Context: an optimization exercise on an open-source flow, tuned for small area. The choices shown serve that exercise and are no tape-out recipe. RTL that was checked went through simulation tests only; none was proved equivalent to the original. Not every run is shown, and edits may drop behaviour that the tests do not exercise. The RTL of runs 2, 4, 5 and 14 was laid out without a check of its function.

[design/flow/design.v]
`timescale 1ns / 1ps
module bpm_from_interval(
    input [31:0] counter, 			   
	 input wire [7:0] default_bpm,   
    output wire [7:0] counted_bpm   
    );
	assign counted_bpm = (counter < 32'd23529 ) ? 254 :  
								(counter < 32'd23622 ) ? 253 :  
								(counter < 32'd23715 ) ? 252 :  
								(counter < 32'd23809 ) ? 251 : 
								(counter < 32'd23904 ) ? 250 :
								(counter < 32'd24000 ) ? 249 :
								(counter < 32'd24096 ) ? 248 :
								(counter < 32'd24193 ) ? 247 :
								(counter < 32'd24291 ) ? 246 :
								(counter < 32'd24390 ) ? 245 :
								(counter < 32'd24489 ) ? 244 :
								(counter < 32'd24590 ) ? 243 :
								(counter < 32'd24691 ) ? 242 :
								(counter < 32'd24793 ) ? 241 :
								(counter < 32'd24896 ) ? 240 :
								(counter < 32'd25000 ) ? 239 :
								(counter < 32'd25104 ) ? 238 :
								(counter < 32'd25210 ) ? 237 :
								(counter < 32'd25316 ) ? 236 :
								(counter < 32'd25423 ) ? 235 :
								(counter < 32'd25531 ) ? 234 :
								(counter < 32'd25641 ) ? 233 :
								(counter < 32'd25751 ) ? 232 :
								(counter < 32'd25862 ) ? 231 :
								(counter < 32'd25974 ) ? 230 :
								(counter < 32'd26086 ) ? 229 :
								(counter < 32'd26200 ) ? 228 :
								(counter < 32'd26315 ) ? 227 :
								(counter < 32'd26431 ) ? 226 :
								(counter < 32'd26548 ) ? 225 :
								(counter < 32'd26666 ) ? 224 :
								(counter < 32'd26785 ) ? 223 :
								(counter < 32'd26905 ) ? 222 :
								(counter < 32'd27027 ) ? 221 :
								(counter < 32'd27149 ) ? 220 :
								(counter < 32'd27272 ) ? 219 :
								(counter < 32'd27397 ) ? 218 :
								(counter < 32'd27522 ) ? 217 :
								(counter < 32'd27649 ) ? 216 :
								(counter < 32'd27777 ) ? 215 :
								(counter < 32'd27906 ) ? 214 :
								(counter < 32'd28037 ) ? 213 :
								(counter < 32'd28169 ) ? 212 :
								(counter < 32'd28301 ) ? 211 :
								(counter < 32'd28436 ) ? 210 :
								(counter < 32'd28571 ) ? 209 :
								(counter < 32'd28708 ) ? 208 :
								(counter < 32'd28846 ) ? 207 :
								(counter < 32'd28985 ) ? 206 :
								(counter < 32'd29126 ) ? 205 :
								(counter < 32'd29268 ) ? 204 :
								(counter < 32'd29411 ) ? 203 :
								(counter < 32'd29556 ) ? 202 :
								(counter < 32'd29702 ) ? 201 :
								(counter < 32'd29850 ) ? 200 :
								(counter < 32'd30000 ) ? 199 :
								(counter < 32'd30150 ) ? 198 :
								(counter < 32'd30303 ) ? 197 :
								(counter < 32'd30456 ) ? 196 :
								(counter < 32'd30612 ) ? 195 :
								(counter < 32'd30769 ) ? 194 :
								(counter < 32'd30927 ) ? 193 :
								(counter < 32'd31088 ) ? 192 :
								(counter < 32'd31250 ) ? 191 :
								(counter < 32'd31413 ) ? 190 :
								(counter < 32'd31578 ) ? 189 :
								(counter < 32'd31746 ) ? 188 :
								(counter < 32'd31914 ) ? 187 :
								(counter < 32'd32085 ) ? 186 :
								(counter < 32'd32258 ) ? 185 :
								(counter < 32'd32432 ) ? 184 :
								(counter < 32'd32608 ) ? 183 :
								(counter < 32'd32786 ) ? 182 :
								(counter < 32'd32967 ) ? 181 :
								(counter < 32'd33149 ) ? 180 :
								(counter < 32'd33333 ) ? 179 :
								(counter < 32'd33519 ) ? 178 :
								(counter < 32'd33707 ) ? 177 :
								(counter < 32'd33898 ) ? 176 :
								(counter < 32'd34090 ) ? 175 :
								(counter < 32'd34285 ) ? 174 :
								(counter < 32'd34482 ) ? 173 :
								(counter < 32'd34682 ) ? 172 :
								(counter < 32'd34883 ) ? 171 :
								(counter < 32'd35087 ) ? 170 :
								(counter < 32'd35294 ) ? 169 :
								(counter < 32'd35502 ) ? 168 :
								(counter < 32'd35714 ) ? 167 :
								(counter < 32'd35928 ) ? 166 :
								(counter < 32'd36144 ) ? 165 :
								(counter < 32'd36363 ) ? 164 :
								(counter < 32'd36585 ) ? 163 :
								(counter < 32'd36809 ) ? 162 :
								(counter < 32'd37037 ) ? 161 :
								(counter < 32'd37267 ) ? 160 :
								(counter < 32'd37500 ) ? 159 :
								(counter < 32'd37735 ) ? 158 :
								(counter < 32'd37974 ) ? 157 :
								(counter < 32'd38216 ) ? 156 :
								(counter < 32'd38461 ) ? 155 :
								(counter < 32'd38709 ) ? 154 :
								(counter < 32'd38961 ) ? 153 :
								(counter < 32'd39215 ) ? 152 :
								(counter < 32'd39473 ) ? 151 :
								(counter < 32'd39735 ) ? 150 :
								(counter < 32'd40000 ) ? 149 :
								(counter < 32'd40268 ) ? 148 :
								(counter < 32'd40540 ) ? 147 :
								(counter < 32'd40816 ) ? 146 :
								(counter < 32'd41095 ) ? 145 :
								(counter < 32'd41379 ) ? 144 :
								(counter < 32'd41666 ) ? 143 :
								(counter < 32'd41958 ) ? 142 :
								(counter < 32'd42253 ) ? 141 :
								(counter < 32'd42553 ) ? 140 :
								(counter < 32'd42857 ) ? 139 :
								(counter < 32'd43165 ) ? 138 :
								(counter < 32'd43478 ) ? 137 :
								(counter < 32'd43795 ) ? 136 :
								(counter < 32'd44117 ) ? 135 :
								(counter < 32'd44444 ) ? 134 :
								(counter < 32'd44776 ) ? 133 :
								(counter < 32'd45112 ) ? 132 :
								(counter < 32'd45454 ) ? 131 :
								(counter < 32'd45801 ) ? 130 :
								(counter < 32'd46153 ) ? 129 :
								(counter < 32'd46511 ) ? 128 :
								(counter < 32'd46875 ) ? 127 :
								(counter < 32'd47244 ) ? 126 :
								(counter < 32'd47619 ) ? 125 :
								(counter < 32'd48000 ) ? 124 :
								(counter < 32'd48387 ) ? 123 :
								(counter < 32'd48780 ) ? 122 :
								(counter < 32'd49180 ) ? 121 :
								(counter < 32'd49586 ) ? 120 :
								(counter < 32'd50000 ) ? 119 :
								(counter < 32'd50420 ) ? 118 :
								(counter < 32'd50847 ) ? 117 :
								(counter < 32'd51282 ) ? 116 :
								(counter < 32'd51724 ) ? 115 :
								(counter < 32'd52173 ) ? 114 :
								(counter < 32'd52631 ) ? 113 :
								(counter < 32'd53097 ) ? 112 :
								(counter < 32'd53571 ) ? 111 :
								(counter < 32'd54054 ) ? 110 :
								(counter < 32'd54545 ) ? 109 :
								(counter < 32'd55045 ) ? 108 :
								(counter < 32'd55555 ) ? 107 :
								(counter < 32'd56074 ) ? 106 :
								(counter < 32'd56603 ) ? 105 :
								(counter < 32'd57142 ) ? 104 :
								(counter < 32'd57692 ) ? 103 :
								(counter < 32'd58252 ) ? 102 :
								(counter < 32'd58823 ) ? 101 :
								(counter < 32'd59405 ) ? 100 :
								(counter < 32'd60000 ) ? 99 :
								(counter < 32'd60606 ) ? 98 :
								(counter < 32'd61224 ) ? 97 :
								(counter < 32'd61855 ) ? 96 :
								(counter < 32'd62500 ) ? 95 :
								(counter < 32'd63157 ) ? 94 :
								(counter < 32'd63829 ) ? 93 :
								(counter < 32'd64516 ) ? 92 :
								(counter < 32'd65217 ) ? 91 :
								(counter < 32'd65934 ) ? 90 :
								(counter < 32'd66666 ) ? 89 :
								(counter < 32'd67415 ) ? 88 :
								(counter < 32'd68181 ) ? 87 :
								(counter < 32'd68965 ) ? 86 :
								(counter < 32'd69767 ) ? 85 :
								(counter < 32'd70588 ) ? 84 :
								(counter < 32'd71428 ) ? 83 :
								(counter < 32'd72289 ) ? 82 :
								(counter < 32'd73170 ) ? 81 :
								(counter < 32'd74074 ) ? 80 :
								(counter < 32'd75000 ) ? 79 :
								(counter < 32'd75949 ) ? 78 :
								(counter < 32'd76923 ) ? 77 :
								(counter < 32'd77922 ) ? 76 :
								(counter < 32'd78947 ) ? 75 :
								(counter < 32'd80000 ) ? 74 :
								(counter < 32'd81081 ) ? 73 :
								(counter < 32'd82191 ) ? 72 :
								(counter < 32'd83333 ) ? 71 :
								(counter < 32'd84507 ) ? 70 :
								(counter < 32'd85714 ) ? 69 :
								(counter < 32'd86956 ) ? 68 :
								(counter < 32'd88235 ) ? 67 :
								(counter < 32'd89552 ) ? 66 :
								(counter < 32'd90909 ) ? 65 :
								(counter < 32'd92307 ) ? 64 :
								(counter < 32'd93750 ) ? 63 :
								(counter < 32'd95238 ) ? 62 :
								(counter < 32'd96774 ) ? 61 :
								(counter < 32'd98360 ) ? 60 :
								(counter < 32'd100000 ) ? 59 :
								(counter < 32'd101694 ) ? 58 :
								(counter < 32'd103448 ) ? 57 :
								(counter < 32'd105263 ) ? 56 :
								(counter < 32'd107142 ) ? 55 :
								(counter < 32'd109090 ) ? 54 :
								(counter < 32'd111111 ) ? 53 :
								(counter < 32'd113207 ) ? 52 :
								(counter < 32'd115384 ) ? 51 :
								(counter < 32'd117647 ) ? 50 :
								(counter < 32'd120000 ) ? 49 :
								(counter < 32'd122448 ) ? 48 :
								(counter < 32'd125000 ) ? 47 :
								(counter < 32'd127659 ) ? 46 :
								(counter < 32'd130434 ) ? 45 :
								(counter < 32'd133333 ) ? 44 :
								(counter < 32'd136363 ) ? 43 :
								(counter < 32'd139534 ) ? 42 :
								(counter < 32'd142857 ) ? 41 :
								(counter < 32'd146341 ) ? 40 :
								(counter < 32'd150000 ) ? 39 :
								(counter < 32'd153846 ) ? 38 :
								(counter < 32'd157894 ) ? 37 :
								(counter < 32'd162162 ) ? 36 :
								(counter < 32'd166666 ) ? 35 :
								(counter < 32'd171428 ) ? 34 :
								(counter < 32'd176470 ) ? 33 :
								(counter < 32'd181818 ) ? 32 :
								(counter < 32'd187500 ) ? 31 :
								(counter < 32'd193548 ) ? 30 : default_bpm;
endmodule
`timescale 1ns / 1ps
module bpmcalculator(
	 input wire clk,  		 	 	  
	 input wire rst,  		 	 	  
	 input wire tick,  		 	 	  
    input wire beat, 				  
	 input wire [7:0] default_bpm,  
    output wire [7:0] bpm_out  	  
    );
	parameter SMALLEST_ALLOWABLE_INTERVAL = 32'd23529;
	parameter LONGEST_ALLOWABLE_INTERVAL = 32'd200000;
	parameter STARTING_BPM = 8'd80; 
	reg [31:0] counter; 
	wire [7:0] counted_bpm; 
	reg [7:0] buffer[0:3]; 
	reg [1:0] oldest_index; 
	reg [9:0] bpm_sum; 
	reg prev_beat; 
	assign bpm_out = bpm_sum[9:2]; 
	bpm_from_interval bfi (
    .counter(counter), 
    .default_bpm(default_bpm), 
    .counted_bpm(counted_bpm)
    );
	always @(posedge clk) begin 
		if (rst) begin 
		bpm_sum <= STARTING_BPM*4; 
		buffer[0] <= STARTING_BPM; 
		buffer[1] <= STARTING_BPM; 
		buffer[2] <= STARTING_BPM; 
		buffer[3] <= STARTING_BPM; 
		counter <= 0; 
		oldest_index <= 0; 
		prev_beat <= 0; 
		end else if (!tick) begin 
		end else if ((counter > LONGEST_ALLOWABLE_INTERVAL) ||    
			 (beat && ~prev_beat && (counter >= SMALLEST_ALLOWABLE_INTERVAL)))   
		begin 
			bpm_sum <= bpm_sum + ({2'b00, counted_bpm} - {2'b00, buffer[oldest_index]}); 
			buffer[oldest_index] <= counted_bpm; 
			oldest_index <= (oldest_index == 3) ? 2'd0 : oldest_index+2'd1; 
			prev_beat <= 1; 
			counter <= 0; 
		end else begin 
			counter <= counter + 1; 
			prev_beat <= beat; 
		end 
	end
endmodule
`timescale 1ns / 1ps
module beatmaker(
	 input clk,
	 input rst,
    input signed [15:0] accel,
    output reg beat
    );
	reg signed [15:0] prev_accel; 
	always @(posedge clk) begin 
		if (rst) begin
			beat <= 0; 
			prev_accel <= 0; 
		end else if ( (accel > 10000 && prev_accel < 10000) || (accel < 10000 && prev_accel > 10000) ) begin
			beat <= ~beat;
			prev_accel <= accel;
		end else begin
			prev_accel <= accel;
		end
	end
endmodule
module BPM_lut(lookup, scaler);
	input [7:0] lookup;
	output [19:0] scaler;
	assign scaler =(lookup == 8'd1)   ? 10000 :
						(lookup == 8'd2)   ? 5000  :
						(lookup == 8'd3)   ? 3333  :
						(lookup == 8'd4)   ? 2500  :
						(lookup == 8'd5)   ? 2000  :
						(lookup == 8'd6)   ? 1667  :
						(lookup == 8'd7)   ? 1429  :
						(lookup == 8'd8)   ? 1250  :
						(lookup == 8'd9)   ? 1111  :
						(lookup == 8'd10)  ? 1000  :
						(lookup == 8'd11)  ? 909   :
						(lookup == 8'd12)  ? 833   : 
						(lookup == 8'd13)  ? 769   :
						(lookup == 8'd14)  ? 714   : 
						(lookup == 8'd15)  ? 667   :
						(lookup == 8'd16)  ? 625   :
						(lookup == 8'd17)  ? 588 :
						(lookup == 8'd18)  ? 556 :
						(lookup == 8'd19)  ? 526 : 
						(lookup == 8'd20)  ? 500 :
						(lookup == 8'd21)  ? 476 : 
						(lookup == 8'd22)  ? 455 :
						(lookup == 8'd23)  ? 435 :
						(lookup == 8'd24)  ? 417 :
						(lookup == 8'd25)  ? 400 :
						(lookup == 8'd26)  ? 385 :
						(lookup == 8'd27)  ? 370 :
						(lookup == 8'd28)  ? 357 :
						(lookup == 8'd29)  ? 345 :
						(lookup == 8'd30)  ? 333 : 
						(lookup == 8'd31)  ? 323 : 
						(lookup == 8'd32)  ? 313 :
						(lookup == 8'd33)  ? 303 :
						(lookup == 8'd34)  ? 294 :
						(lookup == 8'd35)  ? 286 :
						(lookup == 8'd36)  ? 278 :
						(lookup == 8'd37)  ? 270 :
						(lookup == 8'd38)  ? 263 :
						(lookup == 8'd39)  ? 256 :
						(lookup == 8'd40)  ? 250 :
						(lookup == 8'd41)  ? 244 :
						(lookup == 8'd42)  ? 238 :
						(lookup == 8'd43)  ? 233 :
						(lookup == 8'd44)  ? 227 :
						(lookup == 8'd45)  ? 222 :
						(lookup == 8'd46)  ? 217 :
						(lookup == 8'd47)  ? 213 :
						(lookup == 8'd48)  ? 208 :
						(lookup == 8'd49)  ? 204 :
						(lookup == 8'd50)  ? 200 :
						(lookup == 8'd51)  ? 196 :
						(lookup == 8'd52)  ? 192 : 
						(lookup == 8'd53)  ? 189 :
						(lookup == 8'd54)  ? 185 : 
						(lookup == 8'd55)  ? 182 :
						(lookup == 8'd56)  ? 179 :
						(lookup == 8'd57)  ? 175 : 
						(lookup == 8'd58)  ? 172 :
						(lookup == 8'd59)  ? 169 :
						(lookup == 8'd60)  ? 167 :
						(lookup == 8'd61)  ? 164 :
						(lookup == 8'd62)  ? 161 :
						(lookup == 8'd63)  ? 159 :
						(lookup == 8'd64)  ? 156 :
						(lookup == 8'd65)  ? 154 :
						(lookup == 8'd66)  ? 152 :
						(lookup == 8'd67)  ? 149 :
						(lookup == 8'd68)  ? 147 :
						(lookup == 8'd69)  ? 145 :
						(lookup == 8'd70)  ? 143 :
						(lookup == 8'd71)  ? 141 :
						(lookup == 8'd72)  ? 139 :
						(lookup == 8'd73)  ? 137 :
						(lookup == 8'd74)  ? 135 :
						(lookup == 8'd75)  ? 133 :
						(lookup == 8'd76)  ? 132 :
						(lookup == 8'd77)  ? 130 :
						(lookup == 8'd78)  ? 128 :
						(lookup == 8'd79)  ? 127 :
						(lookup == 8'd80)  ? 125 :
						(lookup == 8'd81)  ? 123 :
						(lookup == 8'd82)  ? 122 :
						(lookup == 8'd83)  ? 120 :
						(lookup == 8'd84)  ? 119 :
						(lookup == 8'd85)  ? 118 :
						(lookup == 8'd86)  ? 116 :
						(lookup == 8'd87)  ? 115 :
						(lookup == 8'd88)  ? 114 :
						(lookup == 8'd89)  ? 112 :
						(lookup == 8'd90)  ? 111 :
						(lookup == 8'd91)  ? 110 :
						(lookup == 8'd92)  ? 109 :
						(lookup == 8'd93)  ? 108 :
						(lookup == 8'd94)  ? 106 :
						(lookup == 8'd95)  ? 105 :
						(lookup == 8'd96)  ? 104 : 
						(lookup == 8'd97)  ? 103 :
						(lookup == 8'd98)  ? 102 :
						(lookup == 8'd99)  ? 101 :
						(lookup == 8'd100) ? 100 :
						(lookup == 8'd101) ? 99 : 
						(lookup == 8'd102) ? 98 :
						(lookup == 8'd103) ? 97 :
						(lookup == 8'd104) ? 96 :
						(lookup == 8'd105) ? 95 :
						(lookup == 8'd106) ? 94 :
						(lookup == 8'd107) ? 93 :
						(lookup == 8'd108) ? 93 :
						(lookup == 8'd109) ? 92 :
						(lookup == 8'd110) ? 91 :
						(lookup == 8'd111) ? 90 :
						(lookup == 8'd112) ? 89 :
						(lookup == 8'd113) ? 89 :
						(lookup == 8'd114) ? 88 :
						(lookup == 8'd115) ? 87 :
						(lookup == 8'd116) ? 86 :
						(lookup == 8'd117) ? 85 :
						(lookup == 8'd118) ? 85 :
						(lookup == 8'd119) ? 84 :
						(lookup == 8'd120) ? 83 :
						(lookup == 8'd121) ? 83 :
						(lookup == 8'd122) ? 82 :
						(lookup == 8'd123) ? 81 :
						(lookup == 8'd124) ? 81 :
						(lookup == 8'd125) ? 80 :
						(lookup == 8'd126) ? 79 :
						(lookup == 8'd127) ? 79 :
						(lookup == 8'd128) ? 78 :
						(lookup == 8'd129) ? 78 :
						(lookup == 8'd130) ? 77 :
						(lookup == 8'd131) ? 76 :
						(lookup == 8'd132) ? 76 :
						(lookup == 8'd133) ? 75 :
						(lookup == 8'd134) ? 75 :
						(lookup == 8'd135) ? 74 :
						(lookup == 8'd136) ? 74 :
						(lookup == 8'd137) ? 73 :
						(lookup == 8'd138) ? 72 :
						(lookup == 8'd139) ? 72 : 
						(lookup == 8'd140) ? 71 :
						(lookup == 8'd141) ? 71 :
						(lookup == 8'd142) ? 70 :
						(lookup == 8'd143) ? 70 :
						(lookup == 8'd144) ? 69 :
						(lookup == 8'd145) ? 69 :
						(lookup == 8'd146) ? 68 :
						(lookup == 8'd147) ? 68 :
						(lookup == 8'd148) ? 68 :
						(lookup == 8'd149) ? 67 :
						(lookup == 8'd150) ? 67 :
						(lookup == 8'd151) ? 66 :
						(lookup == 8'd152) ? 66 :
						(lookup == 8'd153) ? 65 :
						(lookup == 8'd154) ? 65 :
						(lookup == 8'd155) ? 65 :
						(lookup == 8'd156) ? 64 :
						(lookup == 8'd157) ? 64 :
						(lookup == 8'd158) ? 63 :
						(lookup == 8'd159) ? 63 :
						(lookup == 8'd160) ? 63 :
						(lookup == 8'd161) ? 62 :
						(lookup == 8'd162) ? 62 :
						(lookup == 8'd163) ? 61 :
						(lookup == 8'd164) ? 61 :
						(lookup == 8'd165) ? 61 : 
						(lookup == 8'd166) ? 60 :
						(lookup == 8'd167) ? 60 :
						(lookup == 8'd168) ? 60 :
						(lookup == 8'd169) ? 59 :
						(lookup == 8'd170) ? 59 :
						(lookup == 8'd171) ? 58 :
						(lookup == 8'd172) ? 58 :
						(lookup == 8'd173) ? 58 :
						(lookup == 8'd174) ? 57 :
						(lookup == 8'd175) ? 57 :
						(lookup == 8'd176) ? 57 :
						(lookup == 8'd177) ? 57 :
						(lookup == 8'd178) ? 56 :
						(lookup == 8'd179) ? 56 :
						(lookup == 8'd180) ? 56 :
						(lookup == 8'd181) ? 55 :
						(lookup == 8'd182) ? 55 :
						(lookup == 8'd183) ? 55 :
						(lookup == 8'd184) ? 54 :
						(lookup == 8'd185) ? 54 :
						(lookup == 8'd186) ? 54 :
						(lookup == 8'd187) ? 53 :
						(lookup == 8'd188) ? 53 :
						(lookup == 8'd189) ? 53 :
						(lookup == 8'd190) ? 53 :
						(lookup == 8'd191) ? 52 :
						(lookup == 8'd192) ? 52 :
						(lookup == 8'd193) ? 52 :
						(lookup == 8'd194) ? 52 :
						(lookup == 8'd195) ? 51 : 
						(lookup == 8'd196) ? 51 :
						(lookup == 8'd197) ? 51 :
						(lookup == 8'd198) ? 51 :
						(lookup == 8'd199) ? 50 :
						(lookup == 8'd200) ? 50 :
						(lookup == 8'd201) ? 50 :
						(lookup == 8'd202) ? 50 :
						(lookup == 8'd203) ? 49 :
						(lookup == 8'd204) ? 49 :
						(lookup == 8'd205) ? 49 :
						(lookup == 8'd206) ? 49 :
						(lookup == 8'd207) ? 48 :
						(lookup == 8'd208) ? 48 :
						(lookup == 8'd209) ? 48 :
						(lookup == 8'd210) ? 48 :
						(lookup == 8'd211) ? 47 :
						(lookup == 8'd212) ? 47 :
						(lookup == 8'd213) ? 47 :
						(lookup == 8'd214) ? 47 :
						(lookup == 8'd215) ? 47 :
						(lookup == 8'd216) ? 46 :
						(lookup == 8'd217) ? 46 :
						(lookup == 8'd218) ? 46 :
						(lookup == 8'd219) ? 46 :
						(lookup == 8'd220) ? 45 :
						(lookup == 8'd221) ? 45 : 
						(lookup == 8'd222) ? 45 :
						(lookup == 8'd223) ? 45 :
						(lookup == 8'd224) ? 45 :
						(lookup == 8'd225) ? 44 :
						(lookup == 8'd226) ? 44 :
						(lookup == 8'd227) ? 44 :
						(lookup == 8'd228) ? 44 :
						(lookup == 8'd229) ? 44 :
						(lookup == 8'd230) ? 43 :
						(lookup == 8'd231) ? 43 :
						(lookup == 8'd232) ? 43 :
						(lookup == 8'd233) ? 43 :
						(lookup == 8'd234) ? 43 :
						(lookup == 8'd235) ? 43 :
						(lookup == 8'd236) ? 42 :
						(lookup == 8'd237) ? 42 :
						(lookup == 8'd238) ? 42 :
						(lookup == 8'd239) ? 42 :
						(lookup == 8'd240) ? 42 :
						(lookup == 8'd241) ? 41 :
						(lookup == 8'd242) ? 41 :
						(lookup == 8'd243) ? 41 :
						(lookup == 8'd244) ? 41 :
						(lookup == 8'd245) ? 41 :
						(lookup == 8'd246) ? 41 :
						(lookup == 8'd247) ? 40 :
						(lookup == 8'd248) ? 40 : 
						(lookup == 8'd249) ? 40 :
						(lookup == 8'd250) ? 40 :
						(lookup == 8'd251) ? 40 :
						(lookup == 8'd252) ? 40 :
						(lookup == 8'd253) ? 40 :
						(lookup == 8'd254) ? 39 :
						(lookup == 8'd255) ? 39 :
						  20'hFFFFF;
endmodule
module BPM_prescaler(CLK, RST, TICK, BPM, slowCLK, slowRise);
	input CLK;
	input RST;
	input TICK;	 
	output slowRise;	 
	input [7:0] BPM;
	output reg slowCLK;
	wire [19:0] scaler;
	BPM_lut U1 (BPM, scaler);
	reg [19:0] counter;  
	wire [19:0] counter_inc = counter + 20'd1;
	assign slowRise = !RST && TICK && !slowCLK && (counter_inc >= scaler/2);
	always @ (posedge CLK) begin
		if (RST) begin
			counter <= 0;
			slowCLK <= 0;
		end else if (TICK) begin
		counter <= counter_inc;
		if (counter_inc >= scaler/2) begin
			counter <= 0;
			slowCLK <= ~slowCLK;
		end
		end
	end
endmodule
module  duration_lut (input [3:0] lookup, output [15:0] duration);
	parameter
		BREVE     			= 16'd48000,		 
		SEMIBREVE			= 16'd24000,		 
		DOTTED_MINIM		= 16'd18000,		 
		MINIM					= 16'd12000,		 
		DOTTED_CROTCHET	= 16'd9000,			 
		CROTCHET 			= 16'd6000,			 
		DOTTED_QUAVER 		= 16'd4500,			 
		QUAVER  				= 16'd3000,			 
		TUPLET				= 16'd2000,			 
		SEMIQUAVER			= 16'd1500,			 
		UNDEF					= 16'd1000;			 
	assign duration = (lookup == 4'd1)  ? SEMIQUAVER 	   :
						   (lookup == 4'd2)  ? TUPLET			   :
							(lookup == 4'd3)  ? QUAVER			   :
							(lookup == 4'd4)  ? DOTTED_QUAVER   :
							(lookup == 4'd5)  ? CROTCHET		   :
							(lookup == 4'd6)  ? DOTTED_CROTCHET :
							(lookup == 4'd7)  ? MINIM			   :
							(lookup == 4'd8)  ? DOTTED_MINIM	   :
							(lookup == 4'd9)  ? SEMIBREVE		   :
							(lookup == 4'd10) ? BREVE			   :
							    UNDEF			   ;
endmodule
module timing_controller (CLK, RST, TICK, BPM, MODE, NOTE, START, EN, DONE);
	input 				 CLK; 	 
	input 				 RST; 	 
	input 				 TICK; 	 
	input [1:0]		   MODE;		 
	input [3:0]			NOTE;		 
	input 			  START;     
	input [7:0] 	 	 BPM;		 
	output reg 			  EN;		 
	wire [15:0]	  DURATION;		 
	output reg 			DONE;		 
	reg [15:0] counter;
	parameter
		NORMAL   = 2'b00,
		STACCATO = 2'b01,
		SLURRED  = 2'b10,
		BPM_COMM = 2'b11;
	duration_lut dur_lut_blk (NOTE[3:0],  DURATION);
	wire slowCLK, slowRise;
	BPM_prescaler bpm_pre_blk (CLK, RST, TICK, BPM, slowCLK, slowRise);
	always @ (posedge CLK) begin
		if (RST) begin
			EN 	  <= 1;
			counter <= 0;
			DONE 	  <= 0;
		end else if (slowRise && START) begin
			DONE <= 0;
			counter <= counter + 1;
			case (MODE) 
				NORMAL  : begin if (counter <= DURATION/128*125) EN <= 1; else EN <= 0; end
				STACCATO: begin if (counter <= DURATION/128*102) EN <= 1; else EN <= 0; end
				SLURRED : begin if (counter <= DURATION)         EN <= 1; end
			endcase
			if (counter == DURATION) begin
				counter <= 0;
				DONE <= 1;
			end
		end
	end
endmodule
module sin_lut (input [5:0] lookup, output [7:0] value);
	assign value = (lookup == 6'd0)  ? 128 :
						(lookup == 6'd1)  ? 140 :
						(lookup == 6'd2)  ? 152 :
						(lookup == 6'd3)  ? 165 :
						(lookup == 6'd4)  ? 176 :
						(lookup == 6'd5)  ? 188 :
						(lookup == 6'd6)  ? 198 :
						(lookup == 6'd7)  ? 208 :
						(lookup == 6'd8)  ? 218 :
						(lookup == 6'd9)  ? 226 :
						(lookup == 6'd10) ? 234 :
						(lookup == 6'd11) ? 240 :
						(lookup == 6'd12) ? 245 :
						(lookup == 6'd13) ? 250 :
						(lookup == 6'd14) ? 253 :
						(lookup == 6'd15) ? 254 :
						(lookup == 6'd16) ? 255 :
						(lookup == 6'd17) ? 254 :
						(lookup == 6'd18) ? 253 :
						(lookup == 6'd19) ? 250 :
						(lookup == 6'd20) ? 245 :
						(lookup == 6'd21) ? 240 :
						(lookup == 6'd22) ? 234 :
						(lookup == 6'd23) ? 226 :
						(lookup == 6'd24) ? 218 :
						(lookup == 6'd25) ? 208 :
						(lookup == 6'd26) ? 198 :
						(lookup == 6'd27) ? 188 :
						(lookup == 6'd28) ? 176 : 
						(lookup == 6'd29) ? 165 : 
						(lookup == 6'd30) ? 152 :
						(lookup == 6'd31) ? 140 :
						(lookup == 6'd32) ? 128 :
						(lookup == 6'd33) ? 115 :
						(lookup == 6'd34) ? 103 :
						(lookup == 6'd35) ? 90  :
						(lookup == 6'd36) ? 79  :
						(lookup == 6'd37) ? 67  :
						(lookup == 6'd38) ? 57  : 
						(lookup == 6'd39) ? 47  :
						(lookup == 6'd40) ? 37  :
						(lookup == 6'd41) ? 29  :
						(lookup == 6'd42) ? 21  :
						(lookup == 6'd43) ? 15  :
						(lookup == 6'd44) ? 10  :
						(lookup == 6'd45) ? 5   :
						(lookup == 6'd46) ? 2   :
						(lookup == 6'd47) ? 1   :
						(lookup == 6'd48) ? 0   :
						(lookup == 6'd49) ? 1   :
						(lookup == 6'd50) ? 2   : 
						(lookup == 6'd51) ? 5   :
						(lookup == 6'd52) ? 10  :
						(lookup == 6'd53) ? 15  :
						(lookup == 6'd54) ? 21  :
						(lookup == 6'd55) ? 29  :
						(lookup == 6'd56) ? 37  :
						(lookup == 6'd57) ? 47  :
						(lookup == 6'd58) ? 57  :
						(lookup == 6'd59) ? 67  :
						(lookup == 6'd60) ? 79  : 
						(lookup == 6'd61) ? 90  : 
						(lookup == 6'd62) ? 103 :
						(lookup == 6'd63) ? 115 :
						  0  ;
endmodule
module tone_lut64 (input [5:0] tone, output [13:0] sixty_fourth_period);
	parameter
				REST= 14'd1000,	 
				C3  = 14'd11945,
				C3S = 14'd11275,
				D3  = 14'd10642,
				D3S = 14'd10045,
				E3  = 14'd9481,
				F3  = 14'd8949,
				F3S = 14'd8446,
				G3  = 14'd7972,
				G3S = 14'd7525,
				A3  = 14'd7103,
				A3S = 14'd6704,
				B3  = 14'd6328,
				C4  = 14'd5973,
				C4S = 14'd5638,
				D4  = 14'd5321,
				D4S = 14'd5022,
				E4  = 14'd4741,
				F4  = 14'd4475,
				F4S = 14'd4223,
				G4  = 14'd3986,
				G4S = 14'd3763,
				A4  = 14'd3552,
				A4S = 14'd3352,
				B4  = 14'd3164,
				C5  = 14'd2987,
				C5S = 14'd2819,
				D5  = 14'd2661,
				D5S = 14'd2511,
				E5  = 14'd2370,
				F5  = 14'd2237,
				F5S = 14'd2112,
				G5  = 14'd1993,
				G5S = 14'd1882,
				A5  = 14'd1776,
				A5S = 14'd1676,
				B5  = 14'd1582,
				C6  = 14'd1493,
				C6S = 14'd1410,
				D6  = 14'd1331,
				D6S = 14'd1256,
				E6  = 14'd1185,
				F6  = 14'd1119,
				F6S = 14'd1056,
				G6  = 14'd997,
				G6S = 14'd941,
				A6  = 14'd888,
				A6S = 14'd838,
				B6  = 14'd791;
	assign sixty_fourth_period =
										(tone == 6'd0)  ? REST:
									   (tone == 6'd1)  ? C3  :
									   (tone == 6'd2)  ? C3S :
									   (tone == 6'd3)  ? D3  :
										(tone == 6'd4)  ? D3S :
										(tone == 6'd5)  ? E3  :
										(tone == 6'd6)  ? F3  :
										(tone == 6'd7)  ? F3S :
										(tone == 6'd8)  ? G3  :
										(tone == 6'd9)  ? G3S :
										(tone == 6'd10)  ? A3  :
										(tone == 6'd11) ? A3S :
										(tone == 6'd12) ? B3  :
										(tone == 6'd13) ? C4  :
										(tone == 6'd14) ? C4S :
										(tone == 6'd15) ? D4  :
										(tone == 6'd16) ? D4S :
										(tone == 6'd17) ? E4  :
										(tone == 6'd18) ? F4  :
										(tone == 6'd19) ? F4S :
										(tone == 6'd20) ? G4  :
										(tone == 6'd21) ? G4S :
										(tone == 6'd22) ? A4  :
										(tone == 6'd23) ? A4S :
										(tone == 6'd24) ? B4  :
										(tone == 6'd25) ? C5  :
										(tone == 6'd26) ? C5S :
										(tone == 6'd27) ? D5  :
										(tone == 6'd28) ? D5S :
										(tone == 6'd29) ? E5  :
										(tone == 6'd30) ? F5  :
										(tone == 6'd31) ? F5S :
										(tone == 6'd32) ? G5  :
										(tone == 6'd33) ? G5S :
										(tone == 6'd34) ? A5  :
										(tone == 6'd35) ? A5S :
										(tone == 6'd36) ? B5  :
										(tone == 6'd37) ? C6  :
										(tone == 6'd38) ? C6S :
										(tone == 6'd39) ? D6  :
										(tone == 6'd40) ? D6S :
										(tone == 6'd41) ? E6  :
										(tone == 6'd42) ? F6  :
										(tone == 6'd43) ? F6S :
										(tone == 6'd44) ? G6  :
										(tone == 6'd45) ? G6S :
										(tone == 6'd46) ? A6  :
										(tone == 6'd47) ? A6S :
										(tone == 6'd48) ? B6  :
										   0 ;
endmodule
module pwm (input CLK, input RST, input [7:0] duty, input [3:0] VOL, output P);
	reg [11:0] counter;
	reg [11:0] latched_comp;
	assign P = (counter[11:0] < latched_comp) ? 1 : 0;
	always @ (posedge CLK) begin
		if (RST) begin
		counter <= 0;
		latched_comp <= 0;
		end else begin
		counter <= counter + 1;
		if (counter == 12'hFFF) begin
			latched_comp <= VOL*duty;
		end
		end
	end	
endmodule
module tone(CLK, RST, TONE, EN, VOL, P);
	input 				 CLK;		 
	input 				 RST;		 
	input 		[5:0] TONE; 	 
	input					  EN;		 
	input			[3:0]  VOL;		 
	output 					P;		 
	reg [5:0] lookup_value;		 
	wire [13:0] 	 period;			 
	wire [7:0] 	  duty_cmp;
	reg [13:0] 		counter;			 
	parameter TONE_MAX = 6'd48;
	pwm pwm_block (CLK, RST, duty_cmp, VOL, P);
	tone_lut64 tone_lut_block (TONE, period);
	sin_lut sin_lut_block (lookup_value, duty_cmp);
	parameter counter_max = 14'd11945;
	always @(posedge CLK) begin
		if (RST) begin
			counter <= 0;
			lookup_value <= 0;
		end else if (EN && (VOL != 4'h0) && (TONE != 6'd0 && TONE <= TONE_MAX)) begin
			counter <= counter + 1;
			if (counter > counter_max) counter <= 0;
			if (counter >= period) begin
				counter <= 14'd0;
				lookup_value <= lookup_value + 1;
			end	
		end
	end
endmodule
module byte_to_BCD(input [7:0] bin, output reg [11:0] BCD);
   reg [19:0] shift;
   integer i;
   always @(*)
   begin
      shift[19:8] = 0;
      shift[7:0] = bin;
      for (i=0; i<8; i=i+1) begin
         if (shift[11:8] >= 5)
            shift[11:8] = shift[11:8] + 3;
         if (shift[15:12] >= 5)
            shift[15:12] = shift[15:12] + 3;
         if (shift[19:16] >= 5)
            shift[19:16] = shift[19:16] + 3;
         shift = shift << 1;
      end
		BCD[11:0] = shift[19:8];
   end
endmodule
module bcdtoseg(nLT, nRBI, A3, A2, A1, A0, nBI,
				nRBO, nA, nB, nC, nD, nE, nF, nG);
	input  nLT, nRBI, A3, A2, A1, A0, nBI;
	output nRBO, nA, nB, nC, nD, nE, nF, nG;
	wire  [3:0] SEGIN;
	reg   [6:0] nSEGOUT;
	assign   SEGIN[3] = A3;
	assign   SEGIN[2] = A2;
	assign   SEGIN[1] = A1;
	assign   SEGIN[0] = A0;
	assign   nA = nSEGOUT[6];
	assign   nB = nSEGOUT[5];
	assign   nC = nSEGOUT[4];
	assign   nD = nSEGOUT[3];
	assign   nE = nSEGOUT[2];
	assign   nF = nSEGOUT[1];
	assign   nG = nSEGOUT[0];
	assign nRBO = ~(~nBI || (~nRBI && (SEGIN == 4'd0) && nLT));
	always @ (nRBO or nLT or SEGIN) begin
		if (~nRBO) begin
			nSEGOUT = ~7'b0000000; 
		end else if (~nLT) begin
			nSEGOUT = ~7'b1111111; 
		end else begin 
			case (SEGIN)
				4'd0:     nSEGOUT = ~7'b1111110; 
				4'd1:     nSEGOUT = ~7'b0110000;
				4'd2:     nSEGOUT = ~7'b1101101;
				4'd3:     nSEGOUT = ~7'b1111001;
				4'd4:     nSEGOUT = ~7'b0110011;
				4'd5:     nSEGOUT = ~7'b1011011;
				4'd6:     nSEGOUT = ~7'b1011111;
				4'd7:     nSEGOUT = ~7'b1110000;
				4'd8:     nSEGOUT = ~7'b1111111;
				4'd9:     nSEGOUT = ~7'b1111011;
				4'hF:		 nSEGOUT = ~7'b1100111;	 
				default:  nSEGOUT = ~7'b0000000;
			endcase
		end
	end
endmodule
module display(CLK, RST, BPM, PLAY, SEGA, SEGD);
	input 			CLK;		 
	input 			RST;		 
	input [7:0]		BPM;		 
	input 		  PLAY;		 
	output reg [3:0] 	SEGA; 		 
	output [7:0] 	SEGD; 		    
	wire [11:0] BCD;
	reg [3:0]			CURRENT_DIG; 
	byte_to_BCD btb_blk (BPM, BCD);
	bcdtoseg seg_disp_blk (1'b1, 1'b1, CURRENT_DIG[3], CURRENT_DIG[2], CURRENT_DIG[1], CURRENT_DIG[0], 1'b1,  
				, SEGD[7], SEGD[6], SEGD[5], SEGD[4], SEGD[3], SEGD[2], SEGD[1]);
	assign SEGD[0] = 1;
	reg [16:0] waveCount;
	wire [16:0] waveNext = waveCount + 17'd1;
	parameter
		KHZ_WAVE = 17'd100000,  
		DISP_D0  = ~4'b0001,
		DISP_D1  = ~4'b0010,
		DISP_D2  = ~4'b0100,
		DISP_D3  = ~4'b1000,
		DISP_OFF = ~4'b0000;
	always @(posedge CLK) begin
		if (RST) begin
		waveCount <= 0;
		SEGA <= ~4'h0;
		CURRENT_DIG[3:0] <= 4'h0;
		end else begin
		waveCount <= waveNext;
	if (waveNext < KHZ_WAVE/4) begin
			if (~PLAY)  begin
				SEGA <= DISP_D0;
				CURRENT_DIG <= 4'hF;
			end else begin
				SEGA <= DISP_OFF;
				CURRENT_DIG <= 4'd0;
			end
		end else if (waveNext < KHZ_WAVE/2) begin
			SEGA <= DISP_D1;
			CURRENT_DIG <= BCD[11:8];
		end else if (waveNext < KHZ_WAVE*3/4) begin
			SEGA <= DISP_D2;
			CURRENT_DIG <= BCD[7:4];
		end else if (waveNext < KHZ_WAVE)begin
			SEGA <= DISP_D3;
			CURRENT_DIG <= BCD[3:0];		
		end else 
			waveCount <= 0;
		end
	end
endmodule
`timescale 1ns / 1ps
module double_thermometer(
    input signed [15:0] accel,
    output wire [7:0] out
    );
	 assign out = 	(accel == 16'd0)     ? 8'b00011000 :
						(accel < -16'd24576) ? 8'b10000000 : 
						(accel < -16'd16384) ? 8'b01000000 : 
						(accel < -16'd8192 ) ? 8'b00100000 : 
						(accel <  16'd0    ) ? 8'b00010000 : 
						(accel <  16'd8192 ) ? 8'b00001000 : 
						(accel <  16'd16384) ? 8'b00000100 : 
						(accel <  16'd24576) ? 8'b00000010 : 8'b00000001;
endmodule
`timescale 1ns / 1ps
module audio_core(
	input clk,          
	input rst,          
	input tick,         
	input tick_1m,      
	input [15:0] accel_z,     
	input accel_valid,        
	output wire beat,   
	output [7:0] LED,   
	input PB_PLY, 	     
	input [3:0]  VOL,	  
	output P,		     
	output [3:0] SEGA,  
	output [7:0] SEGD,  
	output [7:0] BPM,   
	input [15:0] DATA,	  
	output note_req,      
	output song_end       
	);
	parameter
		NORMAL   = 2'b00,
		STACCATO = 2'b01,
		SLURRED  = 2'b10,
		BPM_COMM = 2'b11;
	reg [15:0] accel_out;        
	wire  [1:0] MODE;    
	wire  [3:0] NOTE;	   
	wire  [5:0] TONE;	   
	wire        DONE;   
	wire 	  END_SONG;
	wire 			  EN;
	reg PLAY;
	wire [7:0] DEFAULT_BPM = 8'd80;  
	reg LATCH_PB_PLY;      
	always @(posedge clk) begin
		if (rst) begin
			PLAY <= 0;
			LATCH_PB_PLY <= 0;
		end else begin
			if (PB_PLY && ~LATCH_PB_PLY)
				PLAY <= ~PLAY;
			LATCH_PB_PLY <= PB_PLY;
		end
	end
	always @ (posedge clk) begin
		if (rst)
			accel_out <= 0;
		else if (accel_valid)
			accel_out <= accel_z; 
	end
	assign MODE 	 = (DATA[15:14] == BPM_COMM) ? NORMAL :  DATA[15:14];
	assign NOTE 	 = (DATA[15:14] == BPM_COMM) ? 4'b0	 :  DATA[3:0];
	assign TONE 	 = DATA[13:8];
	assign END_SONG = PLAY && (DATA[15:14] == BPM_COMM) && (DATA[7:0] == 0);
	assign song_end = END_SONG;
	assign note_req = DONE & PLAY;
	double_thermometer LED_display (
		.accel(accel_out), 
		.out(LED)
		);
	beatmaker bm (
		 .clk(clk), 
		 .rst(rst),
		 .accel(accel_out), 
		 .beat(beat)
		 );
	bpmcalculator bpmcalc (
		.clk(clk), 
		.rst(rst),
		.tick(tick),
		.beat(beat), 
		.default_bpm(DEFAULT_BPM),
		.bpm_out(BPM)
	);
	timing_controller timing_ctrl_blk (clk, rst, tick_1m, BPM, MODE, NOTE, PLAY, EN, DONE);
	display  disp_blk (clk, rst, BPM, PLAY, SEGA, SEGD);
	tone     tone_blk (clk, rst, TONE, EN & PLAY ,VOL, P);
endmodule
[design/flow/constraint.sdc]
create_clock -name core_clock -period 10.0 [get_ports {clk}]
set_input_delay 2.0000 -clock core_clock [delete_from_list [all_inputs] [get_ports {clk}]]
set_output_delay 2.0000 -clock core_clock [all_outputs]
set_load 0.01 [all_outputs]
[design/flow/config.mk]
export PLATFORM = sky130hd
export DESIGN_NAME = audio_core
export DESIGN_NICKNAME = audio_core
export VERILOG_FILES = /design/flow/design.v
export SDC_FILE = /design/flow/constraint.sdc
export NUM_CORES = 4
export LEC_CHECK = 0
export CAP_MARGIN = 20
export CORE_MARGIN = 2
export CORE_UTILIZATION = 35
export PLACE_DENSITY = 0.55
export SLEW_MARGIN = 20
[design/flow/run.sh]
#!/bin/bash
# synth_recipe.tcl (not shown) runs the flow's synth.tcl, then flattens the netlist and writes it again
# the make line also repeats each setting of config.mk as NAME=value (left out here)
make -C /OpenROAD-flow-scripts/flow DESIGN_CONFIG=/design/flow/config.mk WORK_HOME=/design/flow/orfs CLKGATE_MAP_FILE= SYNTH_SCRIPT=/design/flow/synth_recipe.tcl finish
### Cell outlines without signal wires, run 1

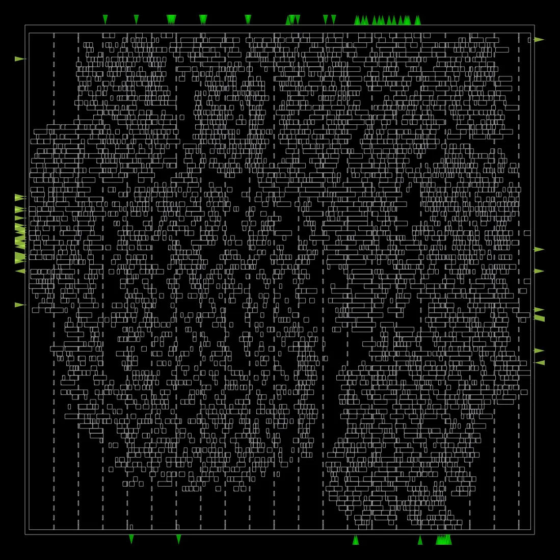
FFs & Latches: 229
Seq/total area: 15.90%
Layout Cells excl Fill: 4922
final core occ: 38.98%
# rows: 103

### Critical path on the layout, run 1

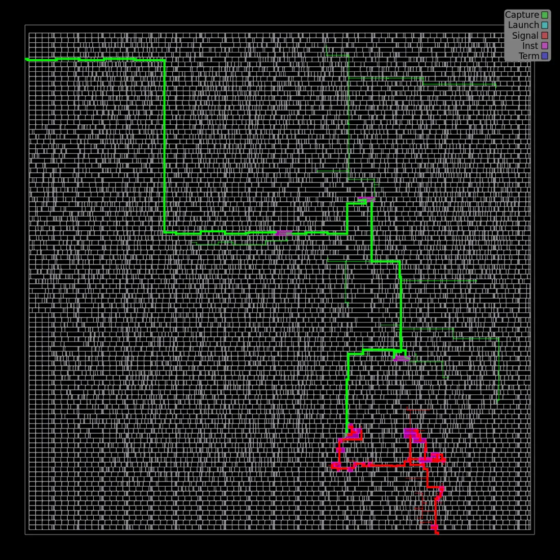
final worst slack: 1.522 ns
Tmin final: 8.478 ns
total negative slack: 0 ns

==> impl_metrics.toml, run 1 <==
[clock_tree]
cts_buffers = 27
post_cts_buffers = 0
cts_htree_levels = 1
cts_buffer_depth = 3
clk_latency_ns = 0.59
cts_tree = "built"

[timing]
worst_slew_pin_slew_ns = 1.265
hold_viol_final = 0
setup_viol = 0
drv_slew = 0
fin_worst_skew_ns = 0.01908

[logic_synthesis]
synthTopCellsByArea = "dfxtp_1 14%, ha_1 9.9%, a21oi_1 6.5%, o21ai_0 6.1%, nor2_1 5.5%"
yosys.area_share.simple_pct = 24.69
yosysWarnings = 10
synth_top_cell_by_area = "dfxtp_1"
syn_area_sq_um = 28110
synth_edf_count = 32
netlist_top_cells_count = "410 x nor2_1, 367 x a21oi_1, 340 x o21ai_0"
synth-seq-area-share_pct = 17.45
synth_compound_area_share_pct = 31.08
ys_seq_elements = 229
netlist_instances = 3930
yosysMostFrequentCell = "nor2_1"

[layout]
inv_count = 191
nonClkBufAreaFrac_pct = 4.941
clock_buffers = 34
top_area_cell_class = "multi-input combinational cells"
clock_area_share_pct = 3.467
drive_gt1_share_pct = 6.855
nNetsFinal = 4160
n_all_buffers = 181
multi_input_area_share_pct = 69.06
ff_latch_area_sq_um = 4911

[placed_design]
postPlaceCellArea_sq_um = 29780
dp_hpwl_microns = 90180
numPortBuffers = 70
preCtsSetupSlack_ns = 0.9582
gp_congestion = 1.078

[routing]
vias = 31000
postRouteAntennaNets = 0
firstDrtPassIters = 8
routed_wl_microns = 123600
first_iter_violations = 3607

[floorplan]
coreArea_sq_um = 79260
die_y_microns = 287.4
tapcell.inserted = 1050
die_x_microns = 287.4
initial_core_util_pct = 35.47

[grt]
grt-ovfl-total = 0
grt_max_degree = 69
grt_pass1_wl_microns = 187000

[worst_setup_path]
cp_max_fo = 10
crit_path_top_delay_cell = "clkdlybuf4s50_1"
startpoint_type = "input port"

[hold_path]
min_path_cells = 1

[run_status]
status = "no timing/DRC/antenna violations"
### Gate families picked out, run 1

Scale: 1.5 px per micron.
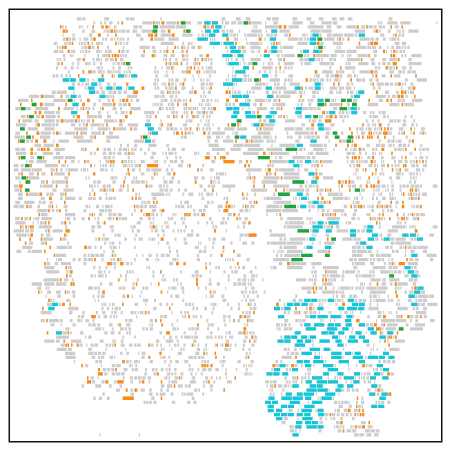
| colour | family | cells |
|---|---|---|
| cyan | adder and majority cells | 273 |
| green | multiplexers | 53 |
| orange | NOR gates | 639 |

run 1: final timing paths:
| path | startpoint | slack [ns] | endpoint |
|---|---|---|---|
| max reg2reg | bpmcalc.counter[0] | 2.23 | bpmcalc.bpm_sum[9] |
| min | tone_blk.pwm_block.counter[0] | 0.47 | tone_blk.pwm_block.counter[0] |
| min reg2reg | tone_blk.pwm_block.counter[0] | 0.47 | tone_blk.pwm_block.counter[0] |
| max | DATA[0] | 1.52 | timing_ctrl_blk.EN |
run 1: metal layers:
| metal | vias up | GRT usage [%] | share of wire, % |
|---|---|---|---|
| met5 | - | 0 | 0.028 |
| met2 | 1738 | 45.40 | 43 |
| met1 | 14520 | 37.48 | 41 |
| met3 | 450 | 7.000 | 9.5 |
| li1 | 14290 | - | - |
| met4 | 6 | 15.17 | 6.3 |
run 1: cell usage in the layout, fill, tap and decap left out, types with 60 or more instances in the layout:
cell type,count
o21ai_0,339
nor2_1,409
nand3_1,114
a21oi_1,367
inv_1,183
nand2b_1,73
nor2b_1,72
nand2_1,334
clkdlybuf4s50_1,68
xnor2_1,79
dfxtp_1,192
a31oi_1,60
ha_1,223
buf_4,112
nor3_1,90
run 1: critical path: cells and delay by family:
kind                     cells  cell delay, ns
buffers and inverters        4            0.98
AO/OA/AOI/OAI               12            2.47
adder cells (fa/ha/maj)      6            2.68
AND/OR/NAND/NOR              4            0.69
XOR/XNOR                     1            0.14
run 1: registers in the layout (all words and copies together), names as in the netlist, 6 cells and up, named ones only:
register and flops:
bpmcalc.counter 32, accel_out 16, disp_blk.waveCount 17, timing_ctrl_blk.bpm_pre_blk.counter 20, tone_blk.counter 14, disp_blk.seg_disp_blk.nSEGOUT 7, tone_blk.pwm_block.latched_comp 12, tone_blk.pwm_block.counter 12
bm.prev_accel 16, bpmcalc.bpm_sum 10, tone_blk.lookup_value 6, bpmcalc.buffer 32, timing_ctrl_blk.counter 16
run 1: cell families after synthesis:
family          count (synthesis)
mux                            53
other cells                     2
fa+ha+maj                     273
xor+xnor                      130
buf+inv                       487
compound gates               1346
flops                         229
simple gates                 1410
### A small window of the routed layout, run 1

Window x 47 to 97, y 191 to 241 microns. Cells in grey, sequential cells in the stronger grey; small squares are vias.
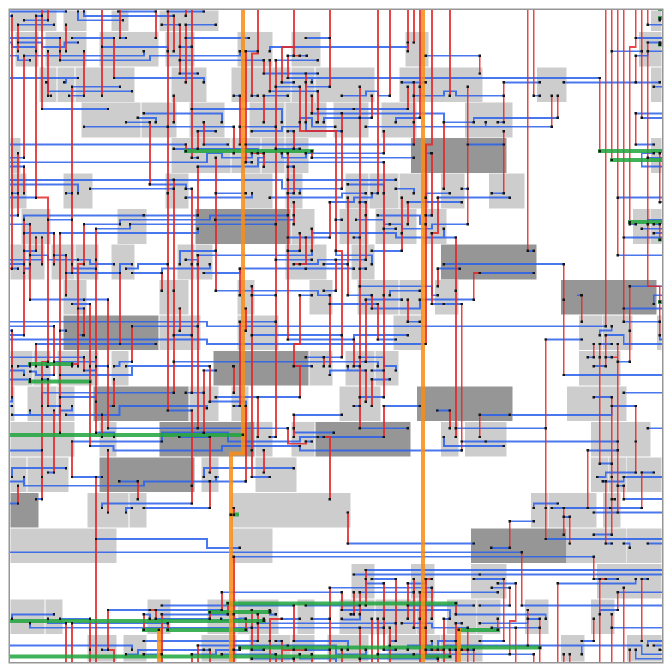

## Run 2: files that changed since run 1, shown whole
removed: design/flow/run.sh
==> design/flow/design.v <==
module bpm_from_interval(input [7:0] b, output reg [12:0] reload);
	always @(*) begin
		case (b)
			8'd0: reload = 13'd7842;
			8'd1: reload = 13'd7842;
			8'd2: reload = 13'd7842;
			8'd3: reload = 13'd7842;
			8'd4: reload = 13'd7842;
			8'd5: reload = 13'd7842;
			8'd6: reload = 13'd7842;
			8'd7: reload = 13'd7842;
			8'd8: reload = 13'd7842;
			8'd9: reload = 13'd7842;
			8'd10: reload = 13'd7842;
			8'd11: reload = 13'd7842;
			8'd12: reload = 13'd7842;
			8'd13: reload = 13'd7842;
			8'd14: reload = 13'd7842;
			8'd15: reload = 13'd7842;
			8'd16: reload = 13'd6453;
			8'd17: reload = 13'd6453;
			8'd18: reload = 13'd6453;
			8'd19: reload = 13'd6453;
			8'd20: reload = 13'd6453;
			8'd21: reload = 13'd6453;
			8'd22: reload = 13'd6453;
			8'd23: reload = 13'd6453;
			8'd24: reload = 13'd6453;
			8'd25: reload = 13'd6453;
			8'd26: reload = 13'd6453;
			8'd27: reload = 13'd6453;
			8'd28: reload = 13'd6453;
			8'd29: reload = 13'd6453;
			8'd30: reload = 13'd6453;
			8'd31: reload = 13'd6047;
			8'd32: reload = 13'd5681;
			8'd33: reload = 13'd5347;
			8'd34: reload = 13'd5041;
			8'd35: reload = 13'd4761;
			8'd36: reload = 13'd4503;
			8'd37: reload = 13'd4267;
			8'd38: reload = 13'd4047;
			8'd39: reload = 13'd3845;
			8'd40: reload = 13'd3658;
			8'd41: reload = 13'd3483;
			8'd42: reload = 13'd3322;
			8'd43: reload = 13'd3170;
			8'd44: reload = 13'd3029;
			8'd45: reload = 13'd2898;
			8'd46: reload = 13'd2774;
			8'd47: reload = 13'd2658;
			8'd48: reload = 13'd2551;
			8'd49: reload = 13'd2447;
			8'd50: reload = 13'd2352;
			8'd51: reload = 13'd2262;
			8'd52: reload = 13'd2176;
			8'd53: reload = 13'd2095;
			8'd54: reload = 13'd2020;
			8'd55: reload = 13'd1947;
			8'd56: reload = 13'd1878;
			8'd57: reload = 13'd1814;
			8'd58: reload = 13'd1753;
			8'd59: reload = 13'd1693;
			8'd60: reload = 13'd1639;
			8'd61: reload = 13'd1585;
			8'd62: reload = 13'd1535;
			8'd63: reload = 13'd1487;
			8'd64: reload = 13'd1442;
			8'd65: reload = 13'd1397;
			8'd66: reload = 13'd1356;
			8'd67: reload = 13'd1316;
			8'd68: reload = 13'd1278;
			8'd69: reload = 13'd1241;
			8'd70: reload = 13'd1206;
			8'd71: reload = 13'd1173;
			8'd72: reload = 13'd1141;
			8'd73: reload = 13'd1109;
			8'd74: reload = 13'd1080;
			8'd75: reload = 13'd1052;
			8'd76: reload = 13'd1024;
			8'd77: reload = 13'd998;
			8'd78: reload = 13'd973;
			8'd79: reload = 13'd948;
			8'd80: reload = 13'd925;
			8'd81: reload = 13'd903;
			8'd82: reload = 13'd880;
			8'd83: reload = 13'd860;
			8'd84: reload = 13'd839;
			8'd85: reload = 13'd820;
			8'd86: reload = 13'd801;
			8'd87: reload = 13'd783;
			8'd88: reload = 13'd765;
			8'd89: reload = 13'd748;
			8'd90: reload = 13'd731;
			8'd91: reload = 13'd716;
			8'd92: reload = 13'd700;
			8'd93: reload = 13'd686;
			8'd94: reload = 13'd671;
			8'd95: reload = 13'd656;
			8'd96: reload = 13'd644;
			8'd97: reload = 13'd630;
			8'd98: reload = 13'd617;
			8'd99: reload = 13'd605;
			8'd100: reload = 13'd594;
			8'd101: reload = 13'd581;
			8'd102: reload = 13'd570;
			8'd103: reload = 13'd559;
			8'd104: reload = 13'd549;
			8'd105: reload = 13'd538;
			8'd106: reload = 13'd528;
			8'd107: reload = 13'd518;
			8'd108: reload = 13'd509;
			8'd109: reload = 13'd499;
			8'd110: reload = 13'd490;
			8'd111: reload = 13'd482;
			8'd112: reload = 13'd473;
			8'd113: reload = 13'd465;
			8'd114: reload = 13'd457;
			8'd115: reload = 13'd448;
			8'd116: reload = 13'd441;
			8'd117: reload = 13'd434;
			8'd118: reload = 13'd426;
			8'd119: reload = 13'd419;
			8'd120: reload = 13'd413;
			8'd121: reload = 13'd405;
			8'd122: reload = 13'd399;
			8'd123: reload = 13'd392;
			8'd124: reload = 13'd386;
			8'd125: reload = 13'd380;
			8'd126: reload = 13'd374;
			8'd127: reload = 13'd368;
			8'd128: reload = 13'd363;
			8'd129: reload = 13'd357;
			8'd130: reload = 13'd351;
			8'd131: reload = 13'd346;
			8'd132: reload = 13'd341;
			8'd133: reload = 13'd335;
			8'd134: reload = 13'd331;
			8'd135: reload = 13'd326;
			8'd136: reload = 13'd321;
			8'd137: reload = 13'd316;
			8'd138: reload = 13'd312;
			8'd139: reload = 13'd307;
			8'd140: reload = 13'd303;
			8'd141: reload = 13'd299;
			8'd142: reload = 13'd294;
			8'd143: reload = 13'd291;
			8'd144: reload = 13'd286;
			8'd145: reload = 13'd283;
			8'd146: reload = 13'd278;
			8'd147: reload = 13'd275;
			8'd148: reload = 13'd271;
			8'd149: reload = 13'd267;
			8'd150: reload = 13'd264;
			8'd151: reload = 13'd261;
			8'd152: reload = 13'd257;
			8'd153: reload = 13'd253;
			8'd154: reload = 13'd251;
			8'd155: reload = 13'd247;
			8'd156: reload = 13'd244;
			8'd157: reload = 13'd241;
			8'd158: reload = 13'd238;
			8'd159: reload = 13'd234;
			8'd160: reload = 13'd232;
			8'd161: reload = 13'd229;
			8'd162: reload = 13'd227;
			8'd163: reload = 13'd223;
			8'd164: reload = 13'd221;
			8'd165: reload = 13'd218;
			8'd166: reload = 13'd215;
			8'd167: reload = 13'd213;
			8'd168: reload = 13'd211;
			8'd169: reload = 13'd207;
			8'd170: reload = 13'd206;
			8'd171: reload = 13'd203;
			8'd172: reload = 13'd200;
			8'd173: reload = 13'd199;
			8'd174: reload = 13'd196;
			8'd175: reload = 13'd194;
			8'd176: reload = 13'd191;
			8'd177: reload = 13'd190;
			8'd178: reload = 13'd187;
			8'd179: reload = 13'd185;
			8'd180: reload = 13'd183;
			8'd181: reload = 13'd181;
			8'd182: reload = 13'd180;
			8'd183: reload = 13'd177;
			8'd184: reload = 13'd175;
			8'd185: reload = 13'd173;
			8'd186: reload = 13'd172;
			8'd187: reload = 13'd170;
			8'd188: reload = 13'd167;
			8'd189: reload = 13'd167;
			8'd190: reload = 13'd164;
			8'd191: reload = 13'd162;
			8'd192: reload = 13'd161;
			8'd193: reload = 13'd160;
			8'd194: reload = 13'd157;
			8'd195: reload = 13'd156;
			8'd196: reload = 13'd155;
			8'd197: reload = 13'd152;
			8'd198: reload = 13'd152;
			8'd199: reload = 13'd149;
			8'd200: reload = 13'd149;
			8'd201: reload = 13'd147;
			8'd202: reload = 13'd145;
			8'd203: reload = 13'd144;
			8'd204: reload = 13'd142;
			8'd205: reload = 13'd141;
			8'd206: reload = 13'd140;
			8'd207: reload = 13'd138;
			8'd208: reload = 13'd137;
			8'd209: reload = 13'd136;
			8'd210: reload = 13'd134;
			8'd211: reload = 13'd134;
			8'd212: reload = 13'd131;
			8'd213: reload = 13'd131;
			8'd214: reload = 13'd130;
			8'd215: reload = 13'd128;
			8'd216: reload = 13'd127;
			8'd217: reload = 13'd126;
			8'd218: reload = 13'd124;
			8'd219: reload = 13'd124;
			8'd220: reload = 13'd122;
			8'd221: reload = 13'd121;
			8'd222: reload = 13'd121;
			8'd223: reload = 13'd119;
			8'd224: reload = 13'd118;
			8'd225: reload = 13'd117;
			8'd226: reload = 13'd116;
			8'd227: reload = 13'd115;
			8'd228: reload = 13'd114;
			8'd229: reload = 13'd113;
			8'd230: reload = 13'd111;
			8'd231: reload = 13'd111;
			8'd232: reload = 13'd110;
			8'd233: reload = 13'd109;
			8'd234: reload = 13'd109;
			8'd235: reload = 13'd107;
			8'd236: reload = 13'd106;
			8'd237: reload = 13'd105;
			8'd238: reload = 13'd105;
			8'd239: reload = 13'd103;
			8'd240: reload = 13'd103;
			8'd241: reload = 13'd102;
			8'd242: reload = 13'd101;
			8'd243: reload = 13'd100;
			8'd244: reload = 13'd100;
			8'd245: reload = 13'd98;
			8'd246: reload = 13'd98;
			8'd247: reload = 13'd97;
			8'd248: reload = 13'd96;
			8'd249: reload = 13'd95;
			8'd250: reload = 13'd95;
			8'd251: reload = 13'd94;
			8'd252: reload = 13'd93;
			8'd253: reload = 13'd92;
			8'd254: reload = 13'd92;
			8'd255: reload = 13'd7842;
			default: reload = 13'd0;
		endcase
	end
endmodule
`timescale 1ns / 1ps
module bpmcalculator(
	input wire clk,
	input wire rst,
	input wire tick,
	input wire beat,
	output wire [7:0] bpm_out
	);
	parameter STARTING_BPM = 8'd80;
	parameter DEFAULT_BPM  = 8'd80;
	reg [7:0]  b;
	reg [12:0] d;
	reg [7:0]  buf0, buf1, buf2, buf3;
	reg        prev_beat;
	wire [12:0] reload;
	bpm_from_interval bfi (.b(b), .reload(reload));
	wire early   = (b == 8'd0) | (b[7:1] == 7'h7F);    
	wire dflt    = (b == 8'd29);
	wire timeout = dflt & (d == 13'd0);
	wire [7:0] counted_bpm = dflt ? DEFAULT_BPM : b;
	wire event_  = timeout | (beat & ~prev_beat & ~early);
	wire [9:0] bpm_sum = ({2'b00, buf0} + {2'b00, buf1}) + ({2'b00, buf2} + {2'b00, buf3});
	assign bpm_out = bpm_sum[9:2];
	always @(posedge clk) begin
		if (rst) begin
			buf0 <= STARTING_BPM;
			buf1 <= STARTING_BPM;
			buf2 <= STARTING_BPM;
			buf3 <= STARTING_BPM;
			b <= 8'd0;
			d <= 13'd7842;
			prev_beat <= 0;
		end else if (tick) begin
			if (event_) begin
				buf0 <= counted_bpm;
				buf1 <= buf0;
				buf2 <= buf1;
				buf3 <= buf2;
				prev_beat <= 1;
				b <= 8'd0;
				d <= 13'd7842;
			end else begin
				prev_beat <= beat;
				if (d == 13'd0) begin
					b <= b - 8'd1;
					d <= reload;
				end else
					d <= d - 13'd1;
			end
		end
	end
endmodule
`timescale 1ns / 1ps
module beatmaker(
	input clk,
	input rst,
	input [15:0] accel_z,
	input accel_valid,
	input [2:0] cls,        
	output reg beat
	);
	wire signed [15:0] a = accel_z;
	wire new_gt = a > 16'sd10000;
	wire new_lt = a < 16'sd10000;
	wire old_gt = (cls == 3'd3);
	wire old_lt = cls[2] | ~cls[1];
	reg xing;
	always @(posedge clk) begin
		if (rst) begin
			beat <= 0;
			xing <= 0;
		end else begin
			xing <= accel_valid & ((new_gt & old_lt) | (new_lt & old_gt));
			if (xing)
				beat <= ~beat;
		end
	end
endmodule
module BPM_lut(input [7:0] bpm, output reg [7:0] half);
	always @(*) begin
		case (bpm)
			8'd0: half = 8'd166;
			8'd1: half = 8'd166;
			8'd2: half = 8'd166;
			8'd3: half = 8'd166;
			8'd4: half = 8'd166;
			8'd5: half = 8'd166;
			8'd6: half = 8'd166;
			8'd7: half = 8'd166;
			8'd8: half = 8'd166;
			8'd9: half = 8'd166;
			8'd10: half = 8'd166;
			8'd11: half = 8'd166;
			8'd12: half = 8'd166;
			8'd13: half = 8'd166;
			8'd14: half = 8'd166;
			8'd15: half = 8'd166;
			8'd16: half = 8'd166;
			8'd17: half = 8'd166;
			8'd18: half = 8'd166;
			8'd19: half = 8'd166;
			8'd20: half = 8'd166;
			8'd21: half = 8'd166;
			8'd22: half = 8'd166;
			8'd23: half = 8'd166;
			8'd24: half = 8'd166;
			8'd25: half = 8'd166;
			8'd26: half = 8'd166;
			8'd27: half = 8'd166;
			8'd28: half = 8'd166;
			8'd29: half = 8'd166;
			8'd30: half = 8'd166;
			8'd31: half = 8'd161;
			8'd32: half = 8'd156;
			8'd33: half = 8'd151;
			8'd34: half = 8'd147;
			8'd35: half = 8'd143;
			8'd36: half = 8'd139;
			8'd37: half = 8'd135;
			8'd38: half = 8'd131;
			8'd39: half = 8'd128;
			8'd40: half = 8'd125;
			8'd41: half = 8'd122;
			8'd42: half = 8'd119;
			8'd43: half = 8'd116;
			8'd44: half = 8'd113;
			8'd45: half = 8'd111;
			8'd46: half = 8'd108;
			8'd47: half = 8'd106;
			8'd48: half = 8'd104;
			8'd49: half = 8'd102;
			8'd50: half = 8'd100;
			8'd51: half = 8'd98;
			8'd52: half = 8'd96;
			8'd53: half = 8'd94;
			8'd54: half = 8'd92;
			8'd55: half = 8'd91;
			8'd56: half = 8'd89;
			8'd57: half = 8'd87;
			8'd58: half = 8'd86;
			8'd59: half = 8'd84;
			8'd60: half = 8'd83;
			8'd61: half = 8'd82;
			8'd62: half = 8'd80;
			8'd63: half = 8'd79;
			8'd64: half = 8'd78;
			8'd65: half = 8'd77;
			8'd66: half = 8'd76;
			8'd67: half = 8'd74;
			8'd68: half = 8'd73;
			8'd69: half = 8'd72;
			8'd70: half = 8'd71;
			8'd71: half = 8'd70;
			8'd72: half = 8'd69;
			8'd73: half = 8'd68;
			8'd74: half = 8'd67;
			8'd75: half = 8'd66;
			8'd76: half = 8'd66;
			8'd77: half = 8'd65;
			8'd78: half = 8'd64;
			8'd79: half = 8'd63;
			8'd80: half = 8'd62;
			8'd81: half = 8'd61;
			8'd82: half = 8'd61;
			8'd83: half = 8'd60;
			8'd84: half = 8'd59;
			8'd85: half = 8'd59;
			8'd86: half = 8'd58;
			8'd87: half = 8'd57;
			8'd88: half = 8'd57;
			8'd89: half = 8'd56;
			8'd90: half = 8'd55;
			8'd91: half = 8'd55;
			8'd92: half = 8'd54;
			8'd93: half = 8'd54;
			8'd94: half = 8'd53;
			8'd95: half = 8'd52;
			8'd96: half = 8'd52;
			8'd97: half = 8'd51;
			8'd98: half = 8'd51;
			8'd99: half = 8'd50;
			8'd100: half = 8'd50;
			8'd101: half = 8'd49;
			8'd102: half = 8'd49;
			8'd103: half = 8'd48;
			8'd104: half = 8'd48;
			8'd105: half = 8'd47;
			8'd106: half = 8'd47;
			8'd107: half = 8'd46;
			8'd108: half = 8'd46;
			8'd109: half = 8'd46;
			8'd110: half = 8'd45;
			8'd111: half = 8'd45;
			8'd112: half = 8'd44;
			8'd113: half = 8'd44;
			8'd114: half = 8'd44;
			8'd115: half = 8'd43;
			8'd116: half = 8'd43;
			8'd117: half = 8'd42;
			8'd118: half = 8'd42;
			8'd119: half = 8'd42;
			8'd120: half = 8'd41;
			8'd121: half = 8'd41;
			8'd122: half = 8'd41;
			8'd123: half = 8'd40;
			8'd124: half = 8'd40;
			8'd125: half = 8'd40;
			8'd126: half = 8'd39;
			8'd127: half = 8'd39;
			8'd128: half = 8'd39;
			8'd129: half = 8'd39;
			8'd130: half = 8'd38;
			8'd131: half = 8'd38;
			8'd132: half = 8'd38;
			8'd133: half = 8'd37;
			8'd134: half = 8'd37;
			8'd135: half = 8'd37;
			8'd136: half = 8'd37;
			8'd137: half = 8'd36;
			8'd138: half = 8'd36;
			8'd139: half = 8'd36;
			8'd140: half = 8'd35;
			8'd141: half = 8'd35;
			8'd142: half = 8'd35;
			8'd143: half = 8'd35;
			8'd144: half = 8'd34;
			8'd145: half = 8'd34;
			8'd146: half = 8'd34;
			8'd147: half = 8'd34;
			8'd148: half = 8'd34;
			8'd149: half = 8'd33;
			8'd150: half = 8'd33;
			8'd151: half = 8'd33;
			8'd152: half = 8'd33;
			8'd153: half = 8'd32;
			8'd154: half = 8'd32;
			8'd155: half = 8'd32;
			8'd156: half = 8'd32;
			8'd157: half = 8'd32;
			8'd158: half = 8'd31;
			8'd159: half = 8'd31;
			8'd160: half = 8'd31;
			8'd161: half = 8'd31;
			8'd162: half = 8'd31;
			8'd163: half = 8'd30;
			8'd164: half = 8'd30;
			8'd165: half = 8'd30;
			8'd166: half = 8'd30;
			8'd167: half = 8'd30;
			8'd168: half = 8'd30;
			8'd169: half = 8'd29;
			8'd170: half = 8'd29;
			8'd171: half = 8'd29;
			8'd172: half = 8'd29;
			8'd173: half = 8'd29;
			8'd174: half = 8'd28;
			8'd175: half = 8'd28;
			8'd176: half = 8'd28;
			8'd177: half = 8'd28;
			8'd178: half = 8'd28;
			8'd179: half = 8'd28;
			8'd180: half = 8'd28;
			8'd181: half = 8'd27;
			8'd182: half = 8'd27;
			8'd183: half = 8'd27;
			8'd184: half = 8'd27;
			8'd185: half = 8'd27;
			8'd186: half = 8'd27;
			8'd187: half = 8'd26;
			8'd188: half = 8'd26;
			8'd189: half = 8'd26;
			8'd190: half = 8'd26;
			8'd191: half = 8'd26;
			8'd192: half = 8'd26;
			8'd193: half = 8'd26;
			8'd194: half = 8'd26;
			8'd195: half = 8'd25;
			8'd196: half = 8'd25;
			8'd197: half = 8'd25;
			8'd198: half = 8'd25;
			8'd199: half = 8'd25;
			8'd200: half = 8'd25;
			8'd201: half = 8'd25;
			8'd202: half = 8'd25;
			8'd203: half = 8'd24;
			8'd204: half = 8'd24;
			8'd205: half = 8'd24;
			8'd206: half = 8'd24;
			8'd207: half = 8'd24;
			8'd208: half = 8'd24;
			8'd209: half = 8'd24;
			8'd210: half = 8'd24;
			8'd211: half = 8'd23;
			8'd212: half = 8'd23;
			8'd213: half = 8'd23;
			8'd214: half = 8'd23;
			8'd215: half = 8'd23;
			8'd216: half = 8'd23;
			8'd217: half = 8'd23;
			8'd218: half = 8'd23;
			8'd219: half = 8'd23;
			8'd220: half = 8'd22;
			8'd221: half = 8'd22;
			8'd222: half = 8'd22;
			8'd223: half = 8'd22;
			8'd224: half = 8'd22;
			8'd225: half = 8'd22;
			8'd226: half = 8'd22;
			8'd227: half = 8'd22;
			8'd228: half = 8'd22;
			8'd229: half = 8'd22;
			8'd230: half = 8'd21;
			8'd231: half = 8'd21;
			8'd232: half = 8'd21;
			8'd233: half = 8'd21;
			8'd234: half = 8'd21;
			8'd235: half = 8'd21;
			8'd236: half = 8'd21;
			8'd237: half = 8'd21;
			8'd238: half = 8'd21;
			8'd239: half = 8'd21;
			8'd240: half = 8'd21;
			8'd241: half = 8'd20;
			8'd242: half = 8'd20;
			8'd243: half = 8'd20;
			8'd244: half = 8'd20;
			8'd245: half = 8'd20;
			8'd246: half = 8'd20;
			8'd247: half = 8'd20;
			8'd248: half = 8'd20;
			8'd249: half = 8'd20;
			8'd250: half = 8'd20;
			8'd251: half = 8'd20;
			8'd252: half = 8'd20;
			8'd253: half = 8'd20;
			8'd254: half = 8'd19;
			8'd255: half = 8'd19;
			default: half = 8'd0;
		endcase
	end
endmodule
 module BPM_prescaler(CLK, RST, TICK, BPM, slowCLK, slowRise);
	input CLK;
	input RST;
	input TICK;	 
	output slowRise;	 
	input [7:0] BPM;
	output reg slowCLK;
	wire [7:0] half;
	BPM_lut U1 (BPM, half);
	reg [7:0] counter;
	wire [7:0] counter_inc = counter + 8'd1;
	wire wrap = (counter_inc >= half);
	assign slowRise = !RST && TICK && !slowCLK && wrap;
	always @ (posedge CLK) begin
		if (RST) begin
			counter <= 0;
			slowCLK <= 0;
		end else if (TICK) begin
			counter <= counter_inc;
			if (wrap) begin
				counter <= 0;
				slowCLK <= ~slowCLK;
			end
		end
	end
endmodule
module  duration_lut (input [3:0] lookup, input [1:0] mode, output reg [15:0] duration, output reg [15:0] on_limit);
	always @(*) begin
		case (lookup)
			4'd0: duration = 16'd1000;
			4'd1: duration = 16'd1500;
			4'd2: duration = 16'd2000;
			4'd3: duration = 16'd3000;
			4'd4: duration = 16'd4500;
			4'd5: duration = 16'd6000;
			4'd6: duration = 16'd9000;
			4'd7: duration = 16'd12000;
			4'd8: duration = 16'd18000;
			4'd9: duration = 16'd24000;
			4'd10: duration = 16'd48000;
			4'd11: duration = 16'd1000;
			4'd12: duration = 16'd1000;
			4'd13: duration = 16'd1000;
			4'd14: duration = 16'd1000;
			4'd15: duration = 16'd1000;
		endcase
		case ({mode[1], mode[0], lookup})
			6'd0: on_limit = 16'd875;
			6'd1: on_limit = 16'd1375;
			6'd2: on_limit = 16'd1875;
			6'd3: on_limit = 16'd2875;
			6'd4: on_limit = 16'd4375;
			6'd5: on_limit = 16'd5750;
			6'd6: on_limit = 16'd8750;
			6'd7: on_limit = 16'd11625;
			6'd8: on_limit = 16'd17500;
			6'd9: on_limit = 16'd23375;
			6'd10: on_limit = 16'd46875;
			6'd11: on_limit = 16'd875;
			6'd12: on_limit = 16'd875;
			6'd13: on_limit = 16'd875;
			6'd14: on_limit = 16'd875;
			6'd15: on_limit = 16'd875;
			6'd16: on_limit = 16'd714;
			6'd17: on_limit = 16'd1122;
			6'd18: on_limit = 16'd1530;
			6'd19: on_limit = 16'd2346;
			6'd20: on_limit = 16'd3570;
			6'd21: on_limit = 16'd4692;
			6'd22: on_limit = 16'd7140;
			6'd23: on_limit = 16'd9486;
			6'd24: on_limit = 16'd14280;
			6'd25: on_limit = 16'd19074;
			6'd26: on_limit = 16'd38250;
			6'd27: on_limit = 16'd714;
			6'd28: on_limit = 16'd714;
			6'd29: on_limit = 16'd714;
			6'd30: on_limit = 16'd714;
			6'd31: on_limit = 16'd714;
			6'd32: on_limit = 16'd1000;
			6'd33: on_limit = 16'd1500;
			6'd34: on_limit = 16'd2000;
			6'd35: on_limit = 16'd3000;
			6'd36: on_limit = 16'd4500;
			6'd37: on_limit = 16'd6000;
			6'd38: on_limit = 16'd9000;
			6'd39: on_limit = 16'd12000;
			6'd40: on_limit = 16'd18000;
			6'd41: on_limit = 16'd24000;
			6'd42: on_limit = 16'd48000;
			6'd43: on_limit = 16'd1000;
			6'd44: on_limit = 16'd1000;
			6'd45: on_limit = 16'd1000;
			6'd46: on_limit = 16'd1000;
			6'd47: on_limit = 16'd1000;
			default: on_limit = 16'd0;
		endcase
	end
endmodule
module timing_controller (CLK, RST, TICK, BPM, MODE, NOTE, START, EN, DONE);
	input 				 CLK; 	 
	input 				 RST; 	 
	input 				 TICK; 	 
	input [1:0]		   MODE;		 
	input [3:0]			NOTE;		 
	input 			  START;     
	input [7:0] 	 	 BPM;		 
	output reg 			  EN;		 
	output reg 			DONE;		 
	wire [15:0] DURATION, ON_LIMIT;
	reg [15:0] counter;
	duration_lut dur_lut_blk (NOTE, MODE, DURATION, ON_LIMIT);
	wire slowCLK, slowRise;
	BPM_prescaler bpm_pre_blk (CLK, RST, TICK, BPM, slowCLK, slowRise);
	wire at_end = (counter == DURATION);
	wire on = (counter <= ON_LIMIT);
	always @ (posedge CLK) begin
		if (RST) begin
			EN 	  <= 1;
			counter <= 0;
			DONE 	  <= 0;
		end else if (slowRise && START) begin
			DONE <= at_end;
			counter <= at_end ? 16'd0 : counter + 16'd1;
			if (on)
				EN <= 1;
			else if (!MODE[1])
				EN <= 0;
		end
	end
endmodule
module sin_lut (input [5:0] lookup, output [7:0] value);
	wire [4:0] idx = lookup[4:0];
	wire [4:0] j = lookup[4] ? (5'd0 - idx) : idx;     
	reg [6:0] q;
	always @(*) begin
		case (j)
			5'd0:  q = 7'd0;
			5'd1:  q = 7'd12;
			5'd2:  q = 7'd24;
			5'd3:  q = 7'd37;
			5'd4:  q = 7'd48;
			5'd5:  q = 7'd60;
			5'd6:  q = 7'd70;
			5'd7:  q = 7'd80;
			5'd8:  q = 7'd90;
			5'd9:  q = 7'd98;
			5'd10: q = 7'd106;
			5'd11: q = 7'd112;
			5'd12: q = 7'd117;
			5'd13: q = 7'd122;
			5'd14: q = 7'd125;
			5'd15: q = 7'd126;
			default: q = 7'd127;
		endcase
	end
	wire zero = (idx == 5'd0);
	assign value = zero ? 8'd128 : {~lookup[5], q ^ {7{lookup[5]}}};
endmodule
module tone_lut64 (input [5:0] tone, output reg [13:0] sixty_fourth_period);
	always @(*) begin
		case (tone)
			6'd0: sixty_fourth_period = 14'd11945;
			6'd1: sixty_fourth_period = 14'd11945;
			6'd2: sixty_fourth_period = 14'd11275;
			6'd3: sixty_fourth_period = 14'd10642;
			6'd4: sixty_fourth_period = 14'd10045;
			6'd5: sixty_fourth_period = 14'd9481;
			6'd6: sixty_fourth_period = 14'd8949;
			6'd7: sixty_fourth_period = 14'd8446;
			6'd8: sixty_fourth_period = 14'd7972;
			6'd9: sixty_fourth_period = 14'd7525;
			6'd10: sixty_fourth_period = 14'd7103;
			6'd11: sixty_fourth_period = 14'd6704;
			6'd12: sixty_fourth_period = 14'd6328;
			6'd13: sixty_fourth_period = 14'd5973;
			6'd14: sixty_fourth_period = 14'd5638;
			6'd15: sixty_fourth_period = 14'd5321;
			6'd16: sixty_fourth_period = 14'd5022;
			6'd17: sixty_fourth_period = 14'd4741;
			6'd18: sixty_fourth_period = 14'd4475;
			6'd19: sixty_fourth_period = 14'd4223;
			6'd20: sixty_fourth_period = 14'd3986;
			6'd21: sixty_fourth_period = 14'd3763;
			6'd22: sixty_fourth_period = 14'd3552;
			6'd23: sixty_fourth_period = 14'd3352;
			6'd24: sixty_fourth_period = 14'd3164;
			6'd25: sixty_fourth_period = 14'd2987;
			6'd26: sixty_fourth_period = 14'd2819;
			6'd27: sixty_fourth_period = 14'd2661;
			6'd28: sixty_fourth_period = 14'd2511;
			6'd29: sixty_fourth_period = 14'd2370;
			6'd30: sixty_fourth_period = 14'd2237;
			6'd31: sixty_fourth_period = 14'd2112;
			6'd32: sixty_fourth_period = 14'd1993;
			6'd33: sixty_fourth_period = 14'd1882;
			6'd34: sixty_fourth_period = 14'd1776;
			6'd35: sixty_fourth_period = 14'd1676;
			6'd36: sixty_fourth_period = 14'd1582;
			6'd37: sixty_fourth_period = 14'd1493;
			6'd38: sixty_fourth_period = 14'd1410;
			6'd39: sixty_fourth_period = 14'd1331;
			6'd40: sixty_fourth_period = 14'd1256;
			6'd41: sixty_fourth_period = 14'd1185;
			6'd42: sixty_fourth_period = 14'd1119;
			6'd43: sixty_fourth_period = 14'd1056;
			6'd44: sixty_fourth_period = 14'd997;
			6'd45: sixty_fourth_period = 14'd941;
			6'd46: sixty_fourth_period = 14'd888;
			6'd47: sixty_fourth_period = 14'd838;
			6'd48: sixty_fourth_period = 14'd791;
			6'd49: sixty_fourth_period = 14'd791;
			6'd50: sixty_fourth_period = 14'd791;
			6'd51: sixty_fourth_period = 14'd791;
			6'd52: sixty_fourth_period = 14'd791;
			6'd53: sixty_fourth_period = 14'd791;
			6'd54: sixty_fourth_period = 14'd791;
			6'd55: sixty_fourth_period = 14'd791;
			6'd56: sixty_fourth_period = 14'd791;
			6'd57: sixty_fourth_period = 14'd791;
			6'd58: sixty_fourth_period = 14'd791;
			6'd59: sixty_fourth_period = 14'd791;
			6'd60: sixty_fourth_period = 14'd791;
			6'd61: sixty_fourth_period = 14'd791;
			6'd62: sixty_fourth_period = 14'd791;
			6'd63: sixty_fourth_period = 14'd791;
		endcase
	end
endmodule
module pwm (input CLK, input RST, input [7:0] duty, input [3:0] VOL, output P);
	reg [11:0] cnt;
	reg [7:0] x;
	reg [3:0] r;
	reg [3:0] vm1;           
	wire last = (cnt == 12'h800);
	wire fb = cnt[11] ^ cnt[10] ^ cnt[9] ^ cnt[3] ^ (cnt[10:0] == 11'd0);
	wire step = (r == 4'd0);
	assign P = |x;
	always @ (posedge CLK) begin
		if (RST) begin
			cnt <= 0;
			x <= 0;
		end else begin
			cnt <= {cnt[10:0], fb};
			if (last)
				x <= (VOL == 4'd0) ? 8'd0 : duty;
			else if (step && P)
				x <= x - 8'd1;
		end
	end
	always @ (posedge CLK) begin
		if (last) begin
			r <= VOL - 4'd1;
			vm1 <= VOL - 4'd1;
		end else
			r <= step ? vm1 : r - 4'd1;
	end
endmodule
module tone(CLK, RST, TONE, EN, VOL, P);
	input 				 CLK;		 
	input 				 RST;		 
	input 		[5:0] TONE; 	 
	input					  EN;		 
	input			[3:0]  VOL;		 
	output 					P;		 
	reg [5:0] lookup_value;		 
	wire [13:0] 	 period;			 
	wire [7:0] 	  duty_cmp;
	reg [13:0] 		counter;			 
	parameter TONE_MAX = 6'd48;
	pwm pwm_block (CLK, RST, duty_cmp, VOL, P);
	tone_lut64 tone_lut_block (TONE, period);
	sin_lut sin_lut_block (lookup_value, duty_cmp);
	always @(posedge CLK) begin
		if (RST) begin
			counter <= 0;
			lookup_value <= 0;
		end else if (EN && (VOL != 4'h0) && (TONE != 6'd0 && TONE <= TONE_MAX)) begin
			counter <= counter + 14'd1;
			if (counter >= period) begin
				counter <= 14'd0;
				lookup_value <= lookup_value + 6'd1;
			end
		end
	end
endmodule
module byte_to_BCD(input [7:0] bin, output reg [11:0] BCD);
   reg [19:0] shift;
   integer i;
   always @(*)
   begin
      shift[19:8] = 0;
      shift[7:0] = bin;
      for (i=0; i<8; i=i+1) begin
         if (shift[11:8] >= 5)
            shift[11:8] = shift[11:8] + 3;
         if (shift[15:12] >= 5)
            shift[15:12] = shift[15:12] + 3;
         if (shift[19:16] >= 5)
            shift[19:16] = shift[19:16] + 3;
         shift = shift << 1;
      end
		BCD[11:0] = shift[19:8];
   end
endmodule
module bcdtoseg(input [3:0] dig, output reg [6:0] nseg);
	always @(*) begin
		case (dig)
			4'd0:     nseg = ~7'b1111110;
			4'd1:     nseg = ~7'b0110000;
			4'd2:     nseg = ~7'b1101101;
			4'd3:     nseg = ~7'b1111001;
			4'd4:     nseg = ~7'b0110011;
			4'd5:     nseg = ~7'b1011011;
			4'd6:     nseg = ~7'b1011111;
			4'd7:     nseg = ~7'b1110000;
			4'd8:     nseg = ~7'b1111111;
			4'd9:     nseg = ~7'b1111011;
			4'hF:     nseg = ~7'b1100111;	 
			default:  nseg = ~7'b0000000;
		endcase
	end
endmodule
module display(CLK, RST, BPM, PLAY, SEGA, SEGD);
	input 			CLK;		 
	input 			RST;		 
	input [7:0]		BPM;		 
	input 		  PLAY;		 
	output reg [3:0] 	SEGA; 		 
	output [7:0] 	SEGD; 		    
	wire [11:0] BCD;
	reg [3:0]			CURRENT_DIG; 
	byte_to_BCD btb_blk (BPM, BCD);
	bcdtoseg seg_disp_blk (CURRENT_DIG, SEGD[7:1]);
	assign SEGD[0] = 1;
	reg [16:0] wave;
	wire at_0     = (wave == 17'h00001);    
	wire at_24999 = (wave == 17'h0A094);
	wire at_49999 = (wave == 17'h0E622);
	wire at_74999 = (wave == 17'h01E56);
	wire at_99999 = (wave == 17'h0FCBC);    
	reg [1:0] q;
	always @(*) begin
		if (at_0)           q = 2'd0;
		else if (at_24999)  q = 2'd1;
		else if (at_49999)  q = 2'd2;
		else if (at_74999)  q = 2'd3;
		else if (!SEGA[1])  q = 2'd1;
		else if (!SEGA[2])  q = 2'd2;
		else if (!SEGA[3])  q = 2'd3;
		else                q = 2'd0;
	end
	always @(posedge CLK) begin
		if (RST) begin
			wave <= 17'h00001;
			SEGA <= 4'b1111;
			CURRENT_DIG <= 4'h0;
		end else if (at_99999) begin
			wave <= 17'h00001;
		end else begin
			wave <= {wave[15:0], wave[16] ^ wave[13]};
			case (q)
				2'd0: begin
					SEGA <= PLAY ? 4'b1111 : 4'b1110;
					CURRENT_DIG <= PLAY ? 4'h0 : 4'hF;
				end
				2'd1: begin SEGA <= 4'b1101; CURRENT_DIG <= BCD[11:8]; end
				2'd2: begin SEGA <= 4'b1011; CURRENT_DIG <= BCD[7:4]; end
				default: begin SEGA <= 4'b0111; CURRENT_DIG <= BCD[3:0]; end
			endcase
		end
	end
endmodule
`timescale 1ns / 1ps
module double_thermometer(
	input clk,
	input rst,
	input [15:0] accel_z,
	input accel_valid,
	output reg [2:0] cls,
	output wire [7:0] out
	);
	wire signed [15:0] a = accel_z;
	reg [2:0] ncls;
	always @(*) begin
		if (a == 16'd0)            ncls = 3'd0;
		else if (a[15:13] == 3'b101) ncls = 3'd4;
		else if (a[15:13] == 3'b110) ncls = 3'd5;
		else if (a[15:13] == 3'b111) ncls = 3'd6;
		else if (a > 16'sd10000)   ncls = 3'd3;
		else if (a == 16'sd10000)  ncls = 3'd2;
		else                       ncls = 3'd1;
	end
	always @(posedge clk) begin
		if (rst)
			cls <= 3'd0;
		else if (accel_valid)
			cls <= ncls;
	end
	wire z = (cls == 3'd0);
	assign out = {~cls[2] & (cls[1] | cls[0]), cls == 3'd4, cls == 3'd5, z, z, 2'b00, cls[2] & cls[1]};
endmodule
`timescale 1ns / 1ps
module audio_core(
	input clk,          
	input rst,          
	input tick,         
	input tick_1m,      
	input [15:0] accel_z,     
	input accel_valid,        
	output wire beat,   
	output [7:0] LED,   
	input PB_PLY, 	     
	input [3:0]  VOL,	  
	output P,		     
	output [3:0] SEGA,  
	output [7:0] SEGD,  
	output [7:0] BPM,   
	input [15:0] DATA,	  
	output note_req,      
	output song_end       
	);
	wire [1:0] MODE;
	wire [3:0] NOTE;
	wire [5:0] TONE;
	wire       DONE;
	wire       EN;
	reg PLAY;
	reg LATCH_PB_PLY;
	always @(posedge clk) begin
		if (rst) begin
			PLAY <= 0;
			LATCH_PB_PLY <= 0;
		end else begin
			if (PB_PLY && ~LATCH_PB_PLY)
				PLAY <= ~PLAY;
			LATCH_PB_PLY <= PB_PLY;
		end
	end
	wire cmd = DATA[15] & DATA[14];
	assign MODE     = cmd ? 2'b00 : DATA[15:14];
	assign NOTE     = cmd ? 4'b0  : DATA[3:0];
	assign TONE     = DATA[13:8];
	assign song_end = PLAY && cmd && (DATA[7:0] == 0);
	assign note_req = DONE & PLAY;
	wire [2:0] acls;
	double_thermometer LED_display (
		.clk(clk), .rst(rst), .accel_z(accel_z), .accel_valid(accel_valid),
		.cls(acls), .out(LED));
	beatmaker bm (
		.clk(clk), .rst(rst), .accel_z(accel_z), .accel_valid(accel_valid),
		.cls(acls), .beat(beat));
	bpmcalculator bpmcalc (
		.clk(clk), .rst(rst), .tick(tick), .beat(beat), .bpm_out(BPM));
	timing_controller timing_ctrl_blk (clk, rst, tick_1m, BPM, MODE, NOTE, PLAY, EN, DONE);
	display  disp_blk (clk, rst, BPM, PLAY, SEGA, SEGD);
	tone     tone_blk (clk, rst, TONE, EN & PLAY, VOL, P);
endmodule
==> design/flow/flow/run.sh <==
#!/bin/bash
# The standard layout (standard.sh) with two changes to its synthesis, both in
# how the logic between the registers is mapped to cells:
#  - Yosys's abc step runs flow/area.abc (ABC's area-oriented mapping with
#    area recovery) instead of ORFS's script;
#  - adders are not first cut out into half/full-adder cells
#    (ADDER_MAP_FILE empty), so that ABC maps them with the rest.
# The synthesis is otherwise synth_recipe.tcl as it is, so the registers, their
# names and their cells are the standard synthesis's. Every step after
# synthesis is the standard one.
set -euo pipefail
W=$(pwd)
F=$W/flow
# synthesis script: an abc wrapper put in front of synth_recipe.tcl
{
	echo "proc abc {args} {"
	echo "  set i [lsearch -exact \$args -script]"
	echo "  if {\$i >= 0} { lset args [expr {\$i + 1}] {$F/area.abc} }"
	echo "  yosys abc {*}\$args"
	echo "}"
	cat "$W/synth_recipe.tcl"
} > "$W/area_synth.tcl"
# standard.sh with the synthesis script replaced
sed "s#SYNTH_SCRIPT=[^ ]*#SYNTH_SCRIPT=$W/area_synth.tcl ADDER_MAP_FILE=#" "$W/standard.sh" > "$W/area_standard.sh"
grep -q "SYNTH_SCRIPT=$W/area_synth.tcl ADDER_MAP_FILE=" "$W/area_standard.sh"
bash "$W/area_standard.sh" "${@:-finish}" > "$W/flow_make.log" 2>&1
==> design/flow/flow/area.abc <==
strash
&get -n
&fraig -x
&put
dc2
strash
&get -n
&dch -f
&nf -R 1000
&put
==> design/flow/standard.sh <==
#!/bin/bash
# synth_recipe.tcl (not shown) runs the flow's synth.tcl, then flattens the netlist and writes it again
# the make line also repeats each setting of config.mk as NAME=value (left out here)
make -C /OpenROAD-flow-scripts/flow DESIGN_CONFIG=/design/flow/config.mk WORK_HOME=/design/flow/orfs CLKGATE_MAP_FILE= SYNTH_SCRIPT=/design/flow/synth_recipe.tcl "${@:-finish}"
### A small window of the routed layout, run 2

Window x 24 to 74, y 121 to 171 microns. Cells in grey, sequential cells in the stronger grey; small squares are vias.
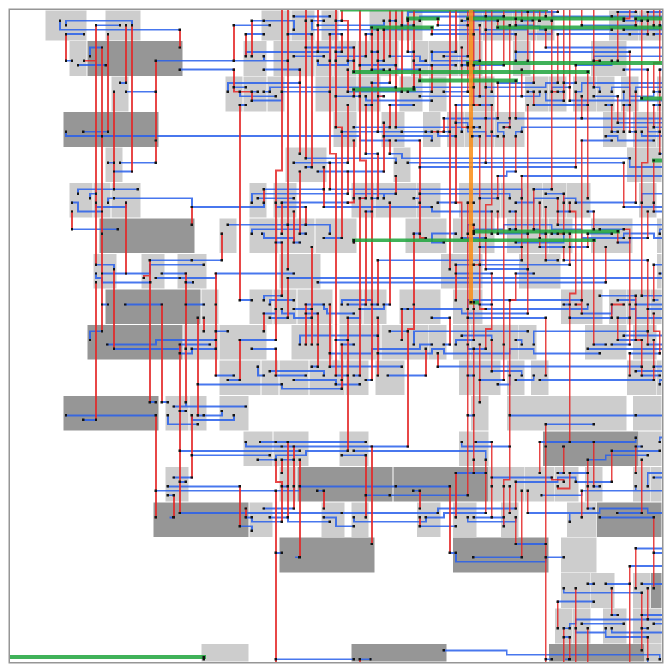
| colour | layer |
|---|---|
| green | met3 |
| orange | met4 |
| red | met2 |
| blue | met1 |
cells with their middle in the window: 159
sequential cells in the window: 15
netlist names of flops here include: timing_ctrl_blk.counter (13)
most frequent: nor2_1 (27), o21ai_0 (15), dfxtp_1 (15)

### Cell outlines without signal wires, run 2

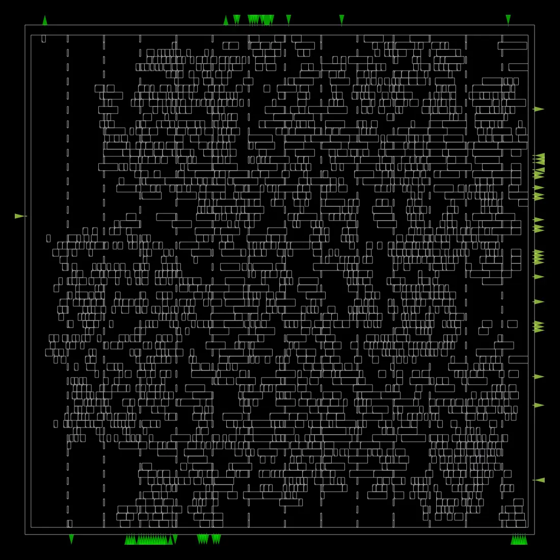
# rows: 69
Core Box Area: 35570 sq um
final core occ: 41.26%
FFs & Latches: 181

==> run 2 against run 1 <==
Flip-flop and latch count down 48. Setup slack worse by 0.48 ns. Worst hold slack worse by 0.014 ns. Final area down 53%. Largest cell class unchanged. Highest routed layer is now met4.
==> impl_metrics.toml, run 2 <==
[run_status]
status = "no timing/DRC/antenna violations"

[timing]
rsz0062_at_grt = "no"
drv_slew = 0
post-route-period-util_pct = 89.55
fin_worst_skew_ns = 0.01272
finalCriticalPeriod_ns = 8.955
hold_viol_final = 0
maxSlewHeadroom_pct = 25.35
setup_viol = 0
fmax_mhz = 111.7
worst_slew_pin_slew_ns = 1.112
fin_setup_tns_ns = 0
setup_ws_ns = 1.045

[routing]
route.detailed.drc = 0
postRouteAntennaNets = 0
viasPerCell = 5.802
firstDrtPassIters = 6
wl_per_cell_microns = 16.82
vias = 14020
first_iter_violations = 1440
routed_wl_microns = 40660

[placed_design]
dp.cells = 2385
dp_hpwl_microns = 29870
gp_congestion = 0.9936
preCtsSetupSlack_ns = 0.9203
numPortBuffers = 70

[clock_tree]
cts_buffer_depth = 2
clkTransAtPathRegs_ns = 0.08
clk_latency_ns = 0.44
cts_resized = 0
cts_htree_levels = 4
clock_sinks = 181
hold_buffers = 0
cts_root_buf = "clkbuf_16"
cts_buffers = 17
cts_tree = "built"
post_cts_buffers = 0

[grt]
grt_usage_pct = 21.08
grt_pass1_vias = 12900
grt_antenna_before_repair = 0
grt-ovfl-total = 0
grt_max_degree = 60
grt_pass1_wl_microns = 66520

[layout]
drive_gt1_share_pct = 2.812
largest_register_ffs = 17
regMostFlops = "disp_blk.wave"
layout_common_cells = "296 x nand2_1, 253 x nor2_1, 190 x a21oi_1, 179 x o21ai_0, 177 x dfxtp_1"
nFillCells = 3746
stdcell_count = 2417
syn_to_final_growth_pct = 15.83
nNetsFinal = 1985
layout_commonest_cell = "nand2_1"
top_regs = "disp_blk.wave: 17 flops, timing_ctrl_blk.counter: 16 flops, tone_blk.counter: 14 flops"
diodes = 0

[worst_setup_path]
crit_path_end_kind = "flop"
cp.arrival_ns = 9.27
critPathKind = "flop to flop"
crit_start = "bpmcalc.buf2[1]"
r2r_start = "bpmcalc.buf2[1]"
slowest_delay_ns = 0.45
crit_top_cell = "nor2_1"
startpoint_type = "flop"
cp_max_fo = 19
crit_path_top_delay_cell = "o21ai_1"
cp.required_ns = 10.31

[logic_synthesis]
netlist_instances = 1838
synth_compound_area_share_pct = 27.77
yosysWarnings = 16
ys_seq_elements = 181
yosys.area_share.simple_pct = 31.85
avgSynthCellArea_sq_um = 6.892
syn_area_sq_um = 12670
ys.flop_type = "dfxtp_1"
yosysMostFrequentCell = "nand2_1"
synthAdderAreaFrac_pct = 2.054
netlist_top_cells_count = "297 x nand2_1, 253 x nor2_1, 190 x a21oi_1"
yosysUniqueCellTypes = 59
synth_top_cell_area_share_pct = 27.97
async_flop_share_pct = 0
synth_edf_count = 4
synth-seq-area-share_pct = 28.92
synth_top_cell_by_area = "dfxtp_1"
synthTopCellsByArea = "dfxtp_1 28%, nand2_1 8.8%, a21oi_1 7.5%, nor2_1 7.5%, o21ai_0 7.1%"
synth_top_family_by_area = "simple AND/OR/NAND/NOR gates"
synth_xor_area_share_pct = 7.743
muxShareOfSynthArea_pct = 0

[floorplan]
ioPinCount = 74
die-area_sq_um = 37730
die_y_microns = 194.3
initial_core_util_pct = 35.62
die_x_microns = 194.3

[job]
maxCapViolations = 0

[hold_path]
hp-class = "flop to flop"
hp-start = "tone_blk.pwm_block.cnt[5]"
### M3 wires, run 2

Scale: 2 px per micron.
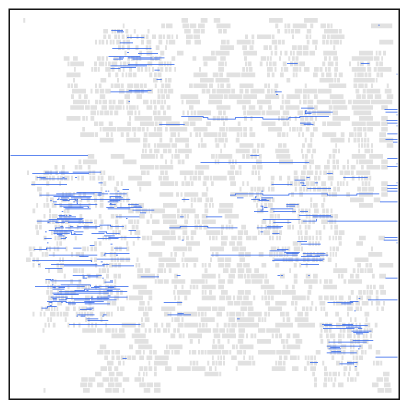
share of all routed wire: 6.2%
wire length on this layer: 2520 microns
nets with wire on the layer: 200
longest straight run: 54.1 microns
main direction: horizontal

-- run 2: changes by cell type after synthesis, moves of 40 or more --
cell      delta
fa_1        -50
or3_1       -40
inv_1      -183
nand3_1     -68
nor2b_1     -43
ha_1       -223
nor2_1     -157
a21oi_1    -177
nand4_1     -47
mux2i_1     -40
o21ai_0    -160
a21o_1      -50
clkbuf_1   -214
-- run 2: metrics by stage --
stage / cell area (sq um) / hold WS (ns)
after detailed placement: 14080 / 0.4560
after global routing: 14670 / 0.4753
final: 14670 / 0.4576
after CTS: 14670 / 0.4666
after floorplan: 12670 / 0.4189
after global placement: 14080 / 0.4472
-- run 2: path summary, 6_finish.rpt --
path | to | slack [ns] | depth (start not counted)
hold / removal | tone_blk.pwm_block.cnt[6] | 0.46 | 1
hold reg to reg | tone_blk.pwm_block.cnt[6] | 0.46 | 1
setup / recovery | disp_blk.seg_disp_blk.nseg[5] | 1.05 | 40
setup reg to reg | disp_blk.seg_disp_blk.nseg[5] | 1.05 | 40
-- run 2: cell type report --
cell class	instances	area, sq um	area share, %
Sequential cell	181	3664	24.97
Inverter	44	165.2	1.126
Tap cell	461	576.8	3.931
Timing Repair Buffer	90	848.3	5.781
Clock inverter	14	167.7	1.143
Clock buffer	18	429.2	2.925
Multi-Input combinational cell	1609	8823	60.13
-- run 2: cell families (layout without fill, tap and decap cells) --
kind of cell | count (synthesis) | in the layout
AO/OA/AOI/OAI | 587 | 587
XOR/XNOR | 112 | 112
AND/OR/NAND/NOR | 881 | 881
adder cells (fa/ha/maj) | 26 | 26
other | 2 | 3
buffers and inverters | 49 | 166
flip-flops | 181 | 181
-- run 2: critical path: cells and delay by family, from the launching register on --
| kind | cells | cell delay [ns] |
|---|---|---|
| buf+inv | 5 | 0.96 |
| flops | 1 | 0.36 |
| xor+xnor | 4 | 0.80 |
| compound gates | 11 | 2.20 |
| fa+ha+maj | 5 | 2.07 |
| simple gates | 15 | 2.42 |
-- run 2: layer usage --
layer,routed length [microns],global-route usage [%],share of wire [%],vias up
met3,2516,3.027,6.2,110
met4,1604,9.512,3.9,0
met2,18310,33.82,45,532
li1,-,-,-,6907
met1,18230,28.02,45,6475
met5,0,0,0,-
### Critical path on the layout, run 2

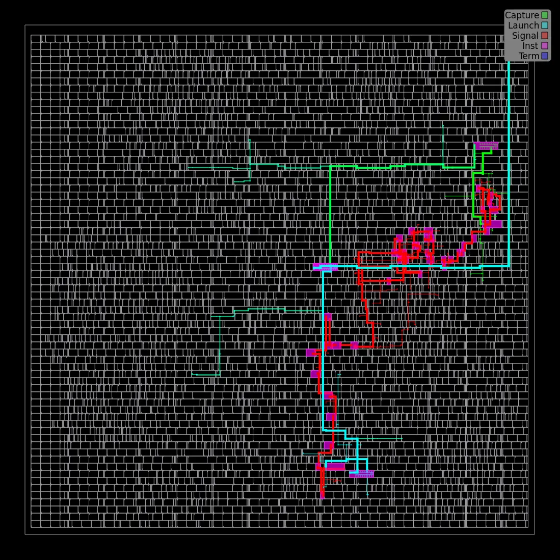

==> run 2 -> run 3 <==
--- a/design/flow/design.v
+++ b/design/flow/design.v
@@ -735,30 +735,69 @@
 endmodule
 module sin_lut (input [5:0] lookup, output [7:0] value);
-	wire [4:0] idx = lookup[4:0];
-	wire [4:0] j = lookup[4] ? (5'd0 - idx) : idx;     
-	reg [6:0] q;
-	always @(*) begin
-		case (j)
-			5'd0:  q = 7'd0;
-			5'd1:  q = 7'd12;
-			5'd2:  q = 7'd24;
-			5'd3:  q = 7'd37;
-			5'd4:  q = 7'd48;
-			5'd5:  q = 7'd60;
-			5'd6:  q = 7'd70;
-			5'd7:  q = 7'd80;
-			5'd8:  q = 7'd90;
-			5'd9:  q = 7'd98;
-			5'd10: q = 7'd106;
-			5'd11: q = 7'd112;
-			5'd12: q = 7'd117;
-			5'd13: q = 7'd122;
-			5'd14: q = 7'd125;
-			5'd15: q = 7'd126;
-			default: q = 7'd127;
-		endcase
-	end
-	wire zero = (idx == 5'd0);
-	assign value = zero ? 8'd128 : {~lookup[5], q ^ {7{lookup[5]}}};
+	assign value = (lookup == 6'd0)  ? 128 :
+						(lookup == 6'd1)  ? 140 :
+						(lookup == 6'd2)  ? 152 :
+						(lookup == 6'd3)  ? 165 :
+						(lookup == 6'd4)  ? 176 :
+						(lookup == 6'd5)  ? 188 :
+						(lookup == 6'd6)  ? 198 :
+						(lookup == 6'd7)  ? 208 :
+						(lookup == 6'd8)  ? 218 :
+						(lookup == 6'd9)  ? 226 :
+						(lookup == 6'd10) ? 234 :
+						(lookup == 6'd11) ? 240 :
+						(lookup == 6'd12) ? 245 :
+						(lookup == 6'd13) ? 250 :
+						(lookup == 6'd14) ? 253 :
+						(lookup == 6'd15) ? 254 :
+						(lookup == 6'd16) ? 255 :
+						(lookup == 6'd17) ? 254 :
+						(lookup == 6'd18) ? 253 :
+						(lookup == 6'd19) ? 250 :
+						(lookup == 6'd20) ? 245 :
+						(lookup == 6'd21) ? 240 :
+						(lookup == 6'd22) ? 234 :
+						(lookup == 6'd23) ? 226 :
+						(lookup == 6'd24) ? 218 :
+						(lookup == 6'd25) ? 208 :
+						(lookup == 6'd26) ? 198 :
+						(lookup == 6'd27) ? 188 :
+						(lookup == 6'd28) ? 176 : 
+						(lookup == 6'd29) ? 165 : 
+						(lookup == 6'd30) ? 152 :
+						(lookup == 6'd31) ? 140 :
+						(lookup == 6'd32) ? 128 :
+						(lookup == 6'd33) ? 115 :
+						(lookup == 6'd34) ? 103 :
+						(lookup == 6'd35) ? 90  :
+						(lookup == 6'd36) ? 79  :
+						(lookup == 6'd37) ? 67  :
+						(lookup == 6'd38) ? 57  : 
+						(lookup == 6'd39) ? 47  :
+						(lookup == 6'd40) ? 37  :
+						(lookup == 6'd41) ? 29  :
+						(lookup == 6'd42) ? 21  :
+						(lookup == 6'd43) ? 15  :
+						(lookup == 6'd44) ? 10  :
+						(lookup == 6'd45) ? 5   :
+						(lookup == 6'd46) ? 2   :
+						(lookup == 6'd47) ? 1   :
+						(lookup == 6'd48) ? 0   :
+						(lookup == 6'd49) ? 1   :
+						(lookup == 6'd50) ? 2   : 
+						(lookup == 6'd51) ? 5   :
+						(lookup == 6'd52) ? 10  :
+						(lookup == 6'd53) ? 15  :
+						(lookup == 6'd54) ? 21  :
+						(lookup == 6'd55) ? 29  :
+						(lookup == 6'd56) ? 37  :
+						(lookup == 6'd57) ? 47  :
+						(lookup == 6'd58) ? 57  :
+						(lookup == 6'd59) ? 67  :
+						(lookup == 6'd60) ? 79  : 
+						(lookup == 6'd61) ? 90  : 
+						(lookup == 6'd62) ? 103 :
+						(lookup == 6'd63) ? 115 :
+						  0  ;
 endmodule
 module tone_lut64 (input [5:0] tone, output reg [13:0] sixty_fourth_period);
@@ -832,19 +871,20 @@
 	end
 endmodule
-module pwm (input CLK, input RST, input [7:0] duty, input [3:0] VOL, output P);
-	reg [11:0] cnt;
+module pwm (input CLK, input RST, input [7:0] duty, input [3:0] VOL, input [4:0] cnt_lo, output P);
+	reg [6:0] cnt_hi;        
 	reg [7:0] x;
 	reg [3:0] r;
 	reg [3:0] vm1;           
-	wire last = (cnt == 12'h800);
-	wire fb = cnt[11] ^ cnt[10] ^ cnt[9] ^ cnt[3] ^ (cnt[10:0] == 11'd0);
+	wire lo_end = &cnt_lo;
+	wire last = lo_end & (&cnt_hi);
 	wire step = (r == 4'd0);
 	assign P = |x;
 	always @ (posedge CLK) begin
 		if (RST) begin
-			cnt <= 0;
+			cnt_hi <= 0;
 			x <= 0;
 		end else begin
-			cnt <= {cnt[10:0], fb};
+			if (lo_end)
+				cnt_hi <= cnt_hi + 7'd1;
 			if (last)
 				x <= (VOL == 4'd0) ? 8'd0 : duty;
@@ -861,5 +901,5 @@
 	end
 endmodule
-module tone(CLK, RST, TONE, EN, VOL, P);
+module tone(CLK, RST, TONE, EN, VOL, CNT_LO, P);
 	input 				 CLK;		 
 	input 				 RST;		 
@@ -867,4 +907,5 @@
 	input					  EN;		 
 	input			[3:0]  VOL;		 
+	input			[4:0]  CNT_LO;	 
 	output 					P;		 
 	reg [5:0] lookup_value;		 
@@ -873,5 +914,5 @@
 	reg [13:0] 		counter;			 
 	parameter TONE_MAX = 6'd48;
-	pwm pwm_block (CLK, RST, duty_cmp, VOL, P);
+	pwm pwm_block (CLK, RST, duty_cmp, VOL, CNT_LO, P);
 	tone_lut64 tone_lut_block (TONE, period);
 	sin_lut sin_lut_block (lookup_value, duty_cmp);
@@ -926,5 +967,5 @@
 	end
 endmodule
-module display(CLK, RST, BPM, PLAY, SEGA, SEGD);
+module display(CLK, RST, BPM, PLAY, SEGA, SEGD, CNT_LO);
 	input 			CLK;		 
 	input 			RST;		 
@@ -933,4 +974,5 @@
 	output reg [3:0] 	SEGA; 		 
 	output [7:0] 	SEGD; 		    
+	output [4:0]   CNT_LO;      
 	wire [11:0] BCD;
 	reg [3:0]			CURRENT_DIG; 
@@ -938,39 +980,40 @@
 	bcdtoseg seg_disp_blk (CURRENT_DIG, SEGD[7:1]);
 	assign SEGD[0] = 1;
-	reg [16:0] wave;
-	wire at_0     = (wave == 17'h00001);    
-	wire at_24999 = (wave == 17'h0A094);
-	wire at_49999 = (wave == 17'h0E622);
-	wire at_74999 = (wave == 17'h01E56);
-	wire at_99999 = (wave == 17'h0FCBC);    
-	reg [1:0] q;
-	always @(*) begin
-		if (at_0)           q = 2'd0;
-		else if (at_24999)  q = 2'd1;
-		else if (at_49999)  q = 2'd2;
-		else if (at_74999)  q = 2'd3;
-		else if (!SEGA[1])  q = 2'd1;
-		else if (!SEGA[2])  q = 2'd2;
-		else if (!SEGA[3])  q = 2'd3;
-		else                q = 2'd0;
-	end
+	reg [16:0] waveCount;
+	wire [16:0] waveNext = waveCount + 17'd1;
+	assign CNT_LO = waveCount[4:0];
+	parameter
+		KHZ_WAVE = 17'd100000,
+		DISP_D0  = ~4'b0001,
+		DISP_D1  = ~4'b0010,
+		DISP_D2  = ~4'b0100,
+		DISP_D3  = ~4'b1000,
+		DISP_OFF = ~4'b0000;
 	always @(posedge CLK) begin
 		if (RST) begin
-			wave <= 17'h00001;
-			SEGA <= 4'b1111;
-			CURRENT_DIG <= 4'h0;
-		end else if (at_99999) begin
-			wave <= 17'h00001;
+			waveCount <= 0;
+			SEGA <= ~4'h0;
+			CURRENT_DIG[3:0] <= 4'h0;
 		end else begin
-			wave <= {wave[15:0], wave[16] ^ wave[13]};
-			case (q)
-				2'd0: begin
-					SEGA <= PLAY ? 4'b1111 : 4'b1110;
-					CURRENT_DIG <= PLAY ? 4'h0 : 4'hF;
+			waveCount <= waveNext;
+			if (waveNext < KHZ_WAVE/4) begin
+				if (~PLAY)  begin
+					SEGA <= DISP_D0;
+					CURRENT_DIG <= 4'hF;
+				end else begin
+					SEGA <= DISP_OFF;
+					CURRENT_DIG <= 4'd0;
 				end
-				2'd1: begin SEGA <= 4'b1101; CURRENT_DIG <= BCD[11:8]; end
-				2'd2: begin SEGA <= 4'b1011; CURRENT_DIG <= BCD[7:4]; end
-				default: begin SEGA <= 4'b0111; CURRENT_DIG <= BCD[3:0]; end
-			endcase
+			end else if (waveNext < KHZ_WAVE/2) begin
+				SEGA <= DISP_D1;
+				CURRENT_DIG <= BCD[11:8];
+			end else if (waveNext < KHZ_WAVE*3/4) begin
+				SEGA <= DISP_D2;
+				CURRENT_DIG <= BCD[7:4];
+			end else if (waveNext < KHZ_WAVE) begin
+				SEGA <= DISP_D3;
+				CURRENT_DIG <= BCD[3:0];
+			end else
+				waveCount <= 0;
 		end
 	end
@@ -1058,5 +1101,6 @@
 		.clk(clk), .rst(rst), .tick(tick), .beat(beat), .bpm_out(BPM));
 	timing_controller timing_ctrl_blk (clk, rst, tick_1m, BPM, MODE, NOTE, PLAY, EN, DONE);
-	display  disp_blk (clk, rst, BPM, PLAY, SEGA, SEGD);
-	tone     tone_blk (clk, rst, TONE, EN & PLAY, VOL, P);
+	wire [4:0] cnt_lo;
+	display  disp_blk (clk, rst, BPM, PLAY, SEGA, SEGD, cnt_lo);
+	tone     tone_blk (clk, rst, TONE, EN & PLAY, VOL, cnt_lo, P);
 endmodule
==> design/flow/run.sh (new file) <==
#!/bin/bash
# synth_recipe.tcl (not shown) runs the flow's synth.tcl, then flattens the netlist and writes it again
# the make line also repeats each setting of config.mk as NAME=value (left out here)
make -C /OpenROAD-flow-scripts/flow DESIGN_CONFIG=/design/flow/config.mk WORK_HOME=/design/flow/orfs CLKGATE_MAP_FILE= SYNTH_SCRIPT=/design/flow/synth_recipe.tcl finish
removed: design/flow/flow/run.sh
removed: design/flow/flow/area.abc
removed: design/flow/standard.sh
### Critical path on the layout, run 3

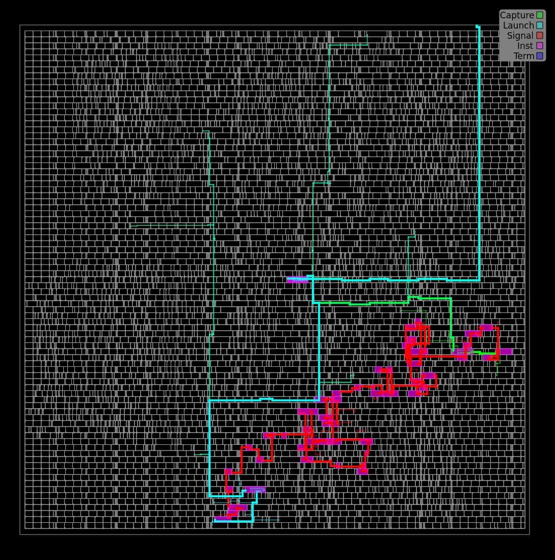
Layout Cells excl Fill: 3229
Tmin final: 9.590 ns
final core occ: 39.72%
final worst slack: 0.4101 ns

### A small window of the routed layout, run 3

Window x 33 to 83, y 148 to 198 microns. Cells in grey, sequential cells in the stronger grey; small squares are vias.
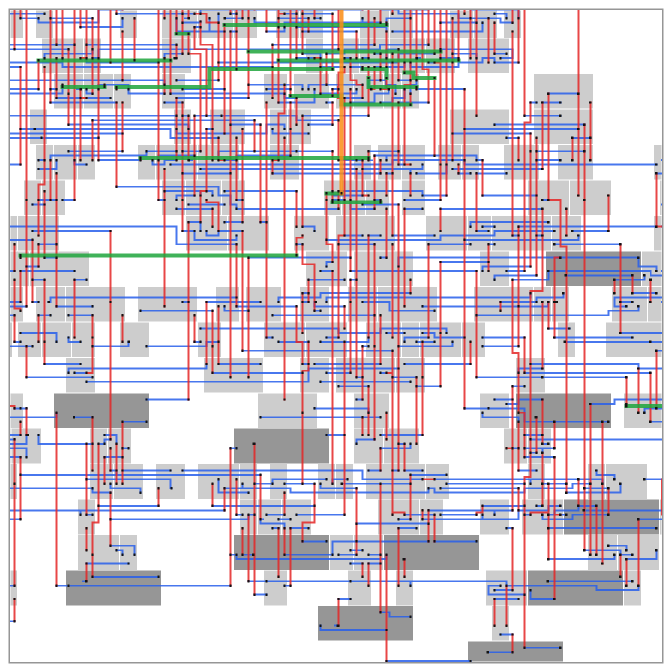
| colour | layer |
|---|---|
| red | met2 |
| orange | met4 |
| blue | met1 |
| green | met3 |
sequential cells in the window: 11
most frequent: nor2_1 (17), a21oi_1 (17)
cells with their middle in the window: 168
netlist names of flops here include: timing_ctrl_blk.counter (11)

### M3 wires, run 3

Scale: 1.5 px per micron.
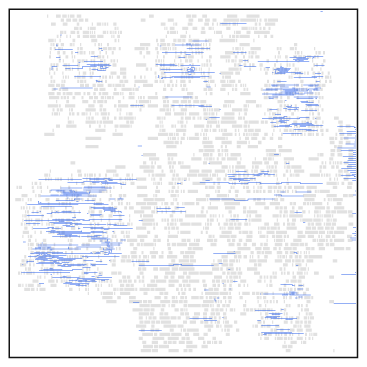
longest straight run: 43.5 microns
share of all routed wire: 6.4%
nets with wire on the layer: 279
Total Routed Length: 58350 microns
total number of vias: 19440

==> run 3 against run 2 <==
Still clean. Synthesized cell count increased by 39%. Die area increased by 42%. Via count increased by 39%. Flip-flop and latch count decreased by 5. Non-clock buffer count increased by 58. Global-route usage increased by 0.26 points. Clock skew decreased by 0.0045 ns.
==> impl_metrics.toml, run 3 <==
[worst_setup_path]
slowest_delay_ns = 0.55
cp.required_ns = 10.36
crit_start = "bpmcalc.buf1[0]"
crit_path_top_delay_cell = "or4b_4"
startpoint_type = "flop"
r2r_slack_ns = 0.41
r2r_cells = 50
crit_top_cell = "inv_1"
critPathKind = "flop to flop"
r2r_start = "bpmcalc.buf1[0]"
r2r_end = "disp_blk.seg_disp_blk.nseg[6]"
cp.arrival_ns = 9.94
cp_max_fo = 6
endpoint = "disp_blk.seg_disp_blk.nseg[6]"
crit_path_end_kind = "flop"

[grt]
grt_pass1_wl_microns = 95150
grt_antenna_before_repair = 1
grt_max_degree = 61
grt_usage_pct = 21.33
grt_pass1_vias = 18210
grt-ovfl-total = 0

[layout]
diodes = 0
largest_register_ffs = 17
layout_common_cells = "275 x nand2_1, 255 x nor2_1, 221 x a21oi_1, 191 x o21ai_0, 168 x dfxtp_1"
drive_gt1_share_pct = 8.552
nNetsFinal = 2723
nFillCells = 5318
top_regs = "disp_blk.waveCount: 17 flops, timing_ctrl_blk.counter: 16 flops, tone_blk.counter: 14 flops"
layout_commonest_cell = "nand2_1"
ff_latch_area_sq_um = 3568
multiInputGateArea_sq_um = 13630
regMostFlops = "disp_blk.waveCount"
syn_to_final_growth_pct = 12.61

[floorplan]
die-area_sq_um = 53430
coreArea_sq_um = 51200
rows = 83
initial_core_util_pct = 35.27
ioPinCount = 74
die_y_microns = 231.1
die_x_microns = 231.1

[placed_design]
dp_hpwl_microns = 41020
numPortBuffers = 70
gp_congestion = 0.9543
dp.cells = 3181

[logic_synthesis]
synth_top_cell_area_share_pct = 19.07
netlist_top_cells_count = "275 x nand2_1, 255 x nor2_1, 235 x a21oi_1"
yosysUniqueCellTypes = 103
ys.flop_type = "dfxtp_1"
yosysMostFrequentCell = "nand2_1"
async_flop_share_pct = 0
synth-seq-area-share_pct = 19.73
yosysWarnings = 15
synth_edf_count = 4
avgSynthCellArea_sq_um = 7.054
synthTopCellsByArea = "dfxtp_1 19%, ha_1 9.9%, a21oi_1 6.5%, nand2_1 5.7%, o21ai_0 5.3%"
ys_seq_elements = 176
syn_area_sq_um = 18060
synth_top_cell_by_area = "dfxtp_1"
netlist_instances = 2560

[clock_tree]
cts_buffer_depth = 2
clkTransAtPathRegs_ns = 0.07
cts_tree = "built"
hold_buffers = 0
clk_latency_ns = 0.47
cts_root_buf = "clkbuf_16"
cts_htree_levels = 4
cts_buffers = 17
clock_sinks = 176

[job]
maxCapViolations = 0

[timing]
drv_slew = 0
hold_slack_ns = 0.4639
fin_worst_skew_ns = 0.008202
hold_viol_final = 0
fmax_mhz = 104.3
worst_slew_pin_slew_ns = 1.017
setup_viol = 0
fin_setup_tns_ns = 0
post-route-period-util_pct = 95.90
maxSlewHeadroom_pct = 32.22

[hold_path]
hp-class = "flop to flop"
hold_end = "timing_ctrl_blk.DONE"
hp-start = "timing_ctrl_blk.DONE"
min_path_cells = 2

[routing]
postRouteAntennaNets = 0
route.detailed.drc = 0
wl_per_cell_microns = 18.07
viasPerCell = 6.019
first_iter_violations = 1916
firstDrtPassIters = 7

[run_status]
status = "no timing/DRC/antenna violations"
run 3: metrics by stage:
| stage | worst slack (ns) | util [%] | cell area, sq um |
|---|---|---|---|
| global placement | 0.1323 | 37.79 | 19350 |
| detailed placement | -0.08369 | 37.80 | 19350 |
| global route | -0.06019 | 39.72 | 20330 |
| floorplan | 0.05474 | - | 18080 |
| finish | 0.4101 | 39.72 | 20330 |
| CTS | 0.001112 | 39.08 | 20010 |
run 3: cell families (layout without fill, tap and decap cells):
| kind of cell | count (synthesis) | count (layout) | synth area share (%) |
|---|---|---|---|
| AOI/OAI and AO/OA | 889 | 889 | 32.46 |
| xor gates and xnor gates | 103 | 103 | 5.037 |
| adders and majority gates | 145 | 145 | 10.13 |
| buffers and inverters | 288 | 276 | 6.250 |
| DFF | 176 | 176 | 19.73 |
| muxes | 33 | 33 | 1.947 |
| other | 2 | 3 | 0.04159 |
| and+or+nand+nor | 924 | 924 | 24.40 |
run 3: final cells by class:
cell class                      count  area share (%)
Multi-Input combinational cell   2097           67.03
Sequential cell                   176           17.55
Timing Repair Buffer              148           6.301
Tap cell                          680           4.184
Clock buffer                       18           2.160
Inverter                           96           1.772
Clock inverter                     14           1.003
run 3: timing repair:
item,in CTS,in global routing
setup endpoints to repair,4,7
gates resized for setup,3,46
pin swaps,1,21
cloned,0,0
setup buffers,0,16
run 3: critical path, delay by kind of cell (launching register included):
kind	cells	cell delay, ns
AO/OA/AOI/OAI	18	3.27
XOR/XNOR	2	0.39
adder cells (fa/ha/maj)	10	2.11
buffers and inverters	6	0.41
flip-flops	1	0.33
multiplexers	1	0.29
AND/OR/NAND/NOR	13	2.70
run 3: routing by layer:
layer | GRT usage (%) | part of all wire, % | wire length, microns | vias up
met3 | 2.731 | 6.4 | 3733 | 130
met4 | 8.851 | 2.7 | 1589 | 0
met5 | 0 | 0 | 0 | -
met2 | 33.91 | 45 | 26520 | 813
met1 | 29.04 | 45 | 26510 | 9106
li1 | - | - | - | 9387
### Gate families picked out, run 3

Scale: 2 px per micron.
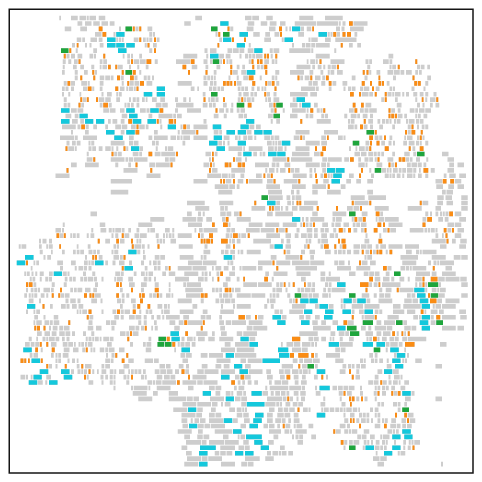

==> run 4: a larger rewrite; changed files in full <==
removed: design/flow/run.sh
==> design/flow/design.v <==
module bpm_from_interval(input [7:0] b, output reg [12:0] reload);
	always @(*) begin
		case (b)
			8'd0: reload = 13'd7842;
			8'd1: reload = 13'd7842;
			8'd2: reload = 13'd7842;
			8'd3: reload = 13'd7842;
			8'd4: reload = 13'd7842;
			8'd5: reload = 13'd7842;
			8'd6: reload = 13'd7842;
			8'd7: reload = 13'd7842;
			8'd8: reload = 13'd7842;
			8'd9: reload = 13'd7842;
			8'd10: reload = 13'd7842;
			8'd11: reload = 13'd7842;
			8'd12: reload = 13'd7842;
			8'd13: reload = 13'd7842;
			8'd14: reload = 13'd7842;
			8'd15: reload = 13'd6453;
			8'd16: reload = 13'd6453;
			8'd17: reload = 13'd6453;
			8'd18: reload = 13'd6453;
			8'd19: reload = 13'd6453;
			8'd20: reload = 13'd6453;
			8'd21: reload = 13'd6453;
			8'd22: reload = 13'd6453;
			8'd23: reload = 13'd6453;
			8'd24: reload = 13'd6453;
			8'd25: reload = 13'd6453;
			8'd26: reload = 13'd6453;
			8'd27: reload = 13'd6453;
			8'd28: reload = 13'd6453;
			8'd29: reload = 13'd6453;
			8'd30: reload = 13'd6047;
			8'd31: reload = 13'd5681;
			8'd32: reload = 13'd5347;
			8'd33: reload = 13'd5041;
			8'd34: reload = 13'd4761;
			8'd35: reload = 13'd4503;
			8'd36: reload = 13'd4267;
			8'd37: reload = 13'd4047;
			8'd38: reload = 13'd3845;
			8'd39: reload = 13'd3658;
			8'd40: reload = 13'd3483;
			8'd41: reload = 13'd3322;
			8'd42: reload = 13'd3170;
			8'd43: reload = 13'd3029;
			8'd44: reload = 13'd2898;
			8'd45: reload = 13'd2774;
			8'd46: reload = 13'd2658;
			8'd47: reload = 13'd2551;
			8'd48: reload = 13'd2447;
			8'd49: reload = 13'd2352;
			8'd50: reload = 13'd2262;
			8'd51: reload = 13'd2176;
			8'd52: reload = 13'd2095;
			8'd53: reload = 13'd2020;
			8'd54: reload = 13'd1947;
			8'd55: reload = 13'd1878;
			8'd56: reload = 13'd1814;
			8'd57: reload = 13'd1753;
			8'd58: reload = 13'd1693;
			8'd59: reload = 13'd1639;
			8'd60: reload = 13'd1585;
			8'd61: reload = 13'd1535;
			8'd62: reload = 13'd1487;
			8'd63: reload = 13'd1442;
			8'd64: reload = 13'd1397;
			8'd65: reload = 13'd1356;
			8'd66: reload = 13'd1316;
			8'd67: reload = 13'd1278;
			8'd68: reload = 13'd1241;
			8'd69: reload = 13'd1206;
			8'd70: reload = 13'd1173;
			8'd71: reload = 13'd1141;
			8'd72: reload = 13'd1109;
			8'd73: reload = 13'd1080;
			8'd74: reload = 13'd1052;
			8'd75: reload = 13'd1024;
			8'd76: reload = 13'd998;
			8'd77: reload = 13'd973;
			8'd78: reload = 13'd948;
			8'd79: reload = 13'd925;
			8'd80: reload = 13'd903;
			8'd81: reload = 13'd880;
			8'd82: reload = 13'd860;
			8'd83: reload = 13'd839;
			8'd84: reload = 13'd820;
			8'd85: reload = 13'd801;
			8'd86: reload = 13'd783;
			8'd87: reload = 13'd765;
			8'd88: reload = 13'd748;
			8'd89: reload = 13'd731;
			8'd90: reload = 13'd716;
			8'd91: reload = 13'd700;
			8'd92: reload = 13'd686;
			8'd93: reload = 13'd671;
			8'd94: reload = 13'd656;
			8'd95: reload = 13'd644;
			8'd96: reload = 13'd630;
			8'd97: reload = 13'd617;
			8'd98: reload = 13'd605;
			8'd99: reload = 13'd594;
			8'd100: reload = 13'd581;
			8'd101: reload = 13'd570;
			8'd102: reload = 13'd559;
			8'd103: reload = 13'd549;
			8'd104: reload = 13'd538;
			8'd105: reload = 13'd528;
			8'd106: reload = 13'd518;
			8'd107: reload = 13'd509;
			8'd108: reload = 13'd499;
			8'd109: reload = 13'd490;
			8'd110: reload = 13'd482;
			8'd111: reload = 13'd473;
			8'd112: reload = 13'd465;
			8'd113: reload = 13'd457;
			8'd114: reload = 13'd448;
			8'd115: reload = 13'd441;
			8'd116: reload = 13'd434;
			8'd117: reload = 13'd426;
			8'd118: reload = 13'd419;
			8'd119: reload = 13'd413;
			8'd120: reload = 13'd405;
			8'd121: reload = 13'd399;
			8'd122: reload = 13'd392;
			8'd123: reload = 13'd386;
			8'd124: reload = 13'd380;
			8'd125: reload = 13'd374;
			8'd126: reload = 13'd368;
			8'd127: reload = 13'd363;
			8'd128: reload = 13'd357;
			8'd129: reload = 13'd351;
			8'd130: reload = 13'd346;
			8'd131: reload = 13'd341;
			8'd132: reload = 13'd335;
			8'd133: reload = 13'd331;
			8'd134: reload = 13'd326;
			8'd135: reload = 13'd321;
			8'd136: reload = 13'd316;
			8'd137: reload = 13'd312;
			8'd138: reload = 13'd307;
			8'd139: reload = 13'd303;
			8'd140: reload = 13'd299;
			8'd141: reload = 13'd294;
			8'd142: reload = 13'd291;
			8'd143: reload = 13'd286;
			8'd144: reload = 13'd283;
			8'd145: reload = 13'd278;
			8'd146: reload = 13'd275;
			8'd147: reload = 13'd271;
			8'd148: reload = 13'd267;
			8'd149: reload = 13'd264;
			8'd150: reload = 13'd261;
			8'd151: reload = 13'd257;
			8'd152: reload = 13'd253;
			8'd153: reload = 13'd251;
			8'd154: reload = 13'd247;
			8'd155: reload = 13'd244;
			8'd156: reload = 13'd241;
			8'd157: reload = 13'd238;
			8'd158: reload = 13'd234;
			8'd159: reload = 13'd232;
			8'd160: reload = 13'd229;
			8'd161: reload = 13'd227;
			8'd162: reload = 13'd223;
			8'd163: reload = 13'd221;
			8'd164: reload = 13'd218;
			8'd165: reload = 13'd215;
			8'd166: reload = 13'd213;
			8'd167: reload = 13'd211;
			8'd168: reload = 13'd207;
			8'd169: reload = 13'd206;
			8'd170: reload = 13'd203;
			8'd171: reload = 13'd200;
			8'd172: reload = 13'd199;
			8'd173: reload = 13'd196;
			8'd174: reload = 13'd194;
			8'd175: reload = 13'd191;
			8'd176: reload = 13'd190;
			8'd177: reload = 13'd187;
			8'd178: reload = 13'd185;
			8'd179: reload = 13'd183;
			8'd180: reload = 13'd181;
			8'd181: reload = 13'd180;
			8'd182: reload = 13'd177;
			8'd183: reload = 13'd175;
			8'd184: reload = 13'd173;
			8'd185: reload = 13'd172;
			8'd186: reload = 13'd170;
			8'd187: reload = 13'd167;
			8'd188: reload = 13'd167;
			8'd189: reload = 13'd164;
			8'd190: reload = 13'd162;
			8'd191: reload = 13'd161;
			8'd192: reload = 13'd160;
			8'd193: reload = 13'd157;
			8'd194: reload = 13'd156;
			8'd195: reload = 13'd155;
			8'd196: reload = 13'd152;
			8'd197: reload = 13'd152;
			8'd198: reload = 13'd149;
			8'd199: reload = 13'd149;
			8'd200: reload = 13'd147;
			8'd201: reload = 13'd145;
			8'd202: reload = 13'd144;
			8'd203: reload = 13'd142;
			8'd204: reload = 13'd141;
			8'd205: reload = 13'd140;
			8'd206: reload = 13'd138;
			8'd207: reload = 13'd137;
			8'd208: reload = 13'd136;
			8'd209: reload = 13'd134;
			8'd210: reload = 13'd134;
			8'd211: reload = 13'd131;
			8'd212: reload = 13'd131;
			8'd213: reload = 13'd130;
			8'd214: reload = 13'd128;
			8'd215: reload = 13'd127;
			8'd216: reload = 13'd126;
			8'd217: reload = 13'd124;
			8'd218: reload = 13'd124;
			8'd219: reload = 13'd122;
			8'd220: reload = 13'd121;
			8'd221: reload = 13'd121;
			8'd222: reload = 13'd119;
			8'd223: reload = 13'd118;
			8'd224: reload = 13'd117;
			8'd225: reload = 13'd116;
			8'd226: reload = 13'd115;
			8'd227: reload = 13'd114;
			8'd228: reload = 13'd113;
			8'd229: reload = 13'd111;
			8'd230: reload = 13'd111;
			8'd231: reload = 13'd110;
			8'd232: reload = 13'd109;
			8'd233: reload = 13'd109;
			8'd234: reload = 13'd107;
			8'd235: reload = 13'd106;
			8'd236: reload = 13'd105;
			8'd237: reload = 13'd105;
			8'd238: reload = 13'd103;
			8'd239: reload = 13'd103;
			8'd240: reload = 13'd102;
			8'd241: reload = 13'd101;
			8'd242: reload = 13'd100;
			8'd243: reload = 13'd100;
			8'd244: reload = 13'd98;
			8'd245: reload = 13'd98;
			8'd246: reload = 13'd97;
			8'd247: reload = 13'd96;
			8'd248: reload = 13'd95;
			8'd249: reload = 13'd95;
			8'd250: reload = 13'd94;
			8'd251: reload = 13'd93;
			8'd252: reload = 13'd92;
			8'd253: reload = 13'd92;
			8'd254: reload = 13'd7842;
			8'd255: reload = 13'd7842;
			default: reload = 13'd0;
		endcase
	end
endmodule
`timescale 1ns / 1ps
module bpmcalculator(
	input wire clk,
	input wire rst,
	input wire tick,
	input wire beat,
	output wire [7:0] bpm_out
	);
	parameter STARTING_BPM = 8'd80;
	parameter DEFAULT_BPM  = 8'd80;
	reg [7:0]  b;
	reg [12:0] d;
	reg [7:0]  buf0, buf1, buf2, buf3;
	reg        prev_beat;
	wire [12:0] reload;
	wire [7:0] bm1 = b - 8'd1;
	bpm_from_interval bfi (.b(bm1), .reload(reload));
	wire early   = (b == 8'd0) | (b[7:1] == 7'h7F);    
	wire dflt    = (b == 8'd29);
	wire timeout = dflt & (d == 13'd0);
	wire [7:0] counted_bpm = dflt ? DEFAULT_BPM : b;
	wire event_  = timeout | (beat & ~prev_beat & ~early);
	wire [9:0] bpm_sum = ({2'b00, buf0} + {2'b00, buf1}) + ({2'b00, buf2} + {2'b00, buf3});
	assign bpm_out = bpm_sum[9:2];
	always @(posedge clk) begin
		if (rst) begin
			buf0 <= STARTING_BPM;
			buf1 <= STARTING_BPM;
			buf2 <= STARTING_BPM;
			buf3 <= STARTING_BPM;
			b <= 8'd0;
			d <= 13'd7842;
			prev_beat <= 0;
		end else if (tick) begin
			if (event_) begin
				buf0 <= counted_bpm;
				buf1 <= buf0;
				buf2 <= buf1;
				buf3 <= buf2;
				prev_beat <= 1;
				b <= 8'd0;
				d <= 13'd7842;
			end else begin
				prev_beat <= beat;
				if (d == 13'd0) begin
					b <= bm1;
					d <= reload;
				end else
					d <= d - 13'd1;
			end
		end
	end
endmodule
`timescale 1ns / 1ps
module beatmaker(
	input clk,
	input rst,
	input [15:0] accel_z,
	input accel_valid,
	input [2:0] cls,        
	output reg beat
	);
	wire signed [15:0] a = accel_z;
	wire new_gt = a > 16'sd10000;
	wire new_lt = a < 16'sd10000;
	wire old_gt = (cls == 3'd3);
	wire old_lt = cls[2] | ~cls[1];
	reg xing;
	always @(posedge clk) begin
		if (rst) begin
			beat <= 0;
			xing <= 0;
		end else begin
			xing <= accel_valid & ((new_gt & old_lt) | (new_lt & old_gt));
			if (xing)
				beat <= ~beat;
		end
	end
endmodule
module BPM_lut(input [7:0] bpm, output reg [7:0] half);
	always @(*) begin
		case (bpm)
			8'd0: half = 8'd166;
			8'd1: half = 8'd166;
			8'd2: half = 8'd166;
			8'd3: half = 8'd166;
			8'd4: half = 8'd166;
			8'd5: half = 8'd166;
			8'd6: half = 8'd166;
			8'd7: half = 8'd166;
			8'd8: half = 8'd166;
			8'd9: half = 8'd166;
			8'd10: half = 8'd166;
			8'd11: half = 8'd166;
			8'd12: half = 8'd166;
			8'd13: half = 8'd166;
			8'd14: half = 8'd166;
			8'd15: half = 8'd166;
			8'd16: half = 8'd166;
			8'd17: half = 8'd166;
			8'd18: half = 8'd166;
			8'd19: half = 8'd166;
			8'd20: half = 8'd166;
			8'd21: half = 8'd166;
			8'd22: half = 8'd166;
			8'd23: half = 8'd166;
			8'd24: half = 8'd166;
			8'd25: half = 8'd166;
			8'd26: half = 8'd166;
			8'd27: half = 8'd166;
			8'd28: half = 8'd166;
			8'd29: half = 8'd166;
			8'd30: half = 8'd166;
			8'd31: half = 8'd161;
			8'd32: half = 8'd156;
			8'd33: half = 8'd151;
			8'd34: half = 8'd147;
			8'd35: half = 8'd143;
			8'd36: half = 8'd139;
			8'd37: half = 8'd135;
			8'd38: half = 8'd131;
			8'd39: half = 8'd128;
			8'd40: half = 8'd125;
			8'd41: half = 8'd122;
			8'd42: half = 8'd119;
			8'd43: half = 8'd116;
			8'd44: half = 8'd113;
			8'd45: half = 8'd111;
			8'd46: half = 8'd108;
			8'd47: half = 8'd106;
			8'd48: half = 8'd104;
			8'd49: half = 8'd102;
			8'd50: half = 8'd100;
			8'd51: half = 8'd98;
			8'd52: half = 8'd96;
			8'd53: half = 8'd94;
			8'd54: half = 8'd92;
			8'd55: half = 8'd91;
			8'd56: half = 8'd89;
			8'd57: half = 8'd87;
			8'd58: half = 8'd86;
			8'd59: half = 8'd84;
			8'd60: half = 8'd83;
			8'd61: half = 8'd82;
			8'd62: half = 8'd80;
			8'd63: half = 8'd79;
			8'd64: half = 8'd78;
			8'd65: half = 8'd77;
			8'd66: half = 8'd76;
			8'd67: half = 8'd74;
			8'd68: half = 8'd73;
			8'd69: half = 8'd72;
			8'd70: half = 8'd71;
			8'd71: half = 8'd70;
			8'd72: half = 8'd69;
			8'd73: half = 8'd68;
			8'd74: half = 8'd67;
			8'd75: half = 8'd66;
			8'd76: half = 8'd66;
			8'd77: half = 8'd65;
			8'd78: half = 8'd64;
			8'd79: half = 8'd63;
			8'd80: half = 8'd62;
			8'd81: half = 8'd61;
			8'd82: half = 8'd61;
			8'd83: half = 8'd60;
			8'd84: half = 8'd59;
			8'd85: half = 8'd59;
			8'd86: half = 8'd58;
			8'd87: half = 8'd57;
			8'd88: half = 8'd57;
			8'd89: half = 8'd56;
			8'd90: half = 8'd55;
			8'd91: half = 8'd55;
			8'd92: half = 8'd54;
			8'd93: half = 8'd54;
			8'd94: half = 8'd53;
			8'd95: half = 8'd52;
			8'd96: half = 8'd52;
			8'd97: half = 8'd51;
			8'd98: half = 8'd51;
			8'd99: half = 8'd50;
			8'd100: half = 8'd50;
			8'd101: half = 8'd49;
			8'd102: half = 8'd49;
			8'd103: half = 8'd48;
			8'd104: half = 8'd48;
			8'd105: half = 8'd47;
			8'd106: half = 8'd47;
			8'd107: half = 8'd46;
			8'd108: half = 8'd46;
			8'd109: half = 8'd46;
			8'd110: half = 8'd45;
			8'd111: half = 8'd45;
			8'd112: half = 8'd44;
			8'd113: half = 8'd44;
			8'd114: half = 8'd44;
			8'd115: half = 8'd43;
			8'd116: half = 8'd43;
			8'd117: half = 8'd42;
			8'd118: half = 8'd42;
			8'd119: half = 8'd42;
			8'd120: half = 8'd41;
			8'd121: half = 8'd41;
			8'd122: half = 8'd41;
			8'd123: half = 8'd40;
			8'd124: half = 8'd40;
			8'd125: half = 8'd40;
			8'd126: half = 8'd39;
			8'd127: half = 8'd39;
			8'd128: half = 8'd39;
			8'd129: half = 8'd39;
			8'd130: half = 8'd38;
			8'd131: half = 8'd38;
			8'd132: half = 8'd38;
			8'd133: half = 8'd37;
			8'd134: half = 8'd37;
			8'd135: half = 8'd37;
			8'd136: half = 8'd37;
			8'd137: half = 8'd36;
			8'd138: half = 8'd36;
			8'd139: half = 8'd36;
			8'd140: half = 8'd35;
			8'd141: half = 8'd35;
			8'd142: half = 8'd35;
			8'd143: half = 8'd35;
			8'd144: half = 8'd34;
			8'd145: half = 8'd34;
			8'd146: half = 8'd34;
			8'd147: half = 8'd34;
			8'd148: half = 8'd34;
			8'd149: half = 8'd33;
			8'd150: half = 8'd33;
			8'd151: half = 8'd33;
			8'd152: half = 8'd33;
			8'd153: half = 8'd32;
			8'd154: half = 8'd32;
			8'd155: half = 8'd32;
			8'd156: half = 8'd32;
			8'd157: half = 8'd32;
			8'd158: half = 8'd31;
			8'd159: half = 8'd31;
			8'd160: half = 8'd31;
			8'd161: half = 8'd31;
			8'd162: half = 8'd31;
			8'd163: half = 8'd30;
			8'd164: half = 8'd30;
			8'd165: half = 8'd30;
			8'd166: half = 8'd30;
			8'd167: half = 8'd30;
			8'd168: half = 8'd30;
			8'd169: half = 8'd29;
			8'd170: half = 8'd29;
			8'd171: half = 8'd29;
			8'd172: half = 8'd29;
			8'd173: half = 8'd29;
			8'd174: half = 8'd28;
			8'd175: half = 8'd28;
			8'd176: half = 8'd28;
			8'd177: half = 8'd28;
			8'd178: half = 8'd28;
			8'd179: half = 8'd28;
			8'd180: half = 8'd28;
			8'd181: half = 8'd27;
			8'd182: half = 8'd27;
			8'd183: half = 8'd27;
			8'd184: half = 8'd27;
			8'd185: half = 8'd27;
			8'd186: half = 8'd27;
			8'd187: half = 8'd26;
			8'd188: half = 8'd26;
			8'd189: half = 8'd26;
			8'd190: half = 8'd26;
			8'd191: half = 8'd26;
			8'd192: half = 8'd26;
			8'd193: half = 8'd26;
			8'd194: half = 8'd26;
			8'd195: half = 8'd25;
			8'd196: half = 8'd25;
			8'd197: half = 8'd25;
			8'd198: half = 8'd25;
			8'd199: half = 8'd25;
			8'd200: half = 8'd25;
			8'd201: half = 8'd25;
			8'd202: half = 8'd25;
			8'd203: half = 8'd24;
			8'd204: half = 8'd24;
			8'd205: half = 8'd24;
			8'd206: half = 8'd24;
			8'd207: half = 8'd24;
			8'd208: half = 8'd24;
			8'd209: half = 8'd24;
			8'd210: half = 8'd24;
			8'd211: half = 8'd23;
			8'd212: half = 8'd23;
			8'd213: half = 8'd23;
			8'd214: half = 8'd23;
			8'd215: half = 8'd23;
			8'd216: half = 8'd23;
			8'd217: half = 8'd23;
			8'd218: half = 8'd23;
			8'd219: half = 8'd23;
			8'd220: half = 8'd22;
			8'd221: half = 8'd22;
			8'd222: half = 8'd22;
			8'd223: half = 8'd22;
			8'd224: half = 8'd22;
			8'd225: half = 8'd22;
			8'd226: half = 8'd22;
			8'd227: half = 8'd22;
			8'd228: half = 8'd22;
			8'd229: half = 8'd22;
			8'd230: half = 8'd21;
			8'd231: half = 8'd21;
			8'd232: half = 8'd21;
			8'd233: half = 8'd21;
			8'd234: half = 8'd21;
			8'd235: half = 8'd21;
			8'd236: half = 8'd21;
			8'd237: half = 8'd21;
			8'd238: half = 8'd21;
			8'd239: half = 8'd21;
			8'd240: half = 8'd21;
			8'd241: half = 8'd20;
			8'd242: half = 8'd20;
			8'd243: half = 8'd20;
			8'd244: half = 8'd20;
			8'd245: half = 8'd20;
			8'd246: half = 8'd20;
			8'd247: half = 8'd20;
			8'd248: half = 8'd20;
			8'd249: half = 8'd20;
			8'd250: half = 8'd20;
			8'd251: half = 8'd20;
			8'd252: half = 8'd20;
			8'd253: half = 8'd20;
			8'd254: half = 8'd19;
			8'd255: half = 8'd19;
			default: half = 8'd0;
		endcase
	end
endmodule
 module BPM_prescaler(CLK, RST, TICK, BPM, slowCLK, slowRise);
	input CLK;
	input RST;
	input TICK;	 
	output slowRise;	 
	input [7:0] BPM;
	output reg slowCLK;
	wire [7:0] half;
	BPM_lut U1 (BPM, half);
	reg [7:0] counter;
	wire [7:0] counter_inc = counter + 8'd1;
	wire wrap = (counter_inc >= half);
	assign slowRise = !RST && TICK && !slowCLK && wrap;
	always @ (posedge CLK) begin
		if (RST) begin
			counter <= 0;
			slowCLK <= 0;
		end else if (TICK) begin
			counter <= counter_inc;
			if (wrap) begin
				counter <= 0;
				slowCLK <= ~slowCLK;
			end
		end
	end
endmodule
module  duration_lut (input [3:0] lookup, input [1:0] mode, output reg [15:0] duration, output reg [15:0] on_limit);
	always @(*) begin
		case (lookup)
			4'd0: duration = 16'd1000;
			4'd1: duration = 16'd1500;
			4'd2: duration = 16'd2000;
			4'd3: duration = 16'd3000;
			4'd4: duration = 16'd4500;
			4'd5: duration = 16'd6000;
			4'd6: duration = 16'd9000;
			4'd7: duration = 16'd12000;
			4'd8: duration = 16'd18000;
			4'd9: duration = 16'd24000;
			4'd10: duration = 16'd48000;
			4'd11: duration = 16'd1000;
			4'd12: duration = 16'd1000;
			4'd13: duration = 16'd1000;
			4'd14: duration = 16'd1000;
			4'd15: duration = 16'd1000;
		endcase
		case ({mode[1], mode[0], lookup})
			6'd0: on_limit = 16'd875;
			6'd1: on_limit = 16'd1375;
			6'd2: on_limit = 16'd1875;
			6'd3: on_limit = 16'd2875;
			6'd4: on_limit = 16'd4375;
			6'd5: on_limit = 16'd5750;
			6'd6: on_limit = 16'd8750;
			6'd7: on_limit = 16'd11625;
			6'd8: on_limit = 16'd17500;
			6'd9: on_limit = 16'd23375;
			6'd10: on_limit = 16'd46875;
			6'd11: on_limit = 16'd875;
			6'd12: on_limit = 16'd875;
			6'd13: on_limit = 16'd875;
			6'd14: on_limit = 16'd875;
			6'd15: on_limit = 16'd875;
			6'd16: on_limit = 16'd714;
			6'd17: on_limit = 16'd1122;
			6'd18: on_limit = 16'd1530;
			6'd19: on_limit = 16'd2346;
			6'd20: on_limit = 16'd3570;
			6'd21: on_limit = 16'd4692;
			6'd22: on_limit = 16'd7140;
			6'd23: on_limit = 16'd9486;
			6'd24: on_limit = 16'd14280;
			6'd25: on_limit = 16'd19074;
			6'd26: on_limit = 16'd38250;
			6'd27: on_limit = 16'd714;
			6'd28: on_limit = 16'd714;
			6'd29: on_limit = 16'd714;
			6'd30: on_limit = 16'd714;
			6'd31: on_limit = 16'd714;
			6'd32: on_limit = 16'd1000;
			6'd33: on_limit = 16'd1500;
			6'd34: on_limit = 16'd2000;
			6'd35: on_limit = 16'd3000;
			6'd36: on_limit = 16'd4500;
			6'd37: on_limit = 16'd6000;
			6'd38: on_limit = 16'd9000;
			6'd39: on_limit = 16'd12000;
			6'd40: on_limit = 16'd18000;
			6'd41: on_limit = 16'd24000;
			6'd42: on_limit = 16'd48000;
			6'd43: on_limit = 16'd1000;
			6'd44: on_limit = 16'd1000;
			6'd45: on_limit = 16'd1000;
			6'd46: on_limit = 16'd1000;
			6'd47: on_limit = 16'd1000;
			default: on_limit = 16'd0;
		endcase
	end
endmodule
module timing_controller (CLK, RST, TICK, BPM, MODE, NOTE, START, EN, DONE);
	input 				 CLK; 	 
	input 				 RST; 	 
	input 				 TICK; 	 
	input [1:0]		   MODE;		 
	input [3:0]			NOTE;		 
	input 			  START;     
	input [7:0] 	 	 BPM;		 
	output reg 			  EN;		 
	output reg 			DONE;		 
	wire [15:0] DURATION, ON_LIMIT;
	reg [15:0] counter;
	duration_lut dur_lut_blk (NOTE, MODE, DURATION, ON_LIMIT);
	wire slowCLK, slowRise;
	BPM_prescaler bpm_pre_blk (CLK, RST, TICK, BPM, slowCLK, slowRise);
	wire at_end = (counter == DURATION);
	wire on = (counter <= ON_LIMIT);
	always @ (posedge CLK) begin
		if (RST) begin
			EN 	  <= 1;
			counter <= 0;
			DONE 	  <= 0;
		end else if (slowRise && START) begin
			DONE <= at_end;
			counter <= at_end ? 16'd0 : counter + 16'd1;
			if (on)
				EN <= 1;
			else if (!MODE[1])
				EN <= 0;
		end
	end
endmodule
module sin_lut (input [5:0] lookup, output [7:0] value);
	wire [4:0] idx = lookup[4:0];
	wire [4:0] j = lookup[4] ? (5'd0 - idx) : idx;     
	reg [6:0] q;
	always @(*) begin
		case (j)
			5'd0:  q = 7'd0;
			5'd1:  q = 7'd12;
			5'd2:  q = 7'd24;
			5'd3:  q = 7'd37;
			5'd4:  q = 7'd48;
			5'd5:  q = 7'd60;
			5'd6:  q = 7'd70;
			5'd7:  q = 7'd80;
			5'd8:  q = 7'd90;
			5'd9:  q = 7'd98;
			5'd10: q = 7'd106;
			5'd11: q = 7'd112;
			5'd12: q = 7'd117;
			5'd13: q = 7'd122;
			5'd14: q = 7'd125;
			5'd15: q = 7'd126;
			default: q = 7'd127;
		endcase
	end
	wire zero = (idx == 5'd0);
	assign value = zero ? 8'd128 : {~lookup[5], q ^ {7{lookup[5]}}};
endmodule
module tone_lut64 (input [5:0] tone, output reg [13:0] sixty_fourth_period);
	always @(*) begin
		case (tone)
			6'd0: sixty_fourth_period = 14'd11945;
			6'd1: sixty_fourth_period = 14'd11945;
			6'd2: sixty_fourth_period = 14'd11275;
			6'd3: sixty_fourth_period = 14'd10642;
			6'd4: sixty_fourth_period = 14'd10045;
			6'd5: sixty_fourth_period = 14'd9481;
			6'd6: sixty_fourth_period = 14'd8949;
			6'd7: sixty_fourth_period = 14'd8446;
			6'd8: sixty_fourth_period = 14'd7972;
			6'd9: sixty_fourth_period = 14'd7525;
			6'd10: sixty_fourth_period = 14'd7103;
			6'd11: sixty_fourth_period = 14'd6704;
			6'd12: sixty_fourth_period = 14'd6328;
			6'd13: sixty_fourth_period = 14'd5973;
			6'd14: sixty_fourth_period = 14'd5638;
			6'd15: sixty_fourth_period = 14'd5321;
			6'd16: sixty_fourth_period = 14'd5022;
			6'd17: sixty_fourth_period = 14'd4741;
			6'd18: sixty_fourth_period = 14'd4475;
			6'd19: sixty_fourth_period = 14'd4223;
			6'd20: sixty_fourth_period = 14'd3986;
			6'd21: sixty_fourth_period = 14'd3763;
			6'd22: sixty_fourth_period = 14'd3552;
			6'd23: sixty_fourth_period = 14'd3352;
			6'd24: sixty_fourth_period = 14'd3164;
			6'd25: sixty_fourth_period = 14'd2987;
			6'd26: sixty_fourth_period = 14'd2819;
			6'd27: sixty_fourth_period = 14'd2661;
			6'd28: sixty_fourth_period = 14'd2511;
			6'd29: sixty_fourth_period = 14'd2370;
			6'd30: sixty_fourth_period = 14'd2237;
			6'd31: sixty_fourth_period = 14'd2112;
			6'd32: sixty_fourth_period = 14'd1993;
			6'd33: sixty_fourth_period = 14'd1882;
			6'd34: sixty_fourth_period = 14'd1776;
			6'd35: sixty_fourth_period = 14'd1676;
			6'd36: sixty_fourth_period = 14'd1582;
			6'd37: sixty_fourth_period = 14'd1493;
			6'd38: sixty_fourth_period = 14'd1410;
			6'd39: sixty_fourth_period = 14'd1331;
			6'd40: sixty_fourth_period = 14'd1256;
			6'd41: sixty_fourth_period = 14'd1185;
			6'd42: sixty_fourth_period = 14'd1119;
			6'd43: sixty_fourth_period = 14'd1056;
			6'd44: sixty_fourth_period = 14'd997;
			6'd45: sixty_fourth_period = 14'd941;
			6'd46: sixty_fourth_period = 14'd888;
			6'd47: sixty_fourth_period = 14'd838;
			6'd48: sixty_fourth_period = 14'd791;
			6'd49: sixty_fourth_period = 14'd791;
			6'd50: sixty_fourth_period = 14'd791;
			6'd51: sixty_fourth_period = 14'd791;
			6'd52: sixty_fourth_period = 14'd791;
			6'd53: sixty_fourth_period = 14'd791;
			6'd54: sixty_fourth_period = 14'd791;
			6'd55: sixty_fourth_period = 14'd791;
			6'd56: sixty_fourth_period = 14'd791;
			6'd57: sixty_fourth_period = 14'd791;
			6'd58: sixty_fourth_period = 14'd791;
			6'd59: sixty_fourth_period = 14'd791;
			6'd60: sixty_fourth_period = 14'd791;
			6'd61: sixty_fourth_period = 14'd791;
			6'd62: sixty_fourth_period = 14'd791;
			6'd63: sixty_fourth_period = 14'd791;
		endcase
	end
endmodule
module pwm (input CLK, input RST, input [7:0] duty, input [3:0] VOL, output P);
	reg [11:0] cnt;
	reg [7:0] x;
	reg [3:0] r;
	reg [3:0] vm1;           
	wire last = (cnt == 12'h800);
	wire fb = cnt[11] ^ cnt[10] ^ cnt[9] ^ cnt[3] ^ (cnt[10:0] == 11'd0);
	wire step = (r == 4'd0);
	assign P = |x;
	always @ (posedge CLK) begin
		if (RST) begin
			cnt <= 0;
			x <= 0;
		end else begin
			cnt <= {cnt[10:0], fb};
			if (last)
				x <= (VOL == 4'd0) ? 8'd0 : duty;
			else if (step && P)
				x <= x - 8'd1;
		end
	end
	always @ (posedge CLK) begin
		if (last) begin
			r <= VOL - 4'd1;
			vm1 <= VOL - 4'd1;
		end else
			r <= step ? vm1 : r - 4'd1;
	end
endmodule
module tone(CLK, RST, TONE, EN, VOL, P);
	input 				 CLK;		 
	input 				 RST;		 
	input 		[5:0] TONE; 	 
	input					  EN;		 
	input			[3:0]  VOL;		 
	output 					P;		 
	reg [5:0] lookup_value;		 
	wire [13:0] 	 period;			 
	wire [7:0] 	  duty_cmp;
	reg [13:0] 		counter;			 
	parameter TONE_MAX = 6'd48;
	pwm pwm_block (CLK, RST, duty_cmp, VOL, P);
	tone_lut64 tone_lut_block (TONE, period);
	sin_lut sin_lut_block (lookup_value, duty_cmp);
	always @(posedge CLK) begin
		if (RST) begin
			counter <= 0;
			lookup_value <= 0;
		end else if (EN && (VOL != 4'h0) && (TONE != 6'd0 && TONE <= TONE_MAX)) begin
			counter <= counter + 14'd1;
			if (counter >= period) begin
				counter <= 14'd0;
				lookup_value <= lookup_value + 6'd1;
			end
		end
	end
endmodule
module byte_to_BCD(input [7:0] bin, output reg [11:0] BCD);
   reg [19:0] shift;
   integer i;
   always @(*)
   begin
      shift[19:8] = 0;
      shift[7:0] = bin;
      for (i=0; i<8; i=i+1) begin
         if (shift[11:8] >= 5)
            shift[11:8] = shift[11:8] + 3;
         if (shift[15:12] >= 5)
            shift[15:12] = shift[15:12] + 3;
         if (shift[19:16] >= 5)
            shift[19:16] = shift[19:16] + 3;
         shift = shift << 1;
      end
		BCD[11:0] = shift[19:8];
   end
endmodule
module bcdtoseg(input [3:0] dig, output [6:0] nseg);
	assign nseg =
		(dig == 4'd0) ? ~7'b1111110 :
		(dig == 4'd1) ? ~7'b0110000 :
		(dig == 4'd2) ? ~7'b1101101 :
		(dig == 4'd3) ? ~7'b1111001 :
		(dig == 4'd4) ? ~7'b0110011 :
		(dig == 4'd5) ? ~7'b1011011 :
		(dig == 4'd6) ? ~7'b1011111 :
		(dig == 4'd7) ? ~7'b1110000 :
		(dig == 4'd8) ? ~7'b1111111 :
		(dig == 4'd9) ? ~7'b1111011 :
		(dig == 4'hF) ? ~7'b1100111 :	 
		~7'b0000000;
endmodule
module display(CLK, RST, BPM, PLAY, SEGA, SEGD);
	input 			CLK;		 
	input 			RST;		 
	input [7:0]		BPM;		 
	input 		  PLAY;		 
	output reg [3:0] 	SEGA; 		 
	output [7:0] 	SEGD; 		    
	wire [11:0] BCD;
	reg [3:0]			CURRENT_DIG; 
	byte_to_BCD btb_blk (BPM, BCD);
	bcdtoseg seg_disp_blk (CURRENT_DIG, SEGD[7:1]);
	assign SEGD[0] = 1;
	reg [16:0] wave;
	wire at_0     = (wave == 17'h00001);    
	wire at_24999 = (wave == 17'h0A094);
	wire at_49999 = (wave == 17'h0E622);
	wire at_74999 = (wave == 17'h01E56);
	wire at_99999 = (wave == 17'h0FCBC);    
	reg [1:0] q;
	always @(*) begin
		if (at_0)           q = 2'd0;
		else if (at_24999)  q = 2'd1;
		else if (at_49999)  q = 2'd2;
		else if (at_74999)  q = 2'd3;
		else if (!SEGA[1])  q = 2'd1;
		else if (!SEGA[2])  q = 2'd2;
		else if (!SEGA[3])  q = 2'd3;
		else                q = 2'd0;
	end
	always @(posedge CLK) begin
		if (RST) begin
			wave <= 17'h00001;
			SEGA <= 4'b1111;
			CURRENT_DIG <= 4'h0;
		end else if (at_99999) begin
			wave <= 17'h00001;
		end else begin
			wave <= {wave[15:0], wave[16] ^ wave[13]};
			case (q)
				2'd0: begin
					SEGA <= PLAY ? 4'b1111 : 4'b1110;
					CURRENT_DIG <= PLAY ? 4'h0 : 4'hF;
				end
				2'd1: begin SEGA <= 4'b1101; CURRENT_DIG <= BCD[11:8]; end
				2'd2: begin SEGA <= 4'b1011; CURRENT_DIG <= BCD[7:4]; end
				default: begin SEGA <= 4'b0111; CURRENT_DIG <= BCD[3:0]; end
			endcase
		end
	end
endmodule
`timescale 1ns / 1ps
module double_thermometer(
	input clk,
	input rst,
	input [15:0] accel_z,
	input accel_valid,
	output reg [2:0] cls,
	output wire [7:0] out
	);
	wire signed [15:0] a = accel_z;
	reg [2:0] ncls;
	always @(*) begin
		if (a == 16'd0)            ncls = 3'd0;
		else if (a[15:13] == 3'b101) ncls = 3'd4;
		else if (a[15:13] == 3'b110) ncls = 3'd5;
		else if (a[15:13] == 3'b111) ncls = 3'd6;
		else if (a > 16'sd10000)   ncls = 3'd3;
		else if (a == 16'sd10000)  ncls = 3'd2;
		else                       ncls = 3'd1;
	end
	always @(posedge clk) begin
		if (rst)
			cls <= 3'd0;
		else if (accel_valid)
			cls <= ncls;
	end
	wire z = (cls == 3'd0);
	assign out = {~cls[2] & (cls[1] | cls[0]), cls == 3'd4, cls == 3'd5, z, z, 2'b00, cls[2] & cls[1]};
endmodule
`timescale 1ns / 1ps
module audio_core(
	input clk,          
	input rst,          
	input tick,         
	input tick_1m,      
	input [15:0] accel_z,     
	input accel_valid,        
	output wire beat,   
	output [7:0] LED,   
	input PB_PLY, 	     
	input [3:0]  VOL,	  
	output P,		     
	output [3:0] SEGA,  
	output [7:0] SEGD,  
	output [7:0] BPM,   
	input [15:0] DATA,	  
	output note_req,      
	output song_end       
	);
	wire [1:0] MODE;
	wire [3:0] NOTE;
	wire [5:0] TONE;
	wire       DONE;
	wire       EN;
	reg PLAY;
	reg LATCH_PB_PLY;
	always @(posedge clk) begin
		if (rst) begin
			PLAY <= 0;
			LATCH_PB_PLY <= 0;
		end else begin
			if (PB_PLY && ~LATCH_PB_PLY)
				PLAY <= ~PLAY;
			LATCH_PB_PLY <= PB_PLY;
		end
	end
	wire cmd = DATA[15] & DATA[14];
	assign MODE     = cmd ? 2'b00 : DATA[15:14];
	assign NOTE     = cmd ? 4'b0  : DATA[3:0];
	assign TONE     = DATA[13:8];
	assign song_end = PLAY && cmd && (DATA[7:0] == 0);
	assign note_req = DONE & PLAY;
	wire [2:0] acls;
	double_thermometer LED_display (
		.clk(clk), .rst(rst), .accel_z(accel_z), .accel_valid(accel_valid),
		.cls(acls), .out(LED));
	beatmaker bm (
		.clk(clk), .rst(rst), .accel_z(accel_z), .accel_valid(accel_valid),
		.cls(acls), .beat(beat));
	bpmcalculator bpmcalc (
		.clk(clk), .rst(rst), .tick(tick), .beat(beat), .bpm_out(BPM));
	timing_controller timing_ctrl_blk (clk, rst, tick_1m, BPM, MODE, NOTE, PLAY, EN, DONE);
	display  disp_blk (clk, rst, BPM, PLAY, SEGA, SEGD);
	tone     tone_blk (clk, rst, TONE, EN & PLAY, VOL, P);
endmodule
==> design/flow/flow/run.sh <==
#!/bin/bash
# The standard layout (standard.sh) with these changes:
#  - synthesis: Yosys's abc step, which maps the logic between the registers
#    to cells, runs flow/area.abc (ABC's area-oriented mapping with area
#    recovery) instead of ORFS's script, and adders are not first cut out into
#    half/full-adder cells (ADDER_MAP_FILE empty), so that ABC maps them with
#    the rest. The synthesis is otherwise synth_recipe.tcl as it is, so the
#    registers, their names and their cells are the standard synthesis's.
#  - placement: every input and output port still gets a buffer, but a buf_1
#    (BUFFER_PORTS_ARGS) rather than the delay buffer buffer_ports picks.
# Every other step is the standard one. Make's output goes to flow_make.log,
# each step's log to orfs/logs/.
set -euo pipefail
W=$(pwd)
F=$W/flow
# synthesis script: an abc wrapper put in front of synth_recipe.tcl
{
	echo "proc abc {args} {"
	echo "  set i [lsearch -exact \$args -script]"
	echo "  if {\$i >= 0} { lset args [expr {\$i + 1}] {$F/area.abc} }"
	echo "  yosys abc {*}\$args"
	echo "}"
	cat "$W/synth_recipe.tcl"
} > "$W/area_synth.tcl"
# standard.sh with the synthesis script replaced and the extra settings
EXTRA="ADDER_MAP_FILE= 'BUFFER_PORTS_ARGS=-buffer_cell sky130_fd_sc_hd__buf_1'"
sed "s#SYNTH_SCRIPT=[^ ]*#SYNTH_SCRIPT=$W/area_synth.tcl $EXTRA#" "$W/standard.sh" > "$W/area_standard.sh"
grep -q "SYNTH_SCRIPT=$W/area_synth.tcl ADDER_MAP_FILE=" "$W/area_standard.sh"
bash "$W/area_standard.sh" "${@:-finish}" > "$W/flow_make.log" 2>&1
==> design/flow/flow/area.abc <==
strash
&get -n
&fraig -x
&put
dc2
strash
&get -n
&deepsyn -T 100
&dch -f
&nf -R 1000
&put
==> design/flow/standard.sh <==
#!/bin/bash
# synth_recipe.tcl (not shown) runs the flow's synth.tcl, then flattens the netlist and writes it again
# the make line also repeats each setting of config.mk as NAME=value (left out here)
make -C /OpenROAD-flow-scripts/flow DESIGN_CONFIG=/design/flow/config.mk WORK_HOME=/design/flow/orfs CLKGATE_MAP_FILE= SYNTH_SCRIPT=/design/flow/synth_recipe.tcl "${@:-finish}"
==> design/flow/config.mk <==
export PLATFORM = sky130hd
export DESIGN_NAME = audio_core
export DESIGN_NICKNAME = audio_core
export VERILOG_FILES = /design/flow/design.v
export SDC_FILE = /design/flow/constraint.sdc
export NUM_CORES = 4
export LEC_CHECK = 0
export CAP_MARGIN = 20
export CORE_MARGIN = 2
export CORE_UTILIZATION = 35
export CTS_BUF_LIST = sky130_fd_sc_hd__clkbuf_8
export GPL_TIMING_DRIVEN = 0
export PLACE_DENSITY = 0.55
export SLEW_MARGIN = 20
### Gate families picked out, run 4

Scale: 2 px per micron.
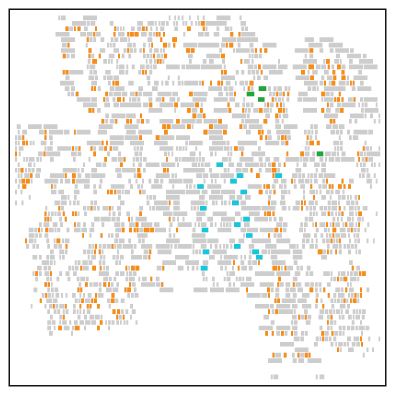
| colour | family | cells |
|---|---|---|
| orange | NOR gates | 378 |
| cyan | adder and majority cells | 17 |
| green | multiplexers | 4 |

### Ports around the boundary, run 4

Scale: 2 px per micron. Pins as bars across the die edge, other pins in grey.
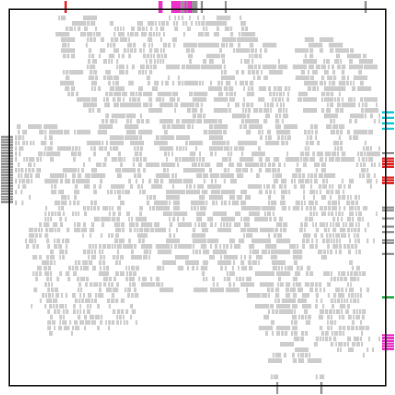
| colour | port | pins | direction | edge |
|---|---|---|---|---|
| cyan | SEGA | 4 | output | right |
| green | rst | 1 | input | right |
| magenta | DATA | 16 | input | 10 top, 6 right |
| red | SEGD | 8 | output | 7 right, 1 top |
all pins by edge: 27 right, 25 left, 20 top, 2 bottom
Die W: 187.5 microns
chip height: 187.5 microns
# port buffers: 70

==> run 4 against run 3 <==
Still clean. Synthesized cell count fell by 33%. Non-clock buffer count fell by 53. Fmax rose by 5.8%. Sequential share of layout area rose by 6.7 points. Global-route usage fell by 1.2 points. First-iteration DRC count fell by 35%.
==> impl_metrics.toml, run 4 <==
[layout]
layout_commonest_cell = "nand2_1"
diodes = 0
layout_common_cells = "268 x nand2_1, 228 x nor2_1, 193 x a21oi_1, 157 x dfxtp_1, 136 x o21ai_0"
top_regs = "disp_blk.wave: 17 flops, timing_ctrl_blk.counter: 16 flops, tone_blk.counter: 14 flops"
nNetsFinal = 1868
final_util_pct = 40.34
stdcell_count = 2286
largest_register_ffs = 17
regMostFlops = "disp_blk.wave"
drive_gt1_share_pct = 4.189
syn_to_final_growth_pct = 14.16
fin_area_sq_um = 13460

[timing]
drv_slew = 0
rsz0062_at_grt = "no"
setup_viol = 0
finalCriticalPeriod_ns = 9.067
fmax_mhz = 110.3
maxSlewHeadroom_pct = 24.58
setup_ws_ns = 0.9329
worst_slew_pin_slew_ns = 1.130
fin_worst_skew_ns = 0.01754
hold_viol_final = 0
post-route-period-util_pct = 90.67

[routing]
top_layer_used = "met4"
firstDrtPassIters = 6
viasPerCell = 5.816
wl_met2_microns = 15860
wl_met3_microns = 2605
wl_met1_microns = 16750
wl_per_cell_microns = 15.94
postRouteAntennaNets = 0
route.detailed.drc = 0
first_iter_violations = 1237

[floorplan]
ioPinCount = 74
die-area_sq_um = 35170
coreArea_sq_um = 33360
initial_core_util_pct = 35.34
rows = 67

[logic_synthesis]
yosysUniqueCellTypes = 64
async_flop_share_pct = 0
yosysMostFrequentCell = "nand2_1"
synth-seq-area-share_pct = 27.67
synth_edf_count = 4
synth_top_cell_by_area = "dfxtp_1"
synth_top_cell_area_share_pct = 26.66
avgSynthCellArea_sq_um = 6.875
ys.flop_type = "dfxtp_1"
netlist_top_cells_count = "269 x nand2_1, 231 x nor2_1, 194 x a21oi_1"
ys_seq_elements = 161
synthTopCellsByArea = "dfxtp_1 27%, nand2_1 8.6%, a21oi_1 8.2%, nor2_1 7.4%, o21ai_0 5.8%"
netlist_instances = 1715
syn_area_sq_um = 11790
yosysWarnings = 15

[worst_setup_path]
cp_max_fo = 12
cp.arrival_ns = 9.40
startpoint_type = "flop"
cp.required_ns = 10.33
crit_top_cell = "maj3_1"
path_delay_family = "simple AND/OR/NAND/NOR gates"
crit_buf_inv = 2
slowest_delay_ns = 0.43
critPathKind = "flop to flop"
crit_path_end_kind = "flop"
crit_path_top_delay_cell = "maj3_1"

[grt]
grt_usage_pct = 20.11
grt_antenna_before_repair = 0
grt_max_degree = 35
grt_pass1_vias = 12170
grt-ovfl-total = 0
grt_pass1_wl_microns = 59810

[clock_tree]
clk_latency_ns = 0.46
hold_buffers = 0
cts_tree = "built"
cts_buffer_depth = 2
clock_sinks = 161
clkTransAtPathRegs_ns = 0.09
cts_htree_levels = 4
cts_buffers = 17
cts_root_buf = "clkbuf_8"

[run_status]
status = "no timing/DRC/antenna violations"

[hold_path]
hp-class = "flop to flop"

[placed_design]
preCtsSetupSlack_ns = 0.02893
dp_hpwl_microns = 26120
postPlaceCellArea_sq_um = 12850
gp_congestion = 0.9883
dp.cells = 2243

[job]
maxCapViolations = 0
### M3 wires, run 4

Scale: 2 px per micron.
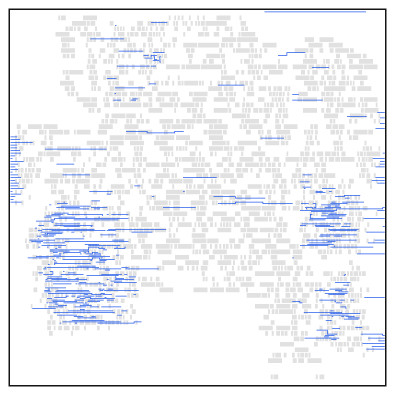
longest straight run: 50.4 microns
share of all routed wire: 7.1%
nets with wire on the layer: 239
wire length on this layer: 2610 microns
main direction: horizontal
met3 Track Usage GR: 3.144%
Total Routed Length: 36430 microns
total number of vias: 13300

[run 4: kinds of logic (layout without fill, tap and decap cells)]
family                     after synthesis  after routing  share of synthesized area (%)
AOI/OAI and AO/OA                      564            564                          29.40
and+or+nand+nor                        831            831                          32.62
other                                    2              3                        0.06369
DFF                                    161            161                          27.67
buffers and inverters                   43            164                          1.528
xor gates and xnor gates                93             94                          6.908
muxes                                    4              4                         0.3608
adders and majority gates               17             17                          1.443
[run 4: tightest hold or removal path: stages (launching register included)]
cell	delay (ns)
dfxtp_1	0.31
nand2_1	0.05
nand2_1	0.04
[run 4: path summary, 6_finish.rpt]
kind                         from                     endpoint  slack, ns  depth (start not counted)
min          timing_ctrl_blk.DONE         timing_ctrl_blk.DONE       0.44                          2
max reg2reg       bpmcalc.buf2[1]  timing_ctrl_blk.counter[15]       0.93                         37
min reg2reg  timing_ctrl_blk.DONE         timing_ctrl_blk.DONE       0.44                          2
max               bpmcalc.buf2[1]  timing_ctrl_blk.counter[15]       0.93                         37
[run 4: repair_timing]
action	4_1_cts	5_1_grt
setup endpoints to repair	1	7
gates cloned	0	1
gates resized for setup	1	16
setup buffers	0	11
pin swaps	0	0
[run 4: area by class of cell]
type,count,area [sq um]
fillers,3572,19900
repair buffers,90,520.5
flip-flops and latches,161,3263
plain buffers,5,37.54
clock inverters,13,158.9
clock buffers,18,247.7
inverters,38,156.4
well taps,448,560.5
multi-input cells,1513,8516
[run 4: metrics by stage]
| step | hold slack, ns | setup TNS, ns |
|---|---|---|
| after CTS | 0.4539 | 0 |
| after global placement | 0.4348 | -1.416 |
| after global routing | 0.4785 | 0 |
| final | 0.4448 | 0 |
| after floorplan | 0.4163 | 0 |
| after detailed placement | 0.4390 | 0 |
[run 4: layer usage]
metal / up-vias / track usage, %
met5: - / 0
met4: 0 / 8.601
met3: 110 / 3.144
met2: 620 / 31.84
met1: 6014 / 27.15
li1: 6552 / -
### Cell outlines without signal wires, run 4

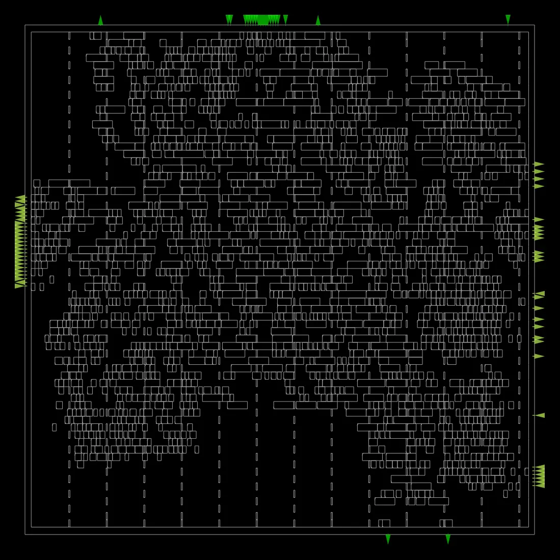

==> run 4 -> run 5 <==
--- a/design/flow/flow/run.sh
+++ b/design/flow/flow/run.sh
@@ -9,4 +9,6 @@
 #  - placement: every input and output port still gets a buffer, but a buf_1
 #    (BUFFER_PORTS_ARGS) rather than the delay buffer buffer_ports picks.
+#  - clock tree: no dummy loads (CTS_ARGS: the standard arguments and the
+#    buffer list, with -dont_use_dummy_load).
 # Every other step is the standard one. Make's output goes to flow_make.log,
 # each step's log to orfs/logs/.
@@ -27,3 +29,4 @@
 sed "s#SYNTH_SCRIPT=[^ ]*#SYNTH_SCRIPT=$W/area_synth.tcl $EXTRA#" "$W/standard.sh" > "$W/area_standard.sh"
 grep -q "SYNTH_SCRIPT=$W/area_synth.tcl ADDER_MAP_FILE=" "$W/area_standard.sh"
+export CTS_ARGS="-sink_clustering_enable -repair_clock_nets -buf_list {sky130_fd_sc_hd__clkbuf_4 sky130_fd_sc_hd__clkbuf_8} -dont_use_dummy_load"
 bash "$W/area_standard.sh" "${@:-finish}" > "$W/flow_make.log" 2>&1
--- a/design/flow/config.mk
+++ b/design/flow/config.mk
@@ -9,5 +9,5 @@
 export CORE_MARGIN = 2
 export CORE_UTILIZATION = 35
-export CTS_BUF_LIST = sky130_fd_sc_hd__clkbuf_8
+export CTS_BUF_LIST = sky130_fd_sc_hd__clkbuf_4 sky130_fd_sc_hd__clkbuf_8
 export GPL_TIMING_DRIVEN = 0
 export PLACE_DENSITY = 0.55
### Cell outlines without signal wires, run 5

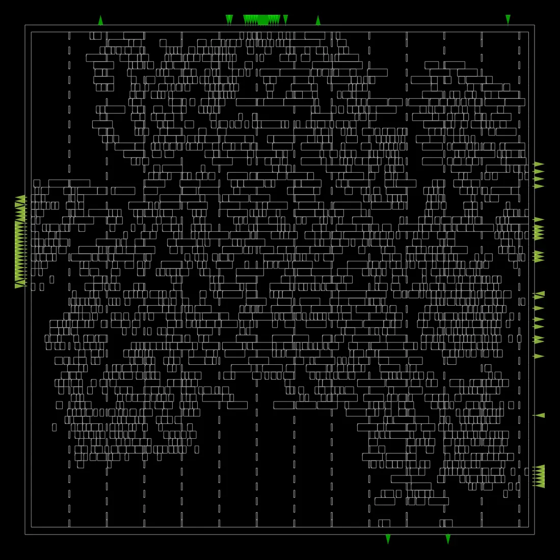
# rows: 67
fill cell count: 3588
final core occ: 39.83%

### Gate families picked out, run 5

Scale: 2 px per micron.
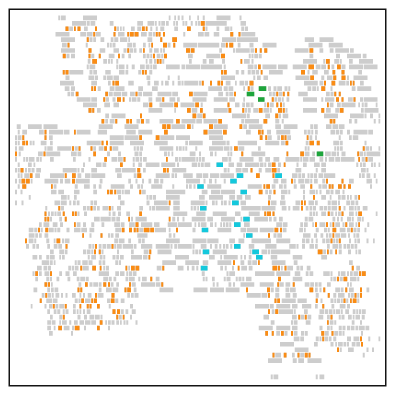
| colour | family | cells |
|---|---|---|
| cyan | adder and majority cells | 17 |
| green | multiplexers | 4 |
| orange | NOR gates | 378 |
Layout Cells excl Fill: 2272
most common cell after layout, fill and taps aside: nand2_1
multi-input combinational area share: 64.09%

==> run 5 against run 4 <==
Still clean on timing, DRC and antenna. First-iteration DRC count is 8.3% higher. Global-route usage hardly changed. Clock skew is 0.020 ns higher. Setup slack worse by 0.0049 ns. Worst hold slack hardly changed. Synthesized area stayed put. Final cell count is 0.61% lower. Critical path depth is 1 lower.
==> impl_metrics.toml, run 5 <==
[logic_synthesis]
synth-seq-area-share_pct = 27.67
netlist_instances = 1715
synthTopCellsByArea = "dfxtp_1 27%, nand2_1 8.6%, a21oi_1 8.2%, nor2_1 7.4%, o21ai_0 5.8%"
netlist_top_cells_count = "269 x nand2_1, 231 x nor2_1, 194 x a21oi_1"
avgSynthCellArea_sq_um = 6.875
ys.flop_type = "dfxtp_1"
synth_edf_count = 4
ys_seq_elements = 161
yosysWarnings = 15
syn_area_sq_um = 11790
synth_top_cell_by_area = "dfxtp_1"
yosysUniqueCellTypes = 64

[clock_tree]
clock_sinks = 161
cts_buffer_depth = 2
clk_latency_ns = 0.46
cts_htree_levels = 4
cts_tree = "built"
clkTransAtPathRegs_ns = 0.09
hold_buffers = 0
cts_buffers = 17
cts_root_buf = "clkbuf_8"

[floorplan]
initial_core_util_pct = 35.34
ioPinCount = 74
die-area_sq_um = 35170
coreArea_sq_um = 33360
die_x_microns = 187.5
die_y_microns = 187.5

[run_status]
status = "no timing/DRC/antenna violations"

[placed_design]
preCtsSetupSlack_ns = 0.02893
numPortBuffers = 70
gp_congestion = 0.9883
postPlaceCellArea_sq_um = 12850

[worst_setup_path]
r2r_cells = 36
startpoint_type = "flop"
slowest_delay_ns = 0.43
crit_path_end_kind = "flop"
critPathKind = "flop to flop"
crit_top_cell = "maj3_1"
r2r_start = "bpmcalc.buf2[1]"
cp.arrival_ns = 9.39

[layout]
largest_register_ffs = 17
regMostFlops = "disp_blk.wave"
diodes = 0
layout_common_cells = "268 x nand2_1, 228 x nor2_1, 193 x a21oi_1, 157 x dfxtp_1, 136 x o21ai_0"
drive_gt1_share_pct = 3.618
nNetsFinal = 1868

[routing]
wl_per_cell_microns = 16.02
vias = 13300
firstDrtPassIters = 6
first_iter_violations = 1340

[timing]
maxSlewHeadroom_pct = 23.81
rsz0062_at_grt = "no"
setup_viol = 0
post-route-period-util_pct = 90.72
fin_setup_tns_ns = 0
fin_worst_skew_ns = 0.03720
hold_viol_final = 0

[grt]
grt_pass1_wl_microns = 59620

[hold_path]
min_path_cells = 2
hp-class = "flop to flop"
### Critical path on the layout, run 5

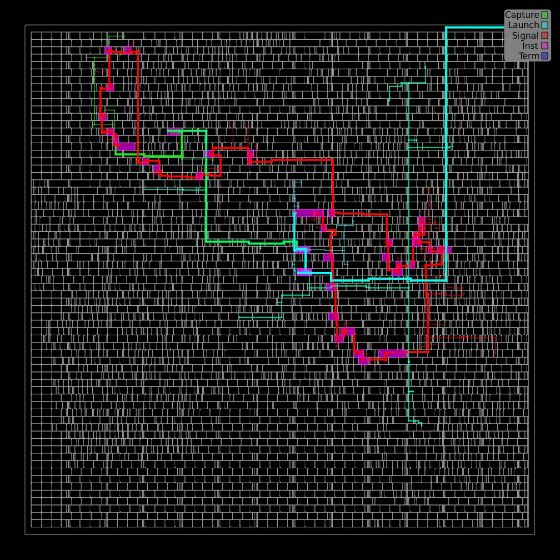
final worst slack: 0.9280 ns
Tmin final: 9.072 ns

==> run 5: cell types whose count changed in the layout (fill, tap and decap cells not counted) <==
cell,change
bufinv_16,-3
clkbuf_8,-1
clkinv_2,-1
clkinvlp_4,-2
inv_1,-3
inv_6,-3
inv_8,-1
==> run 5: how the worst max path moves through the flow <==
stage | slack (ns) | cells past startpoint | start | to
CTS | 0.09 | 39 | bpmcalc.buf0[1] | timing_ctrl_blk.counter[15]
finish | 0.93 | 36 | bpmcalc.buf2[1] | timing_ctrl_blk.counter[15]
global route | 0.02 | 37 | bpmcalc.buf2[1] | timing_ctrl_blk.counter[15]
detailed placement | 0.03 | 38 | bpmcalc.buf0[1] | timing_ctrl_blk.counter[15]
global placement | -0.50 | 37 | bpmcalc.buf2[1] | timing_ctrl_blk.counter[15]
floorplan | 1.30 | 37 | bpmcalc.buf2[1] | timing_ctrl_blk.counter[15]
==> run 5: final cells by class <==
type	count	area [sq um]	share of cell area, %
multi-input cells	1513	8516	64.09
flip-flops and latches	161	3263	24.56
well taps	448	560.5	4.218
repair buffers	90	520.5	3.917
clock buffers	17	234.0	1.761
inverters	38	156.4	1.177
plain buffers	5	37.54	0.2825
==> run 5: timing repair <==
| action | 4_1_cts | 5_1_grt |
|---|---|---|
| setup endpoints to repair | 1 | 7 |
| gates resized for setup | 1 | 16 |
| buffers inserted | 0 | 11 |
| cloned | 0 | 1 |
==> run 5: cells by family (layout without fill, tap and decap cells) <==
kind of cell	after synthesis	count (layout)	share of synthesized area (%)
other cells	2	3	0.06369
fa+ha+maj	17	17	1.443
flops	161	161	27.67
mux	4	4	0.3608
simple gates	831	831	32.62
xor+xnor	93	94	6.908
buf+inv	43	150	1.528
compound gates	564	564	29.40
==> run 5: critical path: cells and delay by family, from the launching register on <==
family | cells | cell delay [ns]
fa+ha+maj | 6 | 2.45
compound gates | 6 | 1.05
xor+xnor | 4 | 1.22
buf+inv | 3 | 0.53
simple gates | 17 | 3.35
flops | 1 | 0.34
==> run 5: layer usage <==
metal  up-vias  share of wire, %  GRT usage (%)
met5         -                 0              0
met4         0               3.5          8.449
li1       6524                 -              -
met1      6041                46          27.09
met3       113               7.4          3.182
met2       618                43          31.79
### Ports around the boundary, run 5

Scale: 2 px per micron. Pins as bars across the die edge, other pins in grey.
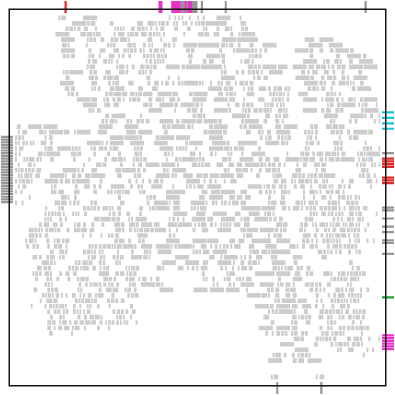

==> run 5 -> run 6 <==
--- a/design/flow/design.v
+++ b/design/flow/design.v
@@ -2,19 +2,19 @@
 	always @(*) begin
 		case (b)
-			8'd0: reload = 13'd7842;
-			8'd1: reload = 13'd7842;
-			8'd2: reload = 13'd7842;
-			8'd3: reload = 13'd7842;
-			8'd4: reload = 13'd7842;
-			8'd5: reload = 13'd7842;
-			8'd6: reload = 13'd7842;
-			8'd7: reload = 13'd7842;
-			8'd8: reload = 13'd7842;
-			8'd9: reload = 13'd7842;
-			8'd10: reload = 13'd7842;
-			8'd11: reload = 13'd7842;
-			8'd12: reload = 13'd7842;
-			8'd13: reload = 13'd7842;
-			8'd14: reload = 13'd7842;
+			8'd0: reload = 13'd6453;
+			8'd1: reload = 13'd6453;
+			8'd2: reload = 13'd6453;
+			8'd3: reload = 13'd6453;
+			8'd4: reload = 13'd6453;
+			8'd5: reload = 13'd6453;
+			8'd6: reload = 13'd6453;
+			8'd7: reload = 13'd6453;
+			8'd8: reload = 13'd6453;
+			8'd9: reload = 13'd6453;
+			8'd10: reload = 13'd6453;
+			8'd11: reload = 13'd6453;
+			8'd12: reload = 13'd6453;
+			8'd13: reload = 13'd6453;
+			8'd14: reload = 13'd6453;
 			8'd15: reload = 13'd6453;
 			8'd16: reload = 13'd6453;
@@ -936,39 +936,29 @@
 	bcdtoseg seg_disp_blk (CURRENT_DIG, SEGD[7:1]);
 	assign SEGD[0] = 1;
-	reg [16:0] wave;
-	wire at_0     = (wave == 17'h00001);    
-	wire at_24999 = (wave == 17'h0A094);
-	wire at_49999 = (wave == 17'h0E622);
-	wire at_74999 = (wave == 17'h01E56);
-	wire at_99999 = (wave == 17'h0FCBC);    
-	reg [1:0] q;
-	always @(*) begin
-		if (at_0)           q = 2'd0;
-		else if (at_24999)  q = 2'd1;
-		else if (at_49999)  q = 2'd2;
-		else if (at_74999)  q = 2'd3;
-		else if (!SEGA[1])  q = 2'd1;
-		else if (!SEGA[2])  q = 2'd2;
-		else if (!SEGA[3])  q = 2'd3;
-		else                q = 2'd0;
-	end
+	reg [14:0] wave;
+	reg [1:0]  quart;
+	wire qend = (wave == 15'h18CA);
+	wire last = qend & (&quart);            
+	wire [1:0] q = quart + {1'b0, qend};
 	always @(posedge CLK) begin
 		if (RST) begin
-			wave <= 17'h00001;
+			wave <= 15'h0001;
+			quart <= 2'd0;
 			SEGA <= 4'b1111;
 			CURRENT_DIG <= 4'h0;
-		end else if (at_99999) begin
-			wave <= 17'h00001;
 		end else begin
-			wave <= {wave[15:0], wave[16] ^ wave[13]};
-			case (q)
-				2'd0: begin
-					SEGA <= PLAY ? 4'b1111 : 4'b1110;
-					CURRENT_DIG <= PLAY ? 4'h0 : 4'hF;
-				end
-				2'd1: begin SEGA <= 4'b1101; CURRENT_DIG <= BCD[11:8]; end
-				2'd2: begin SEGA <= 4'b1011; CURRENT_DIG <= BCD[7:4]; end
-				default: begin SEGA <= 4'b0111; CURRENT_DIG <= BCD[3:0]; end
-			endcase
+			wave <= qend ? 15'h0001 : {wave[13:0], wave[14] ^ wave[13]};
+			quart <= q;
+			if (!last) begin
+				case (q)
+					2'd0: begin
+						SEGA <= PLAY ? 4'b1111 : 4'b1110;
+						CURRENT_DIG <= PLAY ? 4'h0 : 4'hF;
+					end
+					2'd1: begin SEGA <= 4'b1101; CURRENT_DIG <= BCD[11:8]; end
+					2'd2: begin SEGA <= 4'b1011; CURRENT_DIG <= BCD[7:4]; end
+					default: begin SEGA <= 4'b0111; CURRENT_DIG <= BCD[3:0]; end
+				endcase
+			end
 		end
 	end
--- a/design/flow/config.mk
+++ b/design/flow/config.mk
@@ -6,5 +6,5 @@
 export NUM_CORES = 4
 export LEC_CHECK = 0
-export CAP_MARGIN = 20
+export CAP_MARGIN = 10
 export CORE_MARGIN = 2
 export CORE_UTILIZATION = 35
@@ -12,3 +12,3 @@
 export GPL_TIMING_DRIVEN = 0
 export PLACE_DENSITY = 0.55
-export SLEW_MARGIN = 20
+export SLEW_MARGIN = 10
### Ports around the boundary, run 6

Scale: 2 px per micron. Pins as bars across the die edge, other pins in grey.
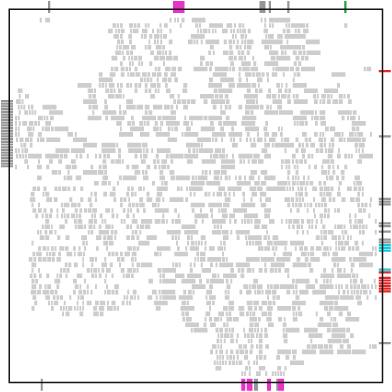
| colour | port | pins | direction | edge |
|---|---|---|---|---|
| green | rst | 1 | input | top |
| cyan | SEGA | 4 | output | right |
| red | SEGD | 8 | output | right |
| magenta | DATA | 16 | input | 10 bottom, 6 top |

### Critical path on the layout, run 6

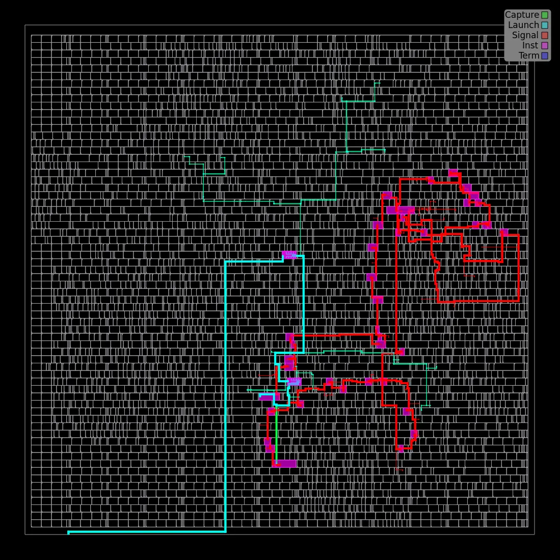
final worst slack: 0.8972 ns
Layout Cells excl Fill: 2195
Tmin final: 9.103 ns
final core occ: 39.41%

### Gate families picked out, run 6

Scale: 2 px per micron.
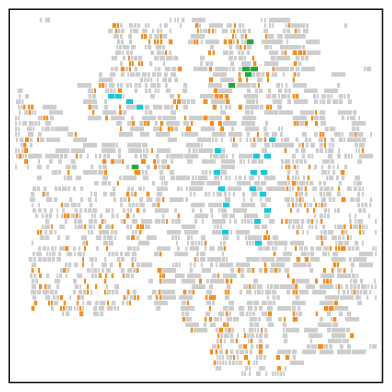
| colour | family | cells |
|---|---|---|
| orange | NOR gates | 344 |
| cyan | adder and majority cells | 19 |
| green | multiplexers | 6 |

==> run 6 against run 5 <==
Synthesized area decreased by 1.8%. Final cell count decreased by 3.4%. Core utilization decreased by 0.42 points.
==> impl_metrics.toml, run 6 <==
[logic_synthesis]
async_flop_share_pct = 0
synthAdderAreaFrac_pct = 1.642
yosysMostFrequentCell = "nand2_1"
avgSynthCellArea_sq_um = 6.982
yosys.area_share.simple_pct = 30.78
synth_compound_area_share_pct = 29.83
muxShareOfSynthArea_pct = 0.5401
syn_area_sq_um = 11580
netlist_top_cells_count = "256 x nand2_1, 224 x nor2_1, 165 x a21oi_1"
ys_seq_elements = 161
ys.flop_type = "dfxtp_1"

[floorplan]
rows = 66
die-area_sq_um = 34560
coreArea_sq_um = 32540
ioPinCount = 74

[layout]
diodes = 0
nNetsFinal = 1797
largest_register_ffs = 16
layout_commonest_cell = "nand2_1"
drive_gt1_share_pct = 2.396
regMostFlops = "timing_ctrl_blk.counter"
syn_to_final_growth_pct = 10.69
top_regs = "timing_ctrl_blk.counter: 16 flops, disp_blk.wave: 15 flops, tone_blk.counter: 14 flops"

[grt]
grt_pass1_wl_microns = 56480
grt_antenna_before_repair = 0
grt_max_degree = 46
grt_usage_pct = 19.85

[clock_tree]
cts_root_buf = "clkbuf_8"
clk_latency_ns = 0.46
cts_buffer_depth = 2
hold_buffers = 0
clkTransAtPathRegs_ns = 0.09
post_cts_buffers = 0
cts_buffers = 17

[routing]
first_iter_violations = 1113
postRouteAntennaNets = 0
firstDrtPassIters = 6
wl_per_cell_microns = 15.74
viasPerCell = 5.755
vias = 12630
routed_wl_microns = 34550

[worst_setup_path]
crit_start = "bpmcalc.buf0[1]"
crit_path_end_kind = "flop"
slowest_delay_ns = 0.43
r2r_start = "bpmcalc.buf0[1]"
cp.arrival_ns = 9.40
cp.required_ns = 10.29

[timing]
post-route-period-util_pct = 91.03
drv_slew = 0
maxSlewHeadroom_pct = 11.25
setup_viol = 0
fin_worst_skew_ns = 0.03514
fmax_mhz = 109.9

[hold_path]
hp-start = "disp_blk.wave[2]"
hp-class = "flop to flop"

[job]
maxCapViolations = 0

[placed_design]
numPortBuffers = 70
dp_hpwl_microns = 25300
postPlaceCellArea_sq_um = 12540
preCtsSetupSlack_ns = 0.02300

[run_status]
status = "no timing/DRC/antenna violations"
[run 6: cell types whose count changed in the layout (fill, tap and decap cells not counted), sizes merged, moves of 6 or more]
cell | before | now
a21oi | 194 | 165
a22oi | 12 | 22
buf | 95 | 80
nand2 | 269 | 256
nand3 | 39 | 29
nand4 | 6 | 12
nor2 | 231 | 224
nor2b | 44 | 35
nor3 | 74 | 62
nor4 | 21 | 15
o21ai | 136 | 143
o22ai | 21 | 28
[run 6: metal layers]
| metal | part of all wire [%] | vias up | global-route usage, % |
|---|---|---|---|
| li1 | - | 6277 | - |
| met1 | 46 | 5781 | 26.90 |
| met2 | 45 | 489 | 31.32 |
| met3 | 6.5 | 85 | 3.170 |
| met4 | 2.8 | 0 | 8.157 |
| met5 | 0 | - | 0 |
[run 6: area by class of cell]
| class | instances | area [sq um] |
|---|---|---|
| Tap cell | 442 | 553.0 |
| Multi-Input combinational cell | 1458 | 8233 |
| Timing Repair Buffer | 76 | 357.8 |
| Buffer | 5 | 37.54 |
| Fill cell | 3510 | 19720 |
| Sequential cell | 161 | 3263 |
| Inverter | 36 | 142.6 |
| Clock buffer | 17 | 234.0 |
[run 6: logic make-up (layout without fill, tap and decap cells)]
| family | count (synthesis) | after routing |
|---|---|---|
| compound gates | 558 | 558 |
| xor+xnor | 99 | 99 |
| fa+ha+maj | 19 | 19 |
| buf+inv | 41 | 134 |
| flops | 161 | 161 |
| mux | 6 | 6 |
| other cells | 2 | 3 |
| simple gates | 773 | 773 |
[run 6: repair_timing]
item / 4_1_cts / 5_1_grt
gates resized for setup: 0 / 7
endpoints found under the hold margin: 0 / 0
setup endpoints to repair: 0 / 6
[run 6: path summary, 6_finish.rpt]
| kind | to | slack (ns) | cells after the start |
|---|---|---|---|
| worst min register to register | disp_blk.wave[3] | 0.44 | 1 |
| worst min-delay path | disp_blk.wave[3] | 0.44 | 1 |
| worst max register to register | timing_ctrl_blk.counter[15] | 0.90 | 39 |
| worst max-delay path | timing_ctrl_blk.counter[15] | 0.90 | 39 |
### M3 wires, run 6

Scale: 2 px per micron.
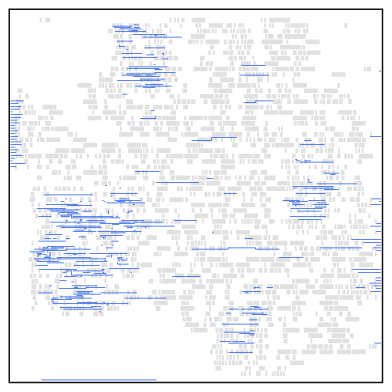

==> run 6 -> run 7 <==
==> design/flow/flow/area.abc (replaced) <==
strash
&get -n
&fraig -x
&put
dc2
strash
&get -n
&deepsyn -T 100
&dch -f
&nf -R 1000
&put
strash
&get -n
&dch -f
&nf -R 1000
&put
### M3 wires, run 7

Scale: 2 px per micron.
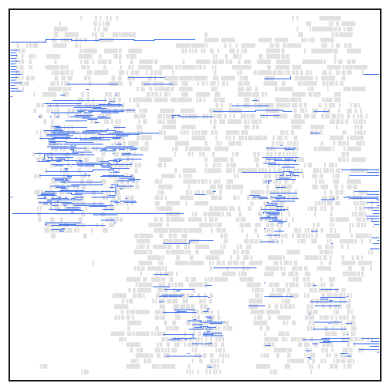
share of all routed wire: 8.0%
nets with wire on the layer: 223
main direction: horizontal

### Ports around the boundary, run 7

Scale: 2 px per micron. Pins as bars across the die edge, other pins in grey.
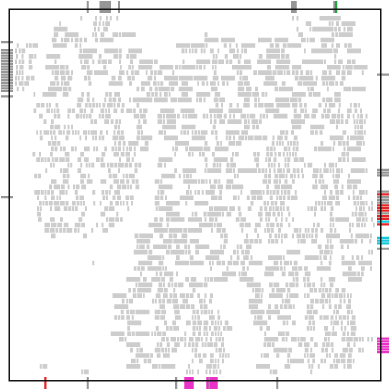
| colour | port | pins | direction | edge |
|---|---|---|---|---|
| cyan | SEGA | 4 | output | right |
| red | SEGD | 8 | output | 7 right, 1 bottom |
| magenta | DATA | 16 | input | 10 bottom, 6 right |
| green | rst | 1 | input | top |

==> run 7 against run 6 <==
Clock skew barely moved. Global-route usage increased by 0.84 points. Wire length up 4.5%. Critical endpoint unchanged.
==> impl_metrics.toml, run 7 <==
[timing]
finalCriticalPeriod_ns = 9.076
hold_viol_final = 0
fmax_mhz = 110.2
maxSlewHeadroom_pct = 15.16
rsz0062_at_grt = "no"
setup_viol = 0

[routing]
route.detailed.drc = 0
firstDrtPassIters = 8
first_iter_violations = 1393
viasPerCell = 5.881

[layout]
largest_register_ffs = 16
nNetsFinal = 1802
top_regs = "timing_ctrl_blk.counter: 16 flops, disp_blk.wave: 15 flops, tone_blk.counter: 14 flops"
drive_gt1_share_pct = 2.787
syn_to_final_growth_pct = 11.51

[clock_tree]
cts_root_buf = "clkbuf_8"
cts_buffer_depth = 2
clk_latency_ns = 0.47
clock_sinks = 161
hold_buffers = 0

[floorplan]
initial_core_util_pct = 35.42
die-area_sq_um = 34230
die_x_microns = 185.0

[placed_design]
dp.cells = 2178
gp_congestion = 0.9687
numPortBuffers = 70

[grt]
grt_pass1_wl_microns = 58100
grt-ovfl-total = 0
grt_usage_pct = 20.69

[run_status]
status = "no timing/DRC/antenna violations"

[logic_synthesis]
synth_top_cell_by_area = "dfxtp_1"
avgSynthCellArea_sq_um = 6.916
netlist_top_cells_count = "255 x nor2_1, 241 x nand2_1, 159 x o21ai_0"
synth_top_cell_area_share_pct = 27.41
async_flop_share_pct = 0
synth-seq-area-share_pct = 28.46

[hold_path]
hp-class = "flop to flop"

[worst_setup_path]
slowest_delay_ns = 0.44
path_delay_family = "simple AND/OR/NAND/NOR gates"
crit_path_top_delay_cell = "maj3_1"
### Gate families picked out, run 7

Scale: 2 px per micron.
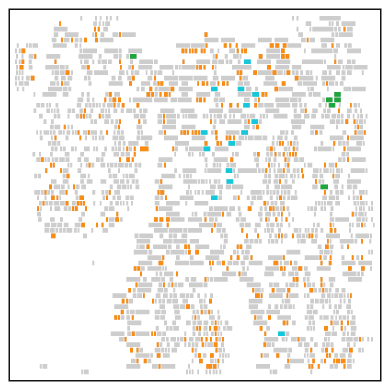
| colour | family | cells |
|---|---|---|
| cyan | adder and majority cells | 14 |
| green | multiplexers | 6 |
| orange | NOR gates | 385 |
multi-input combinational area share: 63.85%
Layout Cells excl Fill: 2201
most common cell after layout, fill and taps aside: nor2_1

-- run 7: final timing paths --
path	from	to	cells after the start
max	bpmcalc.buf2[0]	timing_ctrl_blk.counter[15]	35
min reg2reg	tone_blk.pwm_block.cnt[5]	tone_blk.pwm_block.cnt[6]	1
min	tone_blk.pwm_block.cnt[5]	tone_blk.pwm_block.cnt[6]	1
max reg2reg	bpmcalc.buf2[0]	timing_ctrl_blk.counter[15]	35
-- run 7: cell type report --
class / instances / share of cell area (%)
Tap cell: 442 / 4.325
Antenna cell: 1 / 0.01957
Timing Repair Buffer: 81 / 3.376
Buffer: 5 / 0.2935
Clock buffer: 17 / 1.830
Sequential cell: 161 / 25.52
Multi-Input combinational cell: 1469 / 63.85
Inverter: 25 / 0.7926
-- run 7: cells by family (layout without fill, tap and decap cells) --
group	count (synthesis)	in the layout	share of synthesized area, %
compound gates	549	549	29.79
other cells	2	4	0.06549
fa+ha+maj	14	14	1.222
simple gates	813	813	32.45
mux	6	6	0.5347
xor+xnor	83	84	6.339
buf+inv	30	128	1.146
flops	161	161	28.46
-- run 7: worst reg2reg max path: cells and delay by family (launching register included) --
| kind | cells | cell delay, ns |
|---|---|---|
| buffers and inverters | 1 | 0.11 |
| xor gates and xnor gates | 2 | 0.51 |
| AOI/OAI and AO/OA | 8 | 1.76 |
| DFF | 1 | 0.33 |
| and+or+nand+nor | 18 | 3.71 |
| adders and majority gates | 6 | 2.51 |
-- run 7: metal layers --
metal	vias to the layer above	part of all wire, %	track usage (%)
li1	6328	-	-
met1	5870	44	27.03
met2	606	44	32.94
met3	139	8.0	3.991
met4	0	4.1	9.460
met5	-	0	0
-- run 7: stage by stage --
step	instance area (sq um)	setup TNS [ns]	hold WS (ns)
CTS	12690	0	0.4403
detailed placement	12460	0	0.4428
global placement	12290	-0.02144	0.4358
floorplan	11470	0	0.4285
global route	12780	0	0.4623
finish	12790	0	0.4380
### Cell outlines without signal wires, run 7

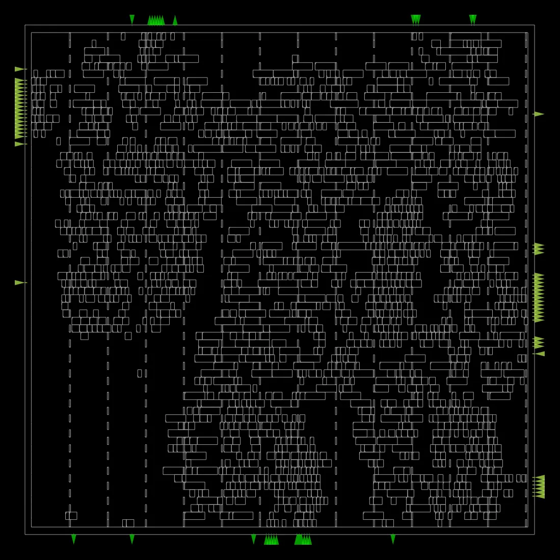

==> run 7 -> run 8 <==
==> design/flow/flow/area.abc (replaced) <==
strash
&get -n
&fraig -x
&put
dc2
strash
&get -n
&deepsyn -T 100
&dch -f
&nf -R 1000
&put
--- a/design/flow/config.mk
+++ b/design/flow/config.mk
@@ -8,7 +8,7 @@
 export CAP_MARGIN = 10
 export CORE_MARGIN = 2
-export CORE_UTILIZATION = 35
+export CORE_UTILIZATION = 60
 export CTS_BUF_LIST = sky130_fd_sc_hd__clkbuf_4 sky130_fd_sc_hd__clkbuf_8
 export GPL_TIMING_DRIVEN = 0
-export PLACE_DENSITY = 0.55
+export PLACE_DENSITY = 0.7
 export SLEW_MARGIN = 10
### Cell outlines without signal wires, run 8

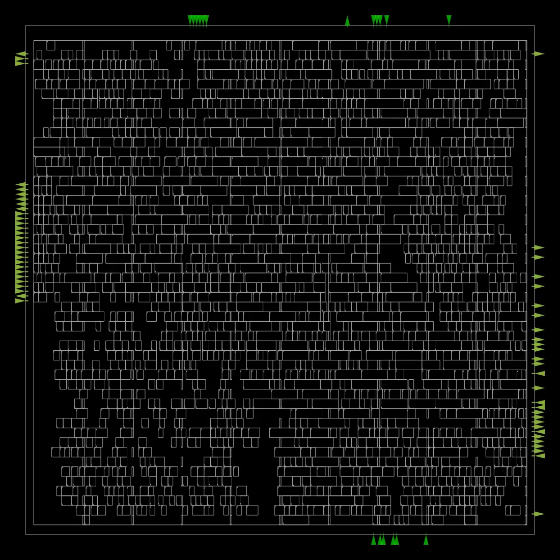
Seq/total area: 25.88%
fill cell count: 1665
final core occ: 66.96%

### Critical path on the layout, run 8

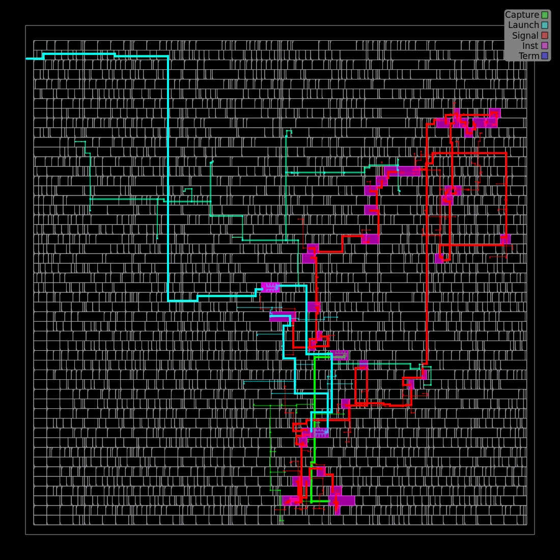
Layout Cells excl Fill: 2015
Tmin final: 9.057 ns
final worst slack: 0.9432 ns

==> run 8 against run 7 <==
Die area fell by 40%. Non-clock buffer count is 3 lower. Worst hold slack improved by 0.010 ns. Still clean on timing, DRC and antenna. Highest routed layer unchanged.
==> impl_metrics.toml, run 8 <==
[clock_tree]
post_cts_buffers = 0
clk_latency_ns = 0.45
cts_buffer_depth = 2
cts_resized = 0
cts_root_buf = "clkbuf_8"
hold_buffers = 0
clock_sinks = 161
cts_htree_levels = 4
clkTransAtPathRegs_ns = 0.10
cts_tree = "built"

[placed_design]
dp_hpwl_microns = 24570
gp_congestion = 1.016
numPortBuffers = 70
preCtsSetupSlack_ns = 0.1300

[layout]
regMostFlops = "timing_ctrl_blk.counter"
syn_to_final_growth_pct = 8.858
top_regs = "timing_ctrl_blk.counter: 16 flops, disp_blk.wave: 15 flops, tone_blk.counter: 14 flops"
largest_register_ffs = 16
layout_commonest_cell = "nand2_1"
layout_common_cells = "256 x nand2_1, 223 x nor2_1, 164 x a21oi_1, 157 x dfxtp_1, 142 x o21ai_0"
nNetsFinal = 1799
diodes = 0

[timing]
fin_worst_skew_ns = 0.04142
fmax_mhz = 110.4
fin_setup_tns_ns = 0
hold_viol_final = 0
maxSlewHeadroom_pct = 15.52
setup_viol = 0
post-route-period-util_pct = 90.57

[logic_synthesis]
synth_compound_area_share_pct = 29.83
synth_top_family_by_area = "simple AND/OR/NAND/NOR gates"
ys_seq_elements = 161
yosysUniqueCellTypes = 63
muxShareOfSynthArea_pct = 0.5401
yosysMostFrequentCell = "nand2_1"
synth-seq-area-share_pct = 28.17
netlist_top_cells_count = "256 x nand2_1, 224 x nor2_1, 165 x a21oi_1"
synth_xor_area_share_pct = 7.486
synthTopCellsByArea = "dfxtp_1 27%, nand2_1 8.3%, nor2_1 7.3%, a21oi_1 7.1%, o21ai_0 6.2%"
synth_top_cell_by_area = "dfxtp_1"
synthAdderAreaFrac_pct = 1.642
async_flop_share_pct = 0
netlist_instances = 1659

[worst_setup_path]
cp.required_ns = 10.33
crit_path_top_delay_cell = "xor2_4"
path_depth = 37
crit_top_cell = "and3_1"
r2r_start = "bpmcalc.buf0[0]"
endpoint = "timing_ctrl_blk.counter[15]"
crit_buf_inv = 2
crit_path_end_kind = "flop"
cp_max_fo = 15
r2r_slack_ns = 0.94
crit_start = "bpmcalc.buf0[0]"
path_delay_family = "simple AND/OR/NAND/NOR gates"
r2r_end = "timing_ctrl_blk.counter[15]"

[grt]
grt_antenna_before_repair = 0
grt_pass1_vias = 11750
grt_usage_pct = 32.95
grt_pass1_wl_microns = 56170

[floorplan]
initial_core_util_pct = 61.51
coreArea_sq_um = 18830
die_y_microns = 142.9
rows = 50

[job]
maxCapViolations = 0

[run_status]
status = "no timing/DRC/antenna violations"

[routing]
first_iter_violations = 1445
wl_per_cell_microns = 16.74
viasPerCell = 6.525
firstDrtPassIters = 5
postRouteAntennaNets = 0
vias = 13150

[hold_path]
hp-class = "flop to flop"
min_path_cells = 1
### Gate families picked out, run 8

Scale: 3 px per micron.
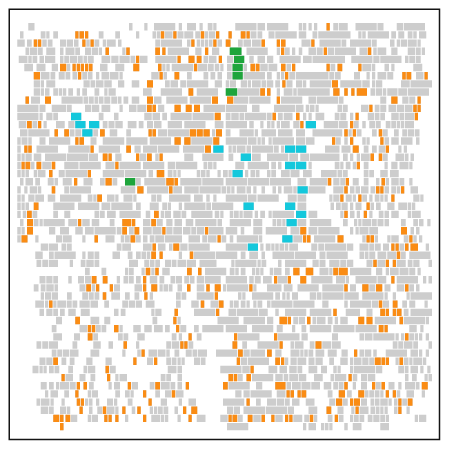
| colour | family | cells |
|---|---|---|
| cyan | adder and majority cells | 19 |
| green | multiplexers | 6 |
| orange | NOR gates | 344 |

## run 8: worst min path at each step
stage                                 from               end  slack [ns]
after CTS                 disp_blk.wave[7]  disp_blk.wave[8]        0.45
after detailed placement  disp_blk.wave[1]  disp_blk.wave[2]        0.44
final                     disp_blk.wave[7]  disp_blk.wave[8]        0.45
after global routing      disp_blk.wave[7]  disp_blk.wave[8]        0.46
after global placement    disp_blk.wave[7]  disp_blk.wave[8]        0.43
after floorplan           disp_blk.wave[8]  disp_blk.wave[9]        0.42
## run 8: cell type report
| type | instances | area, sq um | area share, % |
|---|---|---|---|
| buffer | 5 | 37.54 | 0.2977 |
| inverter | 36 | 138.9 | 1.102 |
| sequential | 161 | 3263 | 25.88 |
| clock buffer | 17 | 234.0 | 1.856 |
| timing repair buffer | 78 | 372.9 | 2.957 |
| multi-input combinational | 1458 | 8237 | 65.33 |
| tap | 260 | 325.3 | 2.580 |
## run 8: routing by layer
| layer | global-route usage [%] | vias up | part of all wire, % | routed length [microns] |
|---|---|---|---|---|
| met4 | 12.35 | 0 | 3.4 | 1158 |
| li1 | - | 6288 | - | - |
| met2 | 53.54 | 752 | 46 | 15410 |
| met3 | 6.170 | 128 | 9.7 | 3257 |
| met1 | 43.53 | 5979 | 41 | 13910 |
| met5 | 0 | - | 0 | 0 |
## run 8: per-stage QoR
stage	utilization [%]	hold slack (ns)	instance area (sq um)	instances
final	66.96	0.4483	12610	2015
after global routing	66.96	0.4631	12610	2015
after CTS	66.61	0.4530	12540	2015
after detailed placement	65.37	0.4433	12310	1998
after global placement	64.65	0.4332	12170	1990
after floorplan	-	0.4216	11590	1660
### A small window of the routed layout, run 8

Window x 11 to 61, y 82 to 132 microns. Cells in grey, sequential cells in the stronger grey; small squares are vias.
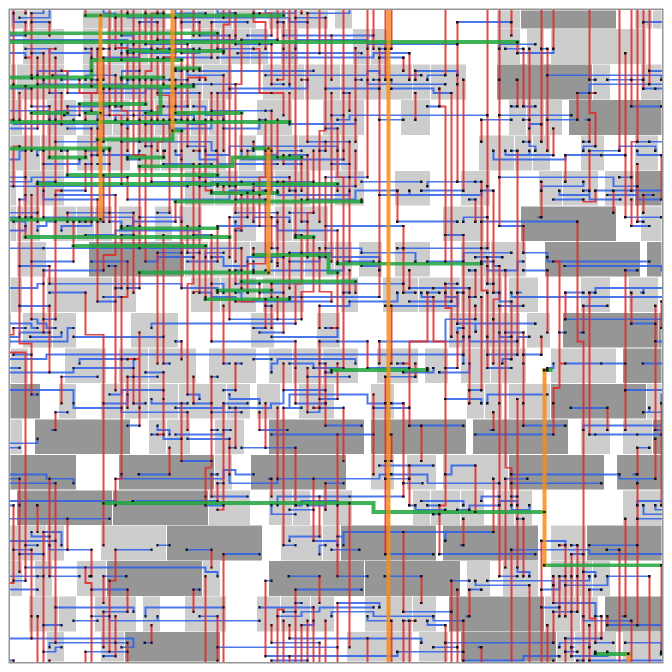

==> run 8 -> run 9 <==
--- a/design/flow/flow/run.sh
+++ b/design/flow/flow/run.sh
@@ -29,4 +29,4 @@
 sed "s#SYNTH_SCRIPT=[^ ]*#SYNTH_SCRIPT=$W/area_synth.tcl $EXTRA#" "$W/standard.sh" > "$W/area_standard.sh"
 grep -q "SYNTH_SCRIPT=$W/area_synth.tcl ADDER_MAP_FILE=" "$W/area_standard.sh"
-export CTS_ARGS="-sink_clustering_enable -repair_clock_nets -buf_list {sky130_fd_sc_hd__clkbuf_4 sky130_fd_sc_hd__clkbuf_8} -dont_use_dummy_load"
+export CTS_ARGS="-sink_clustering_enable -repair_clock_nets -buf_list {sky130_fd_sc_hd__clkbuf_8} -sink_clustering_size 20 -dont_use_dummy_load"
 bash "$W/area_standard.sh" "${@:-finish}" > "$W/flow_make.log" 2>&1
==> design/flow/flow/area.abc (replaced) <==
strash
&get -n
&fraig -x
&put
dc2
strash
&get -n
&dch -f
&nf -R 1000
&put
--- a/design/flow/config.mk
+++ b/design/flow/config.mk
@@ -8,7 +8,7 @@
 export CAP_MARGIN = 10
 export CORE_MARGIN = 2
-export CORE_UTILIZATION = 60
+export CORE_UTILIZATION = 35
 export CTS_BUF_LIST = sky130_fd_sc_hd__clkbuf_4 sky130_fd_sc_hd__clkbuf_8
 export GPL_TIMING_DRIVEN = 0
-export PLACE_DENSITY = 0.7
+export PLACE_DENSITY = 0.55
 export SLEW_MARGIN = 10
### A small window of the routed layout, run 9

Window x 22 to 72, y 117 to 167 microns. Cells in grey, sequential cells in the stronger grey; small squares are vias.
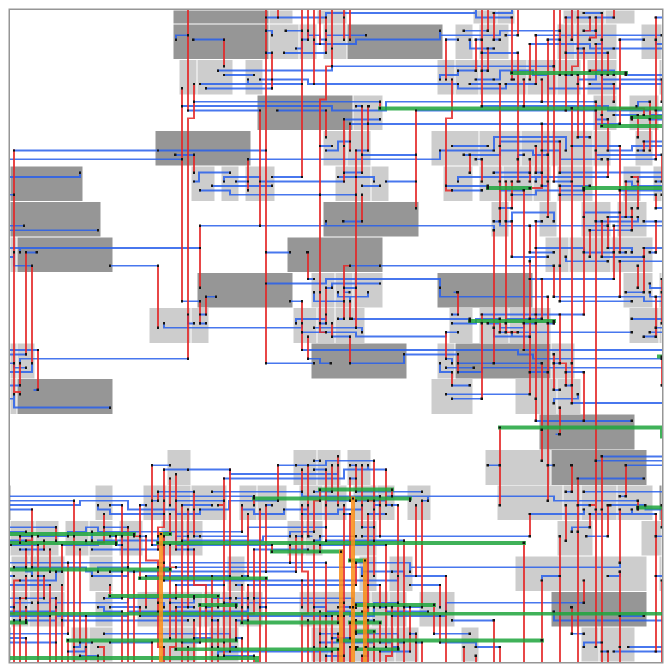
| colour | layer |
|---|---|
| red | met2 |
| green | met3 |
| blue | met1 |
| orange | met4 |
netlist names of flops here include: timing_ctrl_blk.counter (10), LED_display.cls (3), bpmcalc.b (2)
cells with their middle in the window: 145
sequential cells in the window: 17
most frequent: nor2_1 (28), dfxtp_1 (17), o21ai_0 (16)

### Cell outlines without signal wires, run 9

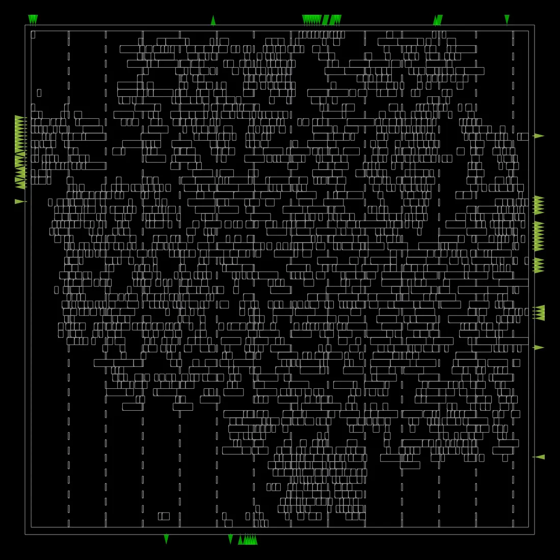
Core Box Area: 34290 sq um
Seq/total area: 24.30%

==> run 9 against run 8 <==
Still clean on timing, DRC and antenna. Register-to-register slack better by 0.07 ns. Final cell count grew 14%. Critical path depth fell by 2. Global-route usage decreased by 13 points.
==> impl_metrics.toml, run 9 <==
[grt]
grt_antenna_before_repair = 0
grt_pass1_wl_microns = 60800
use_met3_pct = 3.007
use_met1_pct = 27.64
grt-ovfl-total = 0

[logic_synthesis]
async_flop_share_pct = 0
ys_seq_elements = 161
synthTopCellsByArea = "dfxtp_1 26%, a21oi_1 8.4%, nand2_1 7.8%, nor2_1 7.2%, o21ai_0 6.9%"
synth_top_cell_by_area = "dfxtp_1"
avgSynthCellArea_sq_um = 6.893
yosysWarnings = 15
synth_top_cell_area_share_pct = 25.98
yosysMostFrequentCell = "nand2_1"
netlist_instances = 1755

[placed_design]
dp.cells = 2288
gp_congestion = 0.9591

[layout]
top_regs = "timing_ctrl_blk.counter: 16 flops, disp_blk.wave: 15 flops, tone_blk.counter: 14 flops"
syn_to_final_growth_pct = 11.04
multiInputGateArea_sq_um = 8791
nNetsFinal = 1896
layout_commonest_cell = "nand2_1"
largest_register_ffs = 16

[clock_tree]
cts_buffers = 17
cts_tree = "built"
cts_root_buf = "clkbuf_8"
clkTransAtPathRegs_ns = 0.10
cts_htree_levels = 4
clock_sinks = 161
clk_latency_ns = 0.47

[job]
maxCapViolations = 0

[timing]
maxSlewHeadroom_pct = 16.45
rsz0062_at_grt = "no"
worst_slew_pin_slew_ns = 1.244
post-route-period-util_pct = 89.83
fin_setup_tns_ns = 0
finalCriticalPeriod_ns = 8.983

[floorplan]
die_y_microns = 189.9

[run_status]
status = "no timing/DRC/antenna violations"

[worst_setup_path]
slowest_delay_ns = 0.49
crit_top_cell = "maj3_1"
crit_buf_inv = 1
cp.required_ns = 10.32
critPathKind = "flop to flop"
crit_path_end_kind = "flop"

[routing]
viasPerCell = 5.932
postRouteAntennaNets = 0
wl_per_cell_microns = 16.13

[hold_path]
min_path_cells = 1
### M3 wires, run 9

Scale: 2 px per micron.
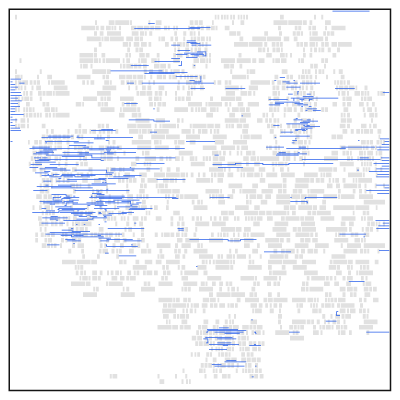
main direction: horizontal
wire length on this layer: 2710 microns
longest straight run: 77.3 microns
share of all routed wire: 7.3%

-- run 9: cell count changes in the layout (fill, tap and decap cells not counted), moves of 8 or more --
cell	change
a21oi_1	+40
a22oi_1	-8
and2_0	+8
nand3_1	+17
nor3_1	+11
nor4_1	+14
o211ai_1	+15
o21ai_0	+25
-- run 9: final cells by class --
cell class	count	share of cell area, %
Buffer	5	0.2795
Clock buffer	17	1.742
Inverter	36	1.062
Multi-Input combinational cell	1554	65.45
Sequential cell	161	24.30
Tap cell	455	4.238
Timing Repair Buffer	78	2.888
Timing Repair inverter	1	0.03726
-- run 9: final timing paths --
kind | startpoint | endpoint | slack, ns
min reg2reg | disp_blk.wave[1] | disp_blk.wave[2] | 0.44
max | bpmcalc.buf0[1] | timing_ctrl_blk.counter[15] | 1.02
min | disp_blk.wave[1] | disp_blk.wave[2] | 0.44
max reg2reg | bpmcalc.buf0[1] | timing_ctrl_blk.counter[15] | 1.02
-- run 9: per-stage QoR --
step                      worst slack [ns]  hold slack, ns  cell area, sq um  util, %
after global routing               0.07970          0.4710             13430    39.17
after floorplan                      1.873          0.4216             12100        -
final                                1.017          0.4356             13430    39.17
after detailed placement            0.1752          0.4408             13120    38.28
after CTS                           0.1397          0.4389             13360    38.96
after global placement            -0.05514          0.4331             12930    37.72
-- run 9: logic make-up (layout without fill, tap and decap cells) --
group	Yosys count	count (layout)	synth area share, %
AO/OA/AOI/OAI	608	608	30.61
buffers and inverters	41	137	1.427
flip-flops	161	161	26.98
AND/OR/NAND/NOR	809	809	30.96
other	2	3	0.06208
multiplexers	1	1	0.08275
adder cells (fa/ha/maj)	25	25	2.069
XOR/XNOR	108	108	7.820
-- run 9: timing repair --
action / in CTS / in global routing
gates resized for setup: 0 / 7
setup buffers: 0 / 0
endpoints found under the setup margin: 0 / 6
-- run 9: metal layers --
metal,up-vias,part of all wire [%]
met3,99,7.3
li1,6703,-
met2,614,45
met5,-,0
met1,6268,46
met4,0,2.6
==> run 9 -> run 10 <==
--- a/design/flow/flow/run.sh
+++ b/design/flow/flow/run.sh
@@ -29,4 +29,4 @@
 sed "s#SYNTH_SCRIPT=[^ ]*#SYNTH_SCRIPT=$W/area_synth.tcl $EXTRA#" "$W/standard.sh" > "$W/area_standard.sh"
 grep -q "SYNTH_SCRIPT=$W/area_synth.tcl ADDER_MAP_FILE=" "$W/area_standard.sh"
-export CTS_ARGS="-sink_clustering_enable -repair_clock_nets -buf_list {sky130_fd_sc_hd__clkbuf_8} -sink_clustering_size 20 -dont_use_dummy_load"
+export CTS_ARGS="-repair_clock_nets -buf_list {sky130_fd_sc_hd__clkbuf_8} -dont_use_dummy_load"
 bash "$W/area_standard.sh" "${@:-finish}" > "$W/flow_make.log" 2>&1
### Ports around the boundary, run 10

Scale: 2 px per micron. Pins as bars across the die edge, other pins in grey.
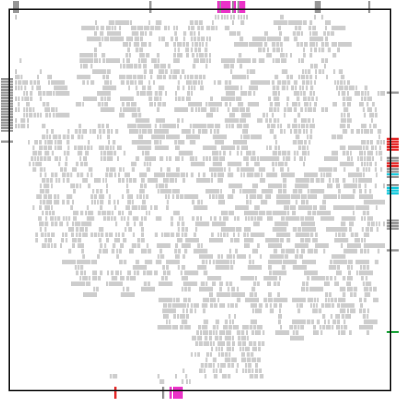
| colour | port | pins | direction | edge |
|---|---|---|---|---|
| magenta | DATA | 16 | input | 10 top, 6 bottom |
| red | SEGD | 8 | output | 7 right, 1 bottom |
| green | rst | 1 | input | right |
| cyan | SEGA | 4 | output | right |

### Critical path on the layout, run 10

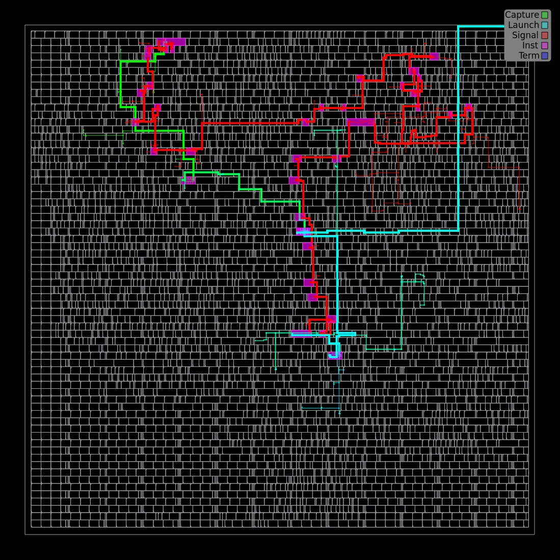
Layout Cells excl Fill: 2307
Tmin final: 8.983 ns
final worst slack: 1.017 ns
final core occ: 39.17%

==> run 10 against run 9 <==
Still clean on timing, DRC and antenna. Setup slack unchanged. Sequential share of layout area unchanged. Non-clock buffer count unchanged. Fmax unchanged. Via count unchanged. Critical path depth unchanged. Critical endpoint unchanged. Highest routed layer unchanged.
==> impl_metrics.toml, run 10 <==
[timing]
fmax_mhz = 111.3
fin_worst_skew_ns = 0.05102
worst_slew_pin_slew_ns = 1.244
hold_viol_final = 0
drv_slew = 0
hold_slack_ns = 0.4356
post-route-period-util_pct = 89.83
maxSlewHeadroom_pct = 16.45
setup_viol = 0
rsz0062_at_grt = "no"

[layout]
diodes = 0
fin_area_sq_um = 13430
nNetsFinal = 1896
largest_register_ffs = 16
multiInputGateArea_sq_um = 8791
layout_common_cells = "250 x nand2_1, 230 x nor2_1, 204 x a21oi_1, 167 x o21ai_0, 156 x dfxtp_1"
regMostFlops = "timing_ctrl_blk.counter"

[hold_path]
hold_end = "disp_blk.wave[2]"
hp-class = "flop to flop"
hp-start = "disp_blk.wave[1]"

[routing]
route.detailed.drc = 0
wl_per_cell_microns = 16.13
firstDrtPassIters = 6
routed_wl_microns = 37220
vias = 13680
postRouteAntennaNets = 0
first_iter_violations = 1653

[floorplan]
die_x_microns = 189.9
ioPinCount = 74
die-area_sq_um = 36060
die_y_microns = 189.9
initial_core_util_pct = 35.28
rows = 68
coreArea_sq_um = 34290

[clock_tree]
cts_buffers = 17
cts_tree = "built"
clk_latency_ns = 0.47
clock_sinks = 161
cts_htree_levels = 4
post_cts_buffers = 0

[logic_synthesis]
netlist_top_cells_count = "250 x nand2_1, 233 x nor2_1, 204 x a21oi_1"
yosysWarnings = 15
ys_seq_elements = 161
async_flop_share_pct = 0
synth_top_cell_area_share_pct = 25.98
syn_area_sq_um = 12100
synthTopCellsByArea = "dfxtp_1 26%, a21oi_1 8.4%, nand2_1 7.8%, nor2_1 7.2%, o21ai_0 6.9%"
netlist_instances = 1755
avgSynthCellArea_sq_um = 6.893
synth_edf_count = 4
yosysUniqueCellTypes = 63

[worst_setup_path]
slowest_delay_ns = 0.49
startpoint_type = "flop"
r2r_start = "bpmcalc.buf0[1]"
crit_top_cell = "maj3_1"
r2r_cells = 35
crit_path_end_kind = "flop"
cp_max_fo = 17
cp.arrival_ns = 9.30
crit_path_top_delay_cell = "clkinv_1"

[placed_design]
numPortBuffers = 70
gp_congestion = 0.9591

[grt]
grt_pass1_vias = 12190
grt_max_degree = 47
grt_antenna_before_repair = 0
grt-ovfl-total = 0
grt_usage_pct = 20.03
grt_pass1_wl_microns = 60800

[run_status]
status = "no timing/DRC/antenna violations"
### Gate families picked out, run 10

Scale: 2 px per micron.
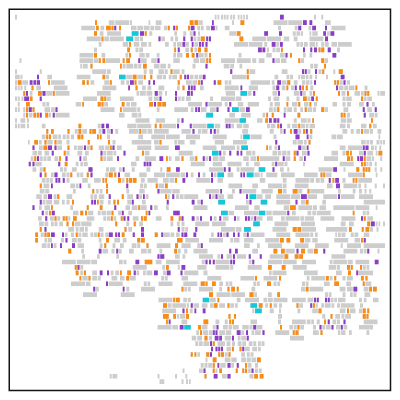
| colour | family | cells |
|---|---|---|
| orange | NOR gates | 369 |
| purple | NAND gates | 339 |
| cyan | adder and majority cells | 25 |
most common cell after layout, fill and taps aside: nand2_1
multi-input combinational area share: 65.45%

## run 10: layer usage
metal / track usage [%] / part of all wire [%] / up-vias
li1: - / - / 6703
met1: 27.64 / 46 / 6268
met2: 32.13 / 45 / 614
met3: 3.007 / 7.3 / 99
met4: 6.261 / 2.6 / 0
met5: 0 / 0 / -
## run 10: worst max path at each step
| stage | startpoint | end |
|---|---|---|
| after global placement | bpmcalc.buf0[1] | timing_ctrl_blk.counter[15] |
| after CTS | bpmcalc.buf0[1] | timing_ctrl_blk.counter[15] |
| after detailed placement | bpmcalc.buf0[1] | timing_ctrl_blk.counter[15] |
| final | bpmcalc.buf0[1] | timing_ctrl_blk.counter[15] |
| after floorplan | bpmcalc.buf0[1] | timing_ctrl_blk.counter[15] |
| after global routing | bpmcalc.buf0[1] | timing_ctrl_blk.counter[15] |
## run 10: cells by family after synthesis
family          after synthesis  synth area share [%]
simple gates                809                 30.96
compound gates              608                 30.61
flops                       161                 26.98
xor+xnor                    108                 7.820
buf+inv                      41                 1.427
fa+ha+maj                    25                 2.069
other cells                   2               0.06208
mux                           1               0.08275
## run 10: critical path: cells and delay by family, from the launching register on
family | cells | cell delay [ns]
simple gates | 19 | 3.72
compound gates | 5 | 0.74
xor+xnor | 5 | 1.52
flops | 1 | 0.34
buf+inv | 1 | 0.49
fa+ha+maj | 5 | 2.05
## run 10: timing repair
action | in CTS | in global routing
endpoints found under the setup margin | 0 | 6
hold buffers | 0 | 0
resized for setup | 0 | 7
## run 10: area by class of cell
cell class,instances,share of cell area (%)
Clock buffer,17,1.742
Tap cell,455,4.238
Timing Repair inverter,1,0.03726
Timing Repair Buffer,78,2.888
Sequential cell,161,24.30
Inverter,36,1.062
Multi-Input combinational cell,1554,65.45
Buffer,5,0.2795
## run 10: stage by stage
stage / util (%) / worst slack (ns)
after floorplan: - / 1.873
final: 39.17 / 1.017
after CTS: 38.96 / 0.1397
after global placement: 37.72 / -0.05514
after detailed placement: 38.28 / 0.1752
after global routing: 39.17 / 0.07970
==> run 10 -> run 11 <==
--- a/design/flow/flow/run.sh
+++ b/design/flow/flow/run.sh
@@ -29,4 +29,4 @@
 sed "s#SYNTH_SCRIPT=[^ ]*#SYNTH_SCRIPT=$W/area_synth.tcl $EXTRA#" "$W/standard.sh" > "$W/area_standard.sh"
 grep -q "SYNTH_SCRIPT=$W/area_synth.tcl ADDER_MAP_FILE=" "$W/area_standard.sh"
-export CTS_ARGS="-repair_clock_nets -buf_list {sky130_fd_sc_hd__clkbuf_8} -dont_use_dummy_load"
+export CTS_ARGS="-sink_clustering_enable -repair_clock_nets -buf_list {sky130_fd_sc_hd__clkbuf_16} -sink_clustering_size 40 -sink_clustering_max_diameter 150 -dont_use_dummy_load"
 bash "$W/area_standard.sh" "${@:-finish}" > "$W/flow_make.log" 2>&1
==> design/flow/flow/area.abc (replaced) <==
strash
&get -n
&fraig -x
&put
dc2
strash
&get -n
&deepsyn -T 100
&dch -f
&nf -R 1000
&put
strash
&get -n
&dch -f
&nf -R 1000
&put
### A small window of the routed layout, run 11

Window x 21 to 71, y 114 to 164 microns. Cells in grey, sequential cells in the stronger grey; small squares are vias.
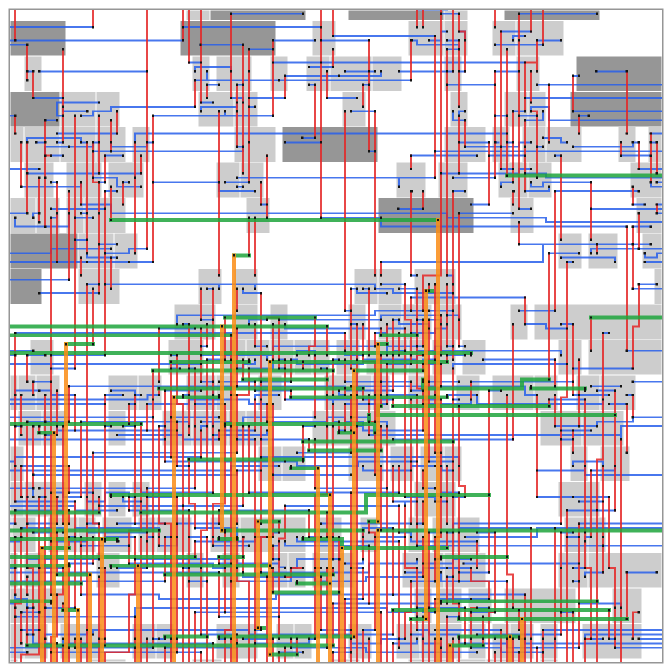
| colour | layer |
|---|---|
| blue | met1 |
| red | met2 |
| green | met3 |
| orange | met4 |
cells with their middle in the window: 192
netlist names of flops here include: bpmcalc.d (8)
most frequent: nand2_1 (32), o21ai_0 (28), a21oi_1 (25)
sequential cells in the window: 8

### Ports around the boundary, run 11

Scale: 2 px per micron. Pins as bars across the die edge, other pins in grey.
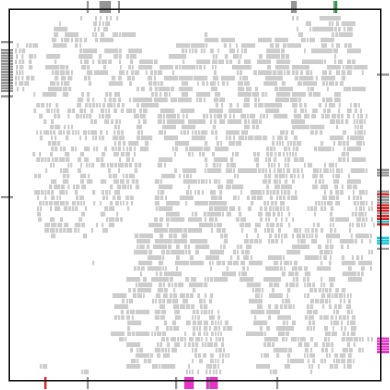
| colour | port | pins | direction | edge |
|---|---|---|---|---|
| magenta | DATA | 16 | input | 10 bottom, 6 right |
| red | SEGD | 8 | output | 7 right, 1 bottom |
| green | rst | 1 | input | top |
| cyan | SEGA | 4 | output | right |
all pins by edge: 27 right, 19 left, 15 bottom, 13 top
Die W: 185.0 microns
chip height: 185.0 microns

==> run 11 against run 10 <==
Register-to-register slack got worse by 0.13 ns. Count of clock-buffer cells in the layout unchanged. First-iteration DRC count decreased by 16%. Synthesized area decreased by 5.2%. Setup slack got worse by 0.13 ns. Clock skew decreased by 0.026 ns. Critical endpoint unchanged.
==> impl_metrics.toml, run 11 <==
[worst_setup_path]
crit_path_top_delay_cell = "maj3_1"
slowest_delay_ns = 0.44
critPathKind = "flop to flop"
crit_path_end_kind = "flop"
cp.required_ns = 10.29
cp.arrival_ns = 9.39
r2r_start = "bpmcalc.buf2[0]"
cp_max_fo = 7
startpoint_type = "flop"

[run_status]
status = "no timing/DRC/antenna violations"

[clock_tree]
clk_latency_ns = 0.44
cts_buffers = 17
clock_sinks = 161
cts_root_buf = "clkbuf_16"

[timing]
worst_slew_pin_slew_ns = 1.256
drv_slew = 0
setup_ws_ns = 0.8913

[floorplan]
ioPinCount = 74
initial_core_util_pct = 35.42
die-area_sq_um = 34230

[placed_design]
gp_congestion = 0.9687
preCtsSetupSlack_ns = 0.5132

[routing]
first_iter_violations = 1390
wl_per_cell_microns = 16.41
viasPerCell = 5.899
route.detailed.drc = 0
wl_met2_microns = 15820

[logic_synthesis]
avgSynthCellArea_sq_um = 6.916
synth_edf_count = 4
ys.flop_type = "dfxtp_1"
syn_area_sq_um = 11470
synthTopCellsByArea = "dfxtp_1 27%, nor2_1 8.3%, nand2_1 7.9%, o21ai_0 6.9%, a21oi_1 6.6%"

[grt]
grt-ovfl-total = 0
grt_usage_pct = 20.79
grt_pass1_wl_microns = 58250
grt_pass1_vias = 11650

[layout]
nNetsFinal = 1802
top_regs = "timing_ctrl_blk.counter: 16 flops, disp_blk.wave: 15 flops, tone_blk.counter: 14 flops"
layout_commonest_cell = "nor2_1"
largest_register_ffs = 16
### Critical path on the layout, run 11

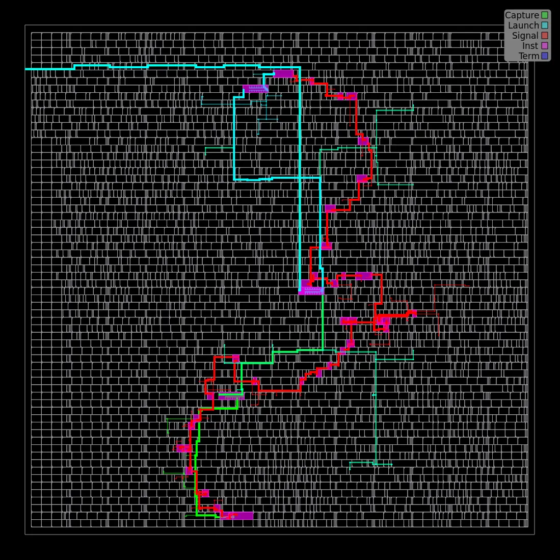
Tmin final: 9.109 ns
Layout Cells excl Fill: 2201

run 11: worst max-delay path by stage:
stage | startpoint | to | slack, ns | cells after the start
floorplan | bpmcalc.buf2[0] | timing_ctrl_blk.counter[15] | 1.55 | 35
global placement | bpmcalc.buf2[0] | timing_ctrl_blk.counter[15] | -0.02 | 36
detailed placement | bpmcalc.buf2[0] | timing_ctrl_blk.counter[15] | 0.51 | 34
CTS | bpmcalc.buf2[0] | timing_ctrl_blk.counter[15] | 0.45 | 34
global route | bpmcalc.buf2[0] | timing_ctrl_blk.counter[15] | 0.01 | 35
finish | bpmcalc.buf2[0] | timing_ctrl_blk.counter[15] | 0.89 | 35
run 11: cells by family (layout without fill, tap and decap cells):
group                      after synthesis  count (layout)  share of synthesized area [%]
DFF                                    161             161                          28.46
muxes                                    6               6                         0.5347
and+or+nand+nor                        813             813                          32.45
adders and majority gates               14              14                          1.222
AOI/OAI and AO/OA                      549             549                          29.79
buffers and inverters                   30             128                          1.146
other                                    2               4                        0.06549
xor gates and xnor gates                83              84                          6.339
run 11: worst max-delay path: cells and delay by family, from the launching register on:
family | cells | cell delay (ns)
buf+inv | 1 | 0.11
simple gates | 18 | 3.73
xor+xnor | 2 | 0.51
compound gates | 8 | 1.76
flops | 1 | 0.33
fa+ha+maj | 6 | 2.51
run 11: stage by stage:
stage          util, %  setup TNS, ns
2_1_floorplan        -              0
3_3_place_gp     37.96       -0.02144
3_5_place_dp     38.48              0
4_1_cts          39.80              0
5_1_grt          40.10              0
6_report         40.11              0
run 11: layout make-up:
| class | count | area [sq um] | area share, % |
|---|---|---|---|
| Antenna cell | 1 | 2.502 | 0.01928 |
| Multi-Input combinational cell | 1469 | 8164 | 62.89 |
| Clock buffer | 17 | 425.4 | 3.277 |
| Tap cell | 442 | 553.0 | 4.260 |
| Inverter | 25 | 105.1 | 0.8096 |
| Buffer | 5 | 37.54 | 0.2891 |
| Timing Repair Buffer | 81 | 431.7 | 3.325 |
| Sequential cell | 161 | 3263 | 25.13 |
run 11: repair_timing:
item | in CTS | in global routing
hold buffers | 0 | 0
setup endpoints to repair | 0 | 4
buffers inserted | 0 | 4
gates resized for setup | 0 | 10
endpoints found under the hold margin | 0 | 0
run 11: per-layer routing:
layer | track usage, % | vias to the layer above
li1 | - | 6333
met1 | 27.06 | 5883
met2 | 33.03 | 617
met3 | 4.070 | 151
met4 | 9.841 | 0
met5 | 0 | -
==> run 11 -> run 12 <==
--- a/design/flow/flow/run.sh
+++ b/design/flow/flow/run.sh
@@ -29,4 +29,4 @@
 sed "s#SYNTH_SCRIPT=[^ ]*#SYNTH_SCRIPT=$W/area_synth.tcl $EXTRA#" "$W/standard.sh" > "$W/area_standard.sh"
 grep -q "SYNTH_SCRIPT=$W/area_synth.tcl ADDER_MAP_FILE=" "$W/area_standard.sh"
-export CTS_ARGS="-sink_clustering_enable -repair_clock_nets -buf_list {sky130_fd_sc_hd__clkbuf_16} -sink_clustering_size 40 -sink_clustering_max_diameter 150 -dont_use_dummy_load"
+export CTS_ARGS="-sink_clustering_enable -repair_clock_nets -buf_list {sky130_fd_sc_hd__clkbuf_8} -sink_clustering_size 30 -sink_clustering_levels 1 -dont_use_dummy_load"
 bash "$W/area_standard.sh" "${@:-finish}" > "$W/flow_make.log" 2>&1
==> design/flow/flow/area.abc (replaced) <==
strash
&get -n
&fraig -x
&put
dc2
strash
&get -n
&dch -f
&nf -R 1000
&put
==> run 12 against run 11 <==
Still clean. Sequential share of layout area shrank 0.83 points. Global-route usage is 0.76 points lower. Critical path depth did not move. Largest cell class unchanged.
==> impl_metrics.toml, run 12 <==
[run_status]
status = "no timing/DRC/antenna violations"

[layout]
stdcell_count = 2307
regMostFlops = "timing_ctrl_blk.counter"
fin_area_sq_um = 13430
nFillCells = 3606
layout_common_cells = "250 x nand2_1, 230 x nor2_1, 204 x a21oi_1, 167 x o21ai_0, 156 x dfxtp_1"
ff_latch_area_sq_um = 3264
multiInputGateArea_sq_um = 8791
drive_gt1_share_pct = 2.646
layout_commonest_cell = "nand2_1"
largest_register_ffs = 16

[worst_setup_path]
r2r_cells = 35
crit_start = "bpmcalc.buf0[1]"
cp.required_ns = 10.32
crit_path_top_delay_cell = "clkinv_1"
endpoint = "timing_ctrl_blk.counter[15]"
crit_top_cell = "maj3_1"
r2r_start = "bpmcalc.buf0[1]"
critPathKind = "flop to flop"
startpoint_type = "flop"
r2r_end = "timing_ctrl_blk.counter[15]"
crit_path_end_kind = "flop"
cp_max_fo = 17

[routing]
first_iter_violations = 1653
routed_wl_microns = 37220
vias = 13680
viasPerCell = 5.932
postRouteAntennaNets = 0

[grt]
grt_pass1_wl_microns = 60800
grt-ovfl-total = 0
grt_usage_pct = 20.03
grt_pass1_vias = 12190
grt_max_degree = 47

[floorplan]
initial_core_util_pct = 35.28
die_y_microns = 189.9
rows = 68
die_x_microns = 189.9
die-area_sq_um = 36060

[placed_design]
postPlaceCellArea_sq_um = 13120
dp_hpwl_microns = 26330
numPortBuffers = 70

[clock_tree]
clk_latency_ns = 0.47
hold_buffers = 0
cts_tree = "built"
clock_sinks = 161
clkTransAtPathRegs_ns = 0.10
cts_root_buf = "clkbuf_8"

[logic_synthesis]
yosysUniqueCellTypes = 63
async_flop_share_pct = 0
ys.flop_type = "dfxtp_1"
yosysMostFrequentCell = "nand2_1"
netlist_top_cells_count = "250 x nand2_1, 233 x nor2_1, 204 x a21oi_1"
ys_seq_elements = 161
synthTopCellsByArea = "dfxtp_1 26%, a21oi_1 8.4%, nand2_1 7.8%, nor2_1 7.2%, o21ai_0 6.9%"
avgSynthCellArea_sq_um = 6.893
netlist_instances = 1755
syn_area_sq_um = 12100
synth-seq-area-share_pct = 26.98

[timing]
fmax_mhz = 111.3
fin_worst_skew_ns = 0.05102
worst_slew_pin_slew_ns = 1.244
rsz0062_at_grt = "no"
drv_slew = 0
setup_viol = 0
finalCriticalPeriod_ns = 8.983
maxSlewHeadroom_pct = 16.45

[hold_path]
min_path_cells = 1
hold_end = "disp_blk.wave[2]"

[job]
maxCapViolations = 0
run 12: cell count changes after synthesis, moves of 15 or more:
cell / change
a21oi_1: +53
nor4_1: +16
xor2_1: +15
nor2_1: -22
run 12: area by class of cell:
| type | instances | area share [%] |
|---|---|---|
| inverters | 36 | 1.062 |
| well taps | 455 | 4.238 |
| repair buffers | 78 | 2.888 |
| clock buffers | 17 | 1.742 |
| multi-input cells | 1554 | 65.45 |
| flip-flops and latches | 161 | 24.30 |
| repair inverters | 1 | 0.03726 |
| plain buffers | 5 | 0.2795 |
run 12: routing by layer:
| layer | track usage, % | vias up | wire [microns] |
|---|---|---|---|
| met3 | 3.007 | 99 | 2712 |
| met4 | 6.261 | 0 | 965 |
| met2 | 32.13 | 614 | 16590 |
| li1 | - | 6703 | - |
| met5 | 0 | - | 0 |
| met1 | 27.64 | 6268 | 16950 |
run 12: logic make-up after synthesis:
logic type | count (synthesis) | synth area share, %
buffers and inverters | 41 | 1.427
DFF | 161 | 26.98
xor gates and xnor gates | 108 | 7.820
adders and majority gates | 25 | 2.069
AOI/OAI and AO/OA | 608 | 30.61
muxes | 1 | 0.08275
and+or+nand+nor | 809 | 30.96
other | 2 | 0.06208
run 12: metrics by stage:
stage	worst slack [ns]	util (%)	TNS, ns	hold WS [ns]
3_3_place_gp	-0.05514	37.72	-0.07148	0.4331
2_1_floorplan	1.873	-	0	0.4216
5_1_grt	0.07970	39.17	0	0.4710
3_5_place_dp	0.1752	38.28	0	0.4408
4_1_cts	0.1397	38.96	0	0.4389
6_report	1.017	39.17	0	0.4356
run 12: repair_timing:
item,in CTS,in global routing
endpoints found under the hold margin,0,0
endpoints found under the setup margin,0,6
resized for setup,0,7
buffers inserted,0,0
run 12: critical path, delay by kind of cell (launching register included):
| kind | cells | cell delay (ns) |
|---|---|---|
| DFF | 1 | 0.34 |
| AOI/OAI and AO/OA | 5 | 0.74 |
| buffers and inverters | 1 | 0.49 |
| xor gates and xnor gates | 5 | 1.52 |
| and+or+nand+nor | 19 | 3.72 |
| adders and majority gates | 5 | 2.05 |
==> run 12 -> run 13 <==
--- a/design/flow/flow/run.sh
+++ b/design/flow/flow/run.sh
@@ -29,4 +29,4 @@
 sed "s#SYNTH_SCRIPT=[^ ]*#SYNTH_SCRIPT=$W/area_synth.tcl $EXTRA#" "$W/standard.sh" > "$W/area_standard.sh"
 grep -q "SYNTH_SCRIPT=$W/area_synth.tcl ADDER_MAP_FILE=" "$W/area_standard.sh"
-export CTS_ARGS="-sink_clustering_enable -repair_clock_nets -buf_list {sky130_fd_sc_hd__clkbuf_8} -sink_clustering_size 30 -sink_clustering_levels 1 -dont_use_dummy_load"
+export CTS_ARGS="-sink_clustering_enable -repair_clock_nets -buf_list {sky130_fd_sc_hd__clkbuf_8} -sink_clustering_size 30 -sink_clustering_max_diameter 120 -dont_use_dummy_load"
 bash "$W/area_standard.sh" "${@:-finish}" > "$W/flow_make.log" 2>&1
==> design/flow/flow/area.abc (replaced) <==
strash
&get -n
&fraig -x
&put
dc2
strash
&get -n
&deepsyn -T 100
&dch -f
&nf -R 1000
&put
strash
&get -n
&dch -f
&nf -R 1000
&put
--- a/design/flow/config.mk
+++ b/design/flow/config.mk
@@ -6,5 +6,5 @@
 export NUM_CORES = 4
 export LEC_CHECK = 0
-export CAP_MARGIN = 10
+export CAP_MARGIN = 5
 export CORE_MARGIN = 2
 export CORE_UTILIZATION = 35
@@ -12,3 +12,3 @@
 export GPL_TIMING_DRIVEN = 0
 export PLACE_DENSITY = 0.55
-export SLEW_MARGIN = 10
+export SLEW_MARGIN = 5
### Ports around the boundary, run 13

Scale: 2 px per micron. Pins as bars across the die edge, other pins in grey.
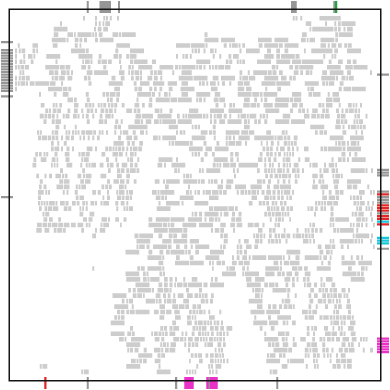
| colour | port | pins | direction | edge |
|---|---|---|---|---|
| red | SEGD | 8 | output | 7 right, 1 bottom |
| green | rst | 1 | input | top |
| magenta | DATA | 16 | input | 10 bottom, 6 right |
| cyan | SEGA | 4 | output | right |
all pins by edge: 27 right, 19 left, 15 bottom, 13 top

### Cell outlines without signal wires, run 13

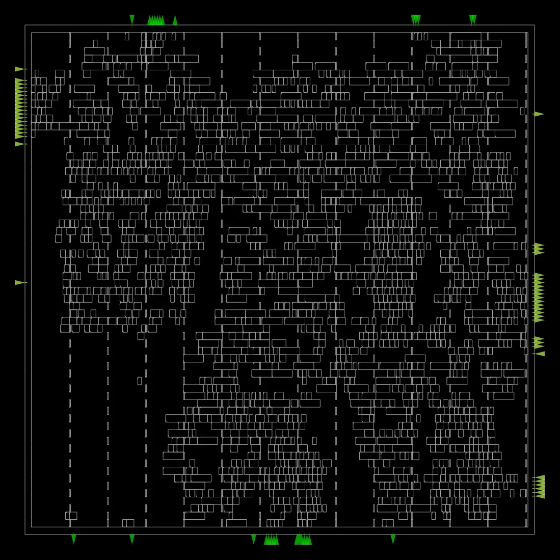
Seq/total area: 25.52%
n_taps: 442
Layout Cells excl Fill: 2199

==> run 13 against run 12 <==
First-iteration DRC count shrank 16%. Final cell count decreased by 4.7%. Via count fell by 5.6%. Still clean. Critical endpoint unchanged. Largest cell class unchanged. Highest routed layer unchanged. Worst hold slack improved by 0.0047 ns.
==> impl_metrics.toml, run 13 <==
[timing]
hold_viol_final = 0
rsz0062_at_grt = "no"
setup_viol = 0
fmax_mhz = 110.5
maxSlewHeadroom_pct = 15.46
fin_worst_skew_ns = 0.04403
worst_slew_pin_slew_ns = 1.266
post-route-period-util_pct = 90.48

[logic_synthesis]
syn_area_sq_um = 11470
synth_top_cell_area_share_pct = 27.41
yosysWarnings = 15
async_flop_share_pct = 0
yosysUniqueCellTypes = 62
avgSynthCellArea_sq_um = 6.916
ys_seq_elements = 161
synth-seq-area-share_pct = 28.46

[clock_tree]
cts_buffer_depth = 2
hold_buffers = 0
cts_buffers = 17
clk_latency_ns = 0.47
clock_sinks = 161
clkTransAtPathRegs_ns = 0.10
cts_root_buf = "clkbuf_8"

[worst_setup_path]
r2r_slack_ns = 0.95
slowest_delay_ns = 0.57
cp.arrival_ns = 9.35
cp_max_fo = 14
crit_path_end_kind = "flop"
crit_top_cell = "and3_1"
critPathKind = "flop to flop"
crit_path_top_delay_cell = "xnor2_2"

[layout]
top_regs = "timing_ctrl_blk.counter: 16 flops, disp_blk.wave: 15 flops, tone_blk.counter: 14 flops"
nNetsFinal = 1801
ff_latch_area_sq_um = 3263
syn_to_final_growth_pct = 11.51
largest_register_ffs = 16
final_util_pct = 39.50

[routing]
first_iter_violations = 1387
wl_per_cell_microns = 16.30
route.detailed.drc = 0
routed_wl_microns = 35850
wl_met2_microns = 15660
top_layer_used = "met4"
postRouteAntennaNets = 0

[floorplan]
ioPinCount = 74
initial_core_util_pct = 35.42

[run_status]
status = "no timing/DRC/antenna violations"

[grt]
grt-ovfl-total = 0
grt_max_degree = 45
grt_usage_pct = 20.52

[placed_design]
preCtsSetupSlack_ns = 0.03623
dp_hpwl_microns = 25960

[hold_path]
hp-class = "flop to flop"
### Gate families picked out, run 13

Scale: 2 px per micron.
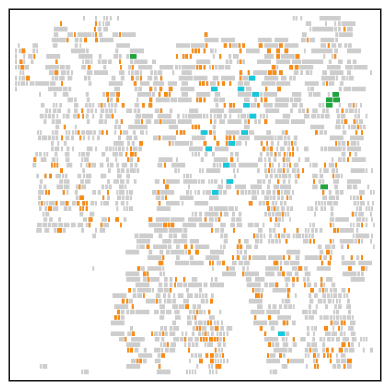
| colour | family | cells |
|---|---|---|
| orange | NOR gates | 385 |
| cyan | adder and majority cells | 14 |
| green | multiplexers | 6 |

==> run 13: critical path: cells and delay by family (launching register included) <==
kind                     cells  cell delay (ns)
AO/OA/AOI/OAI                7             1.43
XOR/XNOR                     3             1.02
adder cells (fa/ha/maj)      4             1.67
buffers and inverters        2             0.64
flip-flops                   1             0.33
AND/OR/NAND/NOR             20             3.83
==> run 13: kinds of logic (layout without fill, tap and decap cells) <==
kind of cell             count (synthesis)  after routing  share of synthesized area [%]
XOR/XNOR                                83             84                          6.339
adder cells (fa/ha/maj)                 14             14                          1.222
AND/OR/NAND/NOR                        813            813                          32.45
AO/OA/AOI/OAI                          549            549                          29.79
buffers and inverters                   30            127                          1.146
other                                    2              3                        0.06549
multiplexers                             6              6                         0.5347
flip-flops                             161            161                          28.46
==> run 13: repair_timing <==
item                       in CTS  in global routing
buffers inserted                0                  3
cloned                          0                  1
gates resized for setup         1                 14
setup endpoints to repair       1                  7
==> run 13: stage by stage <==
| stage | instance area [sq um] | std cells | hold WS [ns] |
|---|---|---|---|
| 2_1_floorplan | 11470 | 1659 | 0.4285 |
| 6_report | 12790 | 2199 | 0.4403 |
| 3_3_place_gp | 12290 | 2171 | 0.4358 |
| 3_5_place_dp | 12420 | 2177 | 0.4397 |
| 4_1_cts | 12660 | 2194 | 0.4451 |
| 5_1_grt | 12790 | 2199 | 0.4545 |
==> run 13: per-layer routing <==
layer / global-route usage [%] / up-vias
met5: 0 / -
met4: 9.937 / 0
met3: 4.070 / 119
met2: 32.15 / 657
met1: 26.96 / 5801
li1: - / 6336
==> run 13: path summary, 6_finish.rpt <==
| kind | startpoint | cells past startpoint | to |
|---|---|---|---|
| hold reg to reg | tone_blk.pwm_block.cnt[4] | 1 | tone_blk.pwm_block.cnt[5] |
| hold / removal | tone_blk.pwm_block.cnt[4] | 1 | tone_blk.pwm_block.cnt[5] |
| setup reg to reg | bpmcalc.buf2[0] | 36 | timing_ctrl_blk.counter[15] |
| setup / recovery | bpmcalc.buf2[0] | 36 | timing_ctrl_blk.counter[15] |
==> run 13: cell type report <==
cell class                 count  area share (%)
inverter                      25          0.8219
clock buffer                  17           1.830
tap                          442           4.325
multi-input combinational   1469           64.00
sequential                   161           25.52
buffer                         5          0.2935
timing repair buffer          80           3.209
### A small window of the routed layout, run 13

Window x 21 to 71, y 114 to 164 microns. Cells in grey, sequential cells in the stronger grey; small squares are vias.
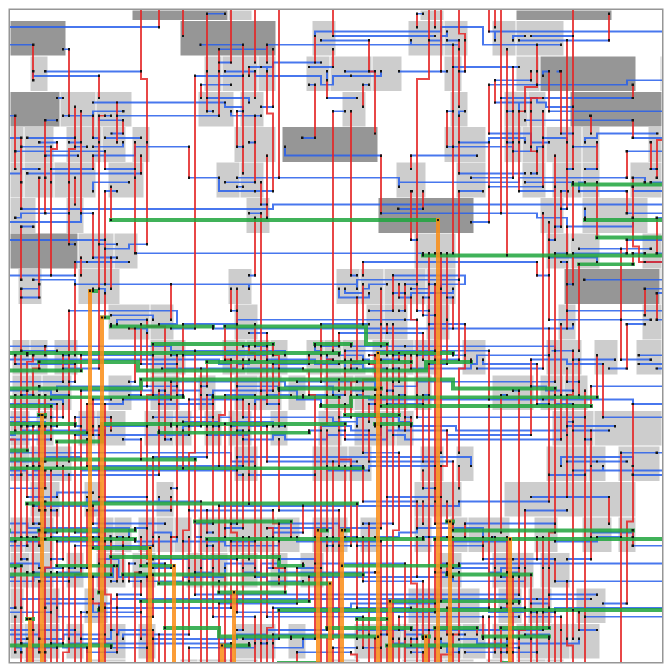

==> run 13 -> run 14 <==
--- a/design/flow/design.v
+++ b/design/flow/design.v
@@ -929,5 +929,5 @@
 	input [7:0]		BPM;		 
 	input 		  PLAY;		 
-	output reg [3:0] 	SEGA; 		 
+	output [3:0] 	SEGA; 		 
 	output [7:0] 	SEGD; 		    
 	wire [11:0] BCD;
@@ -941,22 +941,27 @@
 	wire last = qend & (&quart);            
 	wire [1:0] q = quart + {1'b0, qend};
+	reg play_d, held;
+	assign SEGA = held ? 4'b0111 :
+	              (quart == 2'd0) ? {3'b111, play_d} :
+	              (quart == 2'd1) ? 4'b1101 :
+	              (quart == 2'd2) ? 4'b1011 : 4'b0111;
 	always @(posedge CLK) begin
 		if (RST) begin
 			wave <= 15'h0001;
 			quart <= 2'd0;
-			SEGA <= 4'b1111;
+			play_d <= 1'b1;
+			held <= 1'b0;
 			CURRENT_DIG <= 4'h0;
 		end else begin
 			wave <= qend ? 15'h0001 : {wave[13:0], wave[14] ^ wave[13]};
 			quart <= q;
+			play_d <= PLAY;
+			held <= last;
 			if (!last) begin
 				case (q)
-					2'd0: begin
-						SEGA <= PLAY ? 4'b1111 : 4'b1110;
-						CURRENT_DIG <= PLAY ? 4'h0 : 4'hF;
-					end
-					2'd1: begin SEGA <= 4'b1101; CURRENT_DIG <= BCD[11:8]; end
-					2'd2: begin SEGA <= 4'b1011; CURRENT_DIG <= BCD[7:4]; end
-					default: begin SEGA <= 4'b0111; CURRENT_DIG <= BCD[3:0]; end
+					2'd0:    CURRENT_DIG <= PLAY ? 4'h0 : 4'hF;
+					2'd1:    CURRENT_DIG <= BCD[11:8];
+					2'd2:    CURRENT_DIG <= BCD[7:4];
+					default: CURRENT_DIG <= BCD[3:0];
 				endcase
 			end
--- a/design/flow/flow/run.sh
+++ b/design/flow/flow/run.sh
@@ -7,4 +7,6 @@
 #    the rest. The synthesis is otherwise synth_recipe.tcl as it is, so the
 #    registers, their names and their cells are the standard synthesis's.
+#  - the buffers synthesis puts between a net and each further output port it
+#    drives (insbuf) are buf_1 rather than buf_4 (MIN_BUF_CELL_AND_PORTS).
 #  - placement: every input and output port still gets a buffer, but a buf_1
 #    (BUFFER_PORTS_ARGS) rather than the delay buffer buffer_ports picks.
@@ -26,7 +28,7 @@
 } > "$W/area_synth.tcl"
 # standard.sh with the synthesis script replaced and the extra settings
-EXTRA="ADDER_MAP_FILE= 'BUFFER_PORTS_ARGS=-buffer_cell sky130_fd_sc_hd__buf_1'"
+EXTRA="ADDER_MAP_FILE= 'BUFFER_PORTS_ARGS=-buffer_cell sky130_fd_sc_hd__buf_1' 'MIN_BUF_CELL_AND_PORTS=sky130_fd_sc_hd__buf_1 A X'"
 sed "s#SYNTH_SCRIPT=[^ ]*#SYNTH_SCRIPT=$W/area_synth.tcl $EXTRA#" "$W/standard.sh" > "$W/area_standard.sh"
 grep -q "SYNTH_SCRIPT=$W/area_synth.tcl ADDER_MAP_FILE=" "$W/area_standard.sh"
-export CTS_ARGS="-sink_clustering_enable -repair_clock_nets -buf_list {sky130_fd_sc_hd__clkbuf_8} -sink_clustering_size 30 -sink_clustering_max_diameter 120 -dont_use_dummy_load"
+export CTS_ARGS="-sink_clustering_enable -repair_clock_nets -buf_list {sky130_fd_sc_hd__clkbuf_4 sky130_fd_sc_hd__clkbuf_8} -dont_use_dummy_load"
 bash "$W/area_standard.sh" "${@:-finish}" > "$W/flow_make.log" 2>&1
--- a/design/flow/config.mk
+++ b/design/flow/config.mk
@@ -6,5 +6,5 @@
 export NUM_CORES = 4
 export LEC_CHECK = 0
-export CAP_MARGIN = 5
+export CAP_MARGIN = 10
 export CORE_MARGIN = 2
 export CORE_UTILIZATION = 35
@@ -12,3 +12,3 @@
 export GPL_TIMING_DRIVEN = 0
 export PLACE_DENSITY = 0.55
-export SLEW_MARGIN = 5
+export SLEW_MARGIN = 10
### A small window of the routed layout, run 14

Window x 21 to 71, y 114 to 164 microns. Cells in grey, sequential cells in the stronger grey; small squares are vias.
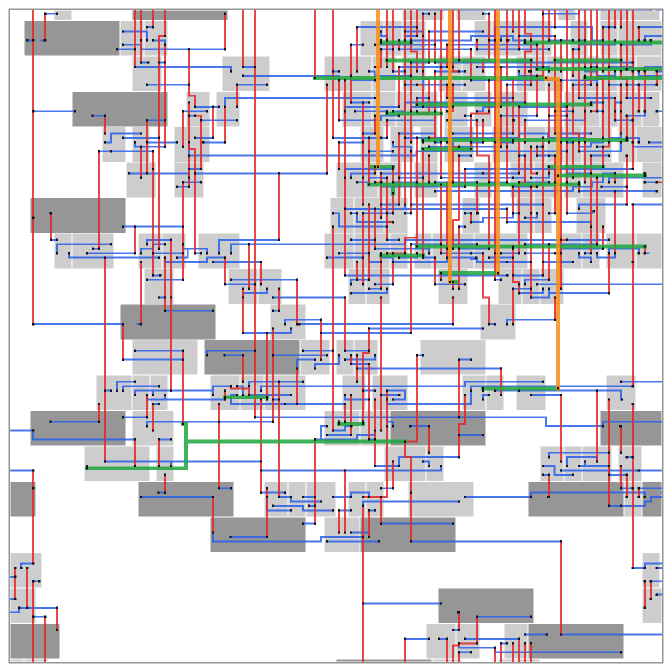
| colour | layer |
|---|---|
| green | met3 |
| blue | met1 |
| orange | met4 |
| red | met2 |
netlist names of flops here include: tone_blk.counter (10), bpmcalc.d (2), tone_blk.lookup_value (2)
sequential cells in the window: 15
cells with their middle in the window: 153
most frequent: nor2_1 (21), nand2_1 (17), a21oi_1 (17)

### M3 wires, run 14

Scale: 2 px per micron.
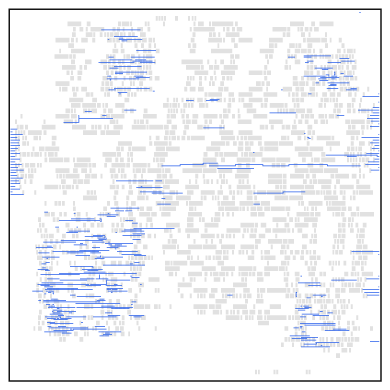
wire length on this layer: 2180 microns
main direction: horizontal
longest straight run: 38.6 microns
nets with wire on the layer: 228
total number of vias: 12840
met3 Track Usage GR: 2.694%
Total Routed Length: 35340 microns

### Cell outlines without signal wires, run 14

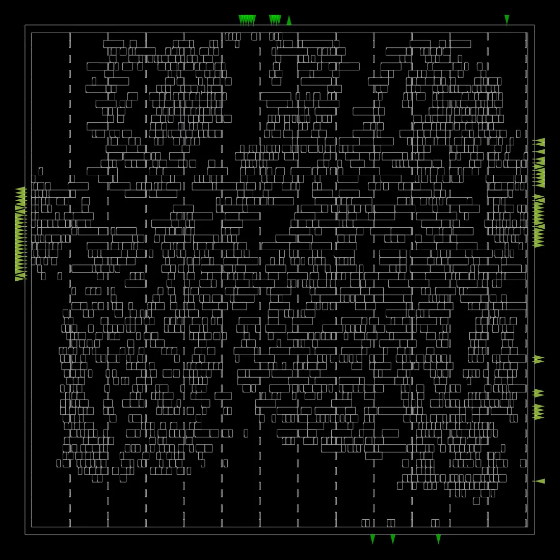
# rows: 66
FFs & Latches: 159
Core Box Area: 32370 sq um

==> run 14 against run 13 <==
Still clean. Via count decreased by 0.53%. Final cell count increased by 0.73%. Synthesized cell count increased by 1.1%. Non-clock buffer count decreased by 1. Fmax decreased by 3.1%. First-iteration DRC count decreased by 2.2%. Wire length decreased by 1.4%.
==> impl_metrics.toml, run 14 <==
[run_status]
status = "no timing/DRC/antenna violations"

[worst_setup_path]
crit_top_cell = "maj3_1"
startpoint_type = "flop"
slowest_delay_ns = 0.44
path_delay_family = "simple AND/OR/NAND/NOR gates"
r2r_start = "bpmcalc.buf3[0]"
cp.required_ns = 10.37
r2r_slack_ns = 0.67
critPathKind = "flop to flop"
r2r_cells = 42
cp.arrival_ns = 9.71
crit_path_top_delay_cell = "maj3_1"
crit_path_end_kind = "flop"
crit_buf_inv = 1
r2r_end = "timing_ctrl_blk.counter[15]"

[clock_tree]
hold_buffers = 0
cts_root_buf = "clkbuf_8"
clock_sinks = 159
clk_latency_ns = 0.45
cts_buffer_depth = 2
cts_buffers = 17

[layout]
layout_common_cells = "241 x nor2_1, 238 x nand2_1, 192 x a21oi_1, 153 x dfxtp_1, 131 x o21ai_0"
regMostFlops = "timing_ctrl_blk.counter"
largest_register_ffs = 16
nNetsFinal = 1817
nFillCells = 3459
top_regs = "timing_ctrl_blk.counter: 16 flops, disp_blk.wave: 15 flops, tone_blk.counter: 14 flops"
drive_gt1_share_pct = 3.158

[logic_synthesis]
synth-seq-area-share_pct = 28.09
yosysWarnings = 15
synthTopCellsByArea = "dfxtp_1 27%, a21oi_1 8.4%, nor2_1 7.9%, nand2_1 7.9%, o21ai_0 6.0%"
synth_top_cell_area_share_pct = 27.04
syn_area_sq_um = 11470
synth_top_cell_by_area = "dfxtp_1"
yosysUniqueCellTypes = 61
async_flop_share_pct = 0
netlist_top_cells_count = "242 x nor2_1, 240 x nand2_1, 193 x a21oi_1"
ys_seq_elements = 159

[routing]
first_iter_violations = 1357
wl_per_cell_microns = 15.95
wl_met2_microns = 15730
wl_met3_microns = 2180
route.detailed.drc = 0
postRouteAntennaNets = 0
firstDrtPassIters = 5
wl_met1_microns = 16530

[grt]
grt_usage_pct = 20.35
grt_antenna_before_repair = 0
grt_pass1_vias = 11600
top_usage_layer = "met2"
use_met1_pct = 28.13
grt_pass1_wl_microns = 57820

[floorplan]
die_y_microns = 185.1
initial_core_util_pct = 35.45
die_x_microns = 185.1
die-area_sq_um = 34250
ioPinCount = 74

[timing]
drv_slew = 0
fmax_mhz = 107.1
post-route-period-util_pct = 93.35
finalCriticalPeriod_ns = 9.335
maxSlewHeadroom_pct = 19.89
hold_viol_final = 0

[job]
maxCapViolations = 0

[placed_design]
numPortBuffers = 70
gp_congestion = 0.9677
dp_hpwl_microns = 25330

[hold_path]
hp-class = "flop to flop"
hp-start = "disp_blk.wave[1]"
hold_end = "disp_blk.wave[2]"
## run 14: cell count changes after synthesis, moves of 6 or more
cell / delta
a21o_1: -6
a21oi_1: +42
a221oi_1: -9
a22oi_1: -9
a311oi_1: -8
a31oi_1: +7
nor2_1: -13
nor3_1: +18
o21ai_0: -22
xor2_1: +16
## run 14: cells by family (layout without fill, tap and decap cells)
kind of cell             after synthesis  count (layout)  synth area share, %
multiplexers                           2               2               0.1854
flip-flops                           159             159                28.09
adder cells (fa/ha/maj)               18              18                1.570
other                                  2               3              0.06545
buffers and inverters                 31             127                1.014
AND/OR/NAND/NOR                      824             824                33.19
XOR/XNOR                              96              96                7.327
AO/OA/AOI/OAI                        544             544                28.56
## run 14: through the flow
step	hold WS, ns	cell area [sq um]	worst slack [ns]	util, %	instances
final	0.4493	12810	0.6651	39.58	2215
after global placement	0.4398	12290	-0.9098	37.98	2189
after floorplan	0.4225	11480	0.7615	-	1677
after detailed placement	0.4476	12420	-0.6522	38.35	2193
after CTS	0.4529	12690	0.01979	39.19	2210
after global routing	0.4607	12810	-0.001184	39.58	2215
## run 14: worst max-delay path by stage
stage                     from                           to  slack [ns]  cells after the start
4_1_cts        bpmcalc.buf3[0]  timing_ctrl_blk.counter[15]        0.02                     42
6_report       bpmcalc.buf3[0]  timing_ctrl_blk.counter[15]        0.67                     42
2_1_floorplan  bpmcalc.buf2[0]  timing_ctrl_blk.counter[15]        0.76                     40
3_3_place_gp   bpmcalc.buf2[0]  timing_ctrl_blk.counter[15]       -0.91                     40
3_5_place_dp   bpmcalc.buf2[0]  timing_ctrl_blk.counter[15]       -0.65                     44
5_1_grt        bpmcalc.buf3[0]  timing_ctrl_blk.counter[15]      -0.001                     43
## run 14: timing repair
item | in CTS | in global routing
setup endpoints to repair | 6 | 14
setup buffers | 0 | 5
pin swaps | 0 | 4
cloned | 0 | 0
gates resized for setup | 8 | 24
## run 14: final cells by class
cell class	instances	area, sq um	share of cell area, %
repair buffers	79	385.4	3.008
inverters	26	105.1	0.8204
multi-input cells	1487	8289	64.70
plain buffers	5	18.77	0.1465
clock buffers	17	234.0	1.826
well taps	442	553.0	4.317
flip-flops and latches	159	3226	25.18

==> screenshots <==
M3 wires.
shot_01.png
Scale: 2 px per micron.
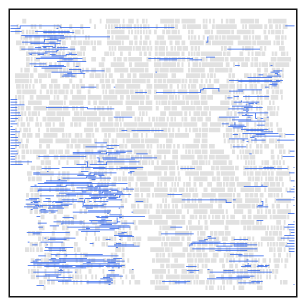
shot_02.png
Scale: 2 px per micron.
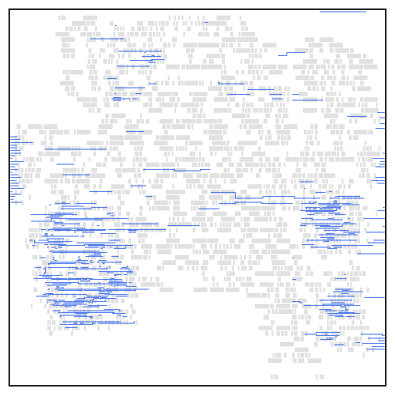
shot_03.png
Scale: 1 px per micron.
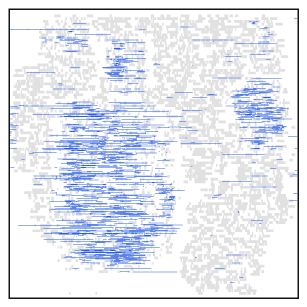
shot_04.png
Scale: 2 px per micron.
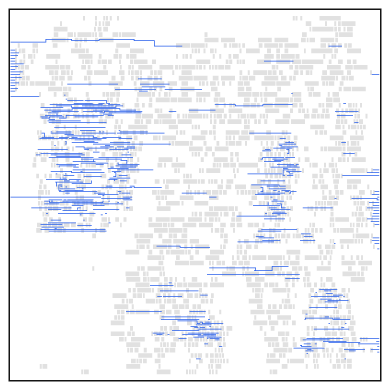
run 1: shot_03.png
run 8: shot_01.png
run 5: shot_02.png
run 13: shot_04.png

Key to shot_02.png:
share of all routed wire: 7.4%
wire length on this layer: 2700 microns
longest straight run: 38.4 microns
nets with wire on the layer: 237
main direction: horizontal


==> notes/layouts.md <==
Pictures saved along the way, in no particular order.

Gate families picked out.
Scale: 2 px per micron.
Plate I
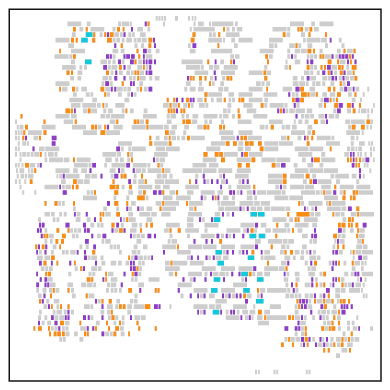
Plate II
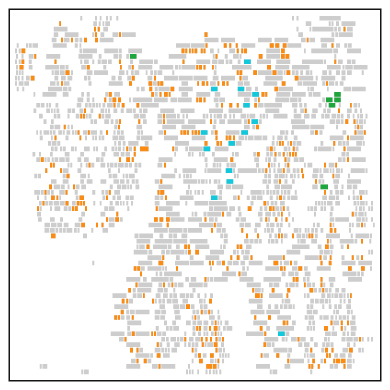
Plate III
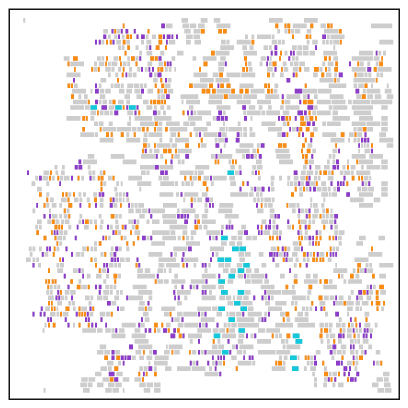
run 14: Plate I
run 2: Plate III
run 11: Plate II

Key to Plate I:
| colour | family | cells |
|---|---|---|
| orange | NOR gates | 399 |
| purple | NAND gates | 322 |
| cyan | adder and majority cells | 18 |

## separate check: timing with driven ports
Ports are ideal in the flow. The routed layouts listed here were re-timed in OpenROAD. Step 1 assumes that a clkbuf_16 drives the clock port and a buf_2 every other input. Step 2 adds t to the input delays and takes it off the output delays; t is the mean of the earliest and latest rising clock arrival at the registers after step 1. Input paths then give back, and output paths get back, about the clock's delay inside the block. a / b / c = ideal / step 1 / step 2; a / b = the first two.
run | t (ns) | setup slack, ns | pins driven straight from the clock port
run 1 | 0.645 | 1.522 / 1.567 / 0.921 | 1
run 2 | 0.481 | 1.045 / 1.045 / 1.045 | 1
run 3 | 0.524 | 0.410 / 0.410 / 0.410 | 1
run 4 | 0.502 | 0.933 / 0.933 / 0.933 | 1
run 5 | 0.494 | 0.928 / 0.928 / 0.928 | 1
run 6 | 0.484 | 0.897 / 0.897 / 0.897 | 1
run 7 | 0.490 | 0.924 / 0.924 / 0.924 | 1
run 8 | 0.473 | 0.943 / 0.943 / 0.943 | 1
run 9 | 0.484 | 1.017 / 1.017 / 1.017 | 1
run 10 | 0.484 | 1.017 / 1.017 / 1.017 | 1
run 11 | 0.474 | 0.891 / 0.891 / 0.891 | 1
run 12 | 0.484 | 1.017 / 1.017 / 1.017 | 1
run 13 | 0.496 | 0.952 / 0.952 / 0.952 | 1
run 14 | 0.474 | 0.665 / 0.665 / 0.665 | 1
After both steps setup and hold are still met in every run listed. The setup slack of run 1, which loses most, moves by +0.045 ns with the drivers and by -0.601 ns with both steps.
